Background: an optimization exercise with open tools, aiming at small area and a short achievable clock period. Do not read the settings as production practice. RTL that was checked went through simulation tests only; none was proved equivalent to the original. Some runs may be left out. An edit can pass the tests and still lose a function that they never use. No functional check of the RTL was part of runs 12 and 13. Power is estimated from default activity; no workload was simulated.

`flow/config.mk`:
```
export PLATFORM = sky130hd
export DESIGN_NAME = DSP
export DESIGN_NICKNAME = DSP
export VERILOG_FILES = /design/flow/design.v
export SDC_FILE = /design/flow/constraint.sdc
export NUM_CORES = 4
export LEC_CHECK = 0
export CAP_MARGIN = 20
export CORE_MARGIN = 2
export CORE_UTILIZATION = 40
export CTS_BUF_LIST = sky130_fd_sc_hd__clkbuf_16
export CTS_CLUSTER_DIAMETER = 200
export CTS_CLUSTER_SIZE = 24
export SETUP_SLACK_MARGIN = 3.9
export SLEW_MARGIN = 20
export SYNTH_HIERARCHICAL = 1
```
`flow/design.v`:
```
module DSP(A, B, C, D, clk, rst_n, P);
input  [17:0] A, B, D;
input  [47:0] C;
input clk, rst_n;
output reg [47:0] P;
reg  [17:0] s1, s2, s3, a1;
reg  [4:0] ah;
reg  [30:0] y0;
reg  [30:0] y1;
reg  [30:0] y2;
reg  [47:0] z0;
reg  [47:0] z1;
wire pp1;
wire pp2;
wire pp3;
wire pp4;
wire pp5;
wire pp6;
wire pp7;
wire pp8;
wire pp9;
wire pp10;
wire pp11;
wire pp12;
wire pp13;
wire pp14;
wire pp15;
wire pp16;
wire pp17;
wire pp18;
wire pp19;
wire pp20;
wire pp21;
wire pp22;
wire pp23;
wire pp24;
wire pp25;
wire pp26;
wire pp27;
wire pp28;
wire pp29;
wire pp30;
wire pp31;
wire pp32;
wire pp33;
wire pp34;
wire pp35;
wire pp36;
wire pp37;
wire pp38;
wire pp39;
wire pp40;
wire pp41;
wire pp42;
wire pp43;
wire pp44;
wire pp45;
wire pp46;
wire pp47;
wire pp48;
wire pp49;
wire pp50;
wire pp51;
wire pp52;
wire pp53;
wire pp54;
wire pp55;
wire pp56;
wire pp57;
wire pp58;
wire pp59;
wire pp60;
wire pp61;
wire pp62;
wire pp63;
wire pp64;
wire pp65;
wire pp66;
wire pp67;
wire pp68;
wire pp69;
wire pp70;
wire pp71;
wire pp72;
wire pp73;
wire pp74;
wire pp75;
wire pp76;
wire pp77;
wire pp78;
wire pp79;
wire pp80;
wire pp81;
wire pp82;
wire pp83;
wire pp84;
wire pp85;
wire pp86;
wire pp87;
wire pp88;
wire pp89;
wire pp90;
wire pp91;
wire pp92;
wire pp93;
wire pp94;
wire pp95;
wire pp96;
wire pp97;
wire pp98;
wire pp99;
wire pp100;
wire pp101;
wire pp102;
wire pp103;
wire pp104;
wire pp105;
wire pp106;
wire pp107;
wire pp108;
wire pp109;
wire pp110;
wire pp111;
wire pp112;
wire pp113;
wire pp114;
wire pp115;
wire pp116;
wire pp117;
wire pp118;
wire pp119;
wire pp120;
wire pp121;
wire pp122;
wire pp123;
wire pp124;
wire pp125;
wire pp126;
wire pp127;
wire pp128;
wire pp129;
wire pp130;
wire pp131;
wire pp132;
wire pp133;
wire pp134;
wire pp135;
wire pp136;
wire pp137;
wire pp138;
wire pp139;
wire pp140;
wire pp141;
wire pp142;
wire pp143;
wire pp144;
wire pp145;
wire pp146;
wire pp147;
wire pp148;
wire pp149;
wire pp150;
wire pp151;
wire pp152;
wire pp153;
wire pp154;
wire pp155;
wire pp156;
wire pp157;
wire pp158;
wire pp159;
wire pp160;
wire pp161;
wire pp162;
wire pp163;
wire pp164;
wire pp165;
wire pp166;
wire pp167;
wire pp168;
wire pp169;
wire pp170;
wire pp171;
wire pp172;
wire pp173;
wire pp174;
wire pp175;
wire pp176;
wire pp177;
wire pp178;
wire pp179;
wire pp180;
wire pp181;
wire pp182;
wire pp183;
wire pp184;
wire pp185;
wire pp186;
wire pp187;
wire pp188;
wire pp189;
wire pp190;
wire pp191;
wire pp192;
wire pp193;
wire pp194;
wire pp195;
wire pp196;
wire pp197;
wire pp198;
wire pp199;
wire pp200;
wire pp201;
wire pp202;
wire pp203;
wire pp204;
wire pp205;
wire pp206;
wire pp207;
wire pp208;
wire pp209;
wire pp210;
wire pp211;
wire pp212;
wire pp213;
wire pp214;
wire pp215;
wire pp216;
wire pp217;
wire pp218;
wire pp219;
wire pp220;
wire pp221;
wire pp222;
wire pp223;
wire pp224;
wire pp225;
wire pp226;
wire pp227;
wire pp228;
wire pp229;
wire pp230;
wire pp231;
wire pp232;
wire pp233;
wire pp234;
wire yhs235;
wire yhc235;
wire yfs236;
wire yfc236;
wire yhs237;
wire yhc237;
wire yfs238;
wire yfc238;
wire yfs239;
wire yfc239;
wire yhs240;
wire yhc240;
wire yfs241;
wire yfc241;
wire yfs242;
wire yfc242;
wire yfs243;
wire yfc243;
wire yhs244;
wire yhc244;
wire yfs245;
wire yfc245;
wire yfs246;
wire yfc246;
wire yfs247;
wire yfc247;
wire yfs248;
wire yfc248;
wire yfs249;
wire yfc249;
wire yfs250;
wire yfc250;
wire yfs251;
wire yfc251;
wire yfs252;
wire yfc252;
wire yfs253;
wire yfc253;
wire yfs254;
wire yfc254;
wire yfs255;
wire yfc255;
wire yfs256;
wire yfc256;
wire yfs257;
wire yfc257;
wire yfs258;
wire yfc258;
wire yfs259;
wire yfc259;
wire yfs260;
wire yfc260;
wire yfs261;
wire yfc261;
wire yfs262;
wire yfc262;
wire yfs263;
wire yfc263;
wire yfs264;
wire yfc264;
wire yfs265;
wire yfc265;
wire yfs266;
wire yfc266;
wire yfs267;
wire yfc267;
wire yhs268;
wire yhc268;
wire yfs269;
wire yfc269;
wire yfs270;
wire yfc270;
wire yfs271;
wire yfc271;
wire yfs272;
wire yfc272;
wire yfs273;
wire yfc273;
wire yfs274;
wire yfc274;
wire yhs275;
wire yhc275;
wire yfs276;
wire yfc276;
wire yhs277;
wire yhc277;
wire yfs278;
wire yfc278;
wire yfs279;
wire yfc279;
wire yhs280;
wire yhc280;
wire yfs281;
wire yfc281;
wire yfs282;
wire yfc282;
wire yfs283;
wire yfc283;
wire yfs284;
wire yfc284;
wire yfs285;
wire yfc285;
wire yfs286;
wire yfc286;
wire yfs287;
wire yfc287;
wire yfs288;
wire yfc288;
wire yfs289;
wire yfc289;
wire yfs290;
wire yfc290;
wire yfs291;
wire yfc291;
wire yfs292;
wire yfc292;
wire yfs293;
wire yfc293;
wire yfs294;
wire yfc294;
wire yfs295;
wire yfc295;
wire yfs296;
wire yfc296;
wire yfs297;
wire yfc297;
wire yfs298;
wire yfc298;
wire yfs299;
wire yfc299;
wire yfs300;
wire yfc300;
wire yfs301;
wire yfc301;
wire yfs302;
wire yfc302;
wire yfs303;
wire yfc303;
wire yfs304;
wire yfc304;
wire yfs305;
wire yfc305;
wire yfs306;
wire yfc306;
wire yfs307;
wire yfc307;
wire yfs308;
wire yfc308;
wire yfs309;
wire yfc309;
wire yfs310;
wire yfc310;
wire yfs311;
wire yfc311;
wire yfs312;
wire yfc312;
wire yfs313;
wire yfc313;
wire yfs314;
wire yfc314;
wire yfs315;
wire yfc315;
wire yfs316;
wire yfc316;
wire yfs317;
wire yfc317;
wire yfs318;
wire yfc318;
wire yfs319;
wire yfc319;
wire yfs320;
wire yfc320;
wire yfs321;
wire yfc321;
wire yfs322;
wire yfc322;
wire yfs323;
wire yfc323;
wire yfs324;
wire yfc324;
wire yfs325;
wire yfc325;
wire yhs326;
wire yhc326;
wire yfs327;
wire yfc327;
wire yhs328;
wire yhc328;
wire yfs329;
wire yfc329;
wire yfs330;
wire yfc330;
wire yfs331;
wire yfc331;
wire yfs332;
wire yfc332;
wire yfs333;
wire yfc333;
wire yfs334;
wire yfc334;
wire yfs335;
wire yfc335;
wire yfs336;
wire yfc336;
wire yfs337;
wire yfc337;
wire yfs338;
wire yfc338;
wire yfs339;
wire yfc339;
wire yfs340;
wire yfc340;
wire yfs341;
wire yfc341;
wire yfs342;
wire yfc342;
wire yfs343;
wire yfc343;
wire yfs344;
wire yfc344;
wire yfs345;
wire yfc345;
wire yfs346;
wire yfc346;
wire yfs347;
wire yfc347;
wire yfs348;
wire yfc348;
wire yfs349;
wire yfc349;
wire yfs350;
wire yfc350;
wire yfs351;
wire yfc351;
wire yfs352;
wire yfc352;
wire yfs353;
wire yfc353;
wire yfs354;
wire yfc354;
wire yfs355;
wire yfc355;
wire yfs356;
wire yfc356;
wire yfs357;
wire yfc357;
wire yfs358;
wire yfc358;
wire yfs359;
wire yfc359;
wire yfs360;
wire yfc360;
wire yfs361;
wire yfc361;
wire yfs362;
wire yfc362;
wire yfs363;
wire yfc363;
wire yfs364;
wire yfc364;
wire yfs365;
wire yfc365;
wire yfs366;
wire yfc366;
wire yfs367;
wire yfc367;
wire yfs368;
wire yfc368;
wire yfs369;
wire yfc369;
wire yhs370;
wire yhc370;
wire yfs371;
wire yfc371;
wire yfs372;
wire yfc372;
wire yfs373;
wire yfc373;
wire yfs374;
wire yfc374;
wire yfs375;
wire yfc375;
wire yfs376;
wire yfc376;
wire yfs377;
wire yfc377;
wire yfs378;
wire yfc378;
wire yfs379;
wire yfc379;
wire yfs380;
wire yfc380;
wire yfs381;
wire yfc381;
wire yfs382;
wire yfc382;
wire yfs383;
wire yfc383;
wire yfs384;
wire yfc384;
wire yfs385;
wire yfc385;
wire yfs386;
wire yfc386;
wire yfs387;
wire yfc387;
wire yfs388;
wire yfc388;
wire yfs389;
wire yfc389;
wire yfs390;
wire yfc390;
wire yfs391;
wire yfc391;
wire yfs392;
wire yfc392;
wire yfs393;
wire yfc393;
wire yfs394;
wire yfc394;
wire pq395;
wire pq396;
wire pq397;
wire pq398;
wire pq399;
wire pq400;
wire pq401;
wire pq402;
wire pq403;
wire pq404;
wire pq405;
wire pq406;
wire pq407;
wire pq408;
wire pq409;
wire pq410;
wire pq411;
wire pq412;
wire pq413;
wire pq414;
wire pq415;
wire pq416;
wire pq417;
wire pq418;
wire pq419;
wire pq420;
wire pq421;
wire pq422;
wire pq423;
wire pq424;
wire pq425;
wire pq426;
wire pq427;
wire pq428;
wire pq429;
wire pq430;
wire pq431;
wire pq432;
wire pq433;
wire pq434;
wire pq435;
wire pq436;
wire pq437;
wire pq438;
wire pq439;
wire pq440;
wire pq441;
wire pq442;
wire pq443;
wire pq444;
wire pq445;
wire pq446;
wire pq447;
wire pq448;
wire pq449;
wire pq450;
wire pq451;
wire pq452;
wire pq453;
wire pq454;
wire pq455;
wire pq456;
wire pq457;
wire pq458;
wire pq459;
wire pq460;
wire pq461;
wire pq462;
wire pq463;
wire pq464;
wire pq465;
wire pq466;
wire pq467;
wire pq468;
wire pq469;
wire pq470;
wire pq471;
wire pq472;
wire pq473;
wire pq474;
wire pq475;
wire pq476;
wire pq477;
wire pq478;
wire pq479;
wire pq480;
wire pq481;
wire pq482;
wire pq483;
wire pq484;
wire zhs485;
wire zhc485;
wire zfs486;
wire zfc486;
wire zhs487;
wire zhc487;
wire zfs488;
wire zfc488;
wire zfs489;
wire zfc489;
wire zhs490;
wire zhc490;
wire zfs491;
wire zfc491;
wire zfs492;
wire zfc492;
wire zfs493;
wire zfc493;
wire zfs494;
wire zfc494;
wire zfs495;
wire zfc495;
wire zfs496;
wire zfc496;
wire zfs497;
wire zfc497;
wire zfs498;
wire zfc498;
wire zfs499;
wire zfc499;
wire zfs500;
wire zfc500;
wire zfs501;
wire zfc501;
wire zfs502;
wire zfc502;
wire zfs503;
wire zfc503;
wire zfs504;
wire zfc504;
wire zfs505;
wire zfc505;
wire zfs506;
wire zfc506;
wire zfs507;
wire zfc507;
wire zfs508;
wire zfc508;
wire zfs509;
wire zfc509;
wire zfs510;
wire zfc510;
wire zfs511;
wire zfc511;
wire zfs512;
wire zfc512;
wire zfs513;
wire zfc513;
wire zfs514;
wire zfc514;
wire zfs515;
wire zfc515;
wire zfs516;
wire zfc516;
wire zfs517;
wire zfc517;
wire zfs518;
wire zfc518;
wire zfs519;
wire zfc519;
wire zfs520;
wire zfc520;
wire zfs521;
wire zfc521;
wire zfs522;
wire zfc522;
wire zfs523;
wire zfc523;
wire zfs524;
wire zfc524;
wire zfs525;
wire zfc525;
wire zfs526;
wire zfc526;
wire zhs527;
wire zhc527;
wire zfs528;
wire zfc528;
wire zhs529;
wire zhc529;
wire zfs530;
wire zfc530;
wire zfs531;
wire zfc531;
wire zfs532;
wire zfc532;
wire zfs533;
wire zfc533;
wire zfs534;
wire zfc534;
wire zfs535;
wire zfc535;
wire zfs536;
wire zfc536;
wire zfs537;
wire zfc537;
wire zfs538;
wire zfc538;
wire zfs539;
wire zfc539;
wire zfs540;
wire zfc540;
wire zfs541;
wire zfc541;
wire zfs542;
wire zfc542;
wire zfs543;
wire zfc543;
wire zfs544;
wire zfc544;
wire zfs545;
wire zfc545;
wire zfs546;
wire zfc546;
wire zfs547;
wire zfc547;
wire zfs548;
wire zfc548;
wire zfs549;
wire zfc549;
wire zfs550;
wire zfc550;
wire zfs551;
wire zfc551;
wire zfs552;
wire zfc552;
wire zfs553;
wire zfc553;
wire zfs554;
wire zfc554;
wire zfs555;
wire zfc555;
wire zfs556;
wire zfc556;
wire zfs557;
wire zfc557;
wire zfs558;
wire zfc558;
wire zfs559;
wire zfc559;
wire zfs560;
wire zfc560;
wire zfs561;
wire zfc561;
wire zfs562;
wire zfc562;
wire zfs563;
wire zfc563;
wire zfs564;
wire zfc564;
wire zhs565;
wire zhc565;
wire zfs566;
wire zfc566;
wire zfs567;
wire zfc567;
wire zfs568;
wire zfc568;
wire zfs569;
wire zfc569;
wire zfs570;
wire zfc570;
wire zfs571;
wire zfc571;
wire zfs572;
wire zfc572;
wire zfs573;
wire zfc573;
wire zfs574;
wire zfc574;
wire zfs575;
wire zfc575;
wire zfs576;
wire zfc576;
wire zfs577;
wire zfc577;
wire zfs578;
wire zfc578;
wire zfs579;
wire zfc579;
wire zfs580;
wire zfc580;
wire zfs581;
wire zfc581;
wire zfs582;
wire zfc582;
wire zfs583;
wire zfc583;
wire zfs584;
wire zfc584;
wire zfs585;
wire zfc585;
wire zfs586;
wire zfc586;
wire zfs587;
wire zfc587;
wire zfs588;
wire zfc588;
wire zfs589;
wire zfc589;
wire zfs590;
wire zfc590;
wire zfs591;
wire zfc591;
wire zfs592;
wire zfc592;
wire zfs593;
wire zfc593;
wire zfs594;
wire zfc594;
wire zfs595;
wire zfc595;
wire zfs596;
wire zfc596;
wire zhs597;
wire zhc597;
wire zfs598;
wire zfc598;
wire zfs599;
wire zfc599;
wire zfs600;
wire zfc600;
wire zfs601;
wire zfc601;
wire zfs602;
wire zfc602;
wire zfs603;
wire zfc603;
wire zfs604;
wire zfc604;
wire zfs605;
wire zfc605;
wire zfs606;
wire zfc606;
wire zfs607;
wire zfc607;
wire zfs608;
wire zfc608;
wire zfs609;
wire zfc609;
wire zfs610;
wire zfc610;
wire zfs611;
wire zfc611;
wire zfs612;
wire zfc612;
wire zfs613;
wire zfc613;
wire zfs614;
wire zfc614;
wire zfs615;
wire zfc615;
wire zfs616;
wire zfc616;
wire zfs617;
wire zfc617;
wire zfs618;
wire zfc618;
wire zfs619;
wire zfc619;
wire zfs620;
wire zfc620;
wire zfs621;
wire zfc621;
wire zfs622;
wire zfc622;
wire zfs623;
wire zfc623;
wire zfs624;
wire zfc624;
wire zfs625;
wire zfc625;
wire zfs626;
wire zfc626;
wire zfs627;
wire zfc627;
wire zfs628;
wire zfc628;
wire zfs629;
wire zfc629;
wire zfs630;
wire zfc630;
assign pp1 = a1[0] & s2[0];
assign pp2 = a1[0] & s2[1];
assign pp3 = a1[0] & s2[2];
assign pp4 = a1[0] & s2[3];
assign pp5 = a1[0] & s2[4];
assign pp6 = a1[0] & s2[5];
assign pp7 = a1[0] & s2[6];
assign pp8 = a1[0] & s2[7];
assign pp9 = a1[0] & s2[8];
assign pp10 = a1[0] & s2[9];
assign pp11 = a1[0] & s2[10];
assign pp12 = a1[0] & s2[11];
assign pp13 = a1[0] & s2[12];
assign pp14 = a1[0] & s2[13];
assign pp15 = a1[0] & s2[14];
assign pp16 = a1[0] & s2[15];
assign pp17 = a1[0] & s2[16];
assign pp18 = a1[0] & s2[17];
assign pp19 = a1[1] & s2[0];
assign pp20 = a1[1] & s2[1];
assign pp21 = a1[1] & s2[2];
assign pp22 = a1[1] & s2[3];
assign pp23 = a1[1] & s2[4];
assign pp24 = a1[1] & s2[5];
assign pp25 = a1[1] & s2[6];
assign pp26 = a1[1] & s2[7];
assign pp27 = a1[1] & s2[8];
assign pp28 = a1[1] & s2[9];
assign pp29 = a1[1] & s2[10];
assign pp30 = a1[1] & s2[11];
assign pp31 = a1[1] & s2[12];
assign pp32 = a1[1] & s2[13];
assign pp33 = a1[1] & s2[14];
assign pp34 = a1[1] & s2[15];
assign pp35 = a1[1] & s2[16];
assign pp36 = a1[1] & s2[17];
assign pp37 = a1[2] & s2[0];
assign pp38 = a1[2] & s2[1];
assign pp39 = a1[2] & s2[2];
assign pp40 = a1[2] & s2[3];
assign pp41 = a1[2] & s2[4];
assign pp42 = a1[2] & s2[5];
assign pp43 = a1[2] & s2[6];
assign pp44 = a1[2] & s2[7];
assign pp45 = a1[2] & s2[8];
assign pp46 = a1[2] & s2[9];
assign pp47 = a1[2] & s2[10];
assign pp48 = a1[2] & s2[11];
assign pp49 = a1[2] & s2[12];
assign pp50 = a1[2] & s2[13];
assign pp51 = a1[2] & s2[14];
assign pp52 = a1[2] & s2[15];
assign pp53 = a1[2] & s2[16];
assign pp54 = a1[2] & s2[17];
assign pp55 = a1[3] & s2[0];
assign pp56 = a1[3] & s2[1];
assign pp57 = a1[3] & s2[2];
assign pp58 = a1[3] & s2[3];
assign pp59 = a1[3] & s2[4];
assign pp60 = a1[3] & s2[5];
assign pp61 = a1[3] & s2[6];
assign pp62 = a1[3] & s2[7];
assign pp63 = a1[3] & s2[8];
assign pp64 = a1[3] & s2[9];
assign pp65 = a1[3] & s2[10];
assign pp66 = a1[3] & s2[11];
assign pp67 = a1[3] & s2[12];
assign pp68 = a1[3] & s2[13];
assign pp69 = a1[3] & s2[14];
assign pp70 = a1[3] & s2[15];
assign pp71 = a1[3] & s2[16];
assign pp72 = a1[3] & s2[17];
assign pp73 = a1[4] & s2[0];
assign pp74 = a1[4] & s2[1];
assign pp75 = a1[4] & s2[2];
assign pp76 = a1[4] & s2[3];
assign pp77 = a1[4] & s2[4];
assign pp78 = a1[4] & s2[5];
assign pp79 = a1[4] & s2[6];
assign pp80 = a1[4] & s2[7];
assign pp81 = a1[4] & s2[8];
assign pp82 = a1[4] & s2[9];
assign pp83 = a1[4] & s2[10];
assign pp84 = a1[4] & s2[11];
assign pp85 = a1[4] & s2[12];
assign pp86 = a1[4] & s2[13];
assign pp87 = a1[4] & s2[14];
assign pp88 = a1[4] & s2[15];
assign pp89 = a1[4] & s2[16];
assign pp90 = a1[4] & s2[17];
assign pp91 = a1[5] & s2[0];
assign pp92 = a1[5] & s2[1];
assign pp93 = a1[5] & s2[2];
assign pp94 = a1[5] & s2[3];
assign pp95 = a1[5] & s2[4];
assign pp96 = a1[5] & s2[5];
assign pp97 = a1[5] & s2[6];
assign pp98 = a1[5] & s2[7];
assign pp99 = a1[5] & s2[8];
assign pp100 = a1[5] & s2[9];
assign pp101 = a1[5] & s2[10];
assign pp102 = a1[5] & s2[11];
assign pp103 = a1[5] & s2[12];
assign pp104 = a1[5] & s2[13];
assign pp105 = a1[5] & s2[14];
assign pp106 = a1[5] & s2[15];
assign pp107 = a1[5] & s2[16];
assign pp108 = a1[5] & s2[17];
assign pp109 = a1[6] & s2[0];
assign pp110 = a1[6] & s2[1];
assign pp111 = a1[6] & s2[2];
assign pp112 = a1[6] & s2[3];
assign pp113 = a1[6] & s2[4];
assign pp114 = a1[6] & s2[5];
assign pp115 = a1[6] & s2[6];
assign pp116 = a1[6] & s2[7];
assign pp117 = a1[6] & s2[8];
assign pp118 = a1[6] & s2[9];
assign pp119 = a1[6] & s2[10];
assign pp120 = a1[6] & s2[11];
assign pp121 = a1[6] & s2[12];
assign pp122 = a1[6] & s2[13];
assign pp123 = a1[6] & s2[14];
assign pp124 = a1[6] & s2[15];
assign pp125 = a1[6] & s2[16];
assign pp126 = a1[6] & s2[17];
assign pp127 = a1[7] & s2[0];
assign pp128 = a1[7] & s2[1];
assign pp129 = a1[7] & s2[2];
assign pp130 = a1[7] & s2[3];
assign pp131 = a1[7] & s2[4];
assign pp132 = a1[7] & s2[5];
assign pp133 = a1[7] & s2[6];
assign pp134 = a1[7] & s2[7];
assign pp135 = a1[7] & s2[8];
assign pp136 = a1[7] & s2[9];
assign pp137 = a1[7] & s2[10];
assign pp138 = a1[7] & s2[11];
assign pp139 = a1[7] & s2[12];
assign pp140 = a1[7] & s2[13];
assign pp141 = a1[7] & s2[14];
assign pp142 = a1[7] & s2[15];
assign pp143 = a1[7] & s2[16];
assign pp144 = a1[7] & s2[17];
assign pp145 = a1[8] & s2[0];
assign pp146 = a1[8] & s2[1];
assign pp147 = a1[8] & s2[2];
assign pp148 = a1[8] & s2[3];
assign pp149 = a1[8] & s2[4];
assign pp150 = a1[8] & s2[5];
assign pp151 = a1[8] & s2[6];
assign pp152 = a1[8] & s2[7];
assign pp153 = a1[8] & s2[8];
assign pp154 = a1[8] & s2[9];
assign pp155 = a1[8] & s2[10];
assign pp156 = a1[8] & s2[11];
assign pp157 = a1[8] & s2[12];
assign pp158 = a1[8] & s2[13];
assign pp159 = a1[8] & s2[14];
assign pp160 = a1[8] & s2[15];
assign pp161 = a1[8] & s2[16];
assign pp162 = a1[8] & s2[17];
assign pp163 = a1[9] & s2[0];
assign pp164 = a1[9] & s2[1];
assign pp165 = a1[9] & s2[2];
assign pp166 = a1[9] & s2[3];
assign pp167 = a1[9] & s2[4];
assign pp168 = a1[9] & s2[5];
assign pp169 = a1[9] & s2[6];
assign pp170 = a1[9] & s2[7];
assign pp171 = a1[9] & s2[8];
assign pp172 = a1[9] & s2[9];
assign pp173 = a1[9] & s2[10];
assign pp174 = a1[9] & s2[11];
assign pp175 = a1[9] & s2[12];
assign pp176 = a1[9] & s2[13];
assign pp177 = a1[9] & s2[14];
assign pp178 = a1[9] & s2[15];
assign pp179 = a1[9] & s2[16];
assign pp180 = a1[9] & s2[17];
assign pp181 = a1[10] & s2[0];
assign pp182 = a1[10] & s2[1];
assign pp183 = a1[10] & s2[2];
assign pp184 = a1[10] & s2[3];
assign pp185 = a1[10] & s2[4];
assign pp186 = a1[10] & s2[5];
assign pp187 = a1[10] & s2[6];
assign pp188 = a1[10] & s2[7];
assign pp189 = a1[10] & s2[8];
assign pp190 = a1[10] & s2[9];
assign pp191 = a1[10] & s2[10];
assign pp192 = a1[10] & s2[11];
assign pp193 = a1[10] & s2[12];
assign pp194 = a1[10] & s2[13];
assign pp195 = a1[10] & s2[14];
assign pp196 = a1[10] & s2[15];
assign pp197 = a1[10] & s2[16];
assign pp198 = a1[10] & s2[17];
assign pp199 = a1[11] & s2[0];
assign pp200 = a1[11] & s2[1];
assign pp201 = a1[11] & s2[2];
assign pp202 = a1[11] & s2[3];
assign pp203 = a1[11] & s2[4];
assign pp204 = a1[11] & s2[5];
assign pp205 = a1[11] & s2[6];
assign pp206 = a1[11] & s2[7];
assign pp207 = a1[11] & s2[8];
assign pp208 = a1[11] & s2[9];
assign pp209 = a1[11] & s2[10];
assign pp210 = a1[11] & s2[11];
assign pp211 = a1[11] & s2[12];
assign pp212 = a1[11] & s2[13];
assign pp213 = a1[11] & s2[14];
assign pp214 = a1[11] & s2[15];
assign pp215 = a1[11] & s2[16];
assign pp216 = a1[11] & s2[17];
assign pp217 = a1[12] & s2[0];
assign pp218 = a1[12] & s2[1];
assign pp219 = a1[12] & s2[2];
assign pp220 = a1[12] & s2[3];
assign pp221 = a1[12] & s2[4];
assign pp222 = a1[12] & s2[5];
assign pp223 = a1[12] & s2[6];
assign pp224 = a1[12] & s2[7];
assign pp225 = a1[12] & s2[8];
assign pp226 = a1[12] & s2[9];
assign pp227 = a1[12] & s2[10];
assign pp228 = a1[12] & s2[11];
assign pp229 = a1[12] & s2[12];
assign pp230 = a1[12] & s2[13];
assign pp231 = a1[12] & s2[14];
assign pp232 = a1[12] & s2[15];
assign pp233 = a1[12] & s2[16];
assign pp234 = a1[12] & s2[17];
assign pq395 = ah[0] & s3[0];
assign pq396 = ah[0] & s3[1];
assign pq397 = ah[0] & s3[2];
assign pq398 = ah[0] & s3[3];
assign pq399 = ah[0] & s3[4];
assign pq400 = ah[0] & s3[5];
assign pq401 = ah[0] & s3[6];
assign pq402 = ah[0] & s3[7];
assign pq403 = ah[0] & s3[8];
assign pq404 = ah[0] & s3[9];
assign pq405 = ah[0] & s3[10];
assign pq406 = ah[0] & s3[11];
assign pq407 = ah[0] & s3[12];
assign pq408 = ah[0] & s3[13];
assign pq409 = ah[0] & s3[14];
assign pq410 = ah[0] & s3[15];
assign pq411 = ah[0] & s3[16];
assign pq412 = ah[0] & s3[17];
assign pq413 = ah[1] & s3[0];
assign pq414 = ah[1] & s3[1];
assign pq415 = ah[1] & s3[2];
assign pq416 = ah[1] & s3[3];
assign pq417 = ah[1] & s3[4];
assign pq418 = ah[1] & s3[5];
assign pq419 = ah[1] & s3[6];
assign pq420 = ah[1] & s3[7];
assign pq421 = ah[1] & s3[8];
assign pq422 = ah[1] & s3[9];
assign pq423 = ah[1] & s3[10];
assign pq424 = ah[1] & s3[11];
assign pq425 = ah[1] & s3[12];
assign pq426 = ah[1] & s3[13];
assign pq427 = ah[1] & s3[14];
assign pq428 = ah[1] & s3[15];
assign pq429 = ah[1] & s3[16];
assign pq430 = ah[1] & s3[17];
assign pq431 = ah[2] & s3[0];
assign pq432 = ah[2] & s3[1];
assign pq433 = ah[2] & s3[2];
assign pq434 = ah[2] & s3[3];
assign pq435 = ah[2] & s3[4];
assign pq436 = ah[2] & s3[5];
assign pq437 = ah[2] & s3[6];
assign pq438 = ah[2] & s3[7];
assign pq439 = ah[2] & s3[8];
assign pq440 = ah[2] & s3[9];
assign pq441 = ah[2] & s3[10];
assign pq442 = ah[2] & s3[11];
assign pq443 = ah[2] & s3[12];
assign pq444 = ah[2] & s3[13];
assign pq445 = ah[2] & s3[14];
assign pq446 = ah[2] & s3[15];
assign pq447 = ah[2] & s3[16];
assign pq448 = ah[2] & s3[17];
assign pq449 = ah[3] & s3[0];
assign pq450 = ah[3] & s3[1];
assign pq451 = ah[3] & s3[2];
assign pq452 = ah[3] & s3[3];
assign pq453 = ah[3] & s3[4];
assign pq454 = ah[3] & s3[5];
assign pq455 = ah[3] & s3[6];
assign pq456 = ah[3] & s3[7];
assign pq457 = ah[3] & s3[8];
assign pq458 = ah[3] & s3[9];
assign pq459 = ah[3] & s3[10];
assign pq460 = ah[3] & s3[11];
assign pq461 = ah[3] & s3[12];
assign pq462 = ah[3] & s3[13];
assign pq463 = ah[3] & s3[14];
assign pq464 = ah[3] & s3[15];
assign pq465 = ah[3] & s3[16];
assign pq466 = ah[3] & s3[17];
assign pq467 = ah[4] & s3[0];
assign pq468 = ah[4] & s3[1];
assign pq469 = ah[4] & s3[2];
assign pq470 = ah[4] & s3[3];
assign pq471 = ah[4] & s3[4];
assign pq472 = ah[4] & s3[5];
assign pq473 = ah[4] & s3[6];
assign pq474 = ah[4] & s3[7];
assign pq475 = ah[4] & s3[8];
assign pq476 = ah[4] & s3[9];
assign pq477 = ah[4] & s3[10];
assign pq478 = ah[4] & s3[11];
assign pq479 = ah[4] & s3[12];
assign pq480 = ah[4] & s3[13];
assign pq481 = ah[4] & s3[14];
assign pq482 = ah[4] & s3[15];
assign pq483 = ah[4] & s3[16];
assign pq484 = ah[4] & s3[17];
dsp_ha u_yha235 (.a(pp10), .b(pp112), .s(yhs235), .co(yhc235));
dsp_fa u_yfa236 (.a(pp11), .b(pp113), .c(pp130), .s(yfs236), .co(yfc236));
dsp_ha u_yha237 (.a(pp147), .b(pp164), .s(yhs237), .co(yhc237));
dsp_fa u_yfa238 (.a(pp114), .b(pp12), .c(pp131), .s(yfs238), .co(yfc238));
dsp_fa u_yfa239 (.a(pp148), .b(pp165), .c(pp182), .s(yfs239), .co(yfc239));
dsp_ha u_yha240 (.a(pp199), .b(pp29), .s(yhs240), .co(yhc240));
dsp_fa u_yfa241 (.a(pp115), .b(pp13), .c(pp132), .s(yfs241), .co(yfc241));
dsp_fa u_yfa242 (.a(pp149), .b(pp166), .c(pp183), .s(yfs242), .co(yfc242));
dsp_fa u_yfa243 (.a(pp200), .b(pp217), .c(pp30), .s(yfs243), .co(yfc243));
dsp_ha u_yha244 (.a(pp47), .b(pp64), .s(yhs244), .co(yhc244));
dsp_fa u_yfa245 (.a(pp116), .b(pp133), .c(pp14), .s(yfs245), .co(yfc245));
dsp_fa u_yfa246 (.a(pp150), .b(pp167), .c(pp184), .s(yfs246), .co(yfc246));
dsp_fa u_yfa247 (.a(pp201), .b(pp218), .c(pp31), .s(yfs247), .co(yfc247));
dsp_fa u_yfa248 (.a(pp48), .b(pp65), .c(pp82), .s(yfs248), .co(yfc248));
dsp_fa u_yfa249 (.a(pp100), .b(pp117), .c(pp134), .s(yfs249), .co(yfc249));
dsp_fa u_yfa250 (.a(pp15), .b(pp151), .c(pp168), .s(yfs250), .co(yfc250));
dsp_fa u_yfa251 (.a(pp185), .b(pp202), .c(pp219), .s(yfs251), .co(yfc251));
dsp_fa u_yfa252 (.a(pp32), .b(pp49), .c(pp66), .s(yfs252), .co(yfc252));
dsp_fa u_yfa253 (.a(pp101), .b(pp118), .c(pp135), .s(yfs253), .co(yfc253));
dsp_fa u_yfa254 (.a(pp152), .b(pp16), .c(pp169), .s(yfs254), .co(yfc254));
dsp_fa u_yfa255 (.a(pp186), .b(pp203), .c(pp220), .s(yfs255), .co(yfc255));
dsp_fa u_yfa256 (.a(pp33), .b(pp50), .c(pp67), .s(yfs256), .co(yfc256));
dsp_fa u_yfa257 (.a(pp102), .b(pp119), .c(pp136), .s(yfs257), .co(yfc257));
dsp_fa u_yfa258 (.a(pp153), .b(pp17), .c(pp170), .s(yfs258), .co(yfc258));
dsp_fa u_yfa259 (.a(pp187), .b(pp204), .c(pp221), .s(yfs259), .co(yfc259));
dsp_fa u_yfa260 (.a(pp34), .b(pp51), .c(pp68), .s(yfs260), .co(yfc260));
dsp_fa u_yfa261 (.a(pp103), .b(pp120), .c(pp137), .s(yfs261), .co(yfc261));
dsp_fa u_yfa262 (.a(pp154), .b(pp171), .c(pp18), .s(yfs262), .co(yfc262));
dsp_fa u_yfa263 (.a(pp188), .b(pp205), .c(pp222), .s(yfs263), .co(yfc263));
dsp_fa u_yfa264 (.a(pp35), .b(pp52), .c(pp69), .s(yfs264), .co(yfc264));
dsp_fa u_yfa265 (.a(pp104), .b(pp121), .c(pp138), .s(yfs265), .co(yfc265));
dsp_fa u_yfa266 (.a(pp155), .b(pp172), .c(pp189), .s(yfs266), .co(yfc266));
dsp_fa u_yfa267 (.a(pp206), .b(pp223), .c(pp36), .s(yfs267), .co(yfc267));
dsp_ha u_yha268 (.a(pp53), .b(pp70), .s(yhs268), .co(yhc268));
dsp_fa u_yfa269 (.a(pp105), .b(pp122), .c(pp139), .s(yfs269), .co(yfc269));
dsp_fa u_yfa270 (.a(pp156), .b(pp173), .c(pp190), .s(yfs270), .co(yfc270));
dsp_fa u_yfa271 (.a(pp207), .b(pp224), .c(pp54), .s(yfs271), .co(yfc271));
dsp_fa u_yfa272 (.a(pp106), .b(pp123), .c(pp140), .s(yfs272), .co(yfc272));
dsp_fa u_yfa273 (.a(pp157), .b(pp174), .c(pp191), .s(yfs273), .co(yfc273));
dsp_fa u_yfa274 (.a(pp107), .b(pp124), .c(pp141), .s(yfs274), .co(yfc274));
dsp_ha u_yha275 (.a(pp109), .b(pp24), .s(yhs275), .co(yhc275));
dsp_fa u_yfa276 (.a(pp110), .b(pp127), .c(pp25), .s(yfs276), .co(yfc276));
dsp_ha u_yha277 (.a(pp42), .b(pp59), .s(yhs277), .co(yhc277));
dsp_fa u_yfa278 (.a(pp111), .b(pp128), .c(pp145), .s(yfs278), .co(yfc278));
dsp_fa u_yfa279 (.a(pp26), .b(pp43), .c(pp60), .s(yfs279), .co(yfc279));
dsp_ha u_yha280 (.a(pp77), .b(pp9), .s(yhs280), .co(yhc280));
dsp_fa u_yfa281 (.a(pp129), .b(pp146), .c(pp163), .s(yfs281), .co(yfc281));
dsp_fa u_yfa282 (.a(pp27), .b(pp44), .c(pp61), .s(yfs282), .co(yfc282));
dsp_fa u_yfa283 (.a(pp78), .b(pp95), .c(yhs235), .s(yfs283), .co(yfc283));
dsp_fa u_yfa284 (.a(pp181), .b(pp28), .c(pp45), .s(yfs284), .co(yfc284));
dsp_fa u_yfa285 (.a(pp62), .b(pp79), .c(pp96), .s(yfs285), .co(yfc285));
dsp_fa u_yfa286 (.a(yhc235), .b(yhs237), .c(yfs236), .s(yfs286), .co(yfc286));
dsp_fa u_yfa287 (.a(pp46), .b(pp63), .c(pp80), .s(yfs287), .co(yfc287));
dsp_fa u_yfa288 (.a(pp97), .b(yhc237), .c(yhs240), .s(yfs288), .co(yfc288));
dsp_fa u_yfa289 (.a(yfc236), .b(yfs238), .c(yfs239), .s(yfs289), .co(yfc289));
dsp_fa u_yfa290 (.a(pp81), .b(pp98), .c(yhc240), .s(yfs290), .co(yfc290));
dsp_fa u_yfa291 (.a(yhs244), .b(yfc238), .c(yfc239), .s(yfs291), .co(yfc291));
dsp_fa u_yfa292 (.a(yfs241), .b(yfs242), .c(yfs243), .s(yfs292), .co(yfc292));
dsp_fa u_yfa293 (.a(pp99), .b(yhc244), .c(yfc241), .s(yfs293), .co(yfc293));
dsp_fa u_yfa294 (.a(yfc242), .b(yfc243), .c(yfs245), .s(yfs294), .co(yfc294));
dsp_fa u_yfa295 (.a(yfs246), .b(yfs247), .c(yfs248), .s(yfs295), .co(yfc295));
dsp_fa u_yfa296 (.a(pp83), .b(yfc245), .c(yfc246), .s(yfs296), .co(yfc296));
dsp_fa u_yfa297 (.a(yfc247), .b(yfc248), .c(yfs249), .s(yfs297), .co(yfc297));
dsp_fa u_yfa298 (.a(yfs250), .b(yfs251), .c(yfs252), .s(yfs298), .co(yfc298));
dsp_fa u_yfa299 (.a(pp84), .b(yfc249), .c(yfc250), .s(yfs299), .co(yfc299));
dsp_fa u_yfa300 (.a(yfc251), .b(yfc252), .c(yfs253), .s(yfs300), .co(yfc300));
dsp_fa u_yfa301 (.a(yfs254), .b(yfs255), .c(yfs256), .s(yfs301), .co(yfc301));
dsp_fa u_yfa302 (.a(pp85), .b(yfc253), .c(yfc254), .s(yfs302), .co(yfc302));
dsp_fa u_yfa303 (.a(yfc255), .b(yfc256), .c(yfs257), .s(yfs303), .co(yfc303));
dsp_fa u_yfa304 (.a(yfs258), .b(yfs259), .c(yfs260), .s(yfs304), .co(yfc304));
dsp_fa u_yfa305 (.a(pp86), .b(yfc257), .c(yfc258), .s(yfs305), .co(yfc305));
dsp_fa u_yfa306 (.a(yfc259), .b(yfc260), .c(yfs261), .s(yfs306), .co(yfc306));
dsp_fa u_yfa307 (.a(yfs262), .b(yfs263), .c(yfs264), .s(yfs307), .co(yfc307));
dsp_fa u_yfa308 (.a(pp87), .b(yhs268), .c(yfc261), .s(yfs308), .co(yfc308));
dsp_fa u_yfa309 (.a(yfc262), .b(yfc263), .c(yfc264), .s(yfs309), .co(yfc309));
dsp_fa u_yfa310 (.a(yfs265), .b(yfs266), .c(yfs267), .s(yfs310), .co(yfc310));
dsp_fa u_yfa311 (.a(pp71), .b(pp88), .c(yhc268), .s(yfs311), .co(yfc311));
dsp_fa u_yfa312 (.a(yfc265), .b(yfc266), .c(yfc267), .s(yfs312), .co(yfc312));
dsp_fa u_yfa313 (.a(yfs269), .b(yfs270), .c(yfs271), .s(yfs313), .co(yfc313));
dsp_fa u_yfa314 (.a(pp208), .b(pp225), .c(pp72), .s(yfs314), .co(yfc314));
dsp_fa u_yfa315 (.a(pp89), .b(yfc269), .c(yfc270), .s(yfs315), .co(yfc315));
dsp_fa u_yfa316 (.a(yfc271), .b(yfs272), .c(yfs273), .s(yfs316), .co(yfc316));
dsp_fa u_yfa317 (.a(pp158), .b(pp175), .c(pp192), .s(yfs317), .co(yfc317));
dsp_fa u_yfa318 (.a(pp209), .b(pp226), .c(pp90), .s(yfs318), .co(yfc318));
dsp_fa u_yfa319 (.a(yfc272), .b(yfc273), .c(yfs274), .s(yfs319), .co(yfc319));
dsp_fa u_yfa320 (.a(pp108), .b(pp125), .c(pp142), .s(yfs320), .co(yfc320));
dsp_fa u_yfa321 (.a(pp159), .b(pp176), .c(pp193), .s(yfs321), .co(yfc321));
dsp_fa u_yfa322 (.a(pp210), .b(pp227), .c(yfc274), .s(yfs322), .co(yfc322));
dsp_fa u_yfa323 (.a(pp126), .b(pp143), .c(pp160), .s(yfs323), .co(yfc323));
dsp_fa u_yfa324 (.a(pp177), .b(pp194), .c(pp211), .s(yfs324), .co(yfc324));
dsp_fa u_yfa325 (.a(pp144), .b(pp161), .c(pp178), .s(yfs325), .co(yfc325));
dsp_ha u_yha326 (.a(pp22), .b(pp39), .s(yhs326), .co(yhc326));
dsp_fa u_yfa327 (.a(pp23), .b(pp40), .c(pp57), .s(yfs327), .co(yfc327));
dsp_ha u_yha328 (.a(pp6), .b(pp74), .s(yhs328), .co(yhc328));
dsp_fa u_yfa329 (.a(pp41), .b(pp58), .c(pp7), .s(yfs329), .co(yfc329));
dsp_fa u_yfa330 (.a(pp75), .b(pp92), .c(yhs275), .s(yfs330), .co(yfc330));
dsp_fa u_yfa331 (.a(pp76), .b(pp8), .c(pp93), .s(yfs331), .co(yfc331));
dsp_fa u_yfa332 (.a(yhc275), .b(yhs277), .c(yfs276), .s(yfs332), .co(yfc332));
dsp_fa u_yfa333 (.a(pp94), .b(yhc277), .c(yhs280), .s(yfs333), .co(yfc333));
dsp_fa u_yfa334 (.a(yfc276), .b(yfs278), .c(yfs279), .s(yfs334), .co(yfc334));
dsp_fa u_yfa335 (.a(yhc280), .b(yfc278), .c(yfc279), .s(yfs335), .co(yfc335));
dsp_fa u_yfa336 (.a(yfs281), .b(yfs282), .c(yfs283), .s(yfs336), .co(yfc336));
dsp_fa u_yfa337 (.a(yfc281), .b(yfc282), .c(yfs284), .s(yfs337), .co(yfc337));
dsp_fa u_yfa338 (.a(yfs285), .b(yfc283), .c(yfs286), .s(yfs338), .co(yfc338));
dsp_fa u_yfa339 (.a(yfc284), .b(yfc285), .c(yfs287), .s(yfs339), .co(yfc339));
dsp_fa u_yfa340 (.a(yfs288), .b(yfc286), .c(yfs289), .s(yfs340), .co(yfc340));
dsp_fa u_yfa341 (.a(yfc287), .b(yfc288), .c(yfs290), .s(yfs341), .co(yfc341));
dsp_fa u_yfa342 (.a(yfc289), .b(yfs291), .c(yfs292), .s(yfs342), .co(yfc342));
dsp_fa u_yfa343 (.a(yfc290), .b(yfc291), .c(yfc292), .s(yfs343), .co(yfc343));
dsp_fa u_yfa344 (.a(yfs293), .b(yfs294), .c(yfs295), .s(yfs344), .co(yfc344));
dsp_fa u_yfa345 (.a(yfc293), .b(yfc294), .c(yfc295), .s(yfs345), .co(yfc345));
dsp_fa u_yfa346 (.a(yfs296), .b(yfs297), .c(yfs298), .s(yfs346), .co(yfc346));
dsp_fa u_yfa347 (.a(yfc296), .b(yfc297), .c(yfc298), .s(yfs347), .co(yfc347));
dsp_fa u_yfa348 (.a(yfs299), .b(yfs300), .c(yfs301), .s(yfs348), .co(yfc348));
dsp_fa u_yfa349 (.a(yfc299), .b(yfc300), .c(yfc301), .s(yfs349), .co(yfc349));
dsp_fa u_yfa350 (.a(yfs302), .b(yfs303), .c(yfs304), .s(yfs350), .co(yfc350));
dsp_fa u_yfa351 (.a(yfc302), .b(yfc303), .c(yfc304), .s(yfs351), .co(yfc351));
dsp_fa u_yfa352 (.a(yfs305), .b(yfs306), .c(yfs307), .s(yfs352), .co(yfc352));
dsp_fa u_yfa353 (.a(yfc305), .b(yfc306), .c(yfc307), .s(yfs353), .co(yfc353));
dsp_fa u_yfa354 (.a(yfs308), .b(yfs309), .c(yfs310), .s(yfs354), .co(yfc354));
dsp_fa u_yfa355 (.a(yfs311), .b(yfc308), .c(yfc309), .s(yfs355), .co(yfc355));
dsp_fa u_yfa356 (.a(yfc310), .b(yfs312), .c(yfs313), .s(yfs356), .co(yfc356));
dsp_fa u_yfa357 (.a(yfs314), .b(yfc311), .c(yfc312), .s(yfs357), .co(yfc357));
dsp_fa u_yfa358 (.a(yfc313), .b(yfs315), .c(yfs316), .s(yfs358), .co(yfc358));
dsp_fa u_yfa359 (.a(yfc314), .b(yfs317), .c(yfs318), .s(yfs359), .co(yfc359));
dsp_fa u_yfa360 (.a(yfc315), .b(yfc316), .c(yfs319), .s(yfs360), .co(yfc360));
dsp_fa u_yfa361 (.a(yfc317), .b(yfc318), .c(yfs320), .s(yfs361), .co(yfc361));
dsp_fa u_yfa362 (.a(yfs321), .b(yfc319), .c(yfs322), .s(yfs362), .co(yfc362));
dsp_fa u_yfa363 (.a(pp228), .b(yfc320), .c(yfc321), .s(yfs363), .co(yfc363));
dsp_fa u_yfa364 (.a(yfs323), .b(yfs324), .c(yfc322), .s(yfs364), .co(yfc364));
dsp_fa u_yfa365 (.a(pp195), .b(pp212), .c(pp229), .s(yfs365), .co(yfc365));
dsp_fa u_yfa366 (.a(yfc323), .b(yfc324), .c(yfs325), .s(yfs366), .co(yfc366));
dsp_fa u_yfa367 (.a(pp162), .b(pp179), .c(pp196), .s(yfs367), .co(yfc367));
dsp_fa u_yfa368 (.a(pp213), .b(pp230), .c(yfc325), .s(yfs368), .co(yfc368));
dsp_fa u_yfa369 (.a(pp180), .b(pp197), .c(pp214), .s(yfs369), .co(yfc369));
dsp_ha u_yha370 (.a(pp21), .b(pp38), .s(yhs370), .co(yhc370));
dsp_fa u_yfa371 (.a(pp5), .b(pp56), .c(pp73), .s(yfs371), .co(yfc371));
dsp_fa u_yfa372 (.a(pp91), .b(yhc326), .c(yhs328), .s(yfs372), .co(yfc372));
dsp_fa u_yfa373 (.a(yhc328), .b(yfc327), .c(yfs329), .s(yfs373), .co(yfc373));
dsp_fa u_yfa374 (.a(yfc329), .b(yfs331), .c(yfc330), .s(yfs374), .co(yfc374));
dsp_fa u_yfa375 (.a(yfc331), .b(yfs333), .c(yfc332), .s(yfs375), .co(yfc375));
dsp_fa u_yfa376 (.a(yfc333), .b(yfc334), .c(yfs335), .s(yfs376), .co(yfc376));
dsp_fa u_yfa377 (.a(yfc335), .b(yfs337), .c(yfc336), .s(yfs377), .co(yfc377));
dsp_fa u_yfa378 (.a(yfc337), .b(yfs339), .c(yfc338), .s(yfs378), .co(yfc378));
dsp_fa u_yfa379 (.a(yfc339), .b(yfs341), .c(yfc340), .s(yfs379), .co(yfc379));
dsp_fa u_yfa380 (.a(yfc341), .b(yfc342), .c(yfs343), .s(yfs380), .co(yfc380));
dsp_fa u_yfa381 (.a(yfc343), .b(yfc344), .c(yfs345), .s(yfs381), .co(yfc381));
dsp_fa u_yfa382 (.a(yfc345), .b(yfc346), .c(yfs347), .s(yfs382), .co(yfc382));
dsp_fa u_yfa383 (.a(yfc347), .b(yfc348), .c(yfs349), .s(yfs383), .co(yfc383));
dsp_fa u_yfa384 (.a(yfc349), .b(yfc350), .c(yfs351), .s(yfs384), .co(yfc384));
dsp_fa u_yfa385 (.a(yfc351), .b(yfc352), .c(yfs353), .s(yfs385), .co(yfc385));
dsp_fa u_yfa386 (.a(yfc353), .b(yfs355), .c(yfc354), .s(yfs386), .co(yfc386));
dsp_fa u_yfa387 (.a(yfc355), .b(yfs357), .c(yfc356), .s(yfs387), .co(yfc387));
dsp_fa u_yfa388 (.a(yfs359), .b(yfc357), .c(yfc358), .s(yfs388), .co(yfc388));
dsp_fa u_yfa389 (.a(yfc359), .b(yfs361), .c(yfc360), .s(yfs389), .co(yfc389));
dsp_fa u_yfa390 (.a(yfc361), .b(yfs363), .c(yfc362), .s(yfs390), .co(yfc390));
dsp_fa u_yfa391 (.a(yfs365), .b(yfc363), .c(yfs366), .s(yfs391), .co(yfc391));
dsp_fa u_yfa392 (.a(yfc365), .b(yfs367), .c(yfc366), .s(yfs392), .co(yfc392));
dsp_fa u_yfa393 (.a(pp231), .b(yfc367), .c(yfs369), .s(yfs393), .co(yfc393));
dsp_fa u_yfa394 (.a(pp198), .b(pp215), .c(pp232), .s(yfs394), .co(yfc394));
dsp_ha u_zha485 (.a(y0[15]), .b(y1[15]), .s(zhs485), .co(zhc485));
dsp_fa u_zfa486 (.a(y0[16]), .b(y1[16]), .c(y2[16]), .s(zfs486), .co(zfc486));
dsp_ha u_zha487 (.a(pq398), .b(pq415), .s(zhs487), .co(zhc487));
dsp_fa u_zfa488 (.a(y0[17]), .b(y1[17]), .c(y2[17]), .s(zfs488), .co(zfc488));
dsp_fa u_zfa489 (.a(pq399), .b(pq416), .c(pq433), .s(zfs489), .co(zfc489));
dsp_ha u_zha490 (.a(pq450), .b(pq467), .s(zhs490), .co(zhc490));
dsp_fa u_zfa491 (.a(y0[18]), .b(y1[18]), .c(y2[18]), .s(zfs491), .co(zfc491));
dsp_fa u_zfa492 (.a(pq400), .b(pq417), .c(pq434), .s(zfs492), .co(zfc492));
dsp_fa u_zfa493 (.a(pq451), .b(pq468), .c(C[18]), .s(zfs493), .co(zfc493));
dsp_fa u_zfa494 (.a(y0[19]), .b(y1[19]), .c(y2[19]), .s(zfs494), .co(zfc494));
dsp_fa u_zfa495 (.a(pq401), .b(pq418), .c(pq435), .s(zfs495), .co(zfc495));
dsp_fa u_zfa496 (.a(pq452), .b(pq469), .c(C[19]), .s(zfs496), .co(zfc496));
dsp_fa u_zfa497 (.a(y0[20]), .b(y1[20]), .c(y2[20]), .s(zfs497), .co(zfc497));
dsp_fa u_zfa498 (.a(pq402), .b(pq419), .c(pq436), .s(zfs498), .co(zfc498));
dsp_fa u_zfa499 (.a(pq453), .b(pq470), .c(C[20]), .s(zfs499), .co(zfc499));
dsp_fa u_zfa500 (.a(y0[21]), .b(y1[21]), .c(y2[21]), .s(zfs500), .co(zfc500));
dsp_fa u_zfa501 (.a(pq403), .b(pq420), .c(pq437), .s(zfs501), .co(zfc501));
dsp_fa u_zfa502 (.a(pq454), .b(pq471), .c(C[21]), .s(zfs502), .co(zfc502));
dsp_fa u_zfa503 (.a(y0[22]), .b(y1[22]), .c(y2[22]), .s(zfs503), .co(zfc503));
dsp_fa u_zfa504 (.a(pq404), .b(pq421), .c(pq438), .s(zfs504), .co(zfc504));
dsp_fa u_zfa505 (.a(pq455), .b(pq472), .c(C[22]), .s(zfs505), .co(zfc505));
dsp_fa u_zfa506 (.a(y0[23]), .b(y1[23]), .c(y2[23]), .s(zfs506), .co(zfc506));
dsp_fa u_zfa507 (.a(pq405), .b(pq422), .c(pq439), .s(zfs507), .co(zfc507));
dsp_fa u_zfa508 (.a(pq456), .b(pq473), .c(C[23]), .s(zfs508), .co(zfc508));
dsp_fa u_zfa509 (.a(y0[24]), .b(y1[24]), .c(y2[24]), .s(zfs509), .co(zfc509));
dsp_fa u_zfa510 (.a(pq406), .b(pq423), .c(pq440), .s(zfs510), .co(zfc510));
dsp_fa u_zfa511 (.a(pq457), .b(pq474), .c(C[24]), .s(zfs511), .co(zfc511));
dsp_fa u_zfa512 (.a(y0[25]), .b(y1[25]), .c(y2[25]), .s(zfs512), .co(zfc512));
dsp_fa u_zfa513 (.a(pq407), .b(pq424), .c(pq441), .s(zfs513), .co(zfc513));
dsp_fa u_zfa514 (.a(pq458), .b(pq475), .c(C[25]), .s(zfs514), .co(zfc514));
dsp_fa u_zfa515 (.a(y0[26]), .b(y1[26]), .c(y2[26]), .s(zfs515), .co(zfc515));
dsp_fa u_zfa516 (.a(pq408), .b(pq425), .c(pq442), .s(zfs516), .co(zfc516));
dsp_fa u_zfa517 (.a(pq459), .b(pq476), .c(C[26]), .s(zfs517), .co(zfc517));
dsp_fa u_zfa518 (.a(y0[27]), .b(y1[27]), .c(y2[27]), .s(zfs518), .co(zfc518));
dsp_fa u_zfa519 (.a(pq409), .b(pq426), .c(pq443), .s(zfs519), .co(zfc519));
dsp_fa u_zfa520 (.a(pq460), .b(pq477), .c(C[27]), .s(zfs520), .co(zfc520));
dsp_fa u_zfa521 (.a(y0[28]), .b(y1[28]), .c(y2[28]), .s(zfs521), .co(zfc521));
dsp_fa u_zfa522 (.a(pq410), .b(pq427), .c(pq444), .s(zfs522), .co(zfc522));
dsp_fa u_zfa523 (.a(pq461), .b(pq478), .c(C[28]), .s(zfs523), .co(zfc523));
dsp_fa u_zfa524 (.a(y0[29]), .b(pq411), .c(pq428), .s(zfs524), .co(zfc524));
dsp_fa u_zfa525 (.a(pq445), .b(pq462), .c(pq479), .s(zfs525), .co(zfc525));
dsp_fa u_zfa526 (.a(pq412), .b(pq429), .c(pq446), .s(zfs526), .co(zfc526));
dsp_ha u_zha527 (.a(y0[13]), .b(y1[13]), .s(zhs527), .co(zhc527));
dsp_fa u_zfa528 (.a(y0[14]), .b(y1[14]), .c(y2[14]), .s(zfs528), .co(zfc528));
dsp_ha u_zha529 (.a(pq396), .b(pq413), .s(zhs529), .co(zhc529));
dsp_fa u_zfa530 (.a(y2[15]), .b(pq397), .c(pq414), .s(zfs530), .co(zfc530));
dsp_fa u_zfa531 (.a(pq431), .b(zhs485), .c(C[15]), .s(zfs531), .co(zfc531));
dsp_fa u_zfa532 (.a(pq432), .b(pq449), .c(zhc485), .s(zfs532), .co(zfc532));
dsp_fa u_zfa533 (.a(zfs486), .b(zhs487), .c(C[16]), .s(zfs533), .co(zfc533));
dsp_fa u_zfa534 (.a(zfc486), .b(zhc487), .c(zfs488), .s(zfs534), .co(zfc534));
dsp_fa u_zfa535 (.a(zhs490), .b(zfs489), .c(C[17]), .s(zfs535), .co(zfc535));
dsp_fa u_zfa536 (.a(zfc488), .b(zhc490), .c(zfs491), .s(zfs536), .co(zfc536));
dsp_fa u_zfa537 (.a(zfc489), .b(zfs492), .c(zfs493), .s(zfs537), .co(zfc537));
dsp_fa u_zfa538 (.a(zfc491), .b(zfs494), .c(zfc492), .s(zfs538), .co(zfc538));
dsp_fa u_zfa539 (.a(zfs495), .b(zfc493), .c(zfs496), .s(zfs539), .co(zfc539));
dsp_fa u_zfa540 (.a(zfc494), .b(zfs497), .c(zfc495), .s(zfs540), .co(zfc540));
dsp_fa u_zfa541 (.a(zfs498), .b(zfc496), .c(zfs499), .s(zfs541), .co(zfc541));
dsp_fa u_zfa542 (.a(zfc497), .b(zfs500), .c(zfc498), .s(zfs542), .co(zfc542));
dsp_fa u_zfa543 (.a(zfs501), .b(zfc499), .c(zfs502), .s(zfs543), .co(zfc543));
dsp_fa u_zfa544 (.a(zfc500), .b(zfs503), .c(zfc501), .s(zfs544), .co(zfc544));
dsp_fa u_zfa545 (.a(zfs504), .b(zfc502), .c(zfs505), .s(zfs545), .co(zfc545));
dsp_fa u_zfa546 (.a(zfc503), .b(zfs506), .c(zfc504), .s(zfs546), .co(zfc546));
dsp_fa u_zfa547 (.a(zfs507), .b(zfc505), .c(zfs508), .s(zfs547), .co(zfc547));
dsp_fa u_zfa548 (.a(zfc506), .b(zfs509), .c(zfc507), .s(zfs548), .co(zfc548));
dsp_fa u_zfa549 (.a(zfs510), .b(zfc508), .c(zfs511), .s(zfs549), .co(zfc549));
dsp_fa u_zfa550 (.a(zfc509), .b(zfs512), .c(zfc510), .s(zfs550), .co(zfc550));
dsp_fa u_zfa551 (.a(zfs513), .b(zfc511), .c(zfs514), .s(zfs551), .co(zfc551));
dsp_fa u_zfa552 (.a(zfc512), .b(zfs515), .c(zfc513), .s(zfs552), .co(zfc552));
dsp_fa u_zfa553 (.a(zfs516), .b(zfc514), .c(zfs517), .s(zfs553), .co(zfc553));
dsp_fa u_zfa554 (.a(zfc515), .b(zfs518), .c(zfc516), .s(zfs554), .co(zfc554));
dsp_fa u_zfa555 (.a(zfs519), .b(zfc517), .c(zfs520), .s(zfs555), .co(zfc555));
dsp_fa u_zfa556 (.a(zfc518), .b(zfs521), .c(zfc519), .s(zfs556), .co(zfc556));
dsp_fa u_zfa557 (.a(zfs522), .b(zfc520), .c(zfs523), .s(zfs557), .co(zfc557));
dsp_fa u_zfa558 (.a(zfc521), .b(zfc522), .c(zfs524), .s(zfs558), .co(zfc558));
dsp_fa u_zfa559 (.a(zfs525), .b(C[29]), .c(zfc523), .s(zfs559), .co(zfc559));
dsp_fa u_zfa560 (.a(pq463), .b(pq480), .c(zfc524), .s(zfs560), .co(zfc560));
dsp_fa u_zfa561 (.a(zfc525), .b(zfs526), .c(C[30]), .s(zfs561), .co(zfc561));
dsp_fa u_zfa562 (.a(pq430), .b(pq447), .c(pq464), .s(zfs562), .co(zfc562));
dsp_fa u_zfa563 (.a(pq481), .b(zfc526), .c(C[31]), .s(zfs563), .co(zfc563));
dsp_fa u_zfa564 (.a(pq448), .b(pq465), .c(pq482), .s(zfs564), .co(zfc564));
dsp_ha u_zha565 (.a(y0[2]), .b(y1[2]), .s(zhs565), .co(zhc565));
dsp_fa u_zfa566 (.a(y0[3]), .b(y1[3]), .c(y2[3]), .s(zfs566), .co(zfc566));
dsp_fa u_zfa567 (.a(y0[4]), .b(y1[4]), .c(y2[4]), .s(zfs567), .co(zfc567));
dsp_fa u_zfa568 (.a(y0[5]), .b(y1[5]), .c(y2[5]), .s(zfs568), .co(zfc568));
dsp_fa u_zfa569 (.a(y0[6]), .b(y1[6]), .c(y2[6]), .s(zfs569), .co(zfc569));
dsp_fa u_zfa570 (.a(y0[7]), .b(y1[7]), .c(y2[7]), .s(zfs570), .co(zfc570));
dsp_fa u_zfa571 (.a(y0[8]), .b(y1[8]), .c(y2[8]), .s(zfs571), .co(zfc571));
dsp_fa u_zfa572 (.a(y0[9]), .b(y1[9]), .c(y2[9]), .s(zfs572), .co(zfc572));
dsp_fa u_zfa573 (.a(y0[10]), .b(y1[10]), .c(y2[10]), .s(zfs573), .co(zfc573));
dsp_fa u_zfa574 (.a(y0[11]), .b(y1[11]), .c(y2[11]), .s(zfs574), .co(zfc574));
dsp_fa u_zfa575 (.a(y0[12]), .b(y1[12]), .c(y2[12]), .s(zfs575), .co(zfc575));
dsp_fa u_zfa576 (.a(y2[13]), .b(pq395), .c(zhs527), .s(zfs576), .co(zfc576));
dsp_fa u_zfa577 (.a(zhc527), .b(zfs528), .c(zhs529), .s(zfs577), .co(zfc577));
dsp_fa u_zfa578 (.a(zfc528), .b(zhc529), .c(zfs530), .s(zfs578), .co(zfc578));
dsp_fa u_zfa579 (.a(zfc530), .b(zfs532), .c(zfc531), .s(zfs579), .co(zfc579));
dsp_fa u_zfa580 (.a(zfc532), .b(zfs534), .c(zfc533), .s(zfs580), .co(zfc580));
dsp_fa u_zfa581 (.a(zfc534), .b(zfs536), .c(zfc535), .s(zfs581), .co(zfc581));
dsp_fa u_zfa582 (.a(zfc536), .b(zfs538), .c(zfc537), .s(zfs582), .co(zfc582));
dsp_fa u_zfa583 (.a(zfc538), .b(zfs540), .c(zfc539), .s(zfs583), .co(zfc583));
dsp_fa u_zfa584 (.a(zfc540), .b(zfs542), .c(zfc541), .s(zfs584), .co(zfc584));
dsp_fa u_zfa585 (.a(zfc542), .b(zfs544), .c(zfc543), .s(zfs585), .co(zfc585));
dsp_fa u_zfa586 (.a(zfc544), .b(zfs546), .c(zfc545), .s(zfs586), .co(zfc586));
dsp_fa u_zfa587 (.a(zfc546), .b(zfs548), .c(zfc547), .s(zfs587), .co(zfc587));
dsp_fa u_zfa588 (.a(zfc548), .b(zfs550), .c(zfc549), .s(zfs588), .co(zfc588));
dsp_fa u_zfa589 (.a(zfc550), .b(zfs552), .c(zfc551), .s(zfs589), .co(zfc589));
dsp_fa u_zfa590 (.a(zfc552), .b(zfs554), .c(zfc553), .s(zfs590), .co(zfc590));
dsp_fa u_zfa591 (.a(zfc554), .b(zfs556), .c(zfc555), .s(zfs591), .co(zfc591));
dsp_fa u_zfa592 (.a(zfc556), .b(zfs558), .c(zfc557), .s(zfs592), .co(zfc592));
dsp_fa u_zfa593 (.a(zfc558), .b(zfs560), .c(zfs561), .s(zfs593), .co(zfc593));
dsp_fa u_zfa594 (.a(zfs562), .b(zfc560), .c(zfc561), .s(zfs594), .co(zfc594));
dsp_fa u_zfa595 (.a(zfc562), .b(zfs564), .c(C[32]), .s(zfs595), .co(zfc595));
dsp_fa u_zfa596 (.a(pq466), .b(pq483), .c(zfc564), .s(zfs596), .co(zfc596));
dsp_ha u_zha597 (.a(y0[1]), .b(y1[1]), .s(zhs597), .co(zhc597));
dsp_fa u_zfa598 (.a(y2[2]), .b(zhs565), .c(C[2]), .s(zfs598), .co(zfc598));
dsp_fa u_zfa599 (.a(zhc565), .b(zfs566), .c(C[3]), .s(zfs599), .co(zfc599));
dsp_fa u_zfa600 (.a(zfc566), .b(zfs567), .c(C[4]), .s(zfs600), .co(zfc600));
dsp_fa u_zfa601 (.a(zfc567), .b(zfs568), .c(C[5]), .s(zfs601), .co(zfc601));
dsp_fa u_zfa602 (.a(zfc568), .b(zfs569), .c(C[6]), .s(zfs602), .co(zfc602));
dsp_fa u_zfa603 (.a(zfc569), .b(zfs570), .c(C[7]), .s(zfs603), .co(zfc603));
dsp_fa u_zfa604 (.a(zfc570), .b(zfs571), .c(C[8]), .s(zfs604), .co(zfc604));
dsp_fa u_zfa605 (.a(zfc571), .b(zfs572), .c(C[9]), .s(zfs605), .co(zfc605));
dsp_fa u_zfa606 (.a(zfc572), .b(zfs573), .c(C[10]), .s(zfs606), .co(zfc606));
dsp_fa u_zfa607 (.a(zfc573), .b(zfs574), .c(C[11]), .s(zfs607), .co(zfc607));
dsp_fa u_zfa608 (.a(zfc574), .b(zfs575), .c(C[12]), .s(zfs608), .co(zfc608));
dsp_fa u_zfa609 (.a(zfc575), .b(zfs576), .c(C[13]), .s(zfs609), .co(zfc609));
dsp_fa u_zfa610 (.a(zfc576), .b(zfs577), .c(C[14]), .s(zfs610), .co(zfc610));
dsp_fa u_zfa611 (.a(zfc577), .b(zfs578), .c(zfs531), .s(zfs611), .co(zfc611));
dsp_fa u_zfa612 (.a(zfc578), .b(zfs533), .c(zfs579), .s(zfs612), .co(zfc612));
dsp_fa u_zfa613 (.a(zfs535), .b(zfc579), .c(zfs580), .s(zfs613), .co(zfc613));
dsp_fa u_zfa614 (.a(zfc580), .b(zfs581), .c(zfs537), .s(zfs614), .co(zfc614));
dsp_fa u_zfa615 (.a(zfc581), .b(zfs539), .c(zfs582), .s(zfs615), .co(zfc615));
dsp_fa u_zfa616 (.a(zfs541), .b(zfc582), .c(zfs583), .s(zfs616), .co(zfc616));
dsp_fa u_zfa617 (.a(zfs543), .b(zfc583), .c(zfs584), .s(zfs617), .co(zfc617));
dsp_fa u_zfa618 (.a(zfs545), .b(zfc584), .c(zfs585), .s(zfs618), .co(zfc618));
dsp_fa u_zfa619 (.a(zfs547), .b(zfc585), .c(zfs586), .s(zfs619), .co(zfc619));
dsp_fa u_zfa620 (.a(zfs549), .b(zfc586), .c(zfs587), .s(zfs620), .co(zfc620));
dsp_fa u_zfa621 (.a(zfs551), .b(zfc587), .c(zfs588), .s(zfs621), .co(zfc621));
dsp_fa u_zfa622 (.a(zfs553), .b(zfc588), .c(zfs589), .s(zfs622), .co(zfc622));
dsp_fa u_zfa623 (.a(zfs555), .b(zfc589), .c(zfs590), .s(zfs623), .co(zfc623));
dsp_fa u_zfa624 (.a(zfs557), .b(zfc590), .c(zfs591), .s(zfs624), .co(zfc624));
dsp_fa u_zfa625 (.a(zfs559), .b(zfc591), .c(zfs592), .s(zfs625), .co(zfc625));
dsp_fa u_zfa626 (.a(zfc559), .b(zfs593), .c(zfc592), .s(zfs626), .co(zfc626));
dsp_fa u_zfa627 (.a(zfs563), .b(zfc593), .c(zfs594), .s(zfs627), .co(zfc627));
dsp_fa u_zfa628 (.a(zfc563), .b(zfs595), .c(zfc594), .s(zfs628), .co(zfc628));
dsp_fa u_zfa629 (.a(zfs596), .b(C[33]), .c(zfc595), .s(zfs629), .co(zfc629));
dsp_fa u_zfa630 (.a(pq484), .b(zfc596), .c(C[34]), .s(zfs630), .co(zfc630));
wire [17:0] sbd;
dsp_add18 u_sbd (.a(B), .b(D), .s(sbd));
always @(posedge clk or negedge rst_n) begin
  if (!rst_n) begin
    P <= 0;
    y0 <= 0;
    y1 <= 0;
    y2 <= 0;
    z0 <= 0;
    z1 <= 0;
  end else begin
    y0[0] <= pp1;
    y0[1] <= pp19;
    y0[2] <= pp20;
    y0[3] <= pp4;
    y0[4] <= yhc370;
    y0[5] <= yfc371;
    y0[6] <= yfc372;
    y0[7] <= yfc373;
    y0[8] <= yfs334;
    y0[9] <= yfc375;
    y0[10] <= yfc376;
    y0[11] <= yfs340;
    y0[12] <= yfs342;
    y0[13] <= yfs344;
    y0[14] <= yfs346;
    y0[15] <= yfs348;
    y0[16] <= yfs350;
    y0[17] <= yfs352;
    y0[18] <= yfs354;
    y0[19] <= yfs356;
    y0[20] <= yfs358;
    y0[21] <= yfs360;
    y0[22] <= yfs362;
    y0[23] <= yfs364;
    y0[24] <= yfc364;
    y0[25] <= yfs368;
    y0[26] <= yfc368;
    y0[27] <= yfc369;
    y0[28] <= pp216;
    y0[29] <= pp234;
    y1[1] <= pp2;
    y1[2] <= pp3;
    y1[3] <= pp55;
    y1[4] <= yhs326;
    y1[5] <= yfs327;
    y1[6] <= yfs330;
    y1[7] <= yfs332;
    y1[8] <= yfc374;
    y1[9] <= yfs336;
    y1[10] <= yfs338;
    y1[11] <= yfc377;
    y1[12] <= yfc378;
    y1[13] <= yfc379;
    y1[14] <= yfc380;
    y1[15] <= yfc381;
    y1[16] <= yfc382;
    y1[17] <= yfc383;
    y1[18] <= yfc384;
    y1[19] <= yfc385;
    y1[20] <= yfc386;
    y1[21] <= yfc387;
    y1[22] <= yfc388;
    y1[23] <= yfc389;
    y1[24] <= yfs391;
    y1[25] <= yfc391;
    y1[26] <= yfs393;
    y1[27] <= yfs394;
    y1[28] <= pp233;
    y2[2] <= pp37;
    y2[3] <= yhs370;
    y2[4] <= yfs371;
    y2[5] <= yfs372;
    y2[6] <= yfs373;
    y2[7] <= yfs374;
    y2[8] <= yfs375;
    y2[9] <= yfs376;
    y2[10] <= yfs377;
    y2[11] <= yfs378;
    y2[12] <= yfs379;
    y2[13] <= yfs380;
    y2[14] <= yfs381;
    y2[15] <= yfs382;
    y2[16] <= yfs383;
    y2[17] <= yfs384;
    y2[18] <= yfs385;
    y2[19] <= yfs386;
    y2[20] <= yfs387;
    y2[21] <= yfs388;
    y2[22] <= yfs389;
    y2[23] <= yfs390;
    y2[24] <= yfc390;
    y2[25] <= yfs392;
    y2[26] <= yfc392;
    y2[27] <= yfc393;
    y2[28] <= yfc394;
    z0[0] <= y0[0];
    z0[1] <= zhs597;
    z0[2] <= zhc597;
    z0[3] <= zfc598;
    z0[4] <= zfc599;
    z0[5] <= zfc600;
    z0[6] <= zfc601;
    z0[7] <= zfc602;
    z0[8] <= zfc603;
    z0[9] <= zfc604;
    z0[10] <= zfc605;
    z0[11] <= zfc606;
    z0[12] <= zfc607;
    z0[13] <= zfc608;
    z0[14] <= zfc609;
    z0[15] <= zfc610;
    z0[16] <= zfc611;
    z0[17] <= zfc612;
    z0[18] <= zfc613;
    z0[19] <= zfc614;
    z0[20] <= zfc615;
    z0[21] <= zfc616;
    z0[22] <= zfc617;
    z0[23] <= zfc618;
    z0[24] <= zfc619;
    z0[25] <= zfc620;
    z0[26] <= zfc621;
    z0[27] <= zfc622;
    z0[28] <= zfc623;
    z0[29] <= zfc624;
    z0[30] <= zfc625;
    z0[31] <= zfs627;
    z0[32] <= zfc627;
    z0[33] <= zfs629;
    z0[34] <= zfs630;
    z0[35] <= C[35];
    z0[36] <= C[36];
    z0[37] <= C[37];
    z0[38] <= C[38];
    z0[39] <= C[39];
    z0[40] <= C[40];
    z0[41] <= C[41];
    z0[42] <= C[42];
    z0[43] <= C[43];
    z0[44] <= C[44];
    z0[45] <= C[45];
    z0[46] <= C[46];
    z0[47] <= C[47];
    z1[0] <= C[0];
    z1[1] <= C[1];
    z1[2] <= zfs598;
    z1[3] <= zfs599;
    z1[4] <= zfs600;
    z1[5] <= zfs601;
    z1[6] <= zfs602;
    z1[7] <= zfs603;
    z1[8] <= zfs604;
    z1[9] <= zfs605;
    z1[10] <= zfs606;
    z1[11] <= zfs607;
    z1[12] <= zfs608;
    z1[13] <= zfs609;
    z1[14] <= zfs610;
    z1[15] <= zfs611;
    z1[16] <= zfs612;
    z1[17] <= zfs613;
    z1[18] <= zfs614;
    z1[19] <= zfs615;
    z1[20] <= zfs616;
    z1[21] <= zfs617;
    z1[22] <= zfs618;
    z1[23] <= zfs619;
    z1[24] <= zfs620;
    z1[25] <= zfs621;
    z1[26] <= zfs622;
    z1[27] <= zfs623;
    z1[28] <= zfs624;
    z1[29] <= zfs625;
    z1[30] <= zfs626;
    z1[31] <= zfc626;
    z1[32] <= zfs628;
    z1[33] <= zfc628;
    z1[34] <= zfc629;
    z1[35] <= zfc630;
    P <= z0 + z1;
    y0[30] <= 1'b0;
    y1[0] <= 1'b0;
    y1[29] <= 1'b0;
    y1[30] <= 1'b0;
    y2[0] <= 1'b0;
    y2[1] <= 1'b0;
    y2[29] <= 1'b0;
    y2[30] <= 1'b0;
    z1[36] <= 1'b0;
    z1[37] <= 1'b0;
    z1[38] <= 1'b0;
    z1[39] <= 1'b0;
    z1[40] <= 1'b0;
    z1[41] <= 1'b0;
    z1[42] <= 1'b0;
    z1[43] <= 1'b0;
    z1[44] <= 1'b0;
    z1[45] <= 1'b0;
    z1[46] <= 1'b0;
    z1[47] <= 1'b0;
  end
end
always @(posedge clk or negedge rst_n) begin
  if (!rst_n) begin
    s1 <= 0;
    a1 <= 0;
    ah <= 0;
  end else begin
    s1 <= sbd;
    a1 <= A;
    ah <= a1[17:13];
  end
end
always @(posedge clk) begin
  s2 <= s1;
  s3 <= s2;
end
endmodule
module dsp_fa(input a, input b, input c, output s, output co);
assign s = a ^ b ^ c;
assign co = (a & b) | (a & c) | (b & c);
endmodule
module dsp_ha(input a, input b, output s, output co);
assign s = a ^ b;
assign co = a & b;
endmodule
module dsp_add18(input [17:0] a, input [17:0] b, output [17:0] s);
wire [17:0] p0 = a ^ b;
wire [17:0] g0 = a & b;
wire G1;
wire G2;
wire P2;
wire G3;
wire P3;
wire G4;
wire P4;
wire G5;
wire P5;
wire G6;
wire P6;
wire G7;
wire P7;
wire G8;
wire P8;
wire G9;
wire P9;
wire G10;
wire G11;
wire G12;
wire P12;
wire G13;
wire P13;
wire G14;
wire P14;
wire G15;
wire P15;
wire G16;
wire P16;
wire G17;
wire P17;
wire G18;
wire G19;
wire G20;
wire G21;
wire G22;
wire P22;
wire G23;
wire P23;
wire G24;
wire P24;
wire G25;
wire P25;
wire G26;
wire G27;
wire G28;
wire G29;
wire G30;
wire G31;
wire G32;
wire G33;
wire G34;
wire G35;
assign G1 = g0[1] | (p0[1] & g0[0]);
assign G2 = g0[3] | (p0[3] & g0[2]);
assign P2 = p0[3] & p0[2];
assign G3 = g0[5] | (p0[5] & g0[4]);
assign P3 = p0[5] & p0[4];
assign G4 = g0[7] | (p0[7] & g0[6]);
assign P4 = p0[7] & p0[6];
assign G5 = g0[9] | (p0[9] & g0[8]);
assign P5 = p0[9] & p0[8];
assign G6 = g0[11] | (p0[11] & g0[10]);
assign P6 = p0[11] & p0[10];
assign G7 = g0[13] | (p0[13] & g0[12]);
assign P7 = p0[13] & p0[12];
assign G8 = g0[15] | (p0[15] & g0[14]);
assign P8 = p0[15] & p0[14];
assign G9 = g0[17] | (p0[17] & g0[16]);
assign P9 = p0[17] & p0[16];
assign G10 = g0[2] | (p0[2] & G1);
assign G11 = G2 | (P2 & G1);
assign G12 = g0[6] | (p0[6] & G3);
assign P12 = p0[6] & P3;
assign G13 = G4 | (P4 & G3);
assign P13 = P4 & P3;
assign G14 = g0[10] | (p0[10] & G5);
assign P14 = p0[10] & P5;
assign G15 = G6 | (P6 & G5);
assign P15 = P6 & P5;
assign G16 = g0[14] | (p0[14] & G7);
assign P16 = p0[14] & P7;
assign G17 = G8 | (P8 & G7);
assign P17 = P8 & P7;
assign G18 = g0[4] | (p0[4] & G11);
assign G19 = G3 | (P3 & G11);
assign G20 = G12 | (P12 & G11);
assign G21 = G13 | (P13 & G11);
assign G22 = g0[12] | (p0[12] & G15);
assign P22 = p0[12] & P15;
assign G23 = G7 | (P7 & G15);
assign P23 = P7 & P15;
assign G24 = G16 | (P16 & G15);
assign P24 = P16 & P15;
assign G25 = G17 | (P17 & G15);
assign P25 = P17 & P15;
assign G26 = g0[8] | (p0[8] & G21);
assign G27 = G5 | (P5 & G21);
assign G28 = G14 | (P14 & G21);
assign G29 = G15 | (P15 & G21);
assign G30 = G22 | (P22 & G21);
assign G31 = G23 | (P23 & G21);
assign G32 = G24 | (P24 & G21);
assign G33 = G25 | (P25 & G21);
assign G34 = g0[16] | (p0[16] & G33);
assign G35 = G9 | (P9 & G33);
assign s[0] = p0[0];
assign s[1] = p0[1] ^ g0[0];
assign s[2] = p0[2] ^ G1;
assign s[3] = p0[3] ^ G10;
assign s[4] = p0[4] ^ G11;
assign s[5] = p0[5] ^ G18;
assign s[6] = p0[6] ^ G19;
assign s[7] = p0[7] ^ G20;
assign s[8] = p0[8] ^ G21;
assign s[9] = p0[9] ^ G26;
assign s[10] = p0[10] ^ G27;
assign s[11] = p0[11] ^ G28;
assign s[12] = p0[12] ^ G29;
assign s[13] = p0[13] ^ G30;
assign s[14] = p0[14] ^ G31;
assign s[15] = p0[15] ^ G32;
assign s[16] = p0[16] ^ G33;
assign s[17] = p0[17] ^ G34;
endmodule
```
`flow/constraint.sdc`:
```
create_clock -name core_clock -period 7.0 [get_ports {clk}]
set_input_delay 1.4000 -clock core_clock [delete_from_list [all_inputs] [get_ports {clk}]]
set_output_delay 1.4000 -clock core_clock [all_outputs]
set_load 0.01 [all_outputs]
```
`flow/flow/run.sh`:
```
#!/bin/bash
# The standard layout, with two changes to how it is made:
#  - the port buffers are plain sky130 buf_1 cells (the default pick is a slow delay cell),
#  - timing repair may swap cells across footprints (so it can resize those buffers).
set -euo pipefail
bash standard.sh "BUFFER_PORTS_ARGS=-buffer_cell sky130_fd_sc_hd__buf_1" MATCH_CELL_FOOTPRINT=0 finish > standard.log 2>&1
```
`flow/standard.sh`:
```
#!/bin/bash
# synth_recipe.tcl (not shown) runs the flow's synth.tcl, then flattens the netlist and writes it again
# the make line also repeats each setting of config.mk as NAME=value (left out here)
make -C /OpenROAD-flow-scripts/flow DESIGN_CONFIG=/design/flow/config.mk WORK_HOME=/design/flow/orfs CLKGATE_MAP_FILE= SYNTH_SCRIPT=/design/flow/synth_recipe.tcl "${@:-finish}"
```
run_1/zoom.png
Region (40, 149) to (70, 179) µm. Cells in grey, sequential cells in the stronger grey; small squares are vias.
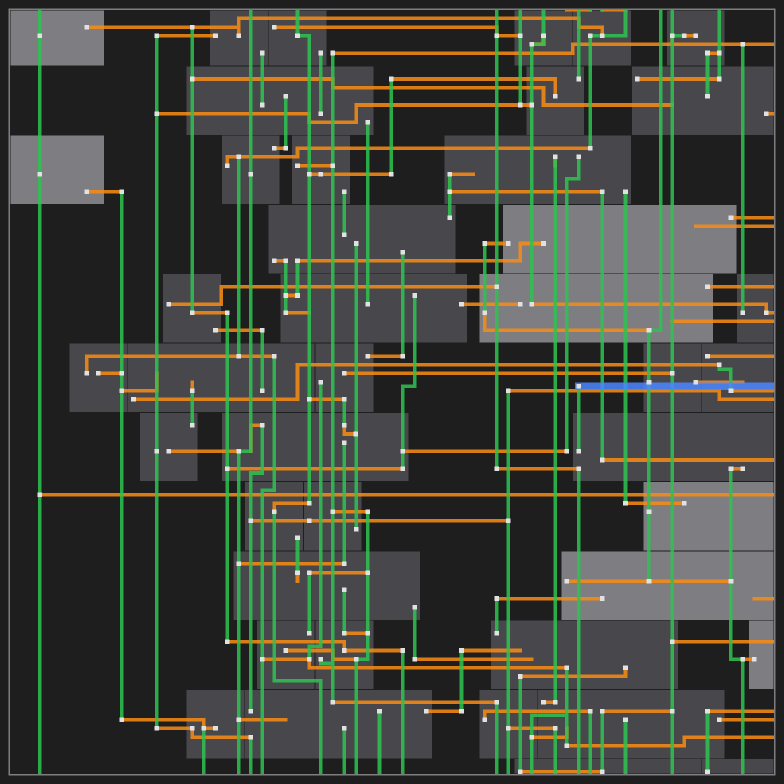
Key: met3 = blue; met2 = green; met1 = orange
Sequential cells in the window: 4. 36 logic cells have their middle in the window. Netlist names of flops here include y2 (2). Most frequent: and2_1 (20), fa_1 (11), dfrtp_1 (4).

run_1/gate_families.png
Drawn at 4 px/µm.
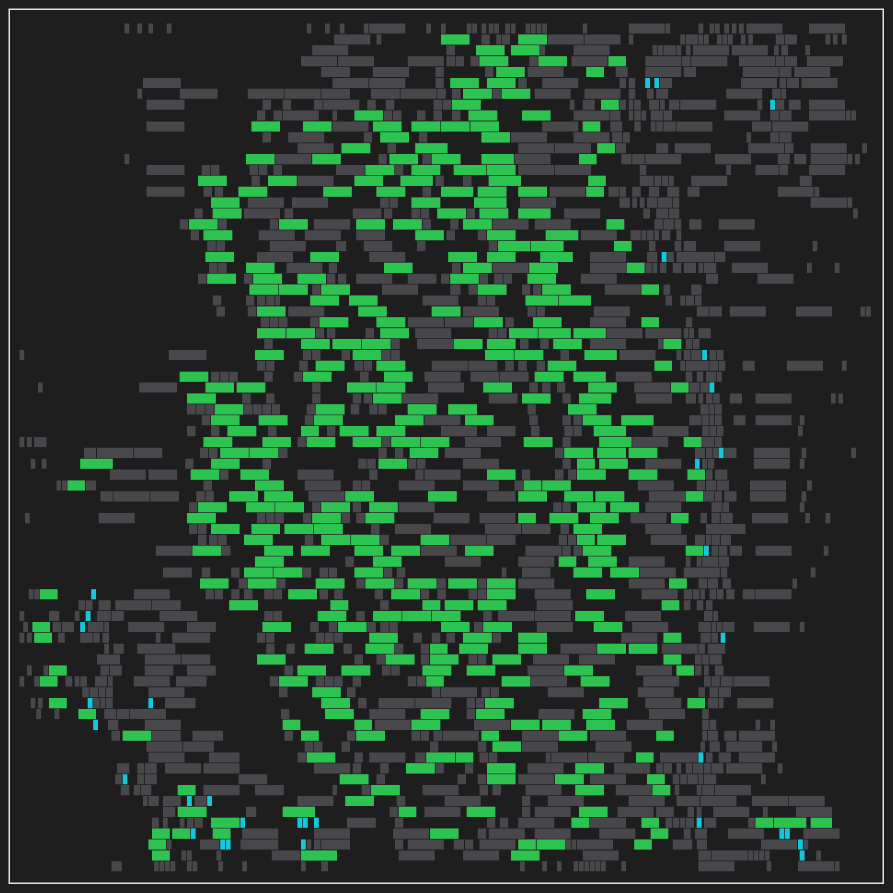
Key: adder and majority cells = green [cells 363, most used fa_1]; inverters = cyan [cells 33, most used inv_1, where spread over the die]
final non-filler cell total: 2118
commonest non-fill, non-tap cell in the layout: and2_1
multi-input gate share of total cell area: 54.4%

==> metrics.md, run 1 <==
| Metric | Value |
|---|---|
| GRT Total Usage | between 10% and 20% |
| Worst reg2reg path endpoint | y2[14] |
| Global-route wire length before repair | 63800 µm |
| Worst hold slack | ~320 ps |
| Num CTS Buffers | 16 |
| Dpl hpwl | 29300 µm |
| Grt total ovfl | 0 |
| Flop+latch power | approximately 2.8 mW |
| Pwr/cell area | between 400 and 500 nW/µm² |
| Crit path largest cell delay | 420 ps |
| Post-Syn Nets | about 1800 |
| Final instance area | ~20000 µm² |
| Adder-cell share of the synthesized area | a little under two fifths |
| Skew final | 19.4 ps |
| N_diodes | 0 |
| Power Internal | between 5 and 6 mW |
| Syn-to-layout area delta | 10.1% |
| DRC Markers | 0 |
| R2r setup slk | approximately 4000 ps |
| Crit. Startpoint | B[0] |
| Synthesized instance count | 1375 |
| Sequential cell area fraction in the yosys report | between 30% and 40% |
| Setup crit start kind | primary input |
| WP depth | 11 |
| Seq pwr share | a little under a third |
| CP max stage cell | fa_2 |
| Port Buf Inserts | about 150 |
| Initial antenna violation count | 0 |
| Clk network pwr share | between 10% and 20% |
| Yosys reg bits | approximately 290 |
| Largest net degree at the start of global routing | 69 |
| Post-synthesis mux area share | 0% |
| Async SR Flop Fraction | just under 90% |
| Die H | 218 µm |
| R2R Path Start | a1[4] |
| Net switching power | roughly 3.7 mW |
| Final wirelength | around 39000 µm |
| Worst path top cell family by delay | adder cells |
| Peak supply drop | between 0.00015 and 0.0002 V |
| HP Start | s1[8] |
| TritonCTS sink count | between 200 and 300 |
| Outcome | no timing/DRC/antenna violations |
| Core Box Area | 45300 µm² |
| Clk. pwr | between 1 and 1.5 mW |
| Post-synth cell types | 64 |
| WHS Endpoint | s2[8] |
| Simple-gate portion of the synthesized area | 14.3% |
| Initial drt markers | about 460 |
| Die area | roughly 48000 µm² |
| Worst-case clock buffer depth | 3 |
| Top Consumer | combinational cells |
| Post-synthesis compound-gate area fraction | approximately 5.3% |
| R2r worst-path depth | 5 |
| Initial Util | about two fifths |
| Top FF cell, synth | dfrtp_1 |
| Crit Path Max Fanout | 3 |
| Final Setup Violations | 0 |
| Post-synth design cell area | 18300 µm² |
| DRT Pass-1 Iters | 4 |
| Commonest cells after routing, fill and taps aside | 329 x and2_1, 269 x fa_1, 246 x dfrtp_1 |
| P_leak | 8.84 nW |
| Crit path buf inv count | 3 |
| WL/cell | around 18 µm |
| Die X | about 220 µm |
run_1/final_worst_path.png
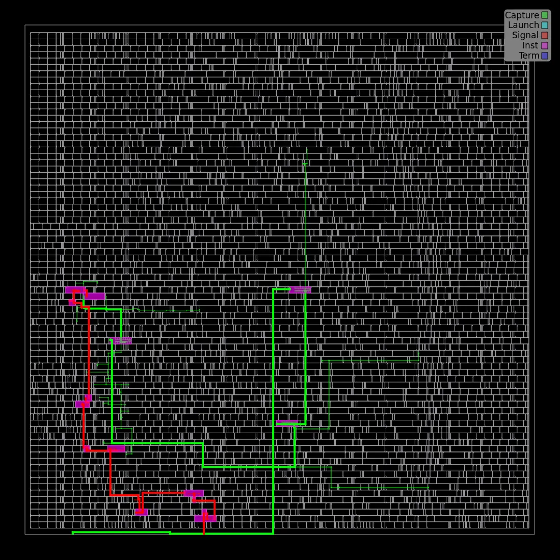
end-of-flow core utilization: 44.6%
setup ws final: 3930 ps
setup_tns: 0 ps
Period minus WS final: 3070 ps

-- run 1: layout make-up --
cell class / instances / area, µm²
fillers: 4176 / 25100
multi-input cells: 1002 / 11000
flip-flops and latches: 294 / 7200
well taps: 600 / 751
repair buffers: 161 / 648
clock buffers: 17 / 425
inverters: 33 / 124
clock inverters: 11 / 57.6
-- run 1: repair_timing --
action,CTS,global route
resized for setup,7,19
hold buffers,0,0
setup buffers,2,4
pin swaps,4,5
endpoints found under the setup margin,8,19
-- run 1: metrics by stage --
stage | utilization, % | power, mW | setup slack, ps
6_report | 44.6 | 8.89 | 3930
5_1_grt | 44.6 | 9.86 | 3860
4_1_cts | 44.4 | 9.00 | 3900
3_5_place_dp | 43.3 | 7.98 | 3260
3_3_place_gp | 43.3 | 7.78 | 3290
2_1_floorplan | - | 6.41 | 3700
-- run 1: routing by layer --
| layer | up-vias | global-route usage (%) | routed length (µm) |
|---|---|---|---|
| li1 | 4672 | - | - |
| met1 | 5356 | 23.9 | 17800 |
| met2 | 197 | 28.8 | 18800 |
| met3 | 48 | 2.05 | 1360 |
| met4 | 0 | 4.38 | 770 |
| met5 | - | 0 | 0 |
-- run 1: cells in the mapped netlist (4+ instances only) --
master / count / area, µm²
a211oi_1: 4 / 30.0
inv_1: 33 / 124
o21ai_0: 26 / 130
dfrtp_1: 258 / 6460
nand4_1: 7 / 43.8
and3_1: 5 / 31.3
nand2_1: 33 / 124
a21o_1: 16 / 120
nor2_1: 17 / 63.8
nand2b_1: 11 / 68.8
dfxtp_1: 36 / 721
a21oi_1: 49 / 245
nor3_1: 6 / 30.0
clkbuf_1: 41 / 154
nand3_1: 18 / 90.1
and2_1: 329 / 2060
xnor2_1: 35 / 307
buf_2: 5 / 25.0
ha_1: 69 / 863
xor2_1: 21 / 184
o21bai_1: 5 / 37.5
fa_1: 294 / 5890
-- run 1: per-module statistics from Yosys (local to each module, per instance) --
module / cell area (µm²) / times used / flip-flops and latches / cells inside
dsp_fa: 20.0 / 288 / 0 / 1
dsp_add18: 733 / 1 / 0 / 93
DSP: 11600 / 1 / 294 / 976
dsp_ha: 12.5 / 18 / 0 / 1
-- run 1: registers in the layout, summed over array words and instances (netlist names) --
signal,flops
P,48
z0,48
z1,36
y0,30
y1,28
y2,27
a1,18
s1,18
s2,18
s3,18
ah,5
==> run 2: changes to the inputs <==
--- a/flow/config.mk
+++ b/flow/config.mk
@@ -7,2 +7,3 @@
 export LEC_CHECK = 0
+export ABC_AREA = 1
 export CAP_MARGIN = 20
@@ -12,3 +13,3 @@
 export CTS_CLUSTER_DIAMETER = 200
-export CTS_CLUSTER_SIZE = 24
+export CTS_CLUSTER_SIZE = 30
 export SETUP_SLACK_MARGIN = 3.9
run_2/met2.png
Drawn at 2 px/µm.
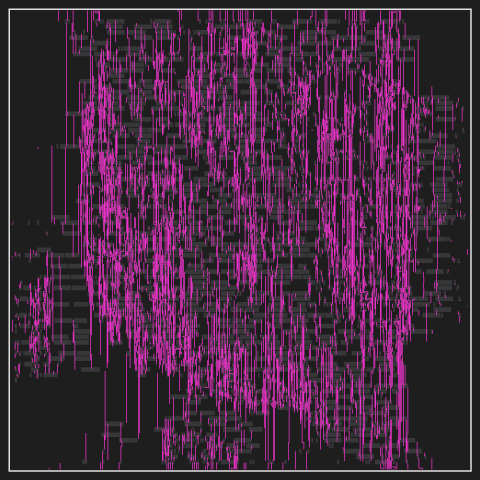
The layer carries 24.1 mm of wire. The layer holds 51% of the routed length. 2186 nets have wire on it.
total number of vias: 13600
final wirelength: 47100 µm
met2 Resource Use GR: 33.6%

run_2/port_nets.png
Drawn at 2 px/µm.
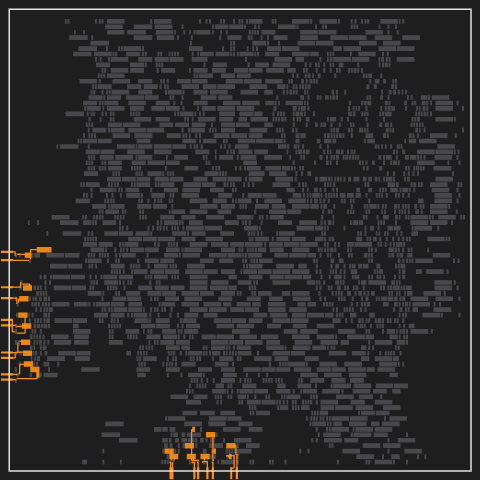
Key: B = orange [bits 18, direction input, edge 10 west, 8 south, end cells 21, buffers 18, wire 236 µm]
Top Ports: 152
Port Buf Inserts: 151

==> run 2 against run 1 <==
  * Via count is 33% higher
  * Synthesized cell count is 62% higher
  * Synthesized area is 11% higher
  * Sequential share of layout area is 3.0 points lower
  * Final area is 9.5% higher
  * Sequential power hardly changed
  * Core utilization is 0.63 points lower
  * Die area is 11% higher
  * Combinational power is 8.6% higher
  * Global-route usage is 1.3 points higher
  * Critical endpoint is now y2[13]
  * Largest cell class unchanged
==> metrics.md, run 2 <==
| Metric | Value |
|---|---|
| Top post-synthesis cells by count | 692 x nand2_1, 527 x inv_1, 294 x fa_1 |
| Peak supply drop | 0.000200 V (+29%) |
| Core Box Area | 50300 µm² (+11%) |
| Syn-to-layout area delta | 8.08% |
| Die X | 230 µm (+5.5%) |
| DP Worst Slack | 3490 ps (+229 ps) |
| Setup ws final | 3980 ps (+47.3 ps) |
| Crit path buf inv count | 1 (-2) |
| Setup crit start kind | flop |
| Dpl hpwl | 38100 µm (+30%) |
| DRC Markers | 0 (unchanged) |
| CP max stage cell | dfxtp_1 |
| Multi-input gate area | 11100 µm² (+0.63%) |
| WL/cell | 15.6 µm (-15%) |
| Via/cell ratio | between 4 and 5 |
| Yosys reg bits | 294 (unchanged) |
| Fillers | 4916 (+18%) |
| Post-CTS setup repair buffer count | 0 (-2) |
| Initial drt markers | 787 (+72%) |
| Crit path largest cell delay | 830 ps (+410 ps) |
| Initial Util | 40.7% (+0.16 points) |
| Setup_tns | 0 ps (unchanged) |
| DRT Pass-1 Iters | 7 (+3) |
| Grt total ovfl | 0 (unchanged) |
| Routed wl met2 | 24100 µm (+28%) |
| Commonest non-fill, non-tap cell in the layout | nand2_1 |
| Async SR Flop Fraction | 87.8% (unchanged) |
| Cell accounting for the most synthesized area | dfrtp_1 |
| Final Setup Violations | 0 (unchanged) |
| Synth top area share | 31.6% (-3.6 points) |
| Max layer used | met4 |
| TritonCTS sink count | 294 (unchanged) |
| Met3 wire len | 1890 µm (+39%) |
| Sequential cell area fraction in the yosys report | 35.1% (-4.0 points) |
| Post-Syn Nets | 2691 (+46%) |
| Post-synth design cell area | 20400 µm² (+11%) |
| Largest net degree at the start of global routing | 155 (+120%) |
| Worst path top cell family by delay | adder cells |
| Top FF cell, synth | dfrtp_1 |
| Outcome | no timing/DRC/antenna violations |
| P_leak | 12.8 nW (+45%) |
| Commonest cells after routing, fill and taps aside | 692 x nand2_1, 534 x inv_1, 283 x fa_1 |
| Crit path required time | around 7400 ps |
| Die H | 230 µm (+5.5%) |
| Skew final | 19.1 ps (-0.314 ps) |
| Pwr/cell area | 416 nW/µm² (-5.5%) |
| Post-synth cell types | 35 (-45%) |
| N_diodes | 0 (unchanged) |
| Met1 WL | 20000 µm (+12%) |
| Initial antenna violation count | 0 (unchanged) |
| Worst-case clock buffer depth | 3 (unchanged) |
| R2r worst-path depth | 6 (+1) |
| Register Area | 7210 µm² (+0.10%) |
| Die area | 52900 µm² (+11%) |
| Worst Hold Class | flop to flop |
| Synthesized instance count | 2224 (+62%) |
| GRT Total Usage | 18.5% (+1.3 points) |
| Worst hold slack | 337 ps (+13.3 ps) |
| Period minus WS final | 3020 ps (-47.3 ps) |
| Cells taking the most area after synthesis | dfrtp_1 32%, fa_1 29%, nand2_1 13% |
| Global-route wire length before repair | 77100 µm (+21%) |
| Crit Path Max Fanout | 14 (+11) |
| WP depth | 6 (-5) |
| Most instantiated library cell after synthesis | nand2_1 |
| Final non-filler cell total | 3016 (+42%) |
| Num CTS Buffers | 13 (-3) |
| Largest regs | P x48, z0 x48, z1 x36 |
==> run 2: worst reg2reg max path, cell delays in order, from the launching register on <==
cell     delay (ps)
dfxtp_1         830
nand2_1         120
inv_1           110
fa_1            460
fa_1            450
fa_1            520
fa_1            410
==> run 2: area by class of cell <==
cell class | instances | area share [%]
clock inverters | 8 | 0.159
multi-input cells | 1333 | 50.0
well taps | 672 | 3.80
clock buffers | 13 | 1.47
repair buffers | 153 | 2.71
inverters | 543 | 9.22
flip-flops and latches | 294 | 32.6
==> run 2: modules after synthesis (local to each module, per instance) <==
module / cells inside / flip-flops and latches
dsp_ha: 1 / 0
DSP: 1782 / 294
dsp_add18: 136 / 0
dsp_fa: 1 / 0
==> run 2: through the flow <==
stage | utilization (%) | total power, mW
floorplan | - | 6.68
global placement | 43.2 | 8.25
detailed placement | 43.2 | 8.48
CTS | 43.9 | 9.36
global route | 44.0 | 10.2
finish | 44.0 | 9.20
==> run 2: cells by family (layout without fill, tap and decap cells) <==
group                      count (synthesis)  count (layout)  synth area share (%)
buffers and inverters                    597             717                  11.0
adders and majority gates                363             363                  33.0
xor gates and xnor gates                  32              32                  1.37
DFF                                      294             294                  35.1
and+or+nand+nor                          898             898                  18.5
AOI/OAI and AO/OA                         40              40                  1.05
==> run 2: where the power goes <==
group / switching, mW / internal (mW) / total, mW
Combinational: 3.36 / 2.21 / 5.57
Clock: 0.524 / 0.346 / 0.870
Sequential: 0.386 / 2.37 / 2.76
==> run 2: per-layer routing <==
metal	GRT usage (%)	up-vias
met3	1.82	66
met1	23.7	6722
li1	-	6547
met2	33.6	305
met4	4.40	0
met5	0	-
==> run 2: what timing repair did <==
action	in CTS	in global routing
resized for setup	4	19
hold buffers	0	0
endpoints found under the setup margin	2	29
==> run 2: final timing paths <==
path | start | to | slack (ps)
max | s2[12] | y2[13] | 3980
min | s1[17] | s2[17] | 340
max reg2reg | s2[12] | y2[13] | 3980
min reg2reg | s1[17] | s2[17] | 340
max in group asynchronous | rst_n | z0[43] | 4770
min in group asynchronous | rst_n | a1[2] | 970
==> run 3: changes to the inputs <==
--- a/flow/config.mk
+++ b/flow/config.mk
@@ -7,3 +7,2 @@
 export LEC_CHECK = 0
-export ABC_AREA = 1
 export CAP_MARGIN = 20
run_3/met2.png
Drawn at 2 px/µm.
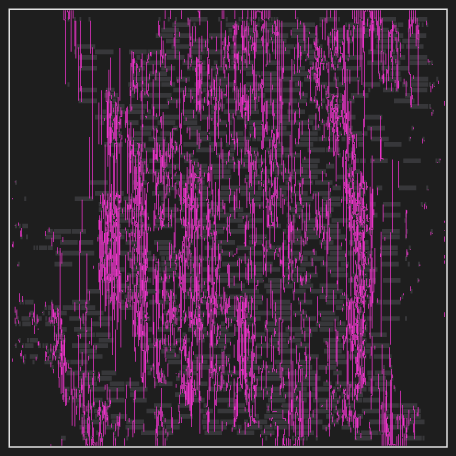
1638 nets have wire on it. The wires run mostly vertical. The layer carries 18700 µm of wire. The longest straight run is 81.6 µm. The layer holds 48% of the routed length.
final wirelength: 38600 µm
met2 Resource Use GR: 28.7%
total number of vias: 10300

run_3/final_worst_path.png
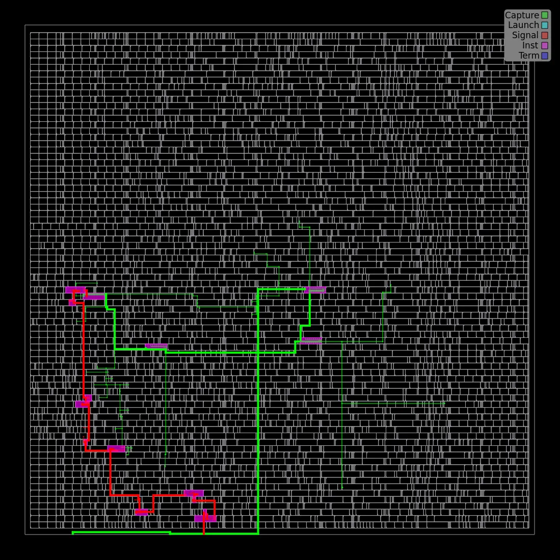
final non-filler cell total: 2110
Period minus WS final: 3080 ps
setup ws final: 3920 ps
end-of-flow core utilization: 44.3%

==> run 3 against run 2 <==
  * Non-clock buffer count grew 6
  * Sequential power barely moved
  * Routed wire length shrank 18%
  * Critical path depth grew 5
  * Global-route usage decreased by 1.4 points
  * Core utilization up 0.34 points
  * Still clean
  * Synthesized area fell by 10%
  * Fmax shrank 1.9%
==> metrics.md, run 3 <==
| Metric | Value |
|---|---|
| Outcome | no timing/DRC/antenna violations |
| Final Setup Violations | 0 (unchanged) |
| Setup_tns | 0 ps (unchanged) |
| Initial antenna violation count | 0 (unchanged) |
| Net switching power | 3.69 mW (-14%) |
| Worst Hold Class | flop to flop |
| Worst reg2reg path endpoint | y2[14] |
| Dpl hpwl | 29300 µm (-23%) |
| Post-synthesis mux area share | 0% (unchanged) |
| Commonest non-fill, non-tap cell in the layout | and2_1 |
| Die X | 218 µm (-5.2%) |
| Main combinational cell family by area after synthesis | adder cells |
| Largest net degree at the start of global routing | 69 (-55%) |
| CP max stage cell | fa_2 |
| Comb power frac | 58.5% (-2.0 points) |
| Root Driver | clkbuf_16 |
| Syn-to-layout area delta | 9.34% |
| Switching share of total power | 42.1% (-4.3 points) |
| Largest regs | P x48, z0 x48, z1 x36 |
| Cts repair resizes | 5 (+1) |
| Core Box Area | 45300 µm² (-9.9%) |
| WHS Endpoint | s2[8] |
| Crit path required time | 7410 ps (+30 ps) |
| Post-Syn Nets | 1842 (-32%) |
| Cell accounting for the most synthesized area | dfrtp_1 |
| Worst path top cell family by delay | adder cells |
| Post-synthesis compound-gate area fraction | 5.33% (+4.3 points) |
| Post-CTS setup repair buffer count | 2 (+2) |
| Power Internal | 5.07 mW (+2.8%) |
| HP Start | s1[8] |
| Simple-gate portion of the synthesized area | 14.3% (-4.2 points) |
| N_diodes | 0 (unchanged) |
| Die H | 218 µm (-5.2%) |
| Top post-synthesis cells by count | 329 x and2_1, 294 x fa_1, 258 x dfrtp_1 |
| Seq pwr share | 31.5% (+1.5 points) |
| Synth top area share | 35.2% (+3.6 points) |
| P_leak | 8.76 nW (-32%) |
| Routing usage on met3 | 1.88% (+0.056 points) |
| Crit path buf inv count | 3 (+2) |
| Adder-cell share of the synthesized area | 36.8% (+3.8 points) |
| Hold Buf Count CTS | 0 (unchanged) |
| Initial Util | 40.5% (-0.16 points) |
| Global-route wire length before repair | 63600 µm (-17%) |
| Grt total ovfl | 0 (unchanged) |
| WL/cell | 18.3 µm (+17%) |
| Synthesized instance count | 1375 (-38%) |
| Most instantiated library cell after synthesis | and2_1 |
| Cells taking the most area after synthesis | dfrtp_1 35%, fa_1 32%, and2_1 11% |
| Crit path largest cell delay | 420 ps (-410 ps) |
| Total Power | 8.76 mW (-4.8%) |
| Setup crit start kind | primary input |
| Yosys reg bits | 294 (unchanged) |
| Worst-case clock buffer depth | 3 (unchanged) |
| TritonCTS sink count | 294 (unchanged) |
| R2r worst-path depth | 5 (-1) |
| Top Ports | 152 (unchanged) |
| Grt met1 use | 24.0% (+0.25 points) |
| Skew final | 26.8 ps (+7.75 ps) |
| Post-synth cell types | 64 (+83%) |
| Synth Area in XOR/XNOR | 2.76% (+1.4 points) |
| Worst hold slack | 336 ps (-0.912 ps) |
| Die area | 47600 µm² (-10%) |
| R2R Path Start | a1[4] |
| Top FF cell, synth | dfrtp_1 |
| Fillers | 4193 (-15%) |
| Clk network pwr share | 10.0% (+0.5 points) |
| GRT Total Usage | 17.1% (-1.4 points) |
| Peak supply drop | 0.000166 V (-17%) |
## run 3: cell count changes after synthesis, moves of 15 or more
cell / before / now
nand2_2: 27 / 0
nor2_1: 60 / 17
xnor2_1: 7 / 35
a21o_1: 0 / 16
nor2_2: 22 / 2
inv_2: 15 / 0
inv_1: 527 / 33
a21oi_1: 29 / 49
nand2_1: 692 / 33
o21ai_0: 4 / 26
and2_1: 1 / 329
nand3_1: 50 / 18
## run 3: per-layer routing
metal	wire, µm	up-vias
met3	1290	53
met5	0	-
met4	800	0
li1	-	4661
met2	18700	199
met1	17900	5365
## run 3: layout make-up
| class | instances | area, µm² | area share, % |
|---|---|---|---|
| Multi-Input combinational cell | 1002 | 11000 | 54.8 |
| Clock buffer | 13 | 325 | 1.62 |
| Clock inverter | 9 | 43.8 | 0.218 |
| Tap cell | 600 | 751 | 3.74 |
| Inverter | 33 | 124 | 0.618 |
| Sequential cell | 294 | 7200 | 35.9 |
| Timing Repair Buffer | 159 | 631 | 3.14 |
## run 3: logic make-up (layout without fill, tap and decap cells)
kind of cell	after synthesis	in the layout
simple gates	442	442
fa+ha+maj	363	363
flops	294	294
compound gates	140	140
buf+inv	79	214
xor+xnor	57	57
## run 3: worst max-delay path by stage
stage,endpoint,slack [ps],from,depth (start not counted)
after floorplan,s1[16],3700,B[0],9
after global placement,s1[16],3290,B[0],10
after detailed placement,s1[16],3260,B[0],10
after CTS,P[44],3900,z0[0],11
after global routing,s1[16],3820,B[0],11
final,s1[16],3920,B[0],11
## run 3: modules after synthesis, one instance, submodules excluded
module / flops+latches / area, µm² / cells / copies in the design
DSP: 294 / 11600 / 976 / 1
dsp_fa: 0 / 20.0 / 1 / 288
dsp_ha: 0 / 12.5 / 1 / 18
dsp_add18: 0 / 733 / 93 / 1
## run 3: per-stage QoR
stage | area, µm² | setup WS, ps | std cells
after floorplan | 18400 | 3700 | 1375
after global placement | 19600 | 3290 | 2084
after detailed placement | 19600 | 3260 | 2084
after CTS | 20000 | 3900 | 2108
after global routing | 20100 | 3820 | 2110
final | 20100 | 3920 | 2110
## run 3: power by group through the flow
stage,clock network [mW],registers [mW],logic (mW)
global placement,0,2.80,4.98
CTS,0.914,2.77,5.17
detailed placement,0,2.81,5.17
floorplan,0,2.68,3.72
finish,0.875,2.76,5.12
global route,0.981,2.83,5.91
==> run 4: changes to the inputs <==
--- a/flow/config.mk
+++ b/flow/config.mk
@@ -13,3 +13,3 @@
 export CTS_CLUSTER_SIZE = 30
-export SETUP_SLACK_MARGIN = 3.9
+export SETUP_SLACK_MARGIN = 4.05
 export SLEW_MARGIN = 20
run_4/zoom.png
Region (40, 149) to (70, 179) µm. Cells in grey, sequential cells in the stronger grey; small squares are vias.
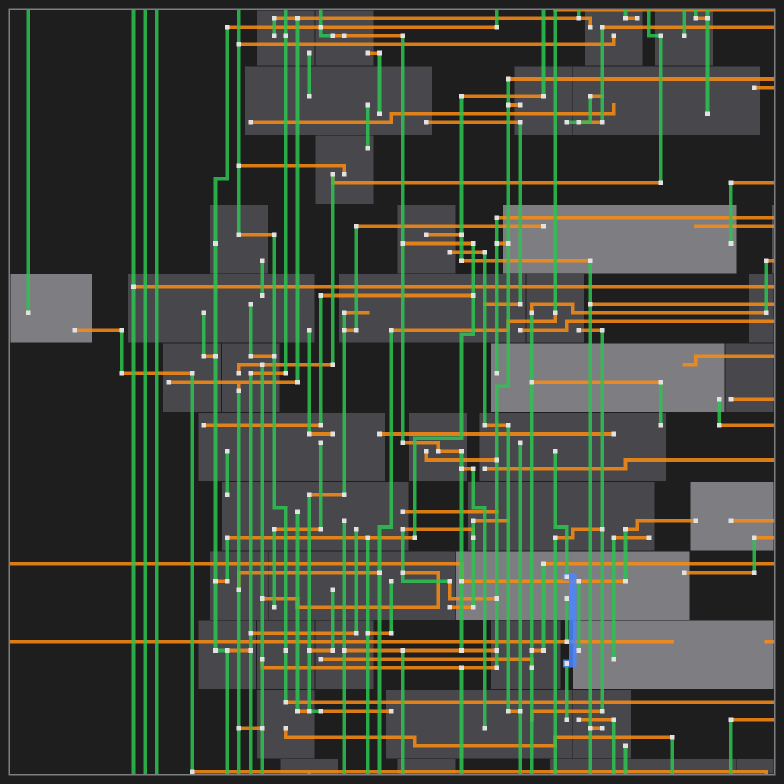
Key: met1 = orange; met3 = blue; met2 = green
33 logic cells have their middle in the window. Netlist names of flops here include y0 (2). Most frequent: and2_1 (18), fa_1 (10), dfrtp_1 (4). Sequential cells in the window: 4.

run_4/met2.png
Drawn at 2 px/µm.
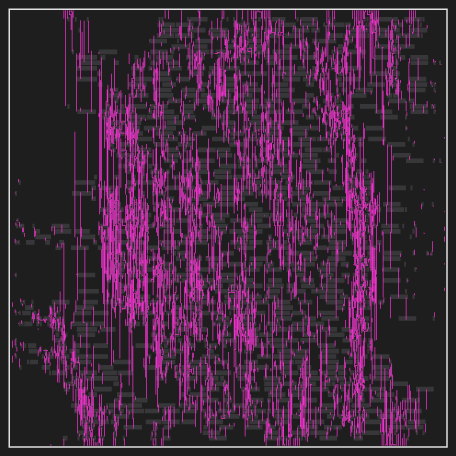
1678 nets have wire on it. The layer holds 48% of the routed length. The wires run mostly vertical. The longest straight run is 73.8 µm. The layer carries 19500 µm of wire.
met2 Resource Use GR: 28.9%
final wirelength: 40200 µm

==> run 4 against run 3 <==
  * Non-clock buffer count is 29 higher
  * Flip-flop and latch count did not move
  * Sequential share of layout area is 0.42 points lower
  * Critical endpoint unchanged
  * Largest power group unchanged
==> metrics.md, run 4 <==
| Metric | Value |
|---|---|
| Total Power | 8.89 mW (+1.5%) |
| Worst reg2reg path endpoint | y2[18] |
| Post-synth EDFFs | 0 |
| Tapcell Cnt | 600 (unchanged) |
| Yosys reg bits | 294 (unchanged) |
| # clk buffers | 13 (unchanged) |
| Skew final | 33.3 ps (+6.50 ps) |
| P_leak | 8.93 nW (+2.0%) |
| Fillers | 4201 (+0.19%) |
| Commonest non-fill, non-tap cell in the layout | and2_1 |
| Async SR Flop Fraction | around 90% |
| R2r worst-path depth | 6 (+1) |
| Seq pwr share | 31.0% (-0.5 points) |
| Post-Syn Nets | 1842 (unchanged) |
| Share of cells above drive strength 1 | between 10% and 20% |
| Max-slew headroom | just over 40% |
| Die area | 47600 µm² (unchanged) |
| Crit path capture type | flop |
| Cell accounting for the most synthesized area | dfrtp_1 |
| Syn-to-layout area delta | 11.3% |
| HP Start | s1[11] |
| Top post-synthesis cells by count | 329 x and2_1, 294 x fa_1, 258 x dfrtp_1 |
| Seq_cells | 294 (unchanged) |
| Skew-Pair Late Insertion Delay | 530 ps |
| RD Place Congestion | a little under 0.9 |
| Top FF cell, synth | dfrtp_1 |
| Die X | 218 µm (unchanged) |
| Clk pin slew, worst setup/hold paths | 120 ps |
| Hold Crit Depth | 0 |
| Worst-case clock buffer depth | 3 (unchanged) |
| Multi-input gate count | 1002 (unchanged) |
| Root Driver | clkbuf_16 |
| Tcrit/Tclk final | around 43% |
| Cells taking the most area after synthesis | dfrtp_1 35%, fa_1 32%, and2_1 11% |
| Outcome | no timing/DRC/antenna violations |
| Switching share of total power | 42.1% (about the same) |
| Global-route wire length before repair | 64700 µm (+1.7%) |
| Final Setup Violations | 0 (unchanged) |
| Fmax | ~330 MHz |
| Pwr/cell area | between 400 and 500 nW/µm² |
| Synthesized instance count | 1375 (unchanged) |
| Clk network pwr share | 9.8% (-0.2 points) |
| Clk tree area frac | 1.81% (-0.032 points) |
| Total number of vias | 10400 (+1.6%) |
| Crit path DAT | 3420 ps |
| N_diodes | 0 (unchanged) |
| Inverter count | 33 (unchanged) |
| Worst Tran Pin Value | 882 ps |
| GRT Total Usage | 17.4% (+0.30 points) |
| Port Buf Inserts | between 150 and 200 |
| Most instantiated library cell after synthesis | and2_1 |
| Endpoints failing hold | 0 |
| WL/cell | 18.8 µm (+2.8%) |
| Post-route ant nets | 0 |
| Dpl hpwl | 29400 µm (+0.30%) |
| Grt total ovfl | 0 (unchanged) |
| Via/cell ratio | 4.88 |
| Period minus WS final | 3000 ps (-82.4 ps) |
| Register Area | 7240 µm² (+0.56%) |
| Crit path required time | 7420 ps (about the same) |
| Largest net degree at the start of global routing | 164 (+140%) |
| Post-synth cell types | 64 (unchanged) |
| Largest regs | P x48, z0 x48, z1 x36 |
| Setup_tns | 0 ps (unchanged) |
| Area-dominant class | multi-input gates |
| R2R Path Start | a1[6] |
| Top Ports | 152 (unchanged) |
| Multi-input gate share of total cell area | 54.1% (-0.62 points) |
| Crit Path Max Fanout | 3 |
| Peak supply drop | 0.000200 V (+21%) |
| Fraction of area in registers | 35.5% (-0.42 points) |
| WHS Endpoint | s2[11] |
| Worst Hold Class | flop to flop |
| Die H | 218 µm (unchanged) |
| Core Box Area | 45300 µm² (unchanged) |
| Buffer share of cell area | 4.30% (+1.2 points) |
| Fin nets | around 2000 |
| Multi-input gate area | 11000 µm² (+0.60%) |
| R2r setup slk | about 4000 ps |
| Non-clock buffer count | 188 (+18%) |
| Initial antenna violation count | 0 (unchanged) |
| Setup crit start kind | primary input |
| Net switching power | 3.74 mW (+1.5%) |
| TritonCTS sink count | 294 (unchanged) |
| Comb power frac | 59.2% (+0.7 points) |
| Initial Util | 40.5% (unchanged) |
| Core Rows | between 70 and 80 |
| Post-synth design cell area | between 15000 and 20000 µm² |
| Power Internal | 5.15 mW (+1.6%) |
| Synth top area share | 35.2% (unchanged) |
## run 4: cell counts after synthesis
No cell type changed its count.
## run 4: worst max-delay path: stages
cell and delay, ps:
buf_6 80, ha_4 120, inv_2 30, fa_2 340, nand2b_4 170, a211oi_4 240, nor2_2 80, o311ai_2 250
buf_4 160, a21o_1 120, fa_2 420
## run 4: per-stage QoR
step | instance area [µm²] | instances | hold WS [ps] | setup slack [ps] | utilization, %
after global placement | 19600 | 2082 | 327 | 3290 | 43.3
after detailed placement | 19600 | 2082 | 327 | 3240 | 43.3
final | 20400 | 2139 | 331 | 4000 | 45.1
after floorplan | 18400 | 1375 | 324 | 3700 | -
after global routing | 20400 | 2139 | 352 | 3910 | 45.1
after CTS | 20100 | 2112 | 333 | 3980 | 44.4
## run 4: kinds of logic (layout without fill, tap and decap cells)
kind of cell / Yosys count / count (layout) / share of synthesized area, %
and+or+nand+nor: 442 / 442 / 14.3
buffers and inverters: 79 / 243 / 1.65
DFF: 294 / 294 / 39.1
xor gates and xnor gates: 57 / 57 / 2.76
AOI/OAI and AO/OA: 140 / 140 / 5.33
adders and majority gates: 363 / 363 / 36.8
## run 4: repair_timing
| action | 4_1_cts | 5_1_grt |
|---|---|---|
| gates resized for setup | 42 | 30 |
| endpoints found under the setup margin | 38 | 37 |
| pin swaps | 14 | 10 |
| hold buffers | 0 | 0 |
| buffers inserted | 8 | 27 |
## run 4: how the worst max path moves through the flow
stage             end  depth (start not counted)  startpoint  slack, ps
2_1_floorplan  s1[16]                          9        B[0]       3700
3_3_place_gp   s1[16]                         10        B[0]       3290
3_5_place_dp   s1[16]                         10        B[0]       3240
4_1_cts        s1[16]                         11        D[0]       3980
5_1_grt        s1[16]                         11        D[0]       3910
6_report       s1[16]                         11        D[0]       4000
## run 4: power by group through the flow
| stage | combinational [mW] | sequential [mW] | clock, mW |
|---|---|---|---|
| floorplan | 3.73 | 2.68 | 0 |
| global placement | 4.99 | 2.80 | 0 |
| detailed placement | 5.20 | 2.80 | 0 |
| CTS | 5.23 | 2.77 | 0.922 |
| global route | 6.06 | 2.83 | 0.972 |
| finish | 5.27 | 2.76 | 0.870 |
## run 4: routing by layer
metal	vias to the layer above	GRT usage (%)	part of all wire, %
li1	4712	-	-
met1	5472	24.2	46
met2	206	28.9	48
met3	53	1.91	3.5
met4	0	4.97	2.5
met5	-	0	0
==> run 5: changes to the inputs <==
--- a/flow/design.v
+++ b/flow/design.v
@@ -1806,4 +1806,4 @@
 module dsp_add18(input [17:0] a, input [17:0] b, output [17:0] s);
-wire [17:0] p0 = a ^ b;
-wire [17:0] g0 = a & b;
+wire [17:0] p0, g0;
+dsp_add18_pg u_pg (.a(a), .b(b), .p(p0), .g(g0));
 wire G1;
@@ -1826,3 +1826,5 @@
 wire G10;
+wire P10;
 wire G11;
+wire P11;
 wire G12;
@@ -1842,3 +1844,5 @@
 wire G20;
+wire P20;
 wire G21;
+wire P21;
 wire G22;
@@ -1852,64 +1856,156 @@
 wire G26;
+wire P26;
 wire G27;
+wire P27;
 wire G28;
+wire P28;
 wire G29;
+wire P29;
 wire G30;
+wire P30;
 wire G31;
+wire P31;
 wire G32;
+wire P32;
 wire G33;
+wire P33;
 wire G34;
 wire G35;
+wire G36;
+wire G37;
+wire G38;
+wire P38;
+wire G39;
+wire P39;
+wire G40;
+wire P40;
+wire G41;
+wire P41;
+wire G42;
+wire P42;
+wire G43;
+wire P43;
+wire G44;
+wire P44;
+wire G45;
+wire P45;
+wire G46;
+wire P46;
+wire G47;
+wire P47;
+wire G48;
+wire G49;
+wire G50;
+wire G51;
+wire G52;
+wire G53;
+wire G54;
+wire G55;
+wire G56;
+wire P56;
+wire G57;
+wire P57;
+wire G58;
+wire G59;
 assign G1 = g0[1] | (p0[1] & g0[0]);
-assign G2 = g0[3] | (p0[3] & g0[2]);
-assign P2 = p0[3] & p0[2];
-assign G3 = g0[5] | (p0[5] & g0[4]);
-assign P3 = p0[5] & p0[4];
-assign G4 = g0[7] | (p0[7] & g0[6]);
-assign P4 = p0[7] & p0[6];
-assign G5 = g0[9] | (p0[9] & g0[8]);
-assign P5 = p0[9] & p0[8];
-assign G6 = g0[11] | (p0[11] & g0[10]);
-assign P6 = p0[11] & p0[10];
-assign G7 = g0[13] | (p0[13] & g0[12]);
-assign P7 = p0[13] & p0[12];
-assign G8 = g0[15] | (p0[15] & g0[14]);
-assign P8 = p0[15] & p0[14];
-assign G9 = g0[17] | (p0[17] & g0[16]);
-assign P9 = p0[17] & p0[16];
-assign G10 = g0[2] | (p0[2] & G1);
-assign G11 = G2 | (P2 & G1);
-assign G12 = g0[6] | (p0[6] & G3);
-assign P12 = p0[6] & P3;
-assign G13 = G4 | (P4 & G3);
-assign P13 = P4 & P3;
-assign G14 = g0[10] | (p0[10] & G5);
-assign P14 = p0[10] & P5;
-assign G15 = G6 | (P6 & G5);
-assign P15 = P6 & P5;
-assign G16 = g0[14] | (p0[14] & G7);
-assign P16 = p0[14] & P7;
-assign G17 = G8 | (P8 & G7);
-assign P17 = P8 & P7;
-assign G18 = g0[4] | (p0[4] & G11);
-assign G19 = G3 | (P3 & G11);
-assign G20 = G12 | (P12 & G11);
-assign G21 = G13 | (P13 & G11);
-assign G22 = g0[12] | (p0[12] & G15);
-assign P22 = p0[12] & P15;
-assign G23 = G7 | (P7 & G15);
-assign P23 = P7 & P15;
-assign G24 = G16 | (P16 & G15);
-assign P24 = P16 & P15;
-assign G25 = G17 | (P17 & G15);
-assign P25 = P17 & P15;
-assign G26 = g0[8] | (p0[8] & G21);
-assign G27 = G5 | (P5 & G21);
-assign G28 = G14 | (P14 & G21);
-assign G29 = G15 | (P15 & G21);
-assign G30 = G22 | (P22 & G21);
-assign G31 = G23 | (P23 & G21);
-assign G32 = G24 | (P24 & G21);
-assign G33 = G25 | (P25 & G21);
-assign G34 = g0[16] | (p0[16] & G33);
-assign G35 = G9 | (P9 & G33);
+assign G2 = g0[2] | (p0[2] & g0[1]);
+assign P2 = p0[2] & p0[1];
+assign G3 = g0[3] | (p0[3] & g0[2]);
+assign P3 = p0[3] & p0[2];
+assign G4 = g0[4] | (p0[4] & g0[3]);
+assign P4 = p0[4] & p0[3];
+assign G5 = g0[5] | (p0[5] & g0[4]);
+assign P5 = p0[5] & p0[4];
+assign G6 = g0[6] | (p0[6] & g0[5]);
+assign P6 = p0[6] & p0[5];
+assign G7 = g0[7] | (p0[7] & g0[6]);
+assign P7 = p0[7] & p0[6];
+assign G8 = g0[8] | (p0[8] & g0[7]);
+assign P8 = p0[8] & p0[7];
+assign G9 = g0[9] | (p0[9] & g0[8]);
+assign P9 = p0[9] & p0[8];
+assign G10 = g0[10] | (p0[10] & g0[9]);
+assign P10 = p0[10] & p0[9];
+assign G11 = g0[11] | (p0[11] & g0[10]);
+assign P11 = p0[11] & p0[10];
+assign G12 = g0[12] | (p0[12] & g0[11]);
+assign P12 = p0[12] & p0[11];
+assign G13 = g0[13] | (p0[13] & g0[12]);
+assign P13 = p0[13] & p0[12];
+assign G14 = g0[14] | (p0[14] & g0[13]);
+assign P14 = p0[14] & p0[13];
+assign G15 = g0[15] | (p0[15] & g0[14]);
+assign P15 = p0[15] & p0[14];
+assign G16 = g0[16] | (p0[16] & g0[15]);
+assign P16 = p0[16] & p0[15];
+assign G17 = g0[17] | (p0[17] & g0[16]);
+assign P17 = p0[17] & p0[16];
+assign G18 = G2 | (P2 & g0[0]);
+assign G19 = G3 | (P3 & G1);
+assign G20 = G4 | (P4 & G2);
+assign P20 = P4 & P2;
+assign G21 = G5 | (P5 & G3);
+assign P21 = P5 & P3;
+assign G22 = G6 | (P6 & G4);
+assign P22 = P6 & P4;
+assign G23 = G7 | (P7 & G5);
+assign P23 = P7 & P5;
+assign G24 = G8 | (P8 & G6);
+assign P24 = P8 & P6;
+assign G25 = G9 | (P9 & G7);
+assign P25 = P9 & P7;
+assign G26 = G10 | (P10 & G8);
+assign P26 = P10 & P8;
+assign G27 = G11 | (P11 & G9);
+assign P27 = P11 & P9;
+assign G28 = G12 | (P12 & G10);
+assign P28 = P12 & P10;
+assign G29 = G13 | (P13 & G11);
+assign P29 = P13 & P11;
+assign G30 = G14 | (P14 & G12);
+assign P30 = P14 & P12;
+assign G31 = G15 | (P15 & G13);
+assign P31 = P15 & P13;
+assign G32 = G16 | (P16 & G14);
+assign P32 = P16 & P14;
+assign G33 = G17 | (P17 & G15);
+assign P33 = P17 & P15;
+assign G34 = G20 | (P20 & g0[0]);
+assign G35 = G21 | (P21 & G1);
+assign G36 = G22 | (P22 & G18);
+assign G37 = G23 | (P23 & G19);
+assign G38 = G24 | (P24 & G20);
+assign P38 = P24 & P20;
+assign G39 = G25 | (P25 & G21);
+assign P39 = P25 & P21;
+assign G40 = G26 | (P26 & G22);
+assign P40 = P26 & P22;
+assign G41 = G27 | (P27 & G23);
+assign P41 = P27 & P23;
+assign G42 = G28 | (P28 & G24);
+assign P42 = P28 & P24;
+assign G43 = G29 | (P29 & G25);
+assign P43 = P29 & P25;
+assign G44 = G30 | (P30 & G26);
+assign P44 = P30 & P26;
+assign G45 = G31 | (P31 & G27);
+assign P45 = P31 & P27;
+assign G46 = G32 | (P32 & G28);
+assign P46 = P32 & P28;
+assign G47 = G33 | (P33 & G29);
+assign P47 = P33 & P29;
+assign G48 = G38 | (P38 & g0[0]);
+assign G49 = G39 | (P39 & G1);
+assign G50 = G40 | (P40 & G18);
+assign G51 = G41 | (P41 & G19);
+assign G52 = G42 | (P42 & G34);
+assign G53 = G43 | (P43 & G35);
+assign G54 = G44 | (P44 & G36);
+assign G55 = G45 | (P45 & G37);
+assign G56 = G46 | (P46 & G38);
+assign P56 = P46 & P38;
+assign G57 = G47 | (P47 & G39);
+assign P57 = P47 & P39;
+assign G58 = G56 | (P56 & g0[0]);
+assign G59 = G57 | (P57 & G1);
 assign s[0] = p0[0];
@@ -1917,17 +2013,21 @@
 assign s[2] = p0[2] ^ G1;
-assign s[3] = p0[3] ^ G10;
-assign s[4] = p0[4] ^ G11;
-assign s[5] = p0[5] ^ G18;
-assign s[6] = p0[6] ^ G19;
-assign s[7] = p0[7] ^ G20;
-assign s[8] = p0[8] ^ G21;
-assign s[9] = p0[9] ^ G26;
-assign s[10] = p0[10] ^ G27;
-assign s[11] = p0[11] ^ G28;
-assign s[12] = p0[12] ^ G29;
-assign s[13] = p0[13] ^ G30;
-assign s[14] = p0[14] ^ G31;
-assign s[15] = p0[15] ^ G32;
-assign s[16] = p0[16] ^ G33;
-assign s[17] = p0[17] ^ G34;
+assign s[3] = p0[3] ^ G18;
+assign s[4] = p0[4] ^ G19;
+assign s[5] = p0[5] ^ G34;
+assign s[6] = p0[6] ^ G35;
+assign s[7] = p0[7] ^ G36;
+assign s[8] = p0[8] ^ G37;
+assign s[9] = p0[9] ^ G48;
+assign s[10] = p0[10] ^ G49;
+assign s[11] = p0[11] ^ G50;
+assign s[12] = p0[12] ^ G51;
+assign s[13] = p0[13] ^ G52;
+assign s[14] = p0[14] ^ G53;
+assign s[15] = p0[15] ^ G54;
+assign s[16] = p0[16] ^ G55;
+assign s[17] = p0[17] ^ G58;
+endmodule
+module dsp_add18_pg(input [17:0] a, input [17:0] b, output [17:0] p, output [17:0] g);
+assign p = a ^ b;
+assign g = a & b;
 endmodule
--- a/flow/config.mk
+++ b/flow/config.mk
@@ -13,3 +13,3 @@
 export CTS_CLUSTER_SIZE = 30
-export SETUP_SLACK_MARGIN = 4.05
+export SETUP_SLACK_MARGIN = 4.1
 export SLEW_MARGIN = 20
run_5/gate_families.png
Drawn at 4 px/µm.
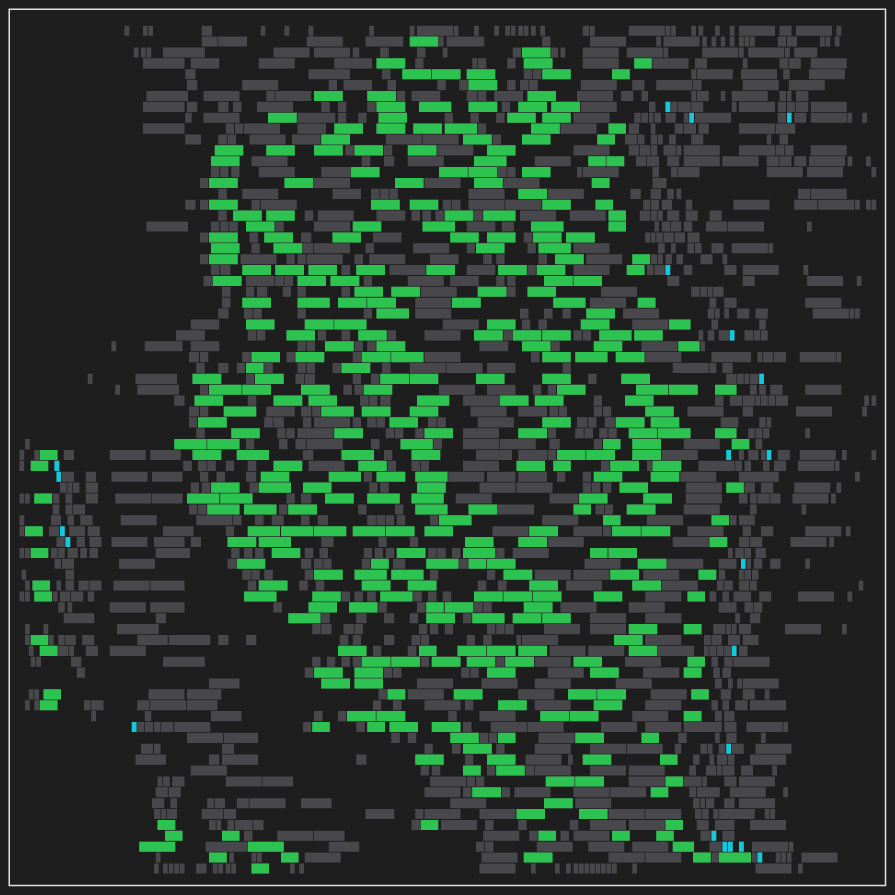
Key: adder and majority cells = green [cells 362, most used fa_1]; inverters = cyan [cells 21, most used inv_1, where spread over the die]
multi-input gate share of total cell area: 53.7%
final non-filler cell total: 2179

run_5/met2.png
Drawn at 2 px/µm.
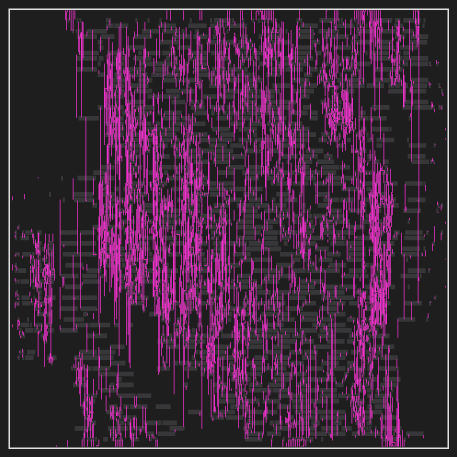
1702 nets have wire on it. The longest straight run is 111 µm.
total number of vias: 10700
final wirelength: 41200 µm
met2 Resource Use GR: 29.0%

==> run 5 against run 4 <==
  * Sequential power barely moved
  * Still clean on timing, DRC and antenna
  * Via count rose by 2.0%
  * Clock-buffer cell count did not move
  * First-iteration DRC count rose by 14%
  * Core utilization rose by 0.96 points
  * Highest routed layer unchanged
==> metrics.md, run 5 <==
| Metric | Value |
|---|---|
| Top post-synthesis cells by count | 331 x and2_1, 289 x fa_1, 258 x dfrtp_1 |
| Core Rows | 78 (unchanged) |
| Outcome | no timing/DRC/antenna violations |
| Most instantiated library cell after synthesis | and2_1 |
| Largest regs | P x48, z0 x48, z1 x36 |
| Crit path required time | 7400 ps (-20 ps) |
| Worst reg2reg path endpoint | y2[19] |
| Cells taking the most area after synthesis | dfrtp_1 35%, fa_1 31%, and2_1 11% |
| Largest net degree at the start of global routing | 177 (+7.9%) |
| Via/cell ratio | 4.89 (+0.15%) |
| Multi-input gate count | 1027 (+2.5%) |
| Non-clock buffer count | 216 (+15%) |
| Worst path top cell family by delay | adder cells |
| Cell accounting for the most synthesized area | dfrtp_1 |
| Global-route wire length before repair | 65500 µm (+1.2%) |
| Yosys reg bits | 294 (unchanged) |
| Skew final | 32.5 ps (-0.796 ps) |
| Fillers | 4153 (-1.1%) |
| Fraction of area in registers | 34.7% (-0.76 points) |
| Inverter count | 21 (-36%) |
| Synth top area share | 35.0% (-0.18 points) |
| Top FF cell, synth | dfrtp_1 |
| R2R Path Start | a1[10] |
| Setup_tns | 0 ps (unchanged) |
| WHS Endpoint | s2[3] |
| Peak supply drop | 0.000212 V (+5.7%) |
| Area-dominant class | multi-input gates |
| Setup crit start kind | primary input |
| Worst Tran Pin Value | 985 ps (+103 ps) |
| Post-synth cell types | 70 (+9.4%) |
| GRT Total Usage | 17.6% (+0.19 points) |
| Dpl hpwl | 29700 µm (+1.1%) |
| Final Setup Violations | 0 (unchanged) |
| Clk tree area frac | 1.75% (-0.063 points) |
| Top Ports | 152 (unchanged) |
| Tcrit/Tclk final | 41.4% (-1.5 points) |
| Fmax | 345 MHz (+3.5%) |
| Hold Buf Count CTS | 0 (unchanged) |
| RD Place Congestion | 0.840 (-3.3%) |
| WL/cell | 18.9 µm (+0.61%) |
| Multi-input gate area | 11200 µm² (+1.7%) |
| Cell mode on critical path | fa_1 |
[run 5: cell count changes in the layout (fill, tap and decap cells not counted), moves of 4 or more]
cell,previous run,this run
a21oi_1,47,52
buf_12,1,12
buf_4,34,45
dfrtp_2,10,5
dfrtp_4,8,13
dfxtp_2,17,13
dfxtp_4,0,5
fa_1,263,239
fa_2,31,50
ha_2,0,5
inv_1,38,26
nand2_1,33,37
[run 5: worst max-delay path by stage]
stage | startpoint | to
after floorplan | C[18] | z1[19]
after global placement | C[20] | z1[21]
after detailed placement | C[21] | z1[22]
after CTS | z0[0] | P[44]
after global routing | z1[0] | P[44]
final | C[19] | z1[20]
[run 5: modules after synthesis (local to each module, per instance)]
module	area, µm²	times used
dsp_fa	20.0	288
dsp_add18	601	1
dsp_ha	12.5	18
DSP	11600	1
dsp_add18_pg	225	1
[run 5: where the power goes]
| part | total (mW) | switching (mW) | internal, mW |
|---|---|---|---|
| Sequential | 2.76 | 0.357 | 2.40 |
| Clock | 0.872 | 0.524 | 0.349 |
| Combinational | 5.32 | 2.88 | 2.44 |
| Total | 8.96 | 3.76 | 5.19 |
[run 5: stage by stage]
step	cells	hold WS, ps	util [%]	cell area, µm²
after detailed placement	2095	327	43.3	19700
after floorplan	1388	324	-	18500
after global placement	2095	326	43.3	19700
after global routing	2179	356	46.0	20900
after CTS	2126	352	44.4	20200
final	2179	350	46.0	20900
[run 5: routing by layer]
layer / global-route usage [%] / wire length [µm] / vias up
met4: 5.09 / 991 / 0
met1: 24.9 / 18800 / 5550
met5: 0 / 0 / -
met2: 29.0 / 20100 / 204
met3: 1.59 / 1320 / 55
li1: - / - / 4845
[run 5: cell families (layout without fill, tap and decap cells)]
| logic type | after synthesis | count (layout) | synth area share (%) |
|---|---|---|---|
| flip-flops | 294 | 294 | 38.9 |
| XOR/XNOR | 58 | 58 | 2.80 |
| AO/OA/AOI/OAI | 161 | 161 | 6.16 |
| buffers and inverters | 67 | 258 | 1.40 |
| AND/OR/NAND/NOR | 446 | 446 | 14.4 |
| adder cells (fa/ha/maj) | 362 | 362 | 36.3 |
[run 5: worst register-to-register path: stages (launching register included)]
cell and delay [ps]:
dfrtp_4 540, buf_4 180, and2_1 170, fa_1 570, fa_1 460, fa_2 360, fa_1 500
[run 5: repair_timing]
item	4_1_cts	5_1_grt
buffers inserted	10	52
endpoints found under the setup margin	41	36
gates cloned	0	1
gates resized for setup	45	74
pin swaps	8	38
==> run 6: changes to the inputs <==
--- a/flow/config.mk
+++ b/flow/config.mk
@@ -13,3 +13,3 @@
 export CTS_CLUSTER_SIZE = 30
-export SETUP_SLACK_MARGIN = 4.1
+export SETUP_SLACK_MARGIN = 4.0
 export SLEW_MARGIN = 20
run_6/gate_families.png
Drawn at 4 px/µm.
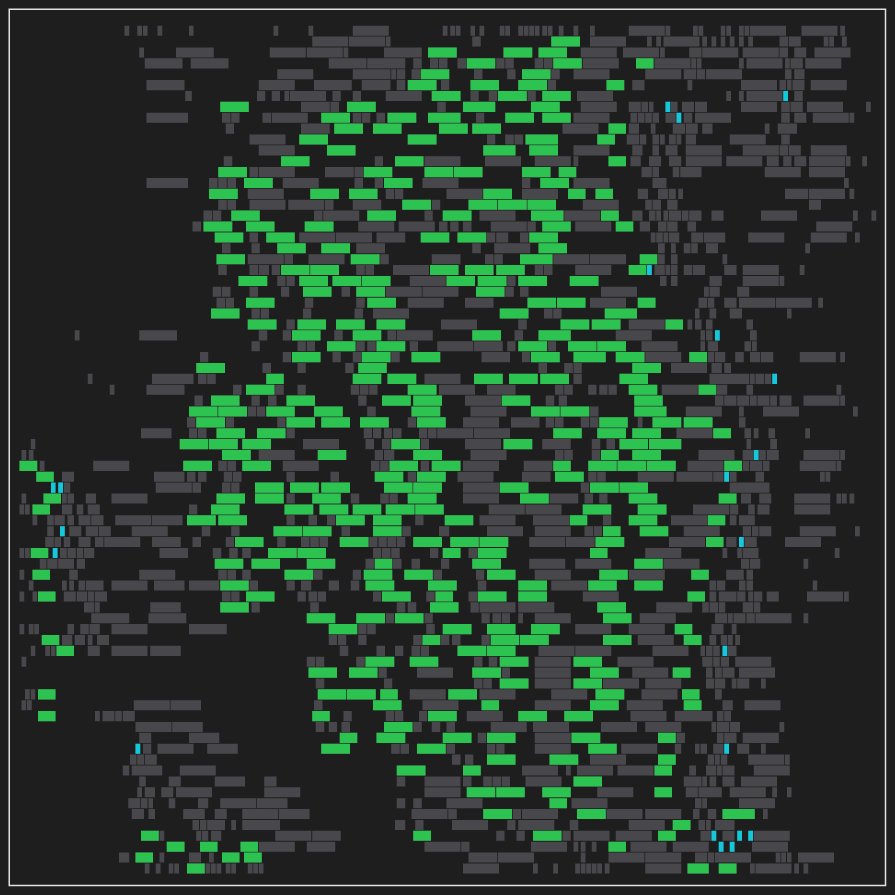
Key: adder and majority cells = green [cells 362, most used fa_1]; inverters = cyan [cells 21, most used inv_1, where spread over the die]
multi-input gate share of total cell area: 54.9%
final non-filler cell total: 2127

run_6/zoom.png
Region (40, 149) to (70, 179) µm. Cells in grey, sequential cells in the stronger grey; small squares are vias.
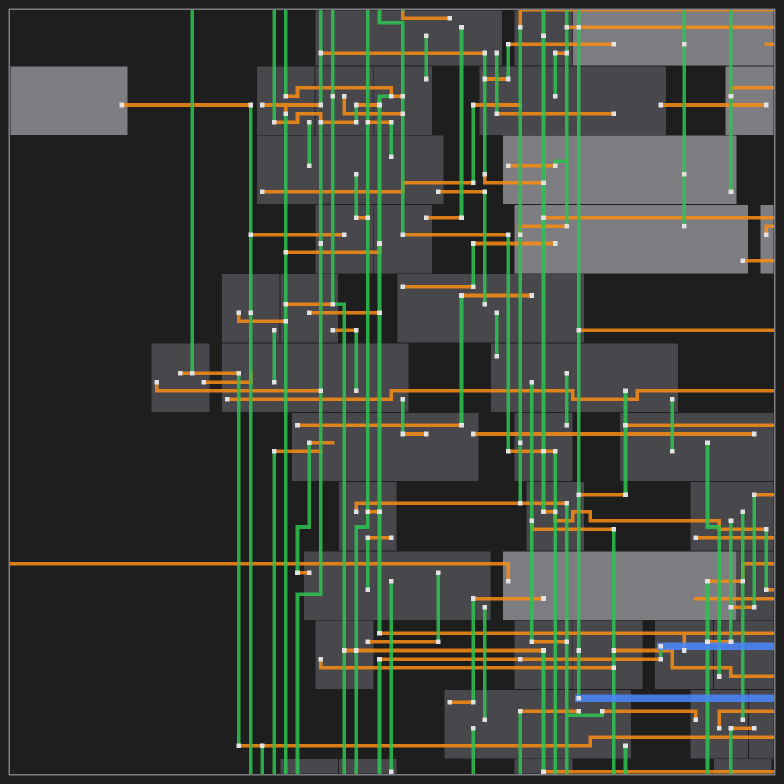
Key: met3 = blue; met2 = green; met1 = orange
Most frequent: and2_1 (17), fa_1 (10), dfrtp_1 (4). Netlist names of flops here include y0 (2), y2 (2). 32 logic cells have their middle in the window. Sequential cells in the window: 4.

==> run 6 against run 5 <==
  * Worst setup slack got worse by 71 ps
  * Core utilization shrank 1.7 points
  * Clock skew grew 1.2 ps
  * Synthesized cell count stayed put
  * Combinational power shrank 3%
  * Die area is the same
  * Sequential power barely moved
  * Routed wire length down 3.4%
  * Clock-buffer cell count unchanged
  * Global-route usage is 0.17 points lower
  * Largest power group unchanged
  * Highest routed layer unchanged
==> metrics.md, run 6 <==
| Metric | Value |
|---|---|
| Worst Tran Pin Value | 891 ps (-93.7 ps) |
| Skew final | 33.7 ps (+1.19 ps) |
| Period minus WS final | 2970 ps |
| WP depth | 6 |
| Yosys reg bits | 294 (unchanged) |
| Cell accounting for the most synthesized area | dfrtp_1 |
| Setup crit start kind | flop |
| Top post-synthesis cells by count | 331 x and2_1, 289 x fa_1, 258 x dfrtp_1 |
| DP Worst Slack | about 3500 ps |
| Core Rows | 78 (unchanged) |
| DP Area | 19600 µm² (-0.18%) |
| Global-route wire length before repair | 64600 µm (-1.4%) |
| Total Power | ~8.8 mW |
| End-of-flow core utilization | 44.3% (-1.7 points) |
| Final Setup Violations | 0 (unchanged) |
| CP max stage cell | dfrtp_4 |
| Clk pin slew, worst setup/hold paths | 120 ps |
| Num CTS Buffers | 13 |
| Outcome | no timing/DRC/antenna violations |
| Number of global-route vias before repair | ~12000 |
| Hold Crit Depth | 0 |
| Setup ws final | approximately 4000 ps |
| DP Cell Count | 2095 (unchanged) |
| WHS Endpoint | s2[1] |
| Endpoints failing hold | 0 |
| Cell mode on critical path | fa_1 |
| Fmax | 337 MHz (-2.4%) |
| Worst hold slack | 351 ps (+0.787 ps) |
| Top FF cell, synth | dfrtp_1 |
| Post-Syn Nets | between 1500 and 2000 |
| Worst reg2reg path endpoint | y2[13] |
| Crit path required time | 7400 ps (about the same) |
| Dpl hpwl | 29900 µm (+0.56%) |
| Top Ports | 152 (unchanged) |
| Crit path capture type | flop |
| WL/cell | 18.7 µm (-1.1%) |
| Die H | 219 µm |
| Worst path top cell family by delay | adder cells |
| Fillers | 4214 (+1.5%) |
| Multi-input gate area | 11100 µm² (-1.5%) |
| Critical path type | flop to flop |
| Final instance area | 20200 µm² (-3.7%) |
| Total number of vias | 10500 (-1.7%) |
| Cells taking the most area after synthesis | dfrtp_1 35%, fa_1 31%, and2_1 11% |
| N_diodes | 0 |
| R2R Path Start | a1[8] |
| Post-synth cell types | 70 (unchanged) |
| R2r worst-path depth | 6 |
| P_leak | between 8 and 9 nW |
| Crit path DAT | approximately 3400 ps |
| RD Place Congestion | 0.849 (+1.1%) |
| Syn-to-layout area delta | 9.38% |
| Largest net degree at the start of global routing | 131 (-26%) |
| Tcrit/Tclk final | 42.4% (+1.0 points) |
| Final wirelength | 39800 µm (-3.4%) |
| Peak supply drop | 0.000193 V (-8.7%) |
| Fin nets | 1986 |
| Synth top area share | 35.0% (unchanged) |
| Via/cell ratio | 4.93 (+0.75%) |
| Skew-Pair Late Insertion Delay | between 500 and 600 ps |
| Most instantiated library cell after synthesis | and2_1 |
| Setup_tns | 0 ps (unchanged) |
| GRT Total Usage | 17.4% (-0.17 points) |
| Worst-case clock buffer depth | 3 |
| Largest regs | P x48, z0 x48, z1 x36 |
[run 6: final cells by class]
| class | instances | share of cell area, % |
|---|---|---|
| inverters | 21 | 0.391 |
| clock buffers | 13 | 1.61 |
| clock inverters | 9 | 0.217 |
| flip-flops and latches | 294 | 35.8 |
| multi-input cells | 1027 | 54.9 |
| well taps | 600 | 3.72 |
| repair buffers | 163 | 3.33 |
[run 6: power breakdown]
group	internal, mW	total (mW)	switching (mW)	leakage, nW
registers	2.40	2.77	0.366	3.38
clock network	0.349	0.875	0.526	0.206
logic	2.33	5.18	2.84	5.20
total	5.08	8.82	3.74	8.79
[run 6: timing repair]
action,in CTS,in global routing
gates resized for setup,26,18
setup buffers,3,7
cloned,0,0
setup endpoints to repair,32,35
pin swaps,4,6
hold buffers,0,0
[run 6: routing by layer]
layer / vias up / global-route usage, % / part of all wire, %
met2: 214 / 29.1 / 48
met1: 5473 / 24.1 / 45
met3: 50 / 2.06 / 4.0
met5: - / 0 / 0
li1: 4741 / - / -
met4: 0 / 4.93 / 2.3
[run 6: per-module statistics from Yosys, one instance, submodules excluded]
module        times used  cell area [µm²]
dsp_add18              1              601
dsp_add18_pg           1              225
DSP                    1            11600
dsp_fa               288             20.0
dsp_ha                18             12.5
[run 6: cells by family after synthesis]
| logic type | share of synthesized area [%] |
|---|---|
| compound gates | 6.16 |
| xor+xnor | 2.80 |
| fa+ha+maj | 36.3 |
| buf+inv | 1.40 |
| flops | 38.9 |
| simple gates | 14.4 |
[run 6: worst max-delay path by stage]
stage,from,endpoint,slack (ps)
after global routing,a1[8],y2[18],3940
after CTS,a1[12],y2[18],3950
final,a1[8],y2[13],4030
after global placement,C[20],z1[21],3570
after floorplan,C[18],z1[19],3780
after detailed placement,C[20],z1[21],3530
[run 6: worst reg2reg max path, stage by stage, from the launching register on]
cell,delay [ps]
dfrtp_4,600
buf_4,190
and2_1,160
fa_1,490
fa_1,420
fa_1,480
fa_1,490
==> run 7: changes to the inputs <==
--- a/flow/design.v
+++ b/flow/design.v
@@ -12,2 +12,3 @@
 reg  [47:0] z1;
+reg  [9:0] zl;
 wire pp1;
@@ -1588,2 +1589,3 @@
     z1 <= 0;
+    zl <= 0;
   end else begin
@@ -1674,11 +1676,2 @@
     y2[28] <= yfc394;
-    z0[0] <= y0[0];
-    z0[1] <= zhs597;
-    z0[2] <= zhc597;
-    z0[3] <= zfc598;
-    z0[4] <= zfc599;
-    z0[5] <= zfc600;
-    z0[6] <= zfc601;
-    z0[7] <= zfc602;
-    z0[8] <= zfc603;
     z0[9] <= zfc604;
@@ -1722,11 +1715,2 @@
     z0[47] <= C[47];
-    z1[0] <= C[0];
-    z1[1] <= C[1];
-    z1[2] <= zfs598;
-    z1[3] <= zfs599;
-    z1[4] <= zfs600;
-    z1[5] <= zfs601;
-    z1[6] <= zfs602;
-    z1[7] <= zfs603;
-    z1[8] <= zfs604;
     z1[9] <= zfs605;
@@ -1758,3 +1742,4 @@
     z1[35] <= zfc630;
-    P <= z0 + z1;
+    zl <= {1'b0, {zfc603, zfc602, zfc601, zfc600, zfc599, zfc598, zhc597, zhs597, y0[0]}} + {1'b0, {zfs604, zfs603, zfs602, zfs601, zfs600, zfs599, zfs598, C[1], C[0]}};
+    P <= {z0[47:9] + z1[47:9] + zl[9], zl[8:0]};
     y0[30] <= 1'b0;
@@ -1767,2 +1752,20 @@
     y2[30] <= 1'b0;
+    z0[0] <= 1'b0;
+    z0[1] <= 1'b0;
+    z0[2] <= 1'b0;
+    z0[3] <= 1'b0;
+    z0[4] <= 1'b0;
+    z0[5] <= 1'b0;
+    z0[6] <= 1'b0;
+    z0[7] <= 1'b0;
+    z0[8] <= 1'b0;
+    z1[0] <= 1'b0;
+    z1[1] <= 1'b0;
+    z1[2] <= 1'b0;
+    z1[3] <= 1'b0;
+    z1[4] <= 1'b0;
+    z1[5] <= 1'b0;
+    z1[6] <= 1'b0;
+    z1[7] <= 1'b0;
+    z1[8] <= 1'b0;
     z1[36] <= 1'b0;
run_7/met2.png
Drawn at 2 px/µm.
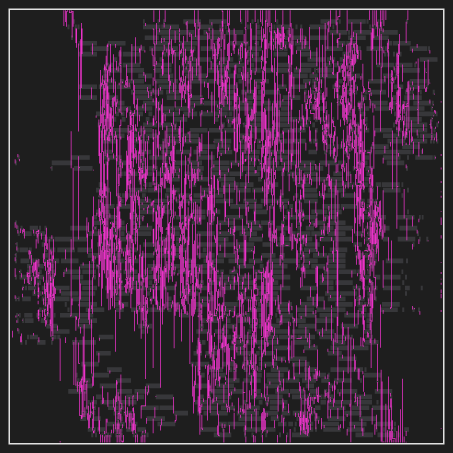
The longest straight run is 73.1 µm. The layer holds 47% of the routed length. The wires run mostly vertical. The layer carries 18100 µm of wire.
final wirelength: 38500 µm
met2 Resource Use GR: 27.6%
total number of vias: 10200

run_7/zoom.png
Region (39, 147) to (69, 177) µm. Cells in grey, sequential cells in the stronger grey; small squares are vias.
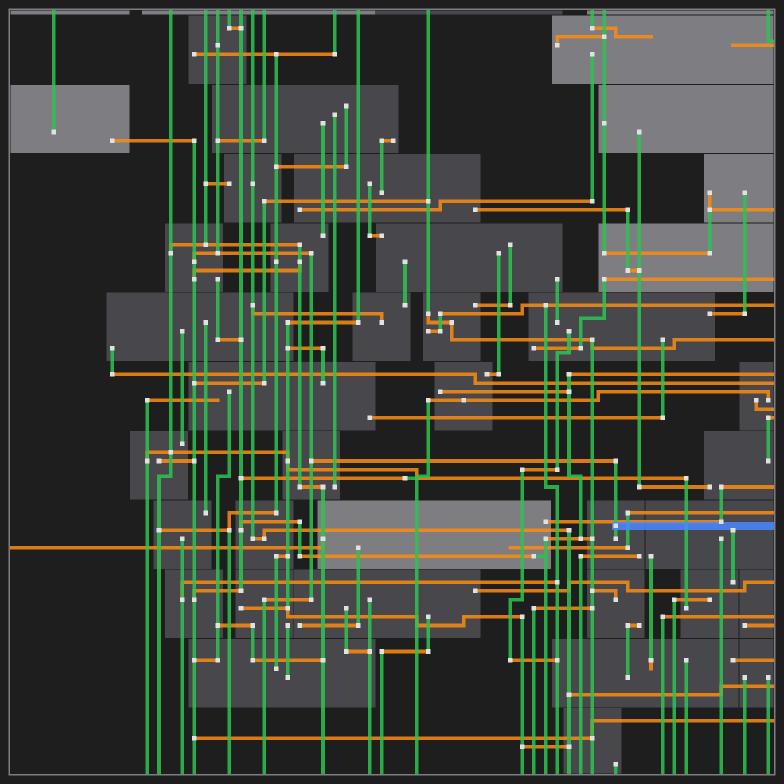
Key: met3 = blue; met1 = orange; met2 = green
Sequential cells in the window: 4. Most frequent: and2_1 (19), fa_1 (10), dfrtp_1 (4). Netlist names of flops here include y0 (2), y2 (2). 33 logic cells have their middle in the window.

==> run 7 against run 6 <==
  * Sequential share of layout area down 0.19 points
  * Clock-buffer cell count unchanged
  * Via count down 2.6%
  * Critical path depth down 1
  * Hold slack worse by 3.1 ps
  * Critical endpoint is now y2[15]
  * Routed wire length down 3.3%
  * Still clean on timing, DRC and antenna
==> metrics.md, run 7 <==
| Metric | Value |
|---|---|
| Outcome | no timing/DRC/antenna violations |
| Peak supply drop | 0.000245 V (+27%) |
| Tcrit/Tclk final | 42.0% (-0.37 points) |
| Post-Syn Nets | 1829 (-1.3%) |
| Switching share of total power | 42.2% (-0.21 points) |
| Number of global-route vias before repair | 11500 (-2.6%) |
| Crit path DAT | 3340 ps (-20 ps) |
| Syn-to-layout area delta | 9.02% |
| Share of cells above drive strength 1 | 5.48% |
| Initial Util | 40.7% |
| P_leak | 8.58 nW (-2.3%) |
| Final Setup Violations | 0 (unchanged) |
| Largest Register | P |
| Fin nets | 1957 (-1.5%) |
| Skew-Pair Late Insertion Delay | 520 ps (about the same) |
| RD Place Congestion | 0.853 (+0.47%) |
| Post-synth cell types | 60 (-14%) |
| Slew Viols, Final | 0 |
| Largest net degree at the start of global routing | 56 (-57%) |
| Met3 wire len | 1260 µm (-21%) |
| Sequential cell area fraction in the yosys report | 38.6% |
| Synthesized area per cell | 13.3 µm² |
| Core Rows | 77 (-1.3%) |
| N_diodes | 0 (unchanged) |
| Clk network pwr share | 10.0% (about the same) |
| Max-Cap Viols | 0 |
| Setup crit start kind | flop |
| Met1 WL | 18500 µm (+2.5%) |
| Crit path capture type | flop |
| Via/cell ratio | 4.89 (-0.82%) |
| Total Power | 8.71 mW (-1.2%) |
| Port Buf Inserts | ~150 |
| Top FF cell, synth | dfrtp_1 |
| GRT Total Usage | 17.2% (-0.21 points) |
| Top post-synthesis cells by count | 330 x and2_1, 291 x fa_1, 250 x dfrtp_1 |
| Fillers | 4046 (-4.0%) |
| Crit path required time | 7400 ps (about the same) |
| Routed wl met2 | 18100 µm (-6.1%) |
| Worst Hold Class | flop to flop |
| Synthesized instance count | between 1000 and 1500 |
| Net switching power | 3.67 mW (-1.7%) |
| DP Worst Slack | 3530 ps (-8.31 ps) |
| Post-synth design cell area | 18100 µm² |
| Most instantiated library cell after synthesis | and2_1 |
| Grt met1 use | 25.3% (+1.3 points) |
| Setup_tns | 0 ps (unchanged) |
| Global-route wire length before repair | 63500 µm (-1.8%) |
| Yosys reg bits | 286 (-2.7%) |
| Top Ports | 152 (unchanged) |
| Cells taking the most area after synthesis | dfrtp_1 35%, fa_1 32%, and2_1 11% |
| WL/cell | 18.4 µm (-1.5%) |
| Largest register FFs | between 40 and 50 |
| DRT Pass-1 Iters | 5 |
| Clk pin slew, worst setup/hold paths | 120 ps (about the same) |
| Num CTS Buffers | 13 (unchanged) |
| Largest regs | P x48, z0 x39, y0 x30 |
| Endpoints failing hold | 0 (unchanged) |
| Synth top area share | 34.6% (-0.39 points) |
| Die H | 217 µm (-0.99%) |
| Crit Path Max Fanout | 18 |
| Cell accounting for the most synthesized area | dfrtp_1 |
| Dpl hpwl | 29200 µm (-2.3%) |
| Setup ws final | 4060 ps (+25.6 ps) |
| Routing usage on met3 | 1.67% (-0.39 points) |
| Period minus WS final | 2940 ps (-25.6 ps) |
| CTS tree | built |
| Fmax | 340 MHz (+0.87%) |
| Busiest metal layer after global routing | met2 |
| Post-route ant nets | 0 |
| Critical path type | flop to flop |
| Max layer used | met4 |
| Power Internal | 5.04 mW (-0.83%) |
| Comb power frac | 58.7% (about the same) |
| Worst-case clock buffer depth | 3 (unchanged) |
| Skew final | 27.4 ps (-6.30 ps) |
| Seq pwr share | 31.3% (about the same) |
| Worst Tran Pin Value | 751 ps (-140 ps) |
==> run 7: power by group through the flow <==
stage	combinational (mW)	sequential (mW)	clock, mW
2_1_floorplan	3.73	2.63	0
3_3_place_gp	4.93	2.76	0
3_5_place_dp	5.16	2.77	0
4_1_cts	5.19	2.73	0.924
5_1_grt	5.88	2.80	0.976
6_report	5.11	2.73	0.873
==> run 7: logic make-up (layout without fill, tap and decap cells) <==
group,count (synthesis),in the layout,synth area share (%)
and+or+nand+nor,440,440,14.4
adders and majority gates,363,363,37.2
DFF,286,286,38.6
AOI/OAI and AO/OA,160,160,5.86
buffers and inverters,60,194,1.30
xor gates and xnor gates,53,53,2.57
==> run 7: cell type report <==
cell class | instances | area (µm²) | area share, %
inverters | 18 | 67.6 | 0.343
multi-input cells | 1016 | 10900 | 55.4
repair buffers | 155 | 601 | 3.05
clock inverters | 8 | 42.5 | 0.216
flip-flops and latches | 286 | 7020 | 35.6
well taps | 592 | 741 | 3.76
clock buffers | 13 | 325 | 1.65
==> run 7: modules after synthesis, one instance, submodules excluded <==
module	cells	times used	flip-flops and latches	cell area, µm²
dsp_fa	1	288	0	20.0
dsp_add18	88	1	0	601
dsp_ha	1	18	0	12.5
dsp_add18_pg	18	1	0	225
DSP	950	1	286	11300
==> run 7: critical path, cell delays in order, from the launching register on <==
cell,delay [ps]
dfrtp_4,610
and2_1,220
fa_1,580
fa_1,460
fa_1,440
fa_1,490
==> run 7: metrics by stage <==
stage | hold WS [ps] | cell area [µm²] | utilization, % | cells
2_1_floorplan | 324 | 18100 | - | 1362
3_3_place_gp | 325 | 19300 | 43.4 | 2067
3_5_place_dp | 327 | 19300 | 43.4 | 2067
4_1_cts | 348 | 19700 | 44.3 | 2088
5_1_grt | 357 | 19700 | 44.4 | 2088
6_report | 348 | 19700 | 44.4 | 2088
==> run 7: timing repair <==
item,in CTS,in global routing
hold buffers,0,0
buffers inserted,0,0
endpoints found under the setup margin,15,13
gates resized for setup,19,13
==> run 7: path summary, 6_finish.rpt <==
check	start	end	slack (ps)	depth (start not counted)
max in group asynchronous	rst_n	ah[0]	4900	2
worst max-delay path	a1[5]	y2[15]	4060	5
min in group asynchronous	rst_n	P[2]	920	1
worst max register to register	a1[5]	y2[15]	4060	5
worst min-delay path	s1[10]	s2[10]	350	0
worst min register to register	s1[10]	s2[10]	350	0
==> run 8: changes to the inputs <==
--- a/flow/config.mk
+++ b/flow/config.mk
@@ -13,2 +13,3 @@
 export CTS_CLUSTER_SIZE = 30
+export PLACE_DENSITY = 0.8
 export SETUP_SLACK_MARGIN = 4.0
run_8/gate_families.png
Drawn at 4 px/µm.
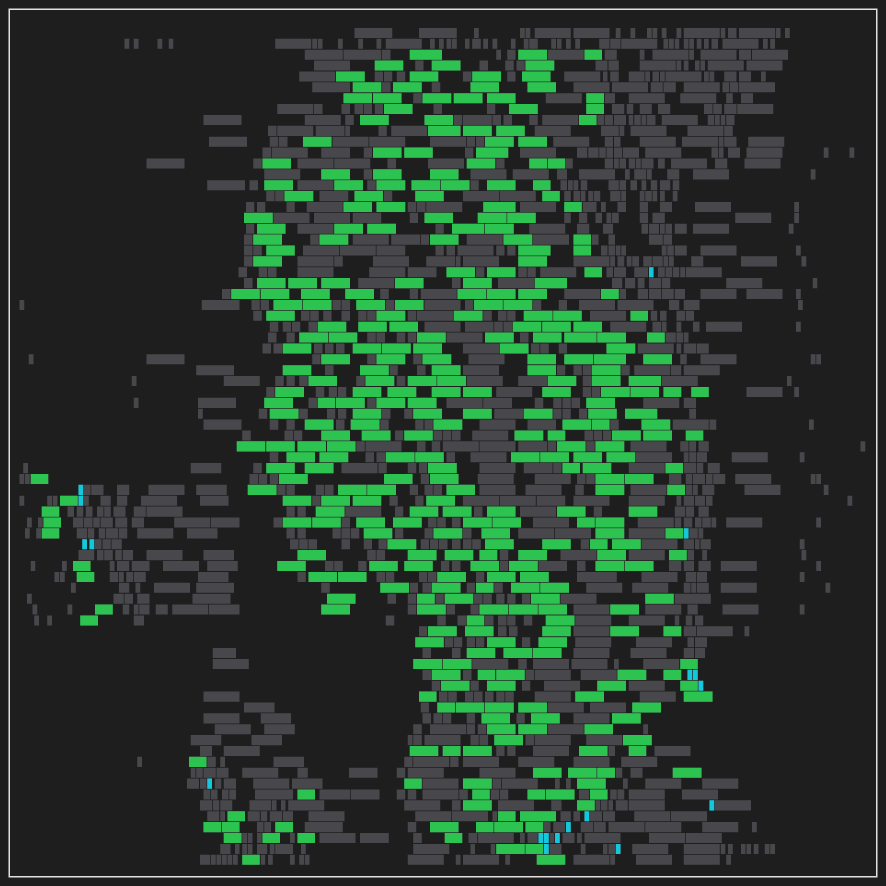
Key: inverters = cyan [cells 18, most used inv_1]; adder and majority cells = green [cells 363, most used fa_1]
final non-filler cell total: 2088
multi-input gate share of total cell area: 55.3%

run_8/zoom.png
Region (39, 147) to (69, 177) µm. Cells in grey, sequential cells in the stronger grey; small squares are vias.
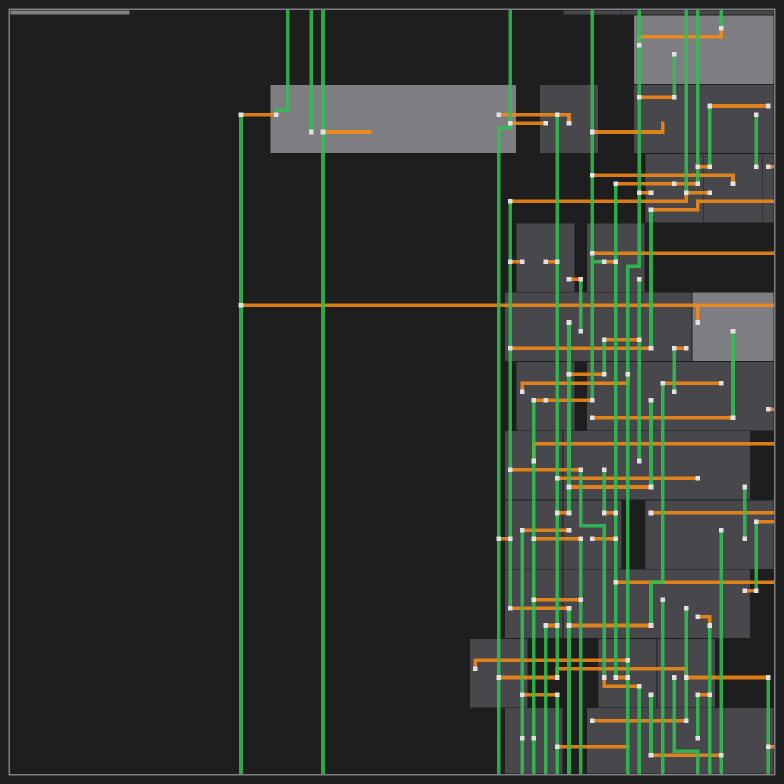
Key: met1 = orange; met2 = green
Sequential cells in the window: 2. 23 logic cells have their middle in the window. Most frequent: and2_1 (14), fa_1 (7). Netlist names of flops here include a1 (1), y0 (1).

==> run 8 against run 7 <==
  * Still clean on timing, DRC and antenna
  * Total power grew 0.11%
  * Final area is 0.13% higher
  * Cell count did not move
  * Core utilization increased by 0.059 points
  * Worst setup slack worse by 13 ps
  * Critical path depth is the same
  * Critical path type unchanged
  * Largest power group unchanged
==> metrics.md, run 8 <==
| Metric | Value |
|---|---|
| Number of global-route vias before repair | 12200 (+5.6%) |
| Clk network pwr share | 9.9% (about the same) |
| Setup_tns | 0 ps (unchanged) |
| Num CTS Buffers | 13 (unchanged) |
| Skew-Pair Late Insertion Delay | 510 ps (about the same) |
| Setup crit start kind | flop |
| Synthesized instance count | 1362 (unchanged) |
| Total number of vias | 10500 (+3.3%) |
| Largest register FFs | 48 (unchanged) |
| Largest regs | P x48, z0 x39, y0 x30 |
| Crit path DAT | 3330 ps (about the same) |
| Fmax | 338 MHz (-0.43%) |
| Comb power frac | 58.9% (+0.2 points) |
| Most instantiated library cell after synthesis | and2_1 |
| Slew Viols, Final | 0 (unchanged) |
| Final wirelength | 38900 µm (+1.0%) |
| Worst-case clock buffer depth | 3 (unchanged) |
| Skew final | 31.9 ps (+4.46 ps) |
| Die X | 217 µm |
| Post-Syn Nets | 1829 (unchanged) |
| Post-route ant nets | 0 (unchanged) |
| Endpoints failing hold | 0 (unchanged) |
| R2r setup slk | 4050 ps (about the same) |
| Peak supply drop | 0.000224 V (-8.6%) |
| Sequential cell area fraction in the yosys report | 38.6% (unchanged) |
| Share of cells above drive strength 1 | 5.48% (about the same) |
| Outcome | no timing/DRC/antenna violations |
| Synth top area share | 34.6% (unchanged) |
| Cts repair resizes | 15 (-4) |
| Initial Util | 40.7% (unchanged) |
| Port Buf Inserts | 151 (unchanged) |
| End-of-flow core utilization | 44.4% (+0.059 points) |
| Clk pin slew, worst setup/hold paths | 120 ps (about the same) |
| R2R Path Start | s2[1] |
| Via/cell ratio | 5.05 (+3.3%) |
| Crit path capture type | flop |
| Power Internal | 5.04 mW (about the same) |
| Largest net degree at the start of global routing | 184 (+230%) |
| Top post-synthesis cells by count | 330 x and2_1, 291 x fa_1, 250 x dfrtp_1 |
| Cells taking the most area after synthesis | dfrtp_1 35%, fa_1 32%, and2_1 11% |
| Seq pwr share | 31.2% (about the same) |
| DRT Pass-1 Iters | 5 (unchanged) |
| Global-route wire length before repair | 63600 µm (+0.25%) |
| Yosys reg bits | 286 (unchanged) |
| GRT Total Usage | 17.1% (-0.13 points) |
| Crit path required time | 7370 ps (-30 ps) |
| CTS tree | built |
| Core Rows | 77 (unchanged) |
| Fin nets | 1956 (-0.051%) |
| Top Ports | 152 (unchanged) |
| HP Start | s1[12] |
| Tcrit/Tclk final | 42.2% (+0.18 points) |
| DP Cell Count | 2065 (-0.097%) |
| Worst reg2reg path endpoint | y2[14] |
| RD Place Congestion | 0.867 (+1.6%) |
| Period minus WS final | 2950 ps (+12.8 ps) |
| Final Setup Violations | 0 (unchanged) |
| Crit Path Max Fanout | 14 (-4) |
| Synthesized area per cell | 13.3 µm² (unchanged) |
| Critical path type | flop to flop |
| Top FF cell, synth | dfrtp_1 |
| Max-Cap Viols | 0 (unchanged) |
| P_leak | 8.59 nW (about the same) |
| Root Driver | clkbuf_16 |
| Post-synth design cell area | 18100 µm² (unchanged) |
| WHS Endpoint | s2[12] |
| Hold Buf Count CTS | 0 (unchanged) |
| Worst Tran Pin Value | 860 ps (+109 ps) |
| Post-synth cell types | 60 (unchanged) |
| Dpl hpwl | 29400 µm (+0.66%) |
| Syn-to-layout area delta | 9.17% |
| WL/cell | 18.6 µm (+1.0%) |
| Cell accounting for the most synthesized area | dfrtp_1 |
| Post-CTS setup repair buffer count | 0 (unchanged) |
==> run 8: cell count changes in the layout (fill, tap and decap cells not counted), sizes merged <==
cell,before,now
buf,154,153
diode,0,1
==> run 8: worst max-delay path, cell delays in order, from the launching register on <==
cell and delay [ps]:
dfxtp_1 690, and2_1 260, fa_1 470, fa_1 510, fa_1 420, fa_1 480
==> run 8: worst max-delay path by stage <==
stage,startpoint,end,cells after the start
CTS,a1[2],y2[15],5
floorplan,C[18],z1[19],4
global route,a1[10],y2[16],5
global placement,C[21],z1[22],5
detailed placement,C[20],z1[21],5
finish,s2[1],y2[14],5
==> run 8: cell type report <==
type	count	area, µm²
Fill cell	3923	24700
Multi-Input combinational cell	1016	10900
Sequential cell	286	7020
Tap cell	592	741
Timing Repair Buffer	154	626
Clock buffer	13	325
Inverter	18	67.6
Clock inverter	8	42.5
Antenna cell	1	2.50
==> run 8: metal layers <==
metal  global-route usage (%)  wire length, µm  share of wire (%)  up-vias
met1                     22.2            16500                 42     5464
met2                     29.8            19500                 50      360
met3                     2.06             1870                4.8       75
met4                     5.57             1010                2.6        0
met5                        0                0                  0        -
li1                         -                -                  -     4637
==> run 8: through the flow <==
step | cell area, µm² | power (mW) | setup WS, ps | hold slack [ps]
floorplan | 18100 | 6.36 | 3780 | 324
global placement | 19300 | 7.49 | 3590 | 327
detailed placement | 19300 | 7.85 | 3540 | 327
CTS | 19700 | 8.76 | 4000 | 318
global route | 19700 | 9.58 | 4000 | 333
finish | 19700 | 8.72 | 4050 | 321
==> run 8: kinds of logic (layout without fill, tap and decap cells) <==
| kind of cell | after synthesis | in the layout | share of synthesized area, % |
|---|---|---|---|
| and+or+nand+nor | 440 | 440 | 14.4 |
| adders and majority gates | 363 | 363 | 37.2 |
| DFF | 286 | 286 | 38.6 |
| AOI/OAI and AO/OA | 160 | 160 | 5.86 |
| buffers and inverters | 60 | 193 | 1.30 |
| xor gates and xnor gates | 53 | 53 | 2.57 |
| other | 0 | 1 | 0 |
==> run 8: power by group through the flow <==
stage	sequential (mW)	combinational [mW]	clock, mW
2_1_floorplan	2.63	3.73	0
3_3_place_gp	2.75	4.74	0
3_5_place_dp	2.76	5.09	0
4_1_cts	2.72	5.13	0.906
5_1_grt	2.79	5.84	0.952
6_report	2.72	5.14	0.866
==> run 9: changes to the inputs <==
--- a/flow/config.mk
+++ b/flow/config.mk
@@ -12,4 +12,3 @@
 export CTS_CLUSTER_DIAMETER = 200
-export CTS_CLUSTER_SIZE = 30
-export PLACE_DENSITY = 0.8
+export CTS_CLUSTER_SIZE = 24
 export SETUP_SLACK_MARGIN = 4.0
run_9/zoom.png
Region (39, 147) to (69, 177) µm. Cells in grey, sequential cells in the stronger grey; small squares are vias.
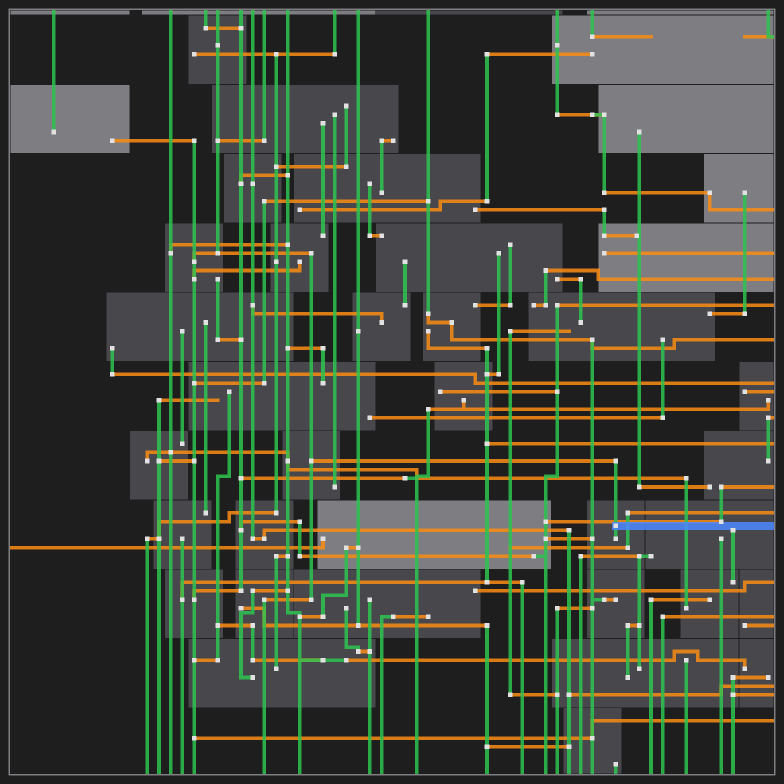
Key: met2 = green; met1 = orange; met3 = blue
Netlist names of flops here include y0 (2), y2 (2). 33 logic cells have their middle in the window. Sequential cells in the window: 4. Most frequent: and2_1 (19), fa_1 (10), dfrtp_1 (4).

run_9/gate_families.png
Drawn at 4 px/µm.
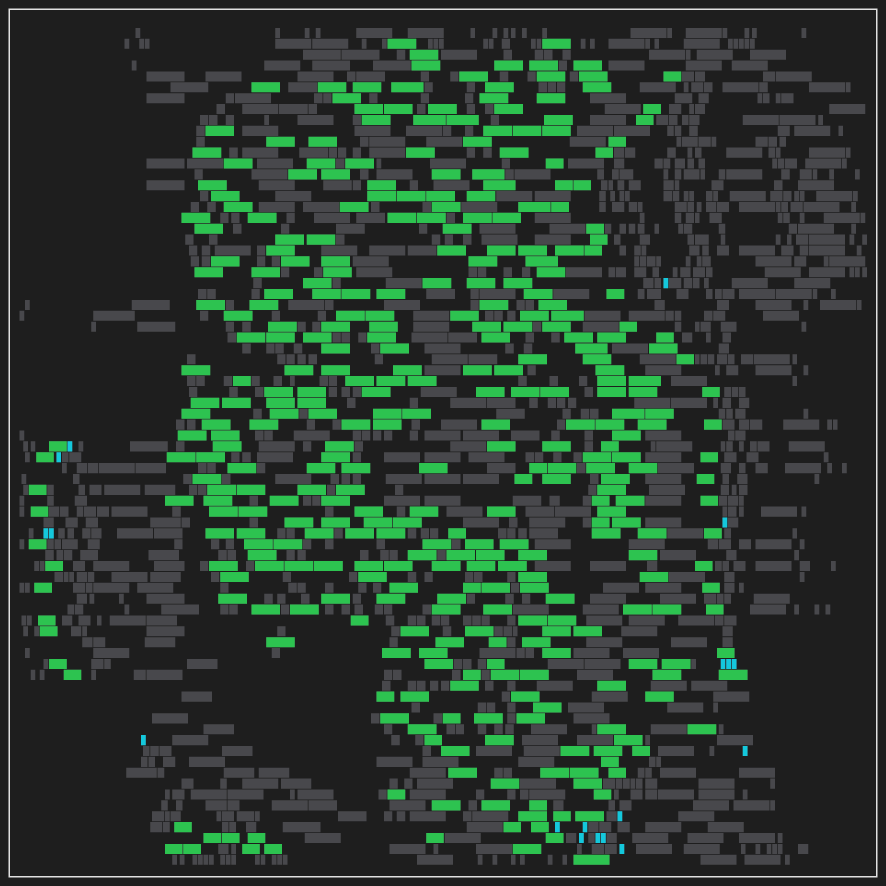
Key: adder and majority cells = green [cells 363, most used fa_1]; inverters = cyan [cells 18, most used inv_1]
final non-filler cell total: 2092
multi-input gate share of total cell area: 55.2%

==> run 9 against run 8 <==
  * Fmax is 0.77% higher
  * Total power up 0.17%
  * Synthesized area stayed put
  * Still clean
  * Critical path depth unchanged
  * Worst setup slack better by 23 ps
==> metrics.md, run 9 <==
| Metric | Value |
|---|---|
| Post-synth cell types | 60 (unchanged) |
| Period minus WS final | 2930 ps (-22.5 ps) |
| DRT Pass-1 Iters | 4 (-1) |
| Clk pin slew, worst setup/hold paths | 110 ps (about the same) |
| Top FF cell, synth | dfrtp_1 |
| Synthesized area per cell | 13.3 µm² (unchanged) |
| Max-Cap Viols | 0 (unchanged) |
| DRC Markers | 0 |
| Fin nets | 1959 (+0.15%) |
| Crit Path Max Fanout | 18 (+4) |
| N_diodes | 0 (-1) |
| TritonCTS sink count | approximately 290 |
| Final Setup Violations | 0 (unchanged) |
| Top post-synthesis cells by count | 330 x and2_1, 291 x fa_1, 250 x dfrtp_1 |
| Skew-Pair Late Insertion Delay | 530 ps (+20 ps) |
| Synth Warn # | 7 |
| Crit path buf inv count | 0 (unchanged) |
| Pwr/cell area | around 440 nW/µm² |
| Cell accounting for the most synthesized area | dfrtp_1 |
| CTS tree | built |
| Post-CTS setup repair buffer count | 0 (unchanged) |
| Synthesized instance count | 1362 (unchanged) |
| Max-slew headroom | roughly 50% |
| Die area | about 47000 µm² |
| DP Cell Count | 2067 (+0.097%) |
| Post-synth EDFFs | 0 |
| Cell mode on critical path | fa_1 |
| H-tree Lvls | 1 |
| Largest regs | P x48, z0 x39, y0 x30 |
| Setup crit start kind | flop |
| Fillers | 4046 (+3.1%) |
| Setup_tns | 0 ps (unchanged) |
| Tcrit/Tclk final | 41.9% (-0.32 points) |
| Via/cell ratio | 4.89 (-3.1%) |
| Critical-path cell list | and2_1 > fa_1 > fa_1 > fa_1 > fa_1 |
| Post-synth design cell area | 18100 µm² (unchanged) |
| Crit path DAT | 3340 ps (about the same) |
| Share of cells above drive strength 1 | 5.60% (+0.12 points) |
| Outcome | no timing/DRC/antenna violations |
| Fmax | 341 MHz (+0.77%) |
| Cells taking the most area after synthesis | dfrtp_1 35%, fa_1 32%, and2_1 11% |
| Syn-to-layout area delta | 9.28% |
| Top Ports | 152 (unchanged) |
| WL/cell | 18.5 µm (-0.84%) |
| Worst-case clock buffer depth | 3 (unchanged) |
| P_leak | 8.61 nW (+0.27%) |
| Slew Viols, Final | 0 (unchanged) |
| Core Rows | 77 (unchanged) |
| Worst Hold Class | flop to flop |
| Largest register FFs | 48 (unchanged) |
| Commonest non-fill, non-tap cell in the layout | and2_1 |
| Die H | 217 µm |
| Async SR Flop Fraction | between 80% and 90% |
| End-of-flow core utilization | 44.5% (+0.045 points) |
| Worst Tran Pin Value | 747 ps (-113 ps) |
| Crit path largest cell delay | 610 ps (-80 ps) |
| Worst path top cell family by delay | adder cells |
| Initial Util | 40.7% (unchanged) |
| Die X | 217 µm (unchanged) |
| Global-route wire length before repair | 63600 µm (about the same) |
| Synth top area share | 34.6% (unchanged) |
| Most instantiated library cell after synthesis | and2_1 |
| Yosys reg bits | 286 (unchanged) |
| Initial drt markers | ~460 |
| RSZ-0062 raised after global routing | no |
| Crit path capture type | flop |
| Crit path required time | 7400 ps (+30 ps) |
| Core Box Area | 44400 µm² |
| Post-route ant nets | 0 (unchanged) |
| GRT Total Usage | 17.2% (+0.17 points) |
| Total number of vias | 10200 (-2.9%) |
| Num CTS Buffers | 15 (+2) |
| Sequential cell area fraction in the yosys report | 38.6% (unchanged) |
| Dpl hpwl | 29200 µm (-0.66%) |
| Number of global-route vias before repair | 11500 (-5.4%) |
| Root Driver | clkbuf_16 |
| Final wirelength | 38600 µm (-0.65%) |
| Initial antenna violation count | 0 |
| RD Place Congestion | 0.853 (-1.6%) |
| Post-Syn Nets | 1829 (unchanged) |
| Skew final | 24.8 ps (-7.06 ps) |
| Port Buf Inserts | 151 (unchanged) |
| CP max stage cell | dfrtp_4 |
| Largest Register | P |
| Endpoints failing hold | 0 (unchanged) |
| Commonest cells after routing, fill and taps aside | 330 x and2_1, 280 x fa_1, 233 x dfrtp_1 |
| Grt total ovfl | 0 |
| Largest net degree at the start of global routing | 56 (-70%) |
| Critical path type | flop to flop |
| Peak supply drop | 0.000225 V (+0.44%) |
==> run 9: cell counts after synthesis <==
Identical to the previous run, type by type.
==> run 9: power by group <==
group,internal [mW],switching (mW)
Clock,0.394,0.533
Sequential,2.35,0.380
Combinational,2.33,2.75
Total,5.08,3.66
==> run 9: stage by stage <==
step	hold WS (ps)	area (µm²)	total power, mW	setup WS [ps]
after floorplan	324	18100	6.36	3780
after global placement	325	19300	7.69	3580
after detailed placement	327	19300	7.93	3530
after CTS	322	19700	8.88	4000
after global routing	355	19700	9.70	4000
final	322	19700	8.74	4070
==> run 9: what timing repair did <==
item                       4_1_cts  5_1_grt
hold buffers                     0        0
setup endpoints to repair       15       16
resized for setup               15       18
==> run 9: worst register-to-register path: stages (launching register included) <==
cell and delay [ps]:
dfrtp_4 610, and2_1 230, fa_1 580, fa_1 460
fa_1 440, fa_1 480
==> run 9: logic make-up (layout without fill, tap and decap cells) <==
family / count (synthesis) / after routing / share of synthesized area, %
AOI/OAI and AO/OA: 160 / 160 / 5.86
and+or+nand+nor: 440 / 440 / 14.4
adders and majority gates: 363 / 363 / 37.2
buffers and inverters: 60 / 198 / 1.30
xor gates and xnor gates: 53 / 53 / 2.57
DFF: 286 / 286 / 38.6
==> run 9: layout make-up <==
| cell class | count | area [µm²] | area share, % |
|---|---|---|---|
| clock buffers | 15 | 375 | 1.90 |
| clock inverters | 10 | 37.5 | 0.190 |
| inverters | 18 | 67.6 | 0.342 |
| multi-input cells | 1016 | 10900 | 55.2 |
| flip-flops and latches | 286 | 7020 | 35.6 |
| well taps | 592 | 741 | 3.75 |
| repair buffers | 155 | 601 | 3.04 |
==> run 9: routing by layer <==
| layer | part of all wire [%] | vias up | track usage [%] |
|---|---|---|---|
| li1 | - | 4631 | - |
| met1 | 48 | 5351 | 25.1 |
| met2 | 47 | 204 | 27.8 |
| met3 | 3.9 | 40 | 1.88 |
| met4 | 1.9 | 0 | 4.27 |
| met5 | 0 | - | 0 |
==> run 9: worst paths after layout <==
check | start | end | slack, ps | cells past startpoint
max | a1[5] | y2[15] | 4070 | 5
min | s1[16] | s2[16] | 320 | 0
min reg2reg | s1[16] | s2[16] | 320 | 0
max in group asynchronous | rst_n | ah[1] | 4900 | 2
min in group asynchronous | rst_n | P[2] | 940 | 1
max reg2reg | a1[5] | y2[15] | 4070 | 5
==> run 10: changes to the inputs <==
--- a/flow/design.v
+++ b/flow/design.v
@@ -12,3 +12,3 @@
 reg  [47:0] z1;
-reg  [9:0] zl;
+reg  [13:0] zl;
 wire pp1;
@@ -1676,6 +1676,2 @@
     y2[28] <= yfc394;
-    z0[9] <= zfc604;
-    z0[10] <= zfc605;
-    z0[11] <= zfc606;
-    z0[12] <= zfc607;
     z0[13] <= zfc608;
@@ -1715,6 +1711,2 @@
     z0[47] <= C[47];
-    z1[9] <= zfs605;
-    z1[10] <= zfs606;
-    z1[11] <= zfs607;
-    z1[12] <= zfs608;
     z1[13] <= zfs609;
@@ -1742,4 +1734,4 @@
     z1[35] <= zfc630;
-    zl <= {1'b0, {zfc603, zfc602, zfc601, zfc600, zfc599, zfc598, zhc597, zhs597, y0[0]}} + {1'b0, {zfs604, zfs603, zfs602, zfs601, zfs600, zfs599, zfs598, C[1], C[0]}};
-    P <= {z0[47:9] + z1[47:9] + zl[9], zl[8:0]};
+    zl <= {1'b0, {zfc607, zfc606, zfc605, zfc604, zfc603, zfc602, zfc601, zfc600, zfc599, zfc598, zhc597, zhs597, y0[0]}} + {1'b0, {zfs608, zfs607, zfs606, zfs605, zfs604, zfs603, zfs602, zfs601, zfs600, zfs599, zfs598, C[1], C[0]}};
+    P <= {z0[47:13] + z1[47:13] + zl[13], zl[12:0]};
     y0[30] <= 1'b0;
@@ -1761,2 +1753,6 @@
     z0[8] <= 1'b0;
+    z0[9] <= 1'b0;
+    z0[10] <= 1'b0;
+    z0[11] <= 1'b0;
+    z0[12] <= 1'b0;
     z1[0] <= 1'b0;
@@ -1770,2 +1766,6 @@
     z1[8] <= 1'b0;
+    z1[9] <= 1'b0;
+    z1[10] <= 1'b0;
+    z1[11] <= 1'b0;
+    z1[12] <= 1'b0;
     z1[36] <= 1'b0;
--- a/flow/config.mk
+++ b/flow/config.mk
@@ -12,3 +12,3 @@
 export CTS_CLUSTER_DIAMETER = 200
-export CTS_CLUSTER_SIZE = 24
+export CTS_CLUSTER_SIZE = 30
 export SETUP_SLACK_MARGIN = 4.0
run_10/final_worst_path.png
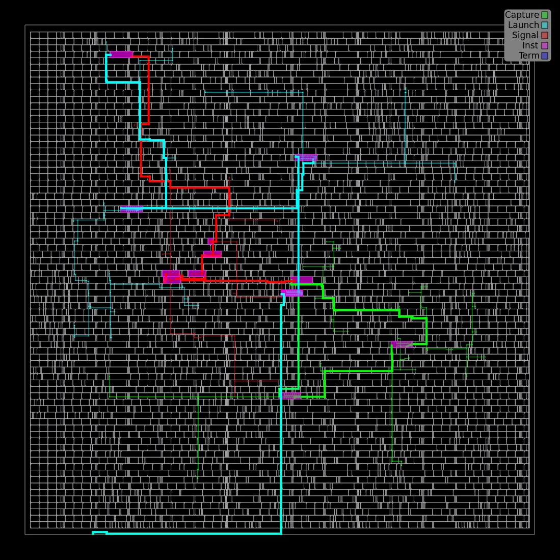
Period minus WS final: 2960 ps
setup ws final: 4040 ps

run_10/port_nets.png
Drawn at 3 px/µm.
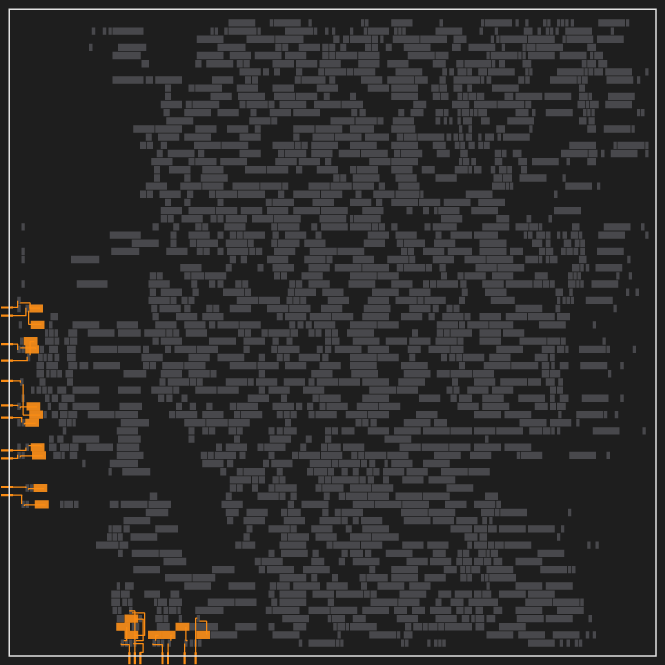
Key: B = orange [bits 18, direction input, edge 11 west, 7 south, end cells 18, buffers 18, wire 237 µm]

==> run 10 against run 9 <==
  * Total power rose by 1.3%
  * Cell count fell by 1.6%
  * Sequential power fell by 2%
  * Die area fell by 1.3%
  * Worst setup slack got worse by 30 ps
  * Critical path depth did not move
  * Largest cell class unchanged
  * Synthesized cell count fell by 2.5%
  * Clock-buffer cell count fell by 2
==> metrics.md, run 10 <==
| Metric | Value |
|---|---|
| Peak supply drop | 0.000194 V (-14%) |
| Post-synthesis mux area share | 0% (unchanged) |
| N_diodes | 0 (unchanged) |
| Largest regs | P x48, z0 x35, y0 x30 |
| Total Power | 8.85 mW (+1.3%) |
| Critical path type | flop to flop |
| RSZ-0062 raised after global routing | yes |
| Sequential cell area fraction in the yosys report | 38.6% (about the same) |
| Crit path buf inv count | 0 (unchanged) |
| Die area | 46300 µm² (-1.3%) |
| Crit path largest cell delay | 590 ps (-20 ps) |
| Root Driver | clkbuf_16 |
| Fillers | 4101 (+1.4%) |
| Commonest non-fill, non-tap cell in the layout | and2_1 |
| Synthesized instance count | 1328 (-2.5%) |
| Initial Util | 40.4% (-0.28 points) |
| P_leak | 8.51 nW (-1.1%) |
| Outcome | no timing/DRC/antenna violations |
| Max-Cap Viols | 0 (unchanged) |
| Post-synth cell types | 58 (-3.3%) |
| Grt total ovfl | 0 (unchanged) |
| Port Buf Inserts | 151 (unchanged) |
| Adder-cell share of the synthesized area | 37.7% (+0.50 points) |
| Slew Viols, Final | 0 (unchanged) |
| Async SR Flop Fraction | 87.2% (-0.18 points) |
| Post-synth EDFFs | 0 (unchanged) |
| CP max stage cell | dfrtp_2 |
| Critical-path cell list | and2_1 > fa_1 > fa_1 > fa_1 > fa_1 |
| Core Rows | 77 (unchanged) |
| Commonest cells after routing, fill and taps aside | 328 x and2_1, 280 x fa_1, 228 x dfrtp_1 |
| Final instance area | 19600 µm² (-0.86%) |
| Synth Warn # | 7 (unchanged) |
| Final Setup Violations | 0 (unchanged) |
| Fin nets | 1929 (-1.5%) |
| Post-Syn Nets | 1795 (-1.9%) |
| Share of cells above drive strength 1 | 6.28% (+0.68 points) |
| Most instantiated library cell after synthesis | and2_1 |
| H-tree Lvls | 1 (unchanged) |
| Clk pin slew, worst setup/hold paths | 120 ps (about the same) |
| Via/cell ratio | 4.83 (-1.2%) |
| Yosys reg bits | 282 (-1.4%) |
| DP Area | 19100 µm² (-1.0%) |
| TritonCTS sink count | 282 (-1.4%) |
| Setup_tns | 0 ps (unchanged) |
| Syn-to-layout area delta | 9.81% |
| Top Ports | 152 (unchanged) |
| Synth top area share | 34.5% (-0.092 points) |
| Skew-Pair Late Insertion Delay | 510 ps (-20 ps) |
| Top post-synthesis cells by count | 328 x and2_1, 291 x fa_1, 246 x dfrtp_1 |
| Fmax | 338 MHz (-1.0%) |
| Initial antenna violation count | 0 (unchanged) |
| Crit path capture type | flop |
| CTS tree | built |
| DRC Markers | 0 (unchanged) |
| Post-synthesis compound-gate area fraction | 5.73% (-0.12 points) |
| R2r setup slk | 4040 ps (-30 ps) |
| DRT Pass-1 Iters | 5 (+1) |
| Global-route wire length before repair | 61600 µm (-3.0%) |
| Worst Hold Class | flop to flop |
| Num CTS Buffers | 13 (-2) |
==> run 10: changes by cell type after synthesis, sizes merged, moves of 5 or more <==
cell / delta
a21oi: -21
inv: +5
nand2: -10
o211ai: +7
o21ai: -7
xor2: -5
==> run 10: power by group <==
part | switching, mW | internal (mW)
Sequential | 0.361 | 2.32
Clock | 0.513 | 0.350
Combinational | 2.82 | 2.50
Total | 3.69 | 5.16
==> run 10: logic make-up (layout without fill, tap and decap cells) <==
kind of cell	after synthesis	after routing
XOR/XNOR	49	49
buffers and inverters	63	201
AND/OR/NAND/NOR	428	428
AO/OA/AOI/OAI	143	143
flip-flops	282	282
adder cells (fa/ha/maj)	363	363
==> run 10: per-stage QoR <==
| stage | setup slack [ps] | std cells | util, % | hold slack, ps |
|---|---|---|---|---|
| 2_1_floorplan | 3770 | 1328 | - | 324 |
| 3_3_place_gp | 3540 | 2033 | 43.3 | 326 |
| 3_5_place_dp | 3530 | 2033 | 43.3 | 327 |
| 4_1_cts | 3990 | 2052 | 44.2 | 348 |
| 5_1_grt | 3970 | 2058 | 44.4 | 356 |
| 6_report | 4040 | 2058 | 44.4 | 347 |
==> run 10: path summary, 6_finish.rpt <==
check	from	to	depth (start not counted)
min reg2reg	s1[11]	s2[11]	0
max reg2reg	a1[10]	y2[18]	5
max in group asynchronous	rst_n	a1[9]	2
min in group asynchronous	rst_n	s1[4]	1
max	a1[10]	y2[18]	5
min	s1[11]	s2[11]	0
==> run 10: what timing repair did <==
item	in CTS	in global routing
gates resized for setup	19	19
hold endpoints to repair	0	0
pin swaps	0	0
hold buffers	0	0
setup buffers	0	6
setup endpoints to repair	18	17
==> run 10: modules after synthesis, one instance, submodules excluded <==
module,flops+latches,cell area (µm²)
DSP,282,11000
dsp_ha,0,12.5
dsp_add18_pg,0,225
dsp_fa,0,20.0
dsp_add18,0,601
==> run 10: final cells by class <==
class	instances	area, µm²	area share, %
Tap cell	592	741	3.78
Multi-Input combinational cell	983	10800	55.2
Timing Repair Buffer	159	656	3.35
Sequential cell	282	6930	35.4
Clock inverter	6	38.8	0.198
Inverter	23	86.3	0.441
Clock buffer	13	325	1.66
==> run 10: metal layers <==
metal / track usage (%) / up-vias / share of wire (%)
met5: 0 / - / 0
met4: 3.24 / 0 / 1.2
met3: 1.73 / 27 / 3.7
met2: 27.1 / 170 / 46
met1: 24.9 / 5215 / 49
li1: - / 4525 / -
==> run 11: changes to the inputs <==
--- a/flow/config.mk
+++ b/flow/config.mk
@@ -12,3 +12,3 @@
 export CTS_CLUSTER_DIAMETER = 200
-export CTS_CLUSTER_SIZE = 30
+export CTS_CLUSTER_SIZE = 24
 export SETUP_SLACK_MARGIN = 4.0
run_11/final_worst_path.png
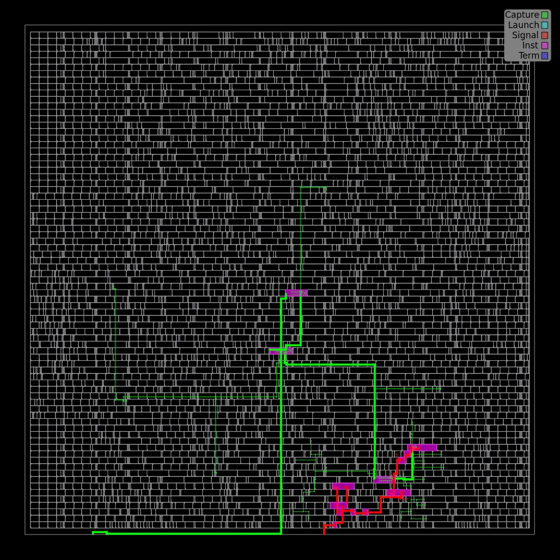
Period minus WS final: 2950 ps
setup ws final: 4050 ps

run_11/gate_families.png
Drawn at 4 px/µm.
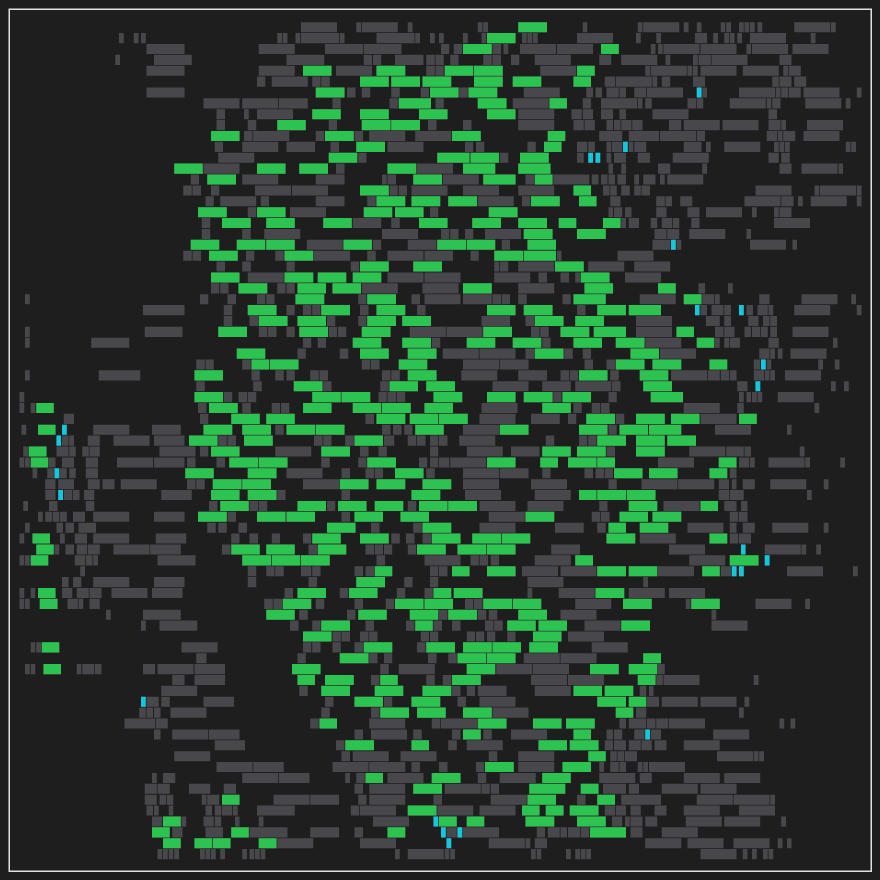
Key: inverters = cyan [cells 23, most used inv_1, where spread over the die]; adder and majority cells = green [cells 363, most used fa_1]
multi-input gate share of total cell area: 55.1%
final non-filler cell total: 2061

==> run 11 against run 10 <==
  * Clock skew decreased by 22 ps
  * Hold slack got worse by 11 ps
  * Largest cell class unchanged
  * Critical path type is now primary input to flop
  * Worst setup slack improved by 12 ps
  * Non-clock buffer count decreased by 3
  * Highest routed layer unchanged
  * Register-to-register slack about the same
  * Cell count increased by 0.15%
==> metrics.md, run 11 <==
| Metric | Value |
|---|---|
| Outcome | no timing/DRC/antenna violations |
| Fin nets | 1928 (-0.052%) |
| Die H | approximately 220 µm |
| Skew-Pair Late Insertion Delay | 500 ps (about the same) |
| Sequential cell area fraction in the yosys report | 38.6% (unchanged) |
| Crit path required time | between 7000 and 8000 ps |
| Num CTS Buffers | 15 (+2) |
| Post-route ant nets | 0 |
| Synthesized area per cell | ~13 µm² |
| Synthesized instance count | 1328 (unchanged) |
| TritonCTS sink count | 282 (unchanged) |
| Post-Syn Nets | 1795 (unchanged) |
| Hold Buf Count CTS | 0 (unchanged) |
| Largest regs | P x48, z0 x35, y0 x30 |
| Fmax | 339 MHz (+0.41%) |
| DP Area | 19100 µm² (unchanged) |
| Syn-to-layout area delta | 9.89% (about the same) |
| P_leak | 8.53 nW (+0.25%) |
| Core Rows | 77 (unchanged) |
| Post-synth design cell area | 17800 µm² |
| Initial Util | 40.4% (unchanged) |
| Initial antenna violation count | 0 (unchanged) |
| Crit path buf inv count | 1 (+1) |
| Endpoints failing hold | 0 |
| Port Buf Inserts | 151 (unchanged) |
| WHS Endpoint | s2[1] |
| Top FF cell, synth | dfrtp_1 |
| Critical-path cell list | buf_1 > fa_1 > ha_4 > nor2b_1 > o21ai_1 > nand2b_1 > a2111oi_4 > o211ai_1 > o211ai_1 > xnor2_1 |
| Post-synth EDFFs | 0 (unchanged) |
| Max-Cap Viols | 0 (unchanged) |
| Number of global-route vias before repair | 11100 |
| Skew final | between 10 and 15 ps |
| Crit path largest cell delay | 520 ps (-70 ps) |
| CP max stage cell | fa_1 |
| Via/cell ratio | 4.80 (-0.56%) |
| Critical path type | primary input to flop |
| N_diodes | 0 (unchanged) |
| Share of cells above drive strength 1 | 6.19% (-0.081 points) |
| DRC Markers | 0 (unchanged) |
| Crit path capture type | flop |
| Final Setup Violations | 0 (unchanged) |
| Cell mode on critical path | o211ai_1 |
| WL/cell | 18.0 µm |
| DRT Pass-1 Iters | 5 (unchanged) |
| Total number of vias | around 10000 |
| Synth Warn # | 7 (unchanged) |
| Post-synth cell types | 58 (unchanged) |
| Most instantiated library cell after synthesis | and2_1 |
| Root Driver | clkbuf_16 |
| Setup_tns | 0 ps (unchanged) |
| HP Start | s1[1] |
| Main combinational cell family by area after synthesis | adder cells |
| Worst reg2reg path endpoint | y2[19] |
| Max-slew headroom | a little under half |
| R2r worst-path depth | 5 (unchanged) |
| Adder-cell share of the synthesized area | 37.7% (unchanged) |
| Crit. Startpoint | C[2] |
| Top Ports | 152 (unchanged) |
| Worst Tran Pin Value | approximately 800 ps |
| Total Power | 8.88 mW (+0.32%) |
| Slew Viols, Final | 0 (unchanged) |
| R2R Path Start | a1[8] |
| Core Box Area | 44100 µm² |
| Dpl hpwl | 27800 µm |
| Post-synthesis mux area share | 0% (unchanged) |
| Grt total ovfl | 0 (unchanged) |
| Worst-case clock buffer depth | 3 |
| Clk pin slew, worst setup/hold paths | 90 ps (-30 ps) |
| Top post-synthesis cells by count | 328 x and2_1, 291 x fa_1, 246 x dfrtp_1 |
| CTS tree | built |
| Async SR Flop Fraction | 87.2% (unchanged) |
| Commonest cells after routing, fill and taps aside | 328 x and2_1, 280 x fa_1, 228 x dfrtp_1 |
| Die area | 46300 µm² (unchanged) |
| RSZ-0062 raised after global routing | yes |
| Final instance area | 19600 µm² (about the same) |
| Cell accounting for the most synthesized area | dfrtp_1 |
| Final wirelength | ~37000 µm |
| Worst path top cell family by delay | adder cells |
| Cells taking the most area after synthesis | dfrtp_1 35%, fa_1 33%, and2_1 12% |
| Commonest non-fill, non-tap cell in the layout | and2_1 |
| RD Place Congestion | roughly 0.81 |
| Pwr/cell area | 453 nW/µm² |
| Synth top area share | 34.5% (unchanged) |
| Worst Hold Class | flop to flop |
| Die X | 215 µm |
| R2r setup slk | 4050 ps (about the same) |
| Yosys reg bits | 282 (unchanged) |
| Peak supply drop | 0.000217 V (+12%) |
| Global-route wire length before repair | 61700 µm (+0.10%) |
| H-tree Lvls | 1 (unchanged) |
| Post-synthesis compound-gate area fraction | 5.73% (unchanged) |
| Hold Crit Depth | 0 (unchanged) |
[run 11: worst max path at each step]
stage                   to  slack [ps]  depth (start not counted)
floorplan           zl[12]        3770                          9
global placement    zl[12]        3540                         10
detailed placement  zl[12]        3530                         10
CTS                 y2[18]        4000                          5
global route        zl[12]        3970                         10
finish              zl[12]        4050                         10
[run 11: final cells by class]
type / instances / area [µm²]
Sequential cell: 282 / 6920
Clock buffer: 15 / 375
Multi-Input combinational cell: 983 / 10800
Fill cell: 4105 / 24500
Inverter: 23 / 86.3
Timing Repair Buffer: 156 / 621
Clock inverter: 10 / 42.5
Tap cell: 592 / 741
[run 11: where the power goes]
part / switching (mW) / total, mW / internal [mW]
sequential: 0.363 / 2.68 / 2.32
clock: 0.511 / 0.907 / 0.395
combinational: 2.80 / 5.29 / 2.49
total: 3.68 / 8.88 / 5.21
[run 11: worst reg2reg max path, stage by stage, from the launching register on]
cell and delay [ps]:
dfrtp_4 600, and2_1 220, fa_1 510, fa_1 470
fa_1 470, fa_1 540
[run 11: per-layer routing]
metal | global-route usage [%] | part of all wire [%] | wire, µm
met5 | 0 | 0 | 0
met4 | 3.13 | 1.4 | 508
met3 | 1.73 | 3.8 | 1430
met2 | 27.3 | 47 | 17200
met1 | 24.8 | 48 | 17900
[run 11: through the flow]
stage               hold slack (ps)  setup WS [ps]  util, %  instances
floorplan                       324           3770        -       1328
global placement                326           3540     43.3       2033
detailed placement              327           3530     43.3       2033
CTS                             337           4000     44.3       2058
global route                    345           3970     44.4       2061
finish                          336           4050     44.4       2061
[run 11: cells by family (layout without fill, tap and decap cells)]
logic type,Yosys count,count (layout)
adder cells (fa/ha/maj),363,363
AND/OR/NAND/NOR,428,428
buffers and inverters,63,204
XOR/XNOR,49,49
AO/OA/AOI/OAI,143,143
flip-flops,282,282
[run 11: timing repair]
action	CTS	global route
pin swaps	0	0
setup buffers	0	3
resized for setup	21	15
endpoints found under the setup margin	15	17
[run 11: per-module statistics from Yosys (local to each module, per instance)]
module / cells inside / area (µm²) / times used / flops+latches
DSP: 916 / 11000 / 1 / 282
dsp_add18: 88 / 601 / 1 / 0
dsp_add18_pg: 18 / 225 / 1 / 0
dsp_fa: 1 / 20.0 / 288 / 0
dsp_ha: 1 / 12.5 / 18 / 0
==> run 12: too many edits to list; what changed since run 11 <==
flow/design.v: 2036 -> 2033 lines; modules unchanged: 4
  DSP: edited, 1800 -> 1797 lines
--- a/flow/config.mk
+++ b/flow/config.mk
@@ -11,5 +11,5 @@
 export CTS_BUF_LIST = sky130_fd_sc_hd__clkbuf_16
 export CTS_CLUSTER_DIAMETER = 200
-export CTS_CLUSTER_SIZE = 24
+export CTS_CLUSTER_SIZE = 30
 export SETUP_SLACK_MARGIN = 4.0
 export SLEW_MARGIN = 20
run_12/port_nets.png
Drawn at 3 px/µm.
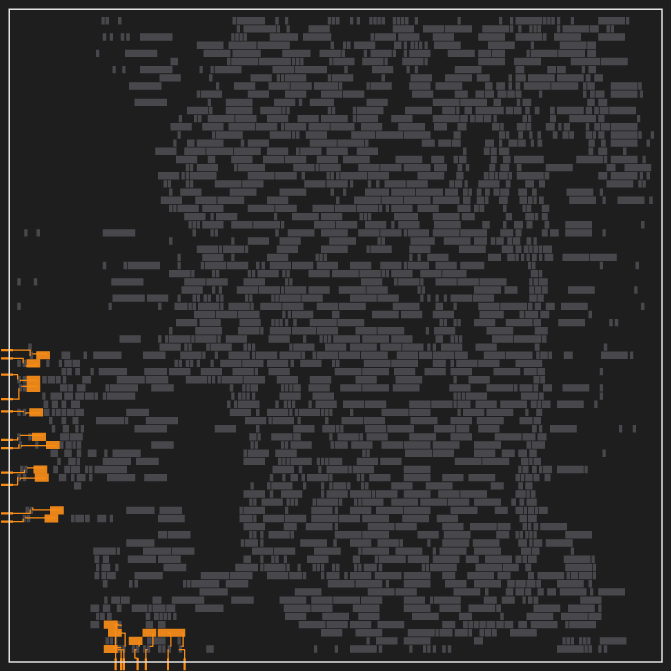
Key: B = orange [bits 18, direction input, edge 11 west, 7 south, end cells 18, buffers 18, wire 205 µm]

run_12/gate_families.png
Drawn at 4 px/µm.
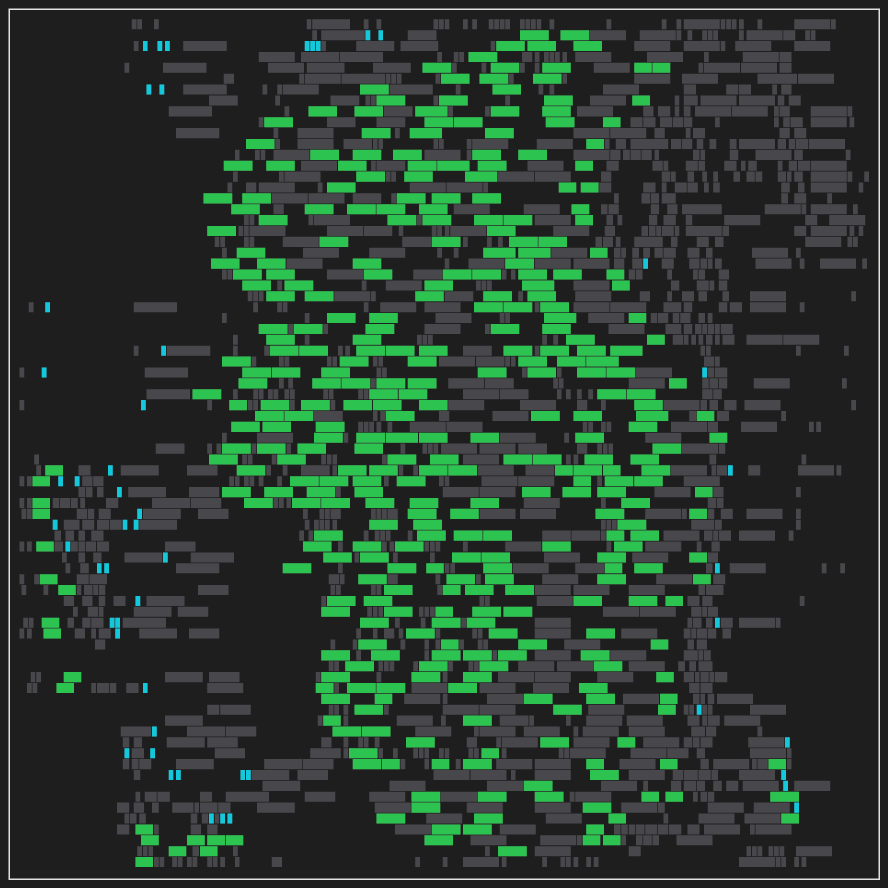
Key: adder and majority cells = green [cells 362, most used fa_1]; inverters = cyan [cells 51, most used inv_1, where spread over the die]
multi-input gate share of total cell area: 52.4%
commonest non-fill, non-tap cell in the layout: nor2_1
final non-filler cell total: 2189

==> run 12 against run 11 <==
  * First-iteration DRC count fell by 0.85%
  * Cell count up 6.2%
  * Clock-buffer cell count down 2
  * Synthesized cell count up 11%
  * Core utilization is 0.43 points lower
  * Total power up 0.15%
  * Combinational power is 2% lower
  * Worst setup slack worse by 24 ps
  * Flip-flop and latch count is 12 higher
  * Sequential share of layout area up 1.5 points
  * Largest cell class unchanged
  * Largest power group unchanged
==> metrics.md, run 12 <==
| Metric | Value |
|---|---|
| Switching share of total power | 42.9% (+1.5 points) |
| Share of cells above drive strength 1 | 8.56% (+2.4 points) |
| RSZ-0062 raised after global routing | yes |
| Period minus WS final | 2970 ps (+24.1 ps) |
| Skew-Pair Late Insertion Delay | 510 ps (about the same) |
| Most instantiated library cell after synthesis | nor2_1 |
| Crit path capture type | flop |
| Number of global-route vias before repair | 12000 (+7.6%) |
| Largest regs | P x48, z0 x48, z1 x36 |
| HP Start | a1n[17] |
| Tcrit/Tclk final | between 40% and 50% |
| Grt total ovfl | 0 (unchanged) |
| Clk network pwr share | 9.7% (-0.5 points) |
| Crit path required time | 7380 ps (-50 ps) |
| Initial Util | 40.3% (-0.11 points) |
| Endpoints failing hold | 0 (unchanged) |
| TritonCTS sink count | 294 (+4.3%) |
| Dpl hpwl | 29700 µm (+7.0%) |
| Cells taking the most area after synthesis | fa_1 32%, dfrtp_1 30%, nor2_1 7.3% |
| Post-route ant nets | 0 (unchanged) |
| Clk pin slew, worst setup/hold paths | 120 ps (+30 ps) |
| Root Driver | clkbuf_16 |
| Top Consumer | combinational cells |
| Top post-synthesis cells by count | 351 x nor2_1, 289 x fa_1, 217 x dfrtp_1 |
| Post-synth EDFFs | 0 (unchanged) |
| Top FF cell, synth | dfrtp_1 |
| Synthesized area per cell | 12.4 µm² (-7.9%) |
| Yosys reg bits | 294 (+4.3%) |
| Max-slew headroom | 44.1% (-2.7 points) |
| Global-route wire length before repair | 64700 µm (+4.8%) |
| WHS Endpoint | ahn[4] |
| R2r setup slk | 4030 ps (-20 ps) |
| Comb group | 5.21 mW (-2%) |
| Peak supply drop | 0.000188 V (-13%) |
| CTS tree | built |
| DP Worst Slack | 3520 ps (-15.4 ps) |
| Pwr/cell area | 449 nW/µm² (-1.0%) |
| Worst Hold Class | flop to flop |
| Post-synth design cell area | 18200 µm² (+1.9%) |
| Core Rows | 78 (+1.3%) |
| Commonest cells after routing, fill and taps aside | 351 x nor2_1, 277 x fa_1, 217 x dfrtp_1 |
| Power Internal | 5.08 mW (-2.4%) |
| R2R Path Start | s2n[17] |
| End-of-flow core utilization | 44.0% (-0.43 points) |
| Setup_tns | 0 ps (unchanged) |
| H-tree Lvls | 1 (unchanged) |
| Worst reg2reg path endpoint | y2[19] |
| Crit Path Max Fanout | 14 |
| Critical path type | flop to flop |
| Sequential cell area fraction in the yosys report | 39.8% (+1.2 points) |
| R2r worst-path depth | 5 (unchanged) |
| Die area | 47100 µm² (+1.9%) |
| Net switching power | 3.81 mW (+3.7%) |
| Largest net degree at the start of global routing | 145 |
| Worst-case clock buffer depth | 3 (unchanged) |
| Hold Buf Count CTS | 0 (unchanged) |
| Fmax | 336 MHz (-0.81%) |
| Post-Syn Nets | 1936 (+7.9%) |
| Hold Crit Depth | 0 (unchanged) |
| Setup ws final | 4030 ps (-24.1 ps) |
| Die H | 217 µm (+0.93%) |
| Top Ports | 152 (unchanged) |
| P_leak | 8.87 nW (+4.0%) |
| Core Box Area | 45100 µm² (+2.2%) |
| Slew Viols, Final | 0 (unchanged) |
| Skew final | 23.0 ps (+8.20 ps) |
| Num CTS Buffers | 13 (-2) |
| Total Power | 8.90 mW (+0.15%) |
| Async SR Flop Fraction | 87.8% (+0.52 points) |
| Post-synth cell types | 75 (+29%) |
| Initial antenna violation count | 1 (+1) |
| DRT Pass-1 Iters | 5 (unchanged) |
| Via/cell ratio | 5.00 (+4.1%) |
| Clk. pwr | 0.864 mW (-4.7%) |
| Final Setup Violations | 0 (unchanged) |
| Max-Cap Viols | 0 (unchanged) |
| Port Buf Inserts | 151 (unchanged) |
| Syn-to-layout area delta | 9.14% |
| WL/cell | 18.1 µm (+0.57%) |
| Worst Tran Pin Value | 833 ps (+35.4 ps) |
| Outcome | no timing/DRC/antenna violations |
| GRT Total Usage | 17.3% |
| N_diodes | 0 (unchanged) |
| Total number of vias | 10900 (+11%) |
| Seq pwr share | 31.8% (+1.6 points) |
| Comb power frac | 58.5% (-1.1 points) |
| Fin nets | 2049 (+6.3%) |
| Synth top area share | 31.9% (-2.7 points) |
| Synthesized instance count | 1470 (+11%) |
| RD Place Congestion | 0.860 (+5.6%) |
| Flop+latch power | 2.83 mW (+6%) |
| Die X | 217 µm (+0.93%) |
| DRC Markers | 0 (unchanged) |
| Synth Warn # | 7 (unchanged) |
| Cell accounting for the most synthesized area | fa_1 |
run 12: cell types whose count changed after synthesis, sizes merged, moves of 6 or more:
| cell | before | now |
|---|---|---|
| a21o | 17 | 28 |
| a21oi | 39 | 51 |
| and2 | 329 | 4 |
| buf | 1 | 15 |
| clkbuf | 39 | 57 |
| dfrtp | 246 | 217 |
| dfstp | 0 | 41 |
| inv | 23 | 51 |
| nand2 | 28 | 41 |
| nand3 | 7 | 16 |
| nand4 | 3 | 14 |
| nor2 | 26 | 352 |
| o211ai | 11 | 5 |
| o21bai | 4 | 11 |
run 12: final cells by class:
type,instances,area [µm²]
Fill cell,4194,25300
Multi-Input combinational cell,1051,10400
Sequential cell,294,7310
Timing Repair Buffer,172,816
Tap cell,600,751
Clock buffer,13,325
Inverter,51,191
Clock inverter,8,35.0
run 12: worst max-delay path by stage:
stage | to | startpoint | slack (ps)
2_1_floorplan | z1[19] | C[18] | 3780
3_3_place_gp | z1[21] | C[20] | 3570
3_5_place_dp | z1[21] | C[20] | 3520
4_1_cts | y2[16] | a1n[3] | 3980
5_1_grt | y2[13] | a1n[6] | 3970
6_report | y2[19] | s2n[17] | 4030
run 12: logic make-up (layout without fill, tap and decap cells):
group,count (synthesis),after routing,synth area share (%)
compound gates,172,172,6.79
simple gates,461,461,10.6
fa+ha+maj,362,362,36.9
buf+inv,125,244,3.28
xor+xnor,56,56,2.70
flops,294,294,39.8
run 12: critical path, stage by stage (launching register included):
cell	delay [ps]
dfxtp_1	780
nor2_1	140
fa_1	500
fa_1	440
fa_1	450
fa_1	540
run 12: what timing repair did:
item,4_1_cts,5_1_grt
buffers inserted,0,19
pin swaps,0,1
endpoints found under the setup margin,18,24
gates resized for setup,21,19
run 12: stage by stage:
stage / instances / instance area (µm²) / hold WS (ps)
final: 2189 / 19800 / 356
after global routing: 2189 / 19800 / 367
after CTS: 2170 / 19600 / 357
after detailed placement: 2149 / 19100 / 339
after global placement: 2149 / 19100 / 338
after floorplan: 1470 / 18200 / 331
run 12: modules after synthesis, one instance, submodules excluded:
module	flip-flops and latches	times used	cells
dsp_add18	0	1	88
dsp_ha	0	18	1
DSP	294	1	1058
dsp_add18_pg	0	1	18
dsp_fa	0	288	1
run 12: routing by layer:
layer	vias to the layer above	GRT usage [%]	share of wire, %
li1	4914	-	-
met1	5663	24.1	45
met2	302	29.0	48
met3	58	2.10	5.0
met4	2	4.32	2.0
met5	-	0	0.030
==> run 13: changes to the inputs <==
--- a/flow/design.v
+++ b/flow/design.v
@@ -12,2 +12,3 @@
 reg  [47:0] z1;
+reg  [9:0] zl;
 wire pp1;
@@ -1588,2 +1589,3 @@
     z1 <= 0;
+    zl <= 0;
   end else begin
@@ -1674,11 +1676,2 @@
     y2[28] <= yfc394;
-    z0[0] <= y0[0];
-    z0[1] <= zhs597;
-    z0[2] <= zhc597;
-    z0[3] <= zfc598;
-    z0[4] <= zfc599;
-    z0[5] <= zfc600;
-    z0[6] <= zfc601;
-    z0[7] <= zfc602;
-    z0[8] <= zfc603;
     z0[9] <= zfc604;
@@ -1722,11 +1715,2 @@
     z0[47] <= C[47];
-    z1[0] <= C[0];
-    z1[1] <= C[1];
-    z1[2] <= zfs598;
-    z1[3] <= zfs599;
-    z1[4] <= zfs600;
-    z1[5] <= zfs601;
-    z1[6] <= zfs602;
-    z1[7] <= zfs603;
-    z1[8] <= zfs604;
     z1[9] <= zfs605;
@@ -1758,3 +1742,4 @@
     z1[35] <= zfc630;
-    P <= z0 + z1;
+    zl <= {1'b0, {zfc603, zfc602, zfc601, zfc600, zfc599, zfc598, zhc597, zhs597, y0[0]}} + {1'b0, {zfs604, zfs603, zfs602, zfs601, zfs600, zfs599, zfs598, C[1], C[0]}};
+    P <= {z0[47:9] + z1[47:9] + zl[9], zl[8:0]};
     y0[30] <= 1'b0;
@@ -1767,2 +1752,20 @@
     y2[30] <= 1'b0;
+    z0[0] <= 1'b0;
+    z0[1] <= 1'b0;
+    z0[2] <= 1'b0;
+    z0[3] <= 1'b0;
+    z0[4] <= 1'b0;
+    z0[5] <= 1'b0;
+    z0[6] <= 1'b0;
+    z0[7] <= 1'b0;
+    z0[8] <= 1'b0;
+    z1[0] <= 1'b0;
+    z1[1] <= 1'b0;
+    z1[2] <= 1'b0;
+    z1[3] <= 1'b0;
+    z1[4] <= 1'b0;
+    z1[5] <= 1'b0;
+    z1[6] <= 1'b0;
+    z1[7] <= 1'b0;
+    z1[8] <= 1'b0;
     z1[36] <= 1'b0;
run_13/gate_families.png
Drawn at 4 px/µm.
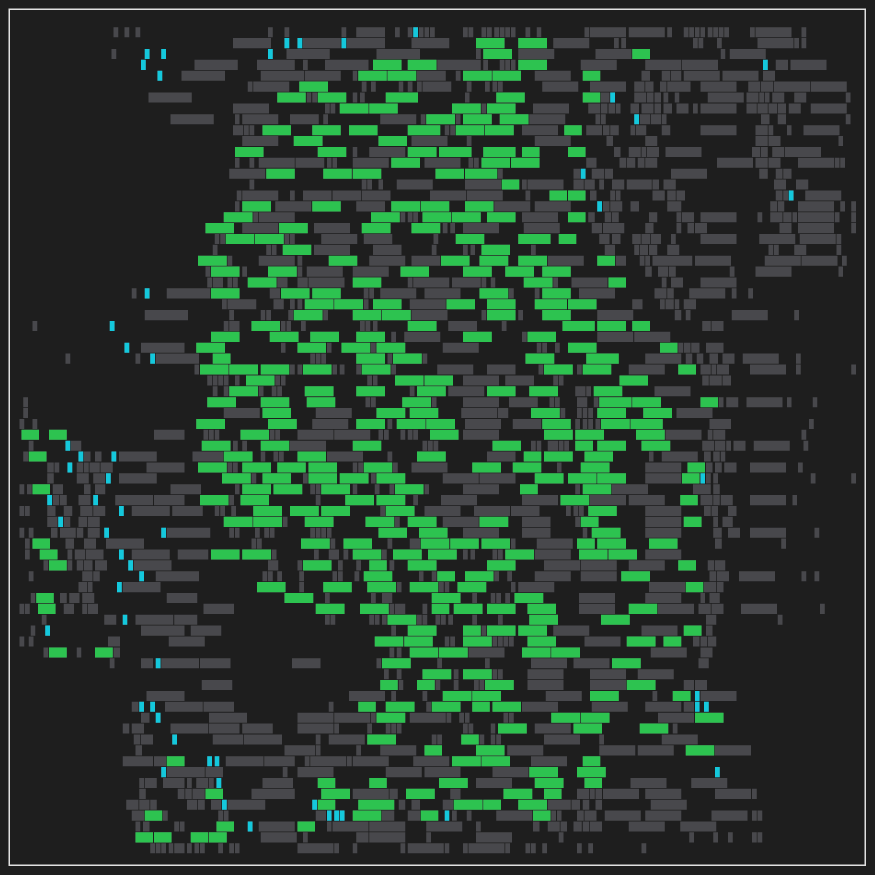
Key: inverters = cyan [cells 57, most used inv_1, where spread over the die]; adder and majority cells = green [cells 363, most used fa_1]
multi-input gate share of total cell area: 52.4%
final non-filler cell total: 2133

run_13/zoom.png
Region (38, 145) to (68, 175) µm. Cells in grey, sequential cells in the stronger grey; small squares are vias.
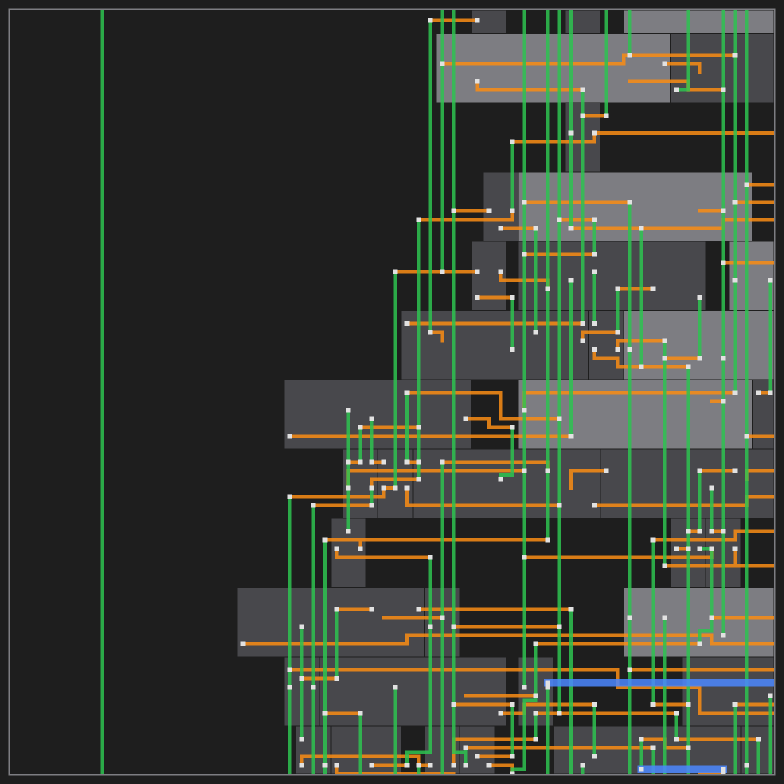
Key: met3 = blue; met1 = orange; met2 = green
Sequential cells in the window: 5. Most frequent: nor2_1 (15), fa_1 (9), dfrtp_1 (5). Netlist names of flops here include y0 (2), y2 (2). 30 logic cells have their middle in the window.

==> run 13 against run 12 <==
  * Synthesized cell count shrank 3.8%
  * Clock power grew 1%
  * Cell count shrank 2.6%
  * Register-to-register slack lost 40 ps
  * Critical endpoint unchanged
  * Largest cell class unchanged
==> metrics.md, run 13 <==
| Metric | Value |
|---|---|
| CP max stage cell | dfstp_4 |
| Die H | 214 µm (-1.6%) |
| Core Box Area | 43300 µm² (-4.0%) |
| Grt total ovfl | 0 (unchanged) |
| Worst reg2reg path endpoint | y2[19] |
| Skew final | 34.4 ps (+11.4 ps) |
| Top FF cell, synth | dfrtp_1 |
| Top post-synthesis cells by count | 343 x nor2_1, 291 x fa_1, 209 x dfrtp_1 |
| Crit path buf inv count | 0 (unchanged) |
| TritonCTS sink count | 286 (-2.7%) |
| Setup_tns | 0 ps (unchanged) |
| Largest regs | P x48, z0 x39, y0 x30 |
| Commonest cells after routing, fill and taps aside | 343 x nor2_1, 280 x fa_1, 209 x dfrtp_1 |
| Hold Buf Count CTS | 0 (unchanged) |
| Async SR Flop Fraction | 87.4% (-0.34 points) |
| Post-synth cell types | 70 (-6.7%) |
| Top Ports | 152 (unchanged) |
| Critical path type | flop to flop |
| DP Cell Count | 2091 (-2.7%) |
| P_leak | 8.67 nW (-2.3%) |
| Final instance area | 19400 µm² (-2.1%) |
| Initial antenna violation count | 0 (-1) |
| Worst hold slack | 352 ps (-3.88 ps) |
| Slew Viols, Final | 0 (unchanged) |
| Total number of vias | 10700 (-2.3%) |
| Clk network pwr share | 10.0% (+0.3 points) |
| Root Driver | clkbuf_16 |
| WP depth | 5 (unchanged) |
| Outcome | no timing/DRC/antenna violations |
| R2r setup slk | 3980 ps (-40 ps) |
| Synth top area share | 33.1% (+1.3 points) |
| H-tree Lvls | 1 (unchanged) |
| R2r worst-path depth | 5 (unchanged) |
| Synthesized area per cell | 12.4 µm² (+0.62%) |
| Syn-to-layout area delta | 10.4% |
| Net switching power | 3.69 mW (-3.3%) |
| Comb power frac | 58.2% (-0.3 points) |
| WL/cell | 17.9 µm (-1.2%) |
| Fillers | 3995 (-4.7%) |
| Hold Crit Depth | 0 (unchanged) |
| Clk pin slew, worst setup/hold paths | 120 ps (about the same) |
| Worst-case clock buffer depth | 3 (unchanged) |
| Critical-path cell list | nor2_1 > fa_1 > fa_1 > fa_1 > fa_1 |
| Yosys reg bits | 286 (-2.7%) |
| Post-route ant nets | 0 (unchanged) |
| Endpoints failing hold | 0 (unchanged) |
| Post-synth EDFFs | 0 (unchanged) |
| Fmax | 331 MHz (-1.4%) |
| DRT Pass-1 Iters | 5 (unchanged) |
| Initial Util | 40.6% (+0.35 points) |
| Synthesized instance count | 1414 (-3.8%) |
| Synth Warn # | 7 (unchanged) |
| DP Area | 18700 µm² (-2.1%) |
| N_diodes | 0 (unchanged) |
| Worst Tran Pin Value | 798 ps (-34.8 ps) |
| Max-slew headroom | 46.3% (+2.2 points) |
| Port Buf Inserts | 151 (unchanged) |
| Dpl hpwl | 28500 µm (-4.2%) |
| Via/cell ratio | 5.01 (+0.29%) |
| Tcrit/Tclk final | 43.1% (+0.61 points) |
| Cell accounting for the most synthesized area | fa_1 |
| Commonest non-fill, non-tap cell in the layout | nor2_1 |
| RSZ-0062 raised after global routing | yes |
| Most instantiated library cell after synthesis | nor2_1 |
| Fin nets | 2009 (-2.0%) |
| RD Place Congestion | 0.821 (-4.5%) |
| Global-route wire length before repair | 61900 µm (-4.3%) |
| Switching share of total power | 42.3% (-0.55 points) |
| Post-synth design cell area | 17600 µm² (-3.2%) |
| Crit Path Max Fanout | 17 (+3) |
| Crit path capture type | flop |
| Number of global-route vias before repair | 11600 (-3.2%) |
==> run 13: cells by family (layout without fill, tap and decap cells) <==
logic type,count (synthesis),in the layout,synth area share [%]
flops,286,286,40.0
fa+ha+maj,363,363,38.3
xor+xnor,49,49,2.44
simple gates,444,444,10.4
mux,1,1,0.0640
buf+inv,118,252,2.53
compound gates,153,153,6.30
==> run 13: per-module statistics from Yosys, one instance, submodules excluded <==
module	area [µm²]	cells inside	times used	flip-flops and latches
dsp_ha	12.5	1	18	0
DSP	10800	1002	1	286
dsp_add18	601	88	1	0
dsp_fa	20.0	1	288	0
dsp_add18_pg	225	18	1	0
==> run 13: layout make-up <==
class / count / area, µm² / share of cell area (%)
inverter: 57 / 214 / 1.10
clock buffer: 13 / 325 / 1.68
tap: 585 / 732 / 3.77
timing repair buffer: 174 / 818 / 4.22
clock inverter: 8 / 42.5 / 0.219
sequential: 286 / 7110 / 36.7
multi-input combinational: 1010 / 10200 / 52.4
==> run 13: through the flow <==
stage          setup WS [ps]  power (mW)  utilization [%]
2_1_floorplan           3780        6.42                -
3_3_place_gp            3590        7.67             43.3
3_5_place_dp            3560        7.91             43.3
4_1_cts                 4000        8.82             44.4
5_1_grt                 3950        9.62             44.9
6_report                3980        8.71             44.9
==> run 13: routing by layer <==
metal	vias up	global-route usage, %	wire [µm]	part of all wire (%)
li1	4763	-	-	-
met1	5541	24.4	16900	44
met2	335	28.5	18200	48
met3	51	2.37	2330	6.1
met4	0	4.98	711	1.9
met5	-	0	0	0
==> run 13: power groups by stage <==
| stage | logic (mW) | clock network, mW | registers, mW |
|---|---|---|---|
| floorplan | 3.76 | 0 | 2.66 |
| CTS | 5.12 | 0.923 | 2.78 |
| global placement | 4.87 | 0 | 2.81 |
| global route | 5.80 | 0.973 | 2.84 |
| finish | 5.07 | 0.874 | 2.77 |
| detailed placement | 5.10 | 0 | 2.81 |
==> run 13: worst min-delay path by stage <==
stage               startpoint  endpoint  slack (ps)
floorplan                zl[0]      P[0]         330
global placement         zl[2]      P[2]         330
detailed placement       zl[1]      P[1]         330
CTS                    s1n[12]   s2n[12]         350
global route           s1n[12]   s2n[12]         360
finish                 s1n[12]   s2n[12]         350
==> run 13: timing repair <==
action,CTS,global route
gates resized for setup,25,11
buffers inserted,8,13
endpoints found under the setup margin,22,26
pin swaps,1,1
==> run 14: changes to the inputs <==
--- a/flow/design.v
+++ b/flow/design.v
@@ -1787,8 +1787,8 @@
     s1n <= {18{1'b1}};
-    a1n <= {18{1'b1}};
-    ahn <= {18{1'b1}};
+    s2n <= {18{1'b1}};
+    s3n <= {18{1'b1}};
   end else begin
     s1n <= ~(sbd);
-    a1n <= ~A;
-    ahn <= a1n[17:13];
+    s2n <= s1n;
+    s3n <= s2n;
   end
@@ -1796,4 +1796,4 @@
 always @(posedge clk) begin
-  s2n <= s1n;
-  s3n <= s2n;
+  a1n <= ~A;
+  ahn <= a1n[17:13];
 end
--- a/flow/config.mk
+++ b/flow/config.mk
@@ -12,3 +12,3 @@
 export CTS_CLUSTER_DIAMETER = 200
-export CTS_CLUSTER_SIZE = 30
+export CTS_CLUSTER_SIZE = 24
 export SETUP_SLACK_MARGIN = 4.0
run_14/final_worst_path.png
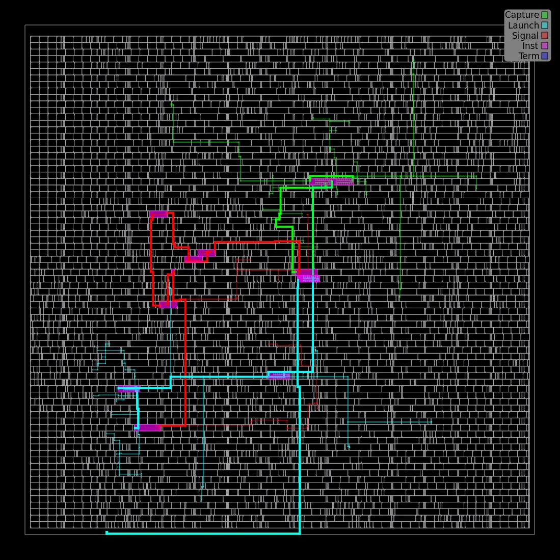
setup ws final: 4040 ps
Period minus WS final: 2960 ps

run_14/gate_families.png
Drawn at 4 px/µm.
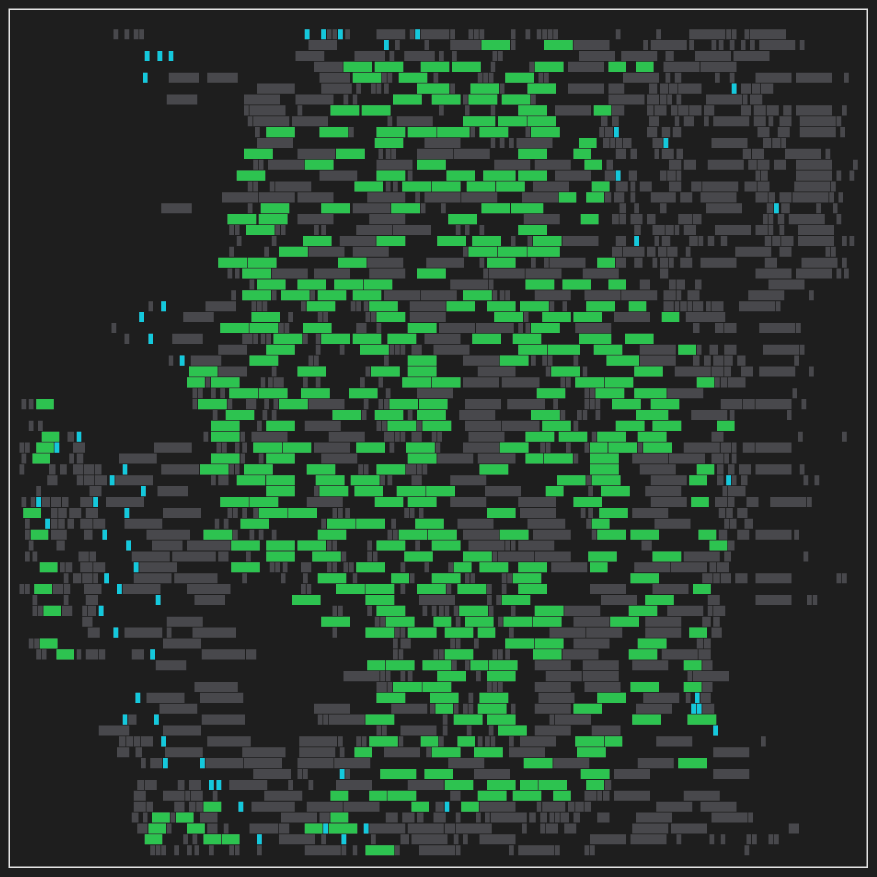
Key: adder and majority cells = green [cells 363, most used fa_1]; inverters = cyan [cells 57, most used inv_1, where spread over the die]
final non-filler cell total: 2137
multi-input gate share of total cell area: 52.2%

==> run 14 against run 13 <==
  * Synthesized area is 0.46% higher
  * Die area increased by 0.45%
  * Clock-buffer cell count rose by 2
==> metrics.md, run 14 <==
| Metric | Value |
|---|---|
| Tcrit/Tclk final | 42.4% (-0.74 points) |
| Largest net degree at the start of global routing | 91 |
| Async SR Flop Fraction | 92.0% (+4.5 points) |
| Outcome | no timing/DRC/antenna violations |
| Grt total ovfl | 0 (unchanged) |
| Post-Syn Nets | between 1500 and 2000 |
| Post-synth cell types | 70 (unchanged) |
| Worst Tran Pin Value | 856 ps (+57.9 ps) |
| Die X | around 210 µm |
| DP Area | 18800 µm² (+0.51%) |
| WP depth | 5 (unchanged) |
| DP Worst Slack | 3550 ps (-14.8 ps) |
| Commonest cells after routing, fill and taps aside | 343 x nor2_1, 280 x fa_1, 209 x dfrtp_1 |
| Synth top area share | 33.0% (-0.15 points) |
| Port Buf Inserts | 151 (unchanged) |
| R2r worst-path depth | 5 (unchanged) |
| Commonest non-fill, non-tap cell in the layout | nor2_1 |
| Crit path capture type | flop |
| Synthesized area per cell | 12.5 µm² (+0.46%) |
| Worst Hold Class | flop to flop |
| Post-synth EDFFs | 0 (unchanged) |
| Num CTS Buffers | 15 |
| Synth Warn # | 7 (unchanged) |
| Grt met1 use | 24.2% (-0.13 points) |
| GRT Total Usage | 17.2% |
| Largest register FFs | 48 |
| Max-slew headroom | 42.4% (-3.9 points) |
| Skew final | 18.9 ps (-15.5 ps) |
| DRC Markers | 0 |
| Crit path DAT | 3330 ps |
| Global-route wire length before repair | 63600 µm (+2.7%) |
| Hold Buf Count CTS | 0 (unchanged) |
| Die area | roughly 46000 µm² |
| Root Driver | clkbuf_16 |
| Cells taking the most area after synthesis | fa_1 33%, dfrtp_1 30%, dfstp_2 8.0% |
| Routing usage on met3 | 2.51% (+0.14 points) |
| Syn-to-layout area delta | 10.3% |
| Met2 Resource Use GR | 28.3% (-0.20 points) |
| Number of global-route vias before repair | 11900 (+2.2%) |
| Cell accounting for the most synthesized area | fa_1 |
| WL/cell | 17.8 µm (-0.12%) |
| P_leak | 8.71 nW (+0.49%) |
| Crit path buf inv count | 0 (unchanged) |
| Via/cell ratio | 4.96 (-0.97%) |
| Max-Cap Viols | 0 |
| Critical-path cell list | nor2_1 > fa_1 > fa_1 > fa_1 > fa_1 |
| Top post-synthesis cells by count | 343 x nor2_1, 291 x fa_1, 209 x dfrtp_1 |
| CTS tree | built |
| Clk pin slew, worst setup/hold paths | 100 ps (-20 ps) |
| Share of cells above drive strength 1 | 9.34% |
| Fmax | 337 MHz (+1.8%) |
| Die H | 214 µm (+0.23%) |
| Setup crit start kind | flop |
| Synthesized instance count | 1414 (unchanged) |
| Final Setup Violations | 0 |
| Dpl hpwl | 28600 µm (+0.27%) |
| H-tree Lvls | 1 (unchanged) |
| Total number of vias | 10600 (-0.79%) |
| Post-route ant nets | 0 (unchanged) |
| DRT Pass-1 Iters | 4 (-1) |
| Most instantiated library cell after synthesis | nor2_1 |
| Largest Register | P |
| Skew-Pair Late Insertion Delay | 510 ps |
| TritonCTS sink count | 286 (unchanged) |
| Top FF cell, synth | dfrtp_1 |
| Yosys reg bits | 286 (unchanged) |
| N_diodes | 0 (unchanged) |
| Worst-case clock buffer depth | 3 (unchanged) |
| Crit path required time | 7370 ps |
| Worst path top cell family by delay | adder cells |
| Slew Viols, Final | 0 (unchanged) |
| Critical path type | flop to flop |
| Sequential cell area fraction in the yosys report | 40.3% |
| Final instance area | 19500 µm² (+0.35%) |
| Busiest metal layer after global routing | met2 |
| Core Rows | 76 |
| Setup_tns | 0 ps (unchanged) |
| Fin nets | 2011 (+0.10%) |
| RD Place Congestion | 0.822 (about the same) |
| Cell mode on critical path | fa_1 |
| Crit path largest cell delay | about 770 ps |
| Initial drt markers | about 560 |
| CP max stage cell | dfstp_4 |
| Pwr/cell area | between 400 and 500 nW/µm² |
| Initial Util | 40.7% (+0.098 points) |
| RSZ-0062 raised after global routing | no |
| Crit Path Max Fanout | 14 (-3) |
| Peak supply drop | around 0.00021 V |
| Endpoints failing hold | 0 (unchanged) |
| Post-synth design cell area | 17700 µm² (+0.46%) |
| Hold Crit Depth | 0 (unchanged) |
| Top Ports | 152 (unchanged) |
| Initial antenna violation count | 0 (unchanged) |
| Largest regs | P x48, z0 x39, y0 x30 |
| Core Box Area | 43400 µm² (+0.22%) |
| Final wirelength | 38100 µm |
[run 14: cell count changes after synthesis]
cell / previous run / this run
dfstp_2: 41 / 54
dfxtp_1: 36 / 23
[run 14: where the power goes]
part	switching (mW)	internal, mW
Combinational	2.80	2.33
Clock	0.516	0.394
Sequential	0.382	2.41
[run 14: final timing paths]
kind                            endpoint  slack (ps)    start
worst max-delay path              y2[19]        4040   s2n[8]
worst min-delay path              ahn[2]         320  a1n[15]
worst max register to register    y2[19]        4040   s2n[8]
worst min register to register    ahn[2]         320  a1n[15]
max in group asynchronous          y0[0]        4650    rst_n
min in group asynchronous          P[12]         980    rst_n
[run 14: layout make-up]
type / count / area [µm²]
Tap cell: 585 / 732
Fill cell: 4047 / 23900
Inverter: 57 / 214
Clock inverter: 10 / 37.5
Sequential cell: 286 / 7180
Multi-Input combinational cell: 1010 / 10200
Timing Repair Buffer: 174 / 781
Clock buffer: 15 / 375
[run 14: timing repair]
| item | 4_1_cts | 5_1_grt |
|---|---|---|
| endpoints found under the setup margin | 34 | 12 |
| gates resized for setup | 22 | 8 |
| setup buffers | 3 | 16 |
| pin swaps | 1 | 0 |
[run 14: cells by family (layout without fill, tap and decap cells)]
logic type               Yosys count  after routing  synth area share, %
AND/OR/NAND/NOR                  444            444                 10.4
flip-flops                       286            286                 40.3
buffers and inverters            118            256                 2.52
multiplexers                       1              1               0.0638
XOR/XNOR                          49             49                 2.43
adder cells (fa/ha/maj)          363            363                 38.1
AO/OA/AOI/OAI                    153            153                 6.27
[run 14: routing by layer]
metal	part of all wire, %	routed length [µm]
met5	0	0
met2	48	18200
met3	5.2	2000
met1	45	17200
met4	1.9	713
[run 14: metrics by stage]
stage | hold slack, ps | std cells | util [%] | total power [mW]
5_1_grt | 339 | 2137 | 44.9 | 9.82
6_report | 322 | 2137 | 44.9 | 8.83
3_5_place_dp | 317 | 2093 | 43.4 | 7.98
3_3_place_gp | 310 | 2093 | 43.4 | 7.72
2_1_floorplan | 310 | 1414 | - | 6.45
4_1_cts | 333 | 2121 | 44.5 | 8.92
[run 14: worst reg2reg max path: stages (launching register included)]
cell     delay (ps)
dfstp_4         770
nor2_1          120
fa_1            480
fa_1            550
fa_1            440
fa_1            490
[run 14: per-module statistics from Yosys (local to each module, per instance)]
module        copies in the design  cells inside
dsp_add18                        1            88
DSP                              1          1002
dsp_fa                         288             1
dsp_add18_pg                     1            18
dsp_ha                          18             1

==> port drivers added, routing unchanged <==
The results above use ideal ports. As a check the final layouts listed here were re-extracted and re-timed, cells and wires unchanged.
Step 1: set_driving_cell puts a clkbuf_16 on clk and a buf_2 on each other input, an assumption about the parent block.
Step 2, shift: input delay + t, output delay - t, t = (earliest + latest rising clock arrival at the registers) / 2. This alone moves slack from input paths to output paths.
Three values: no drivers, after step 1, after step 2; two values: the first two.
run | t, ns | setup slack, ns | hold WS [ns] | clock arrival spread, ns
run 1 | 0.562 | 3.931 / 3.956 / 3.394 | 0.324 / 0.324 / 0.324 | 0.028 / 0.028
run 2 | 0.555 | 3.978 / 3.978 / 3.512 | 0.337 / 0.337 / 0.337 | 0.021 / 0.020
run 3 | 0.557 | 3.919 / 3.949 / 3.392 | 0.336 / 0.336 / 0.336 | 0.035 / 0.035
run 4 | 0.563 | 4.002 / 4.014 / 3.451 | 0.331 / 0.331 / 0.331 | 0.036 / 0.036
run 5 | 0.558 | 4.104 / 4.104 / 3.575 | 0.350 / 0.350 / 0.350 | 0.035 / 0.035
run 6 | 0.556 | 4.033 / 4.033 / 3.556 | 0.351 / 0.351 / 0.351 | 0.034 / 0.034
run 7 | 0.555 | 4.059 / 4.059 / 3.570 | 0.348 / 0.348 / 0.348 | 0.028 / 0.028
run 8 | 0.549 | 4.046 / 4.046 / 3.547 | 0.321 / 0.321 / 0.321 | 0.033 / 0.032
run 9 | 0.566 | 4.068 / 4.068 / 3.556 | 0.322 / 0.322 / 0.322 | 0.025 / 0.025
run 10 | 0.543 | 4.038 / 4.038 / 3.534 | 0.347 / 0.347 / 0.347 | 0.036 / 0.036
run 11 | 0.540 | 4.050 / 4.055 / 3.536 | 0.336 / 0.336 / 0.336 | 0.016 / 0.017
run 12 | 0.544 | 4.026 / 4.026 / 3.556 | 0.356 / 0.356 / 0.356 | 0.024 / 0.023
run 13 | 0.549 | 3.983 / 3.983 / 3.609 | 0.352 / 0.352 / 0.352 | 0.037 / 0.037
run 14 | 0.548 | 4.035 / 4.035 / 3.563 | 0.322 / 0.322 / 0.322 | 0.018 / 0.019
After both steps setup and hold are still met in every run listed. For run 4, which loses most, drivers alone change the setup slack by +0.012 ns; drivers and shift together by -0.551 ns.
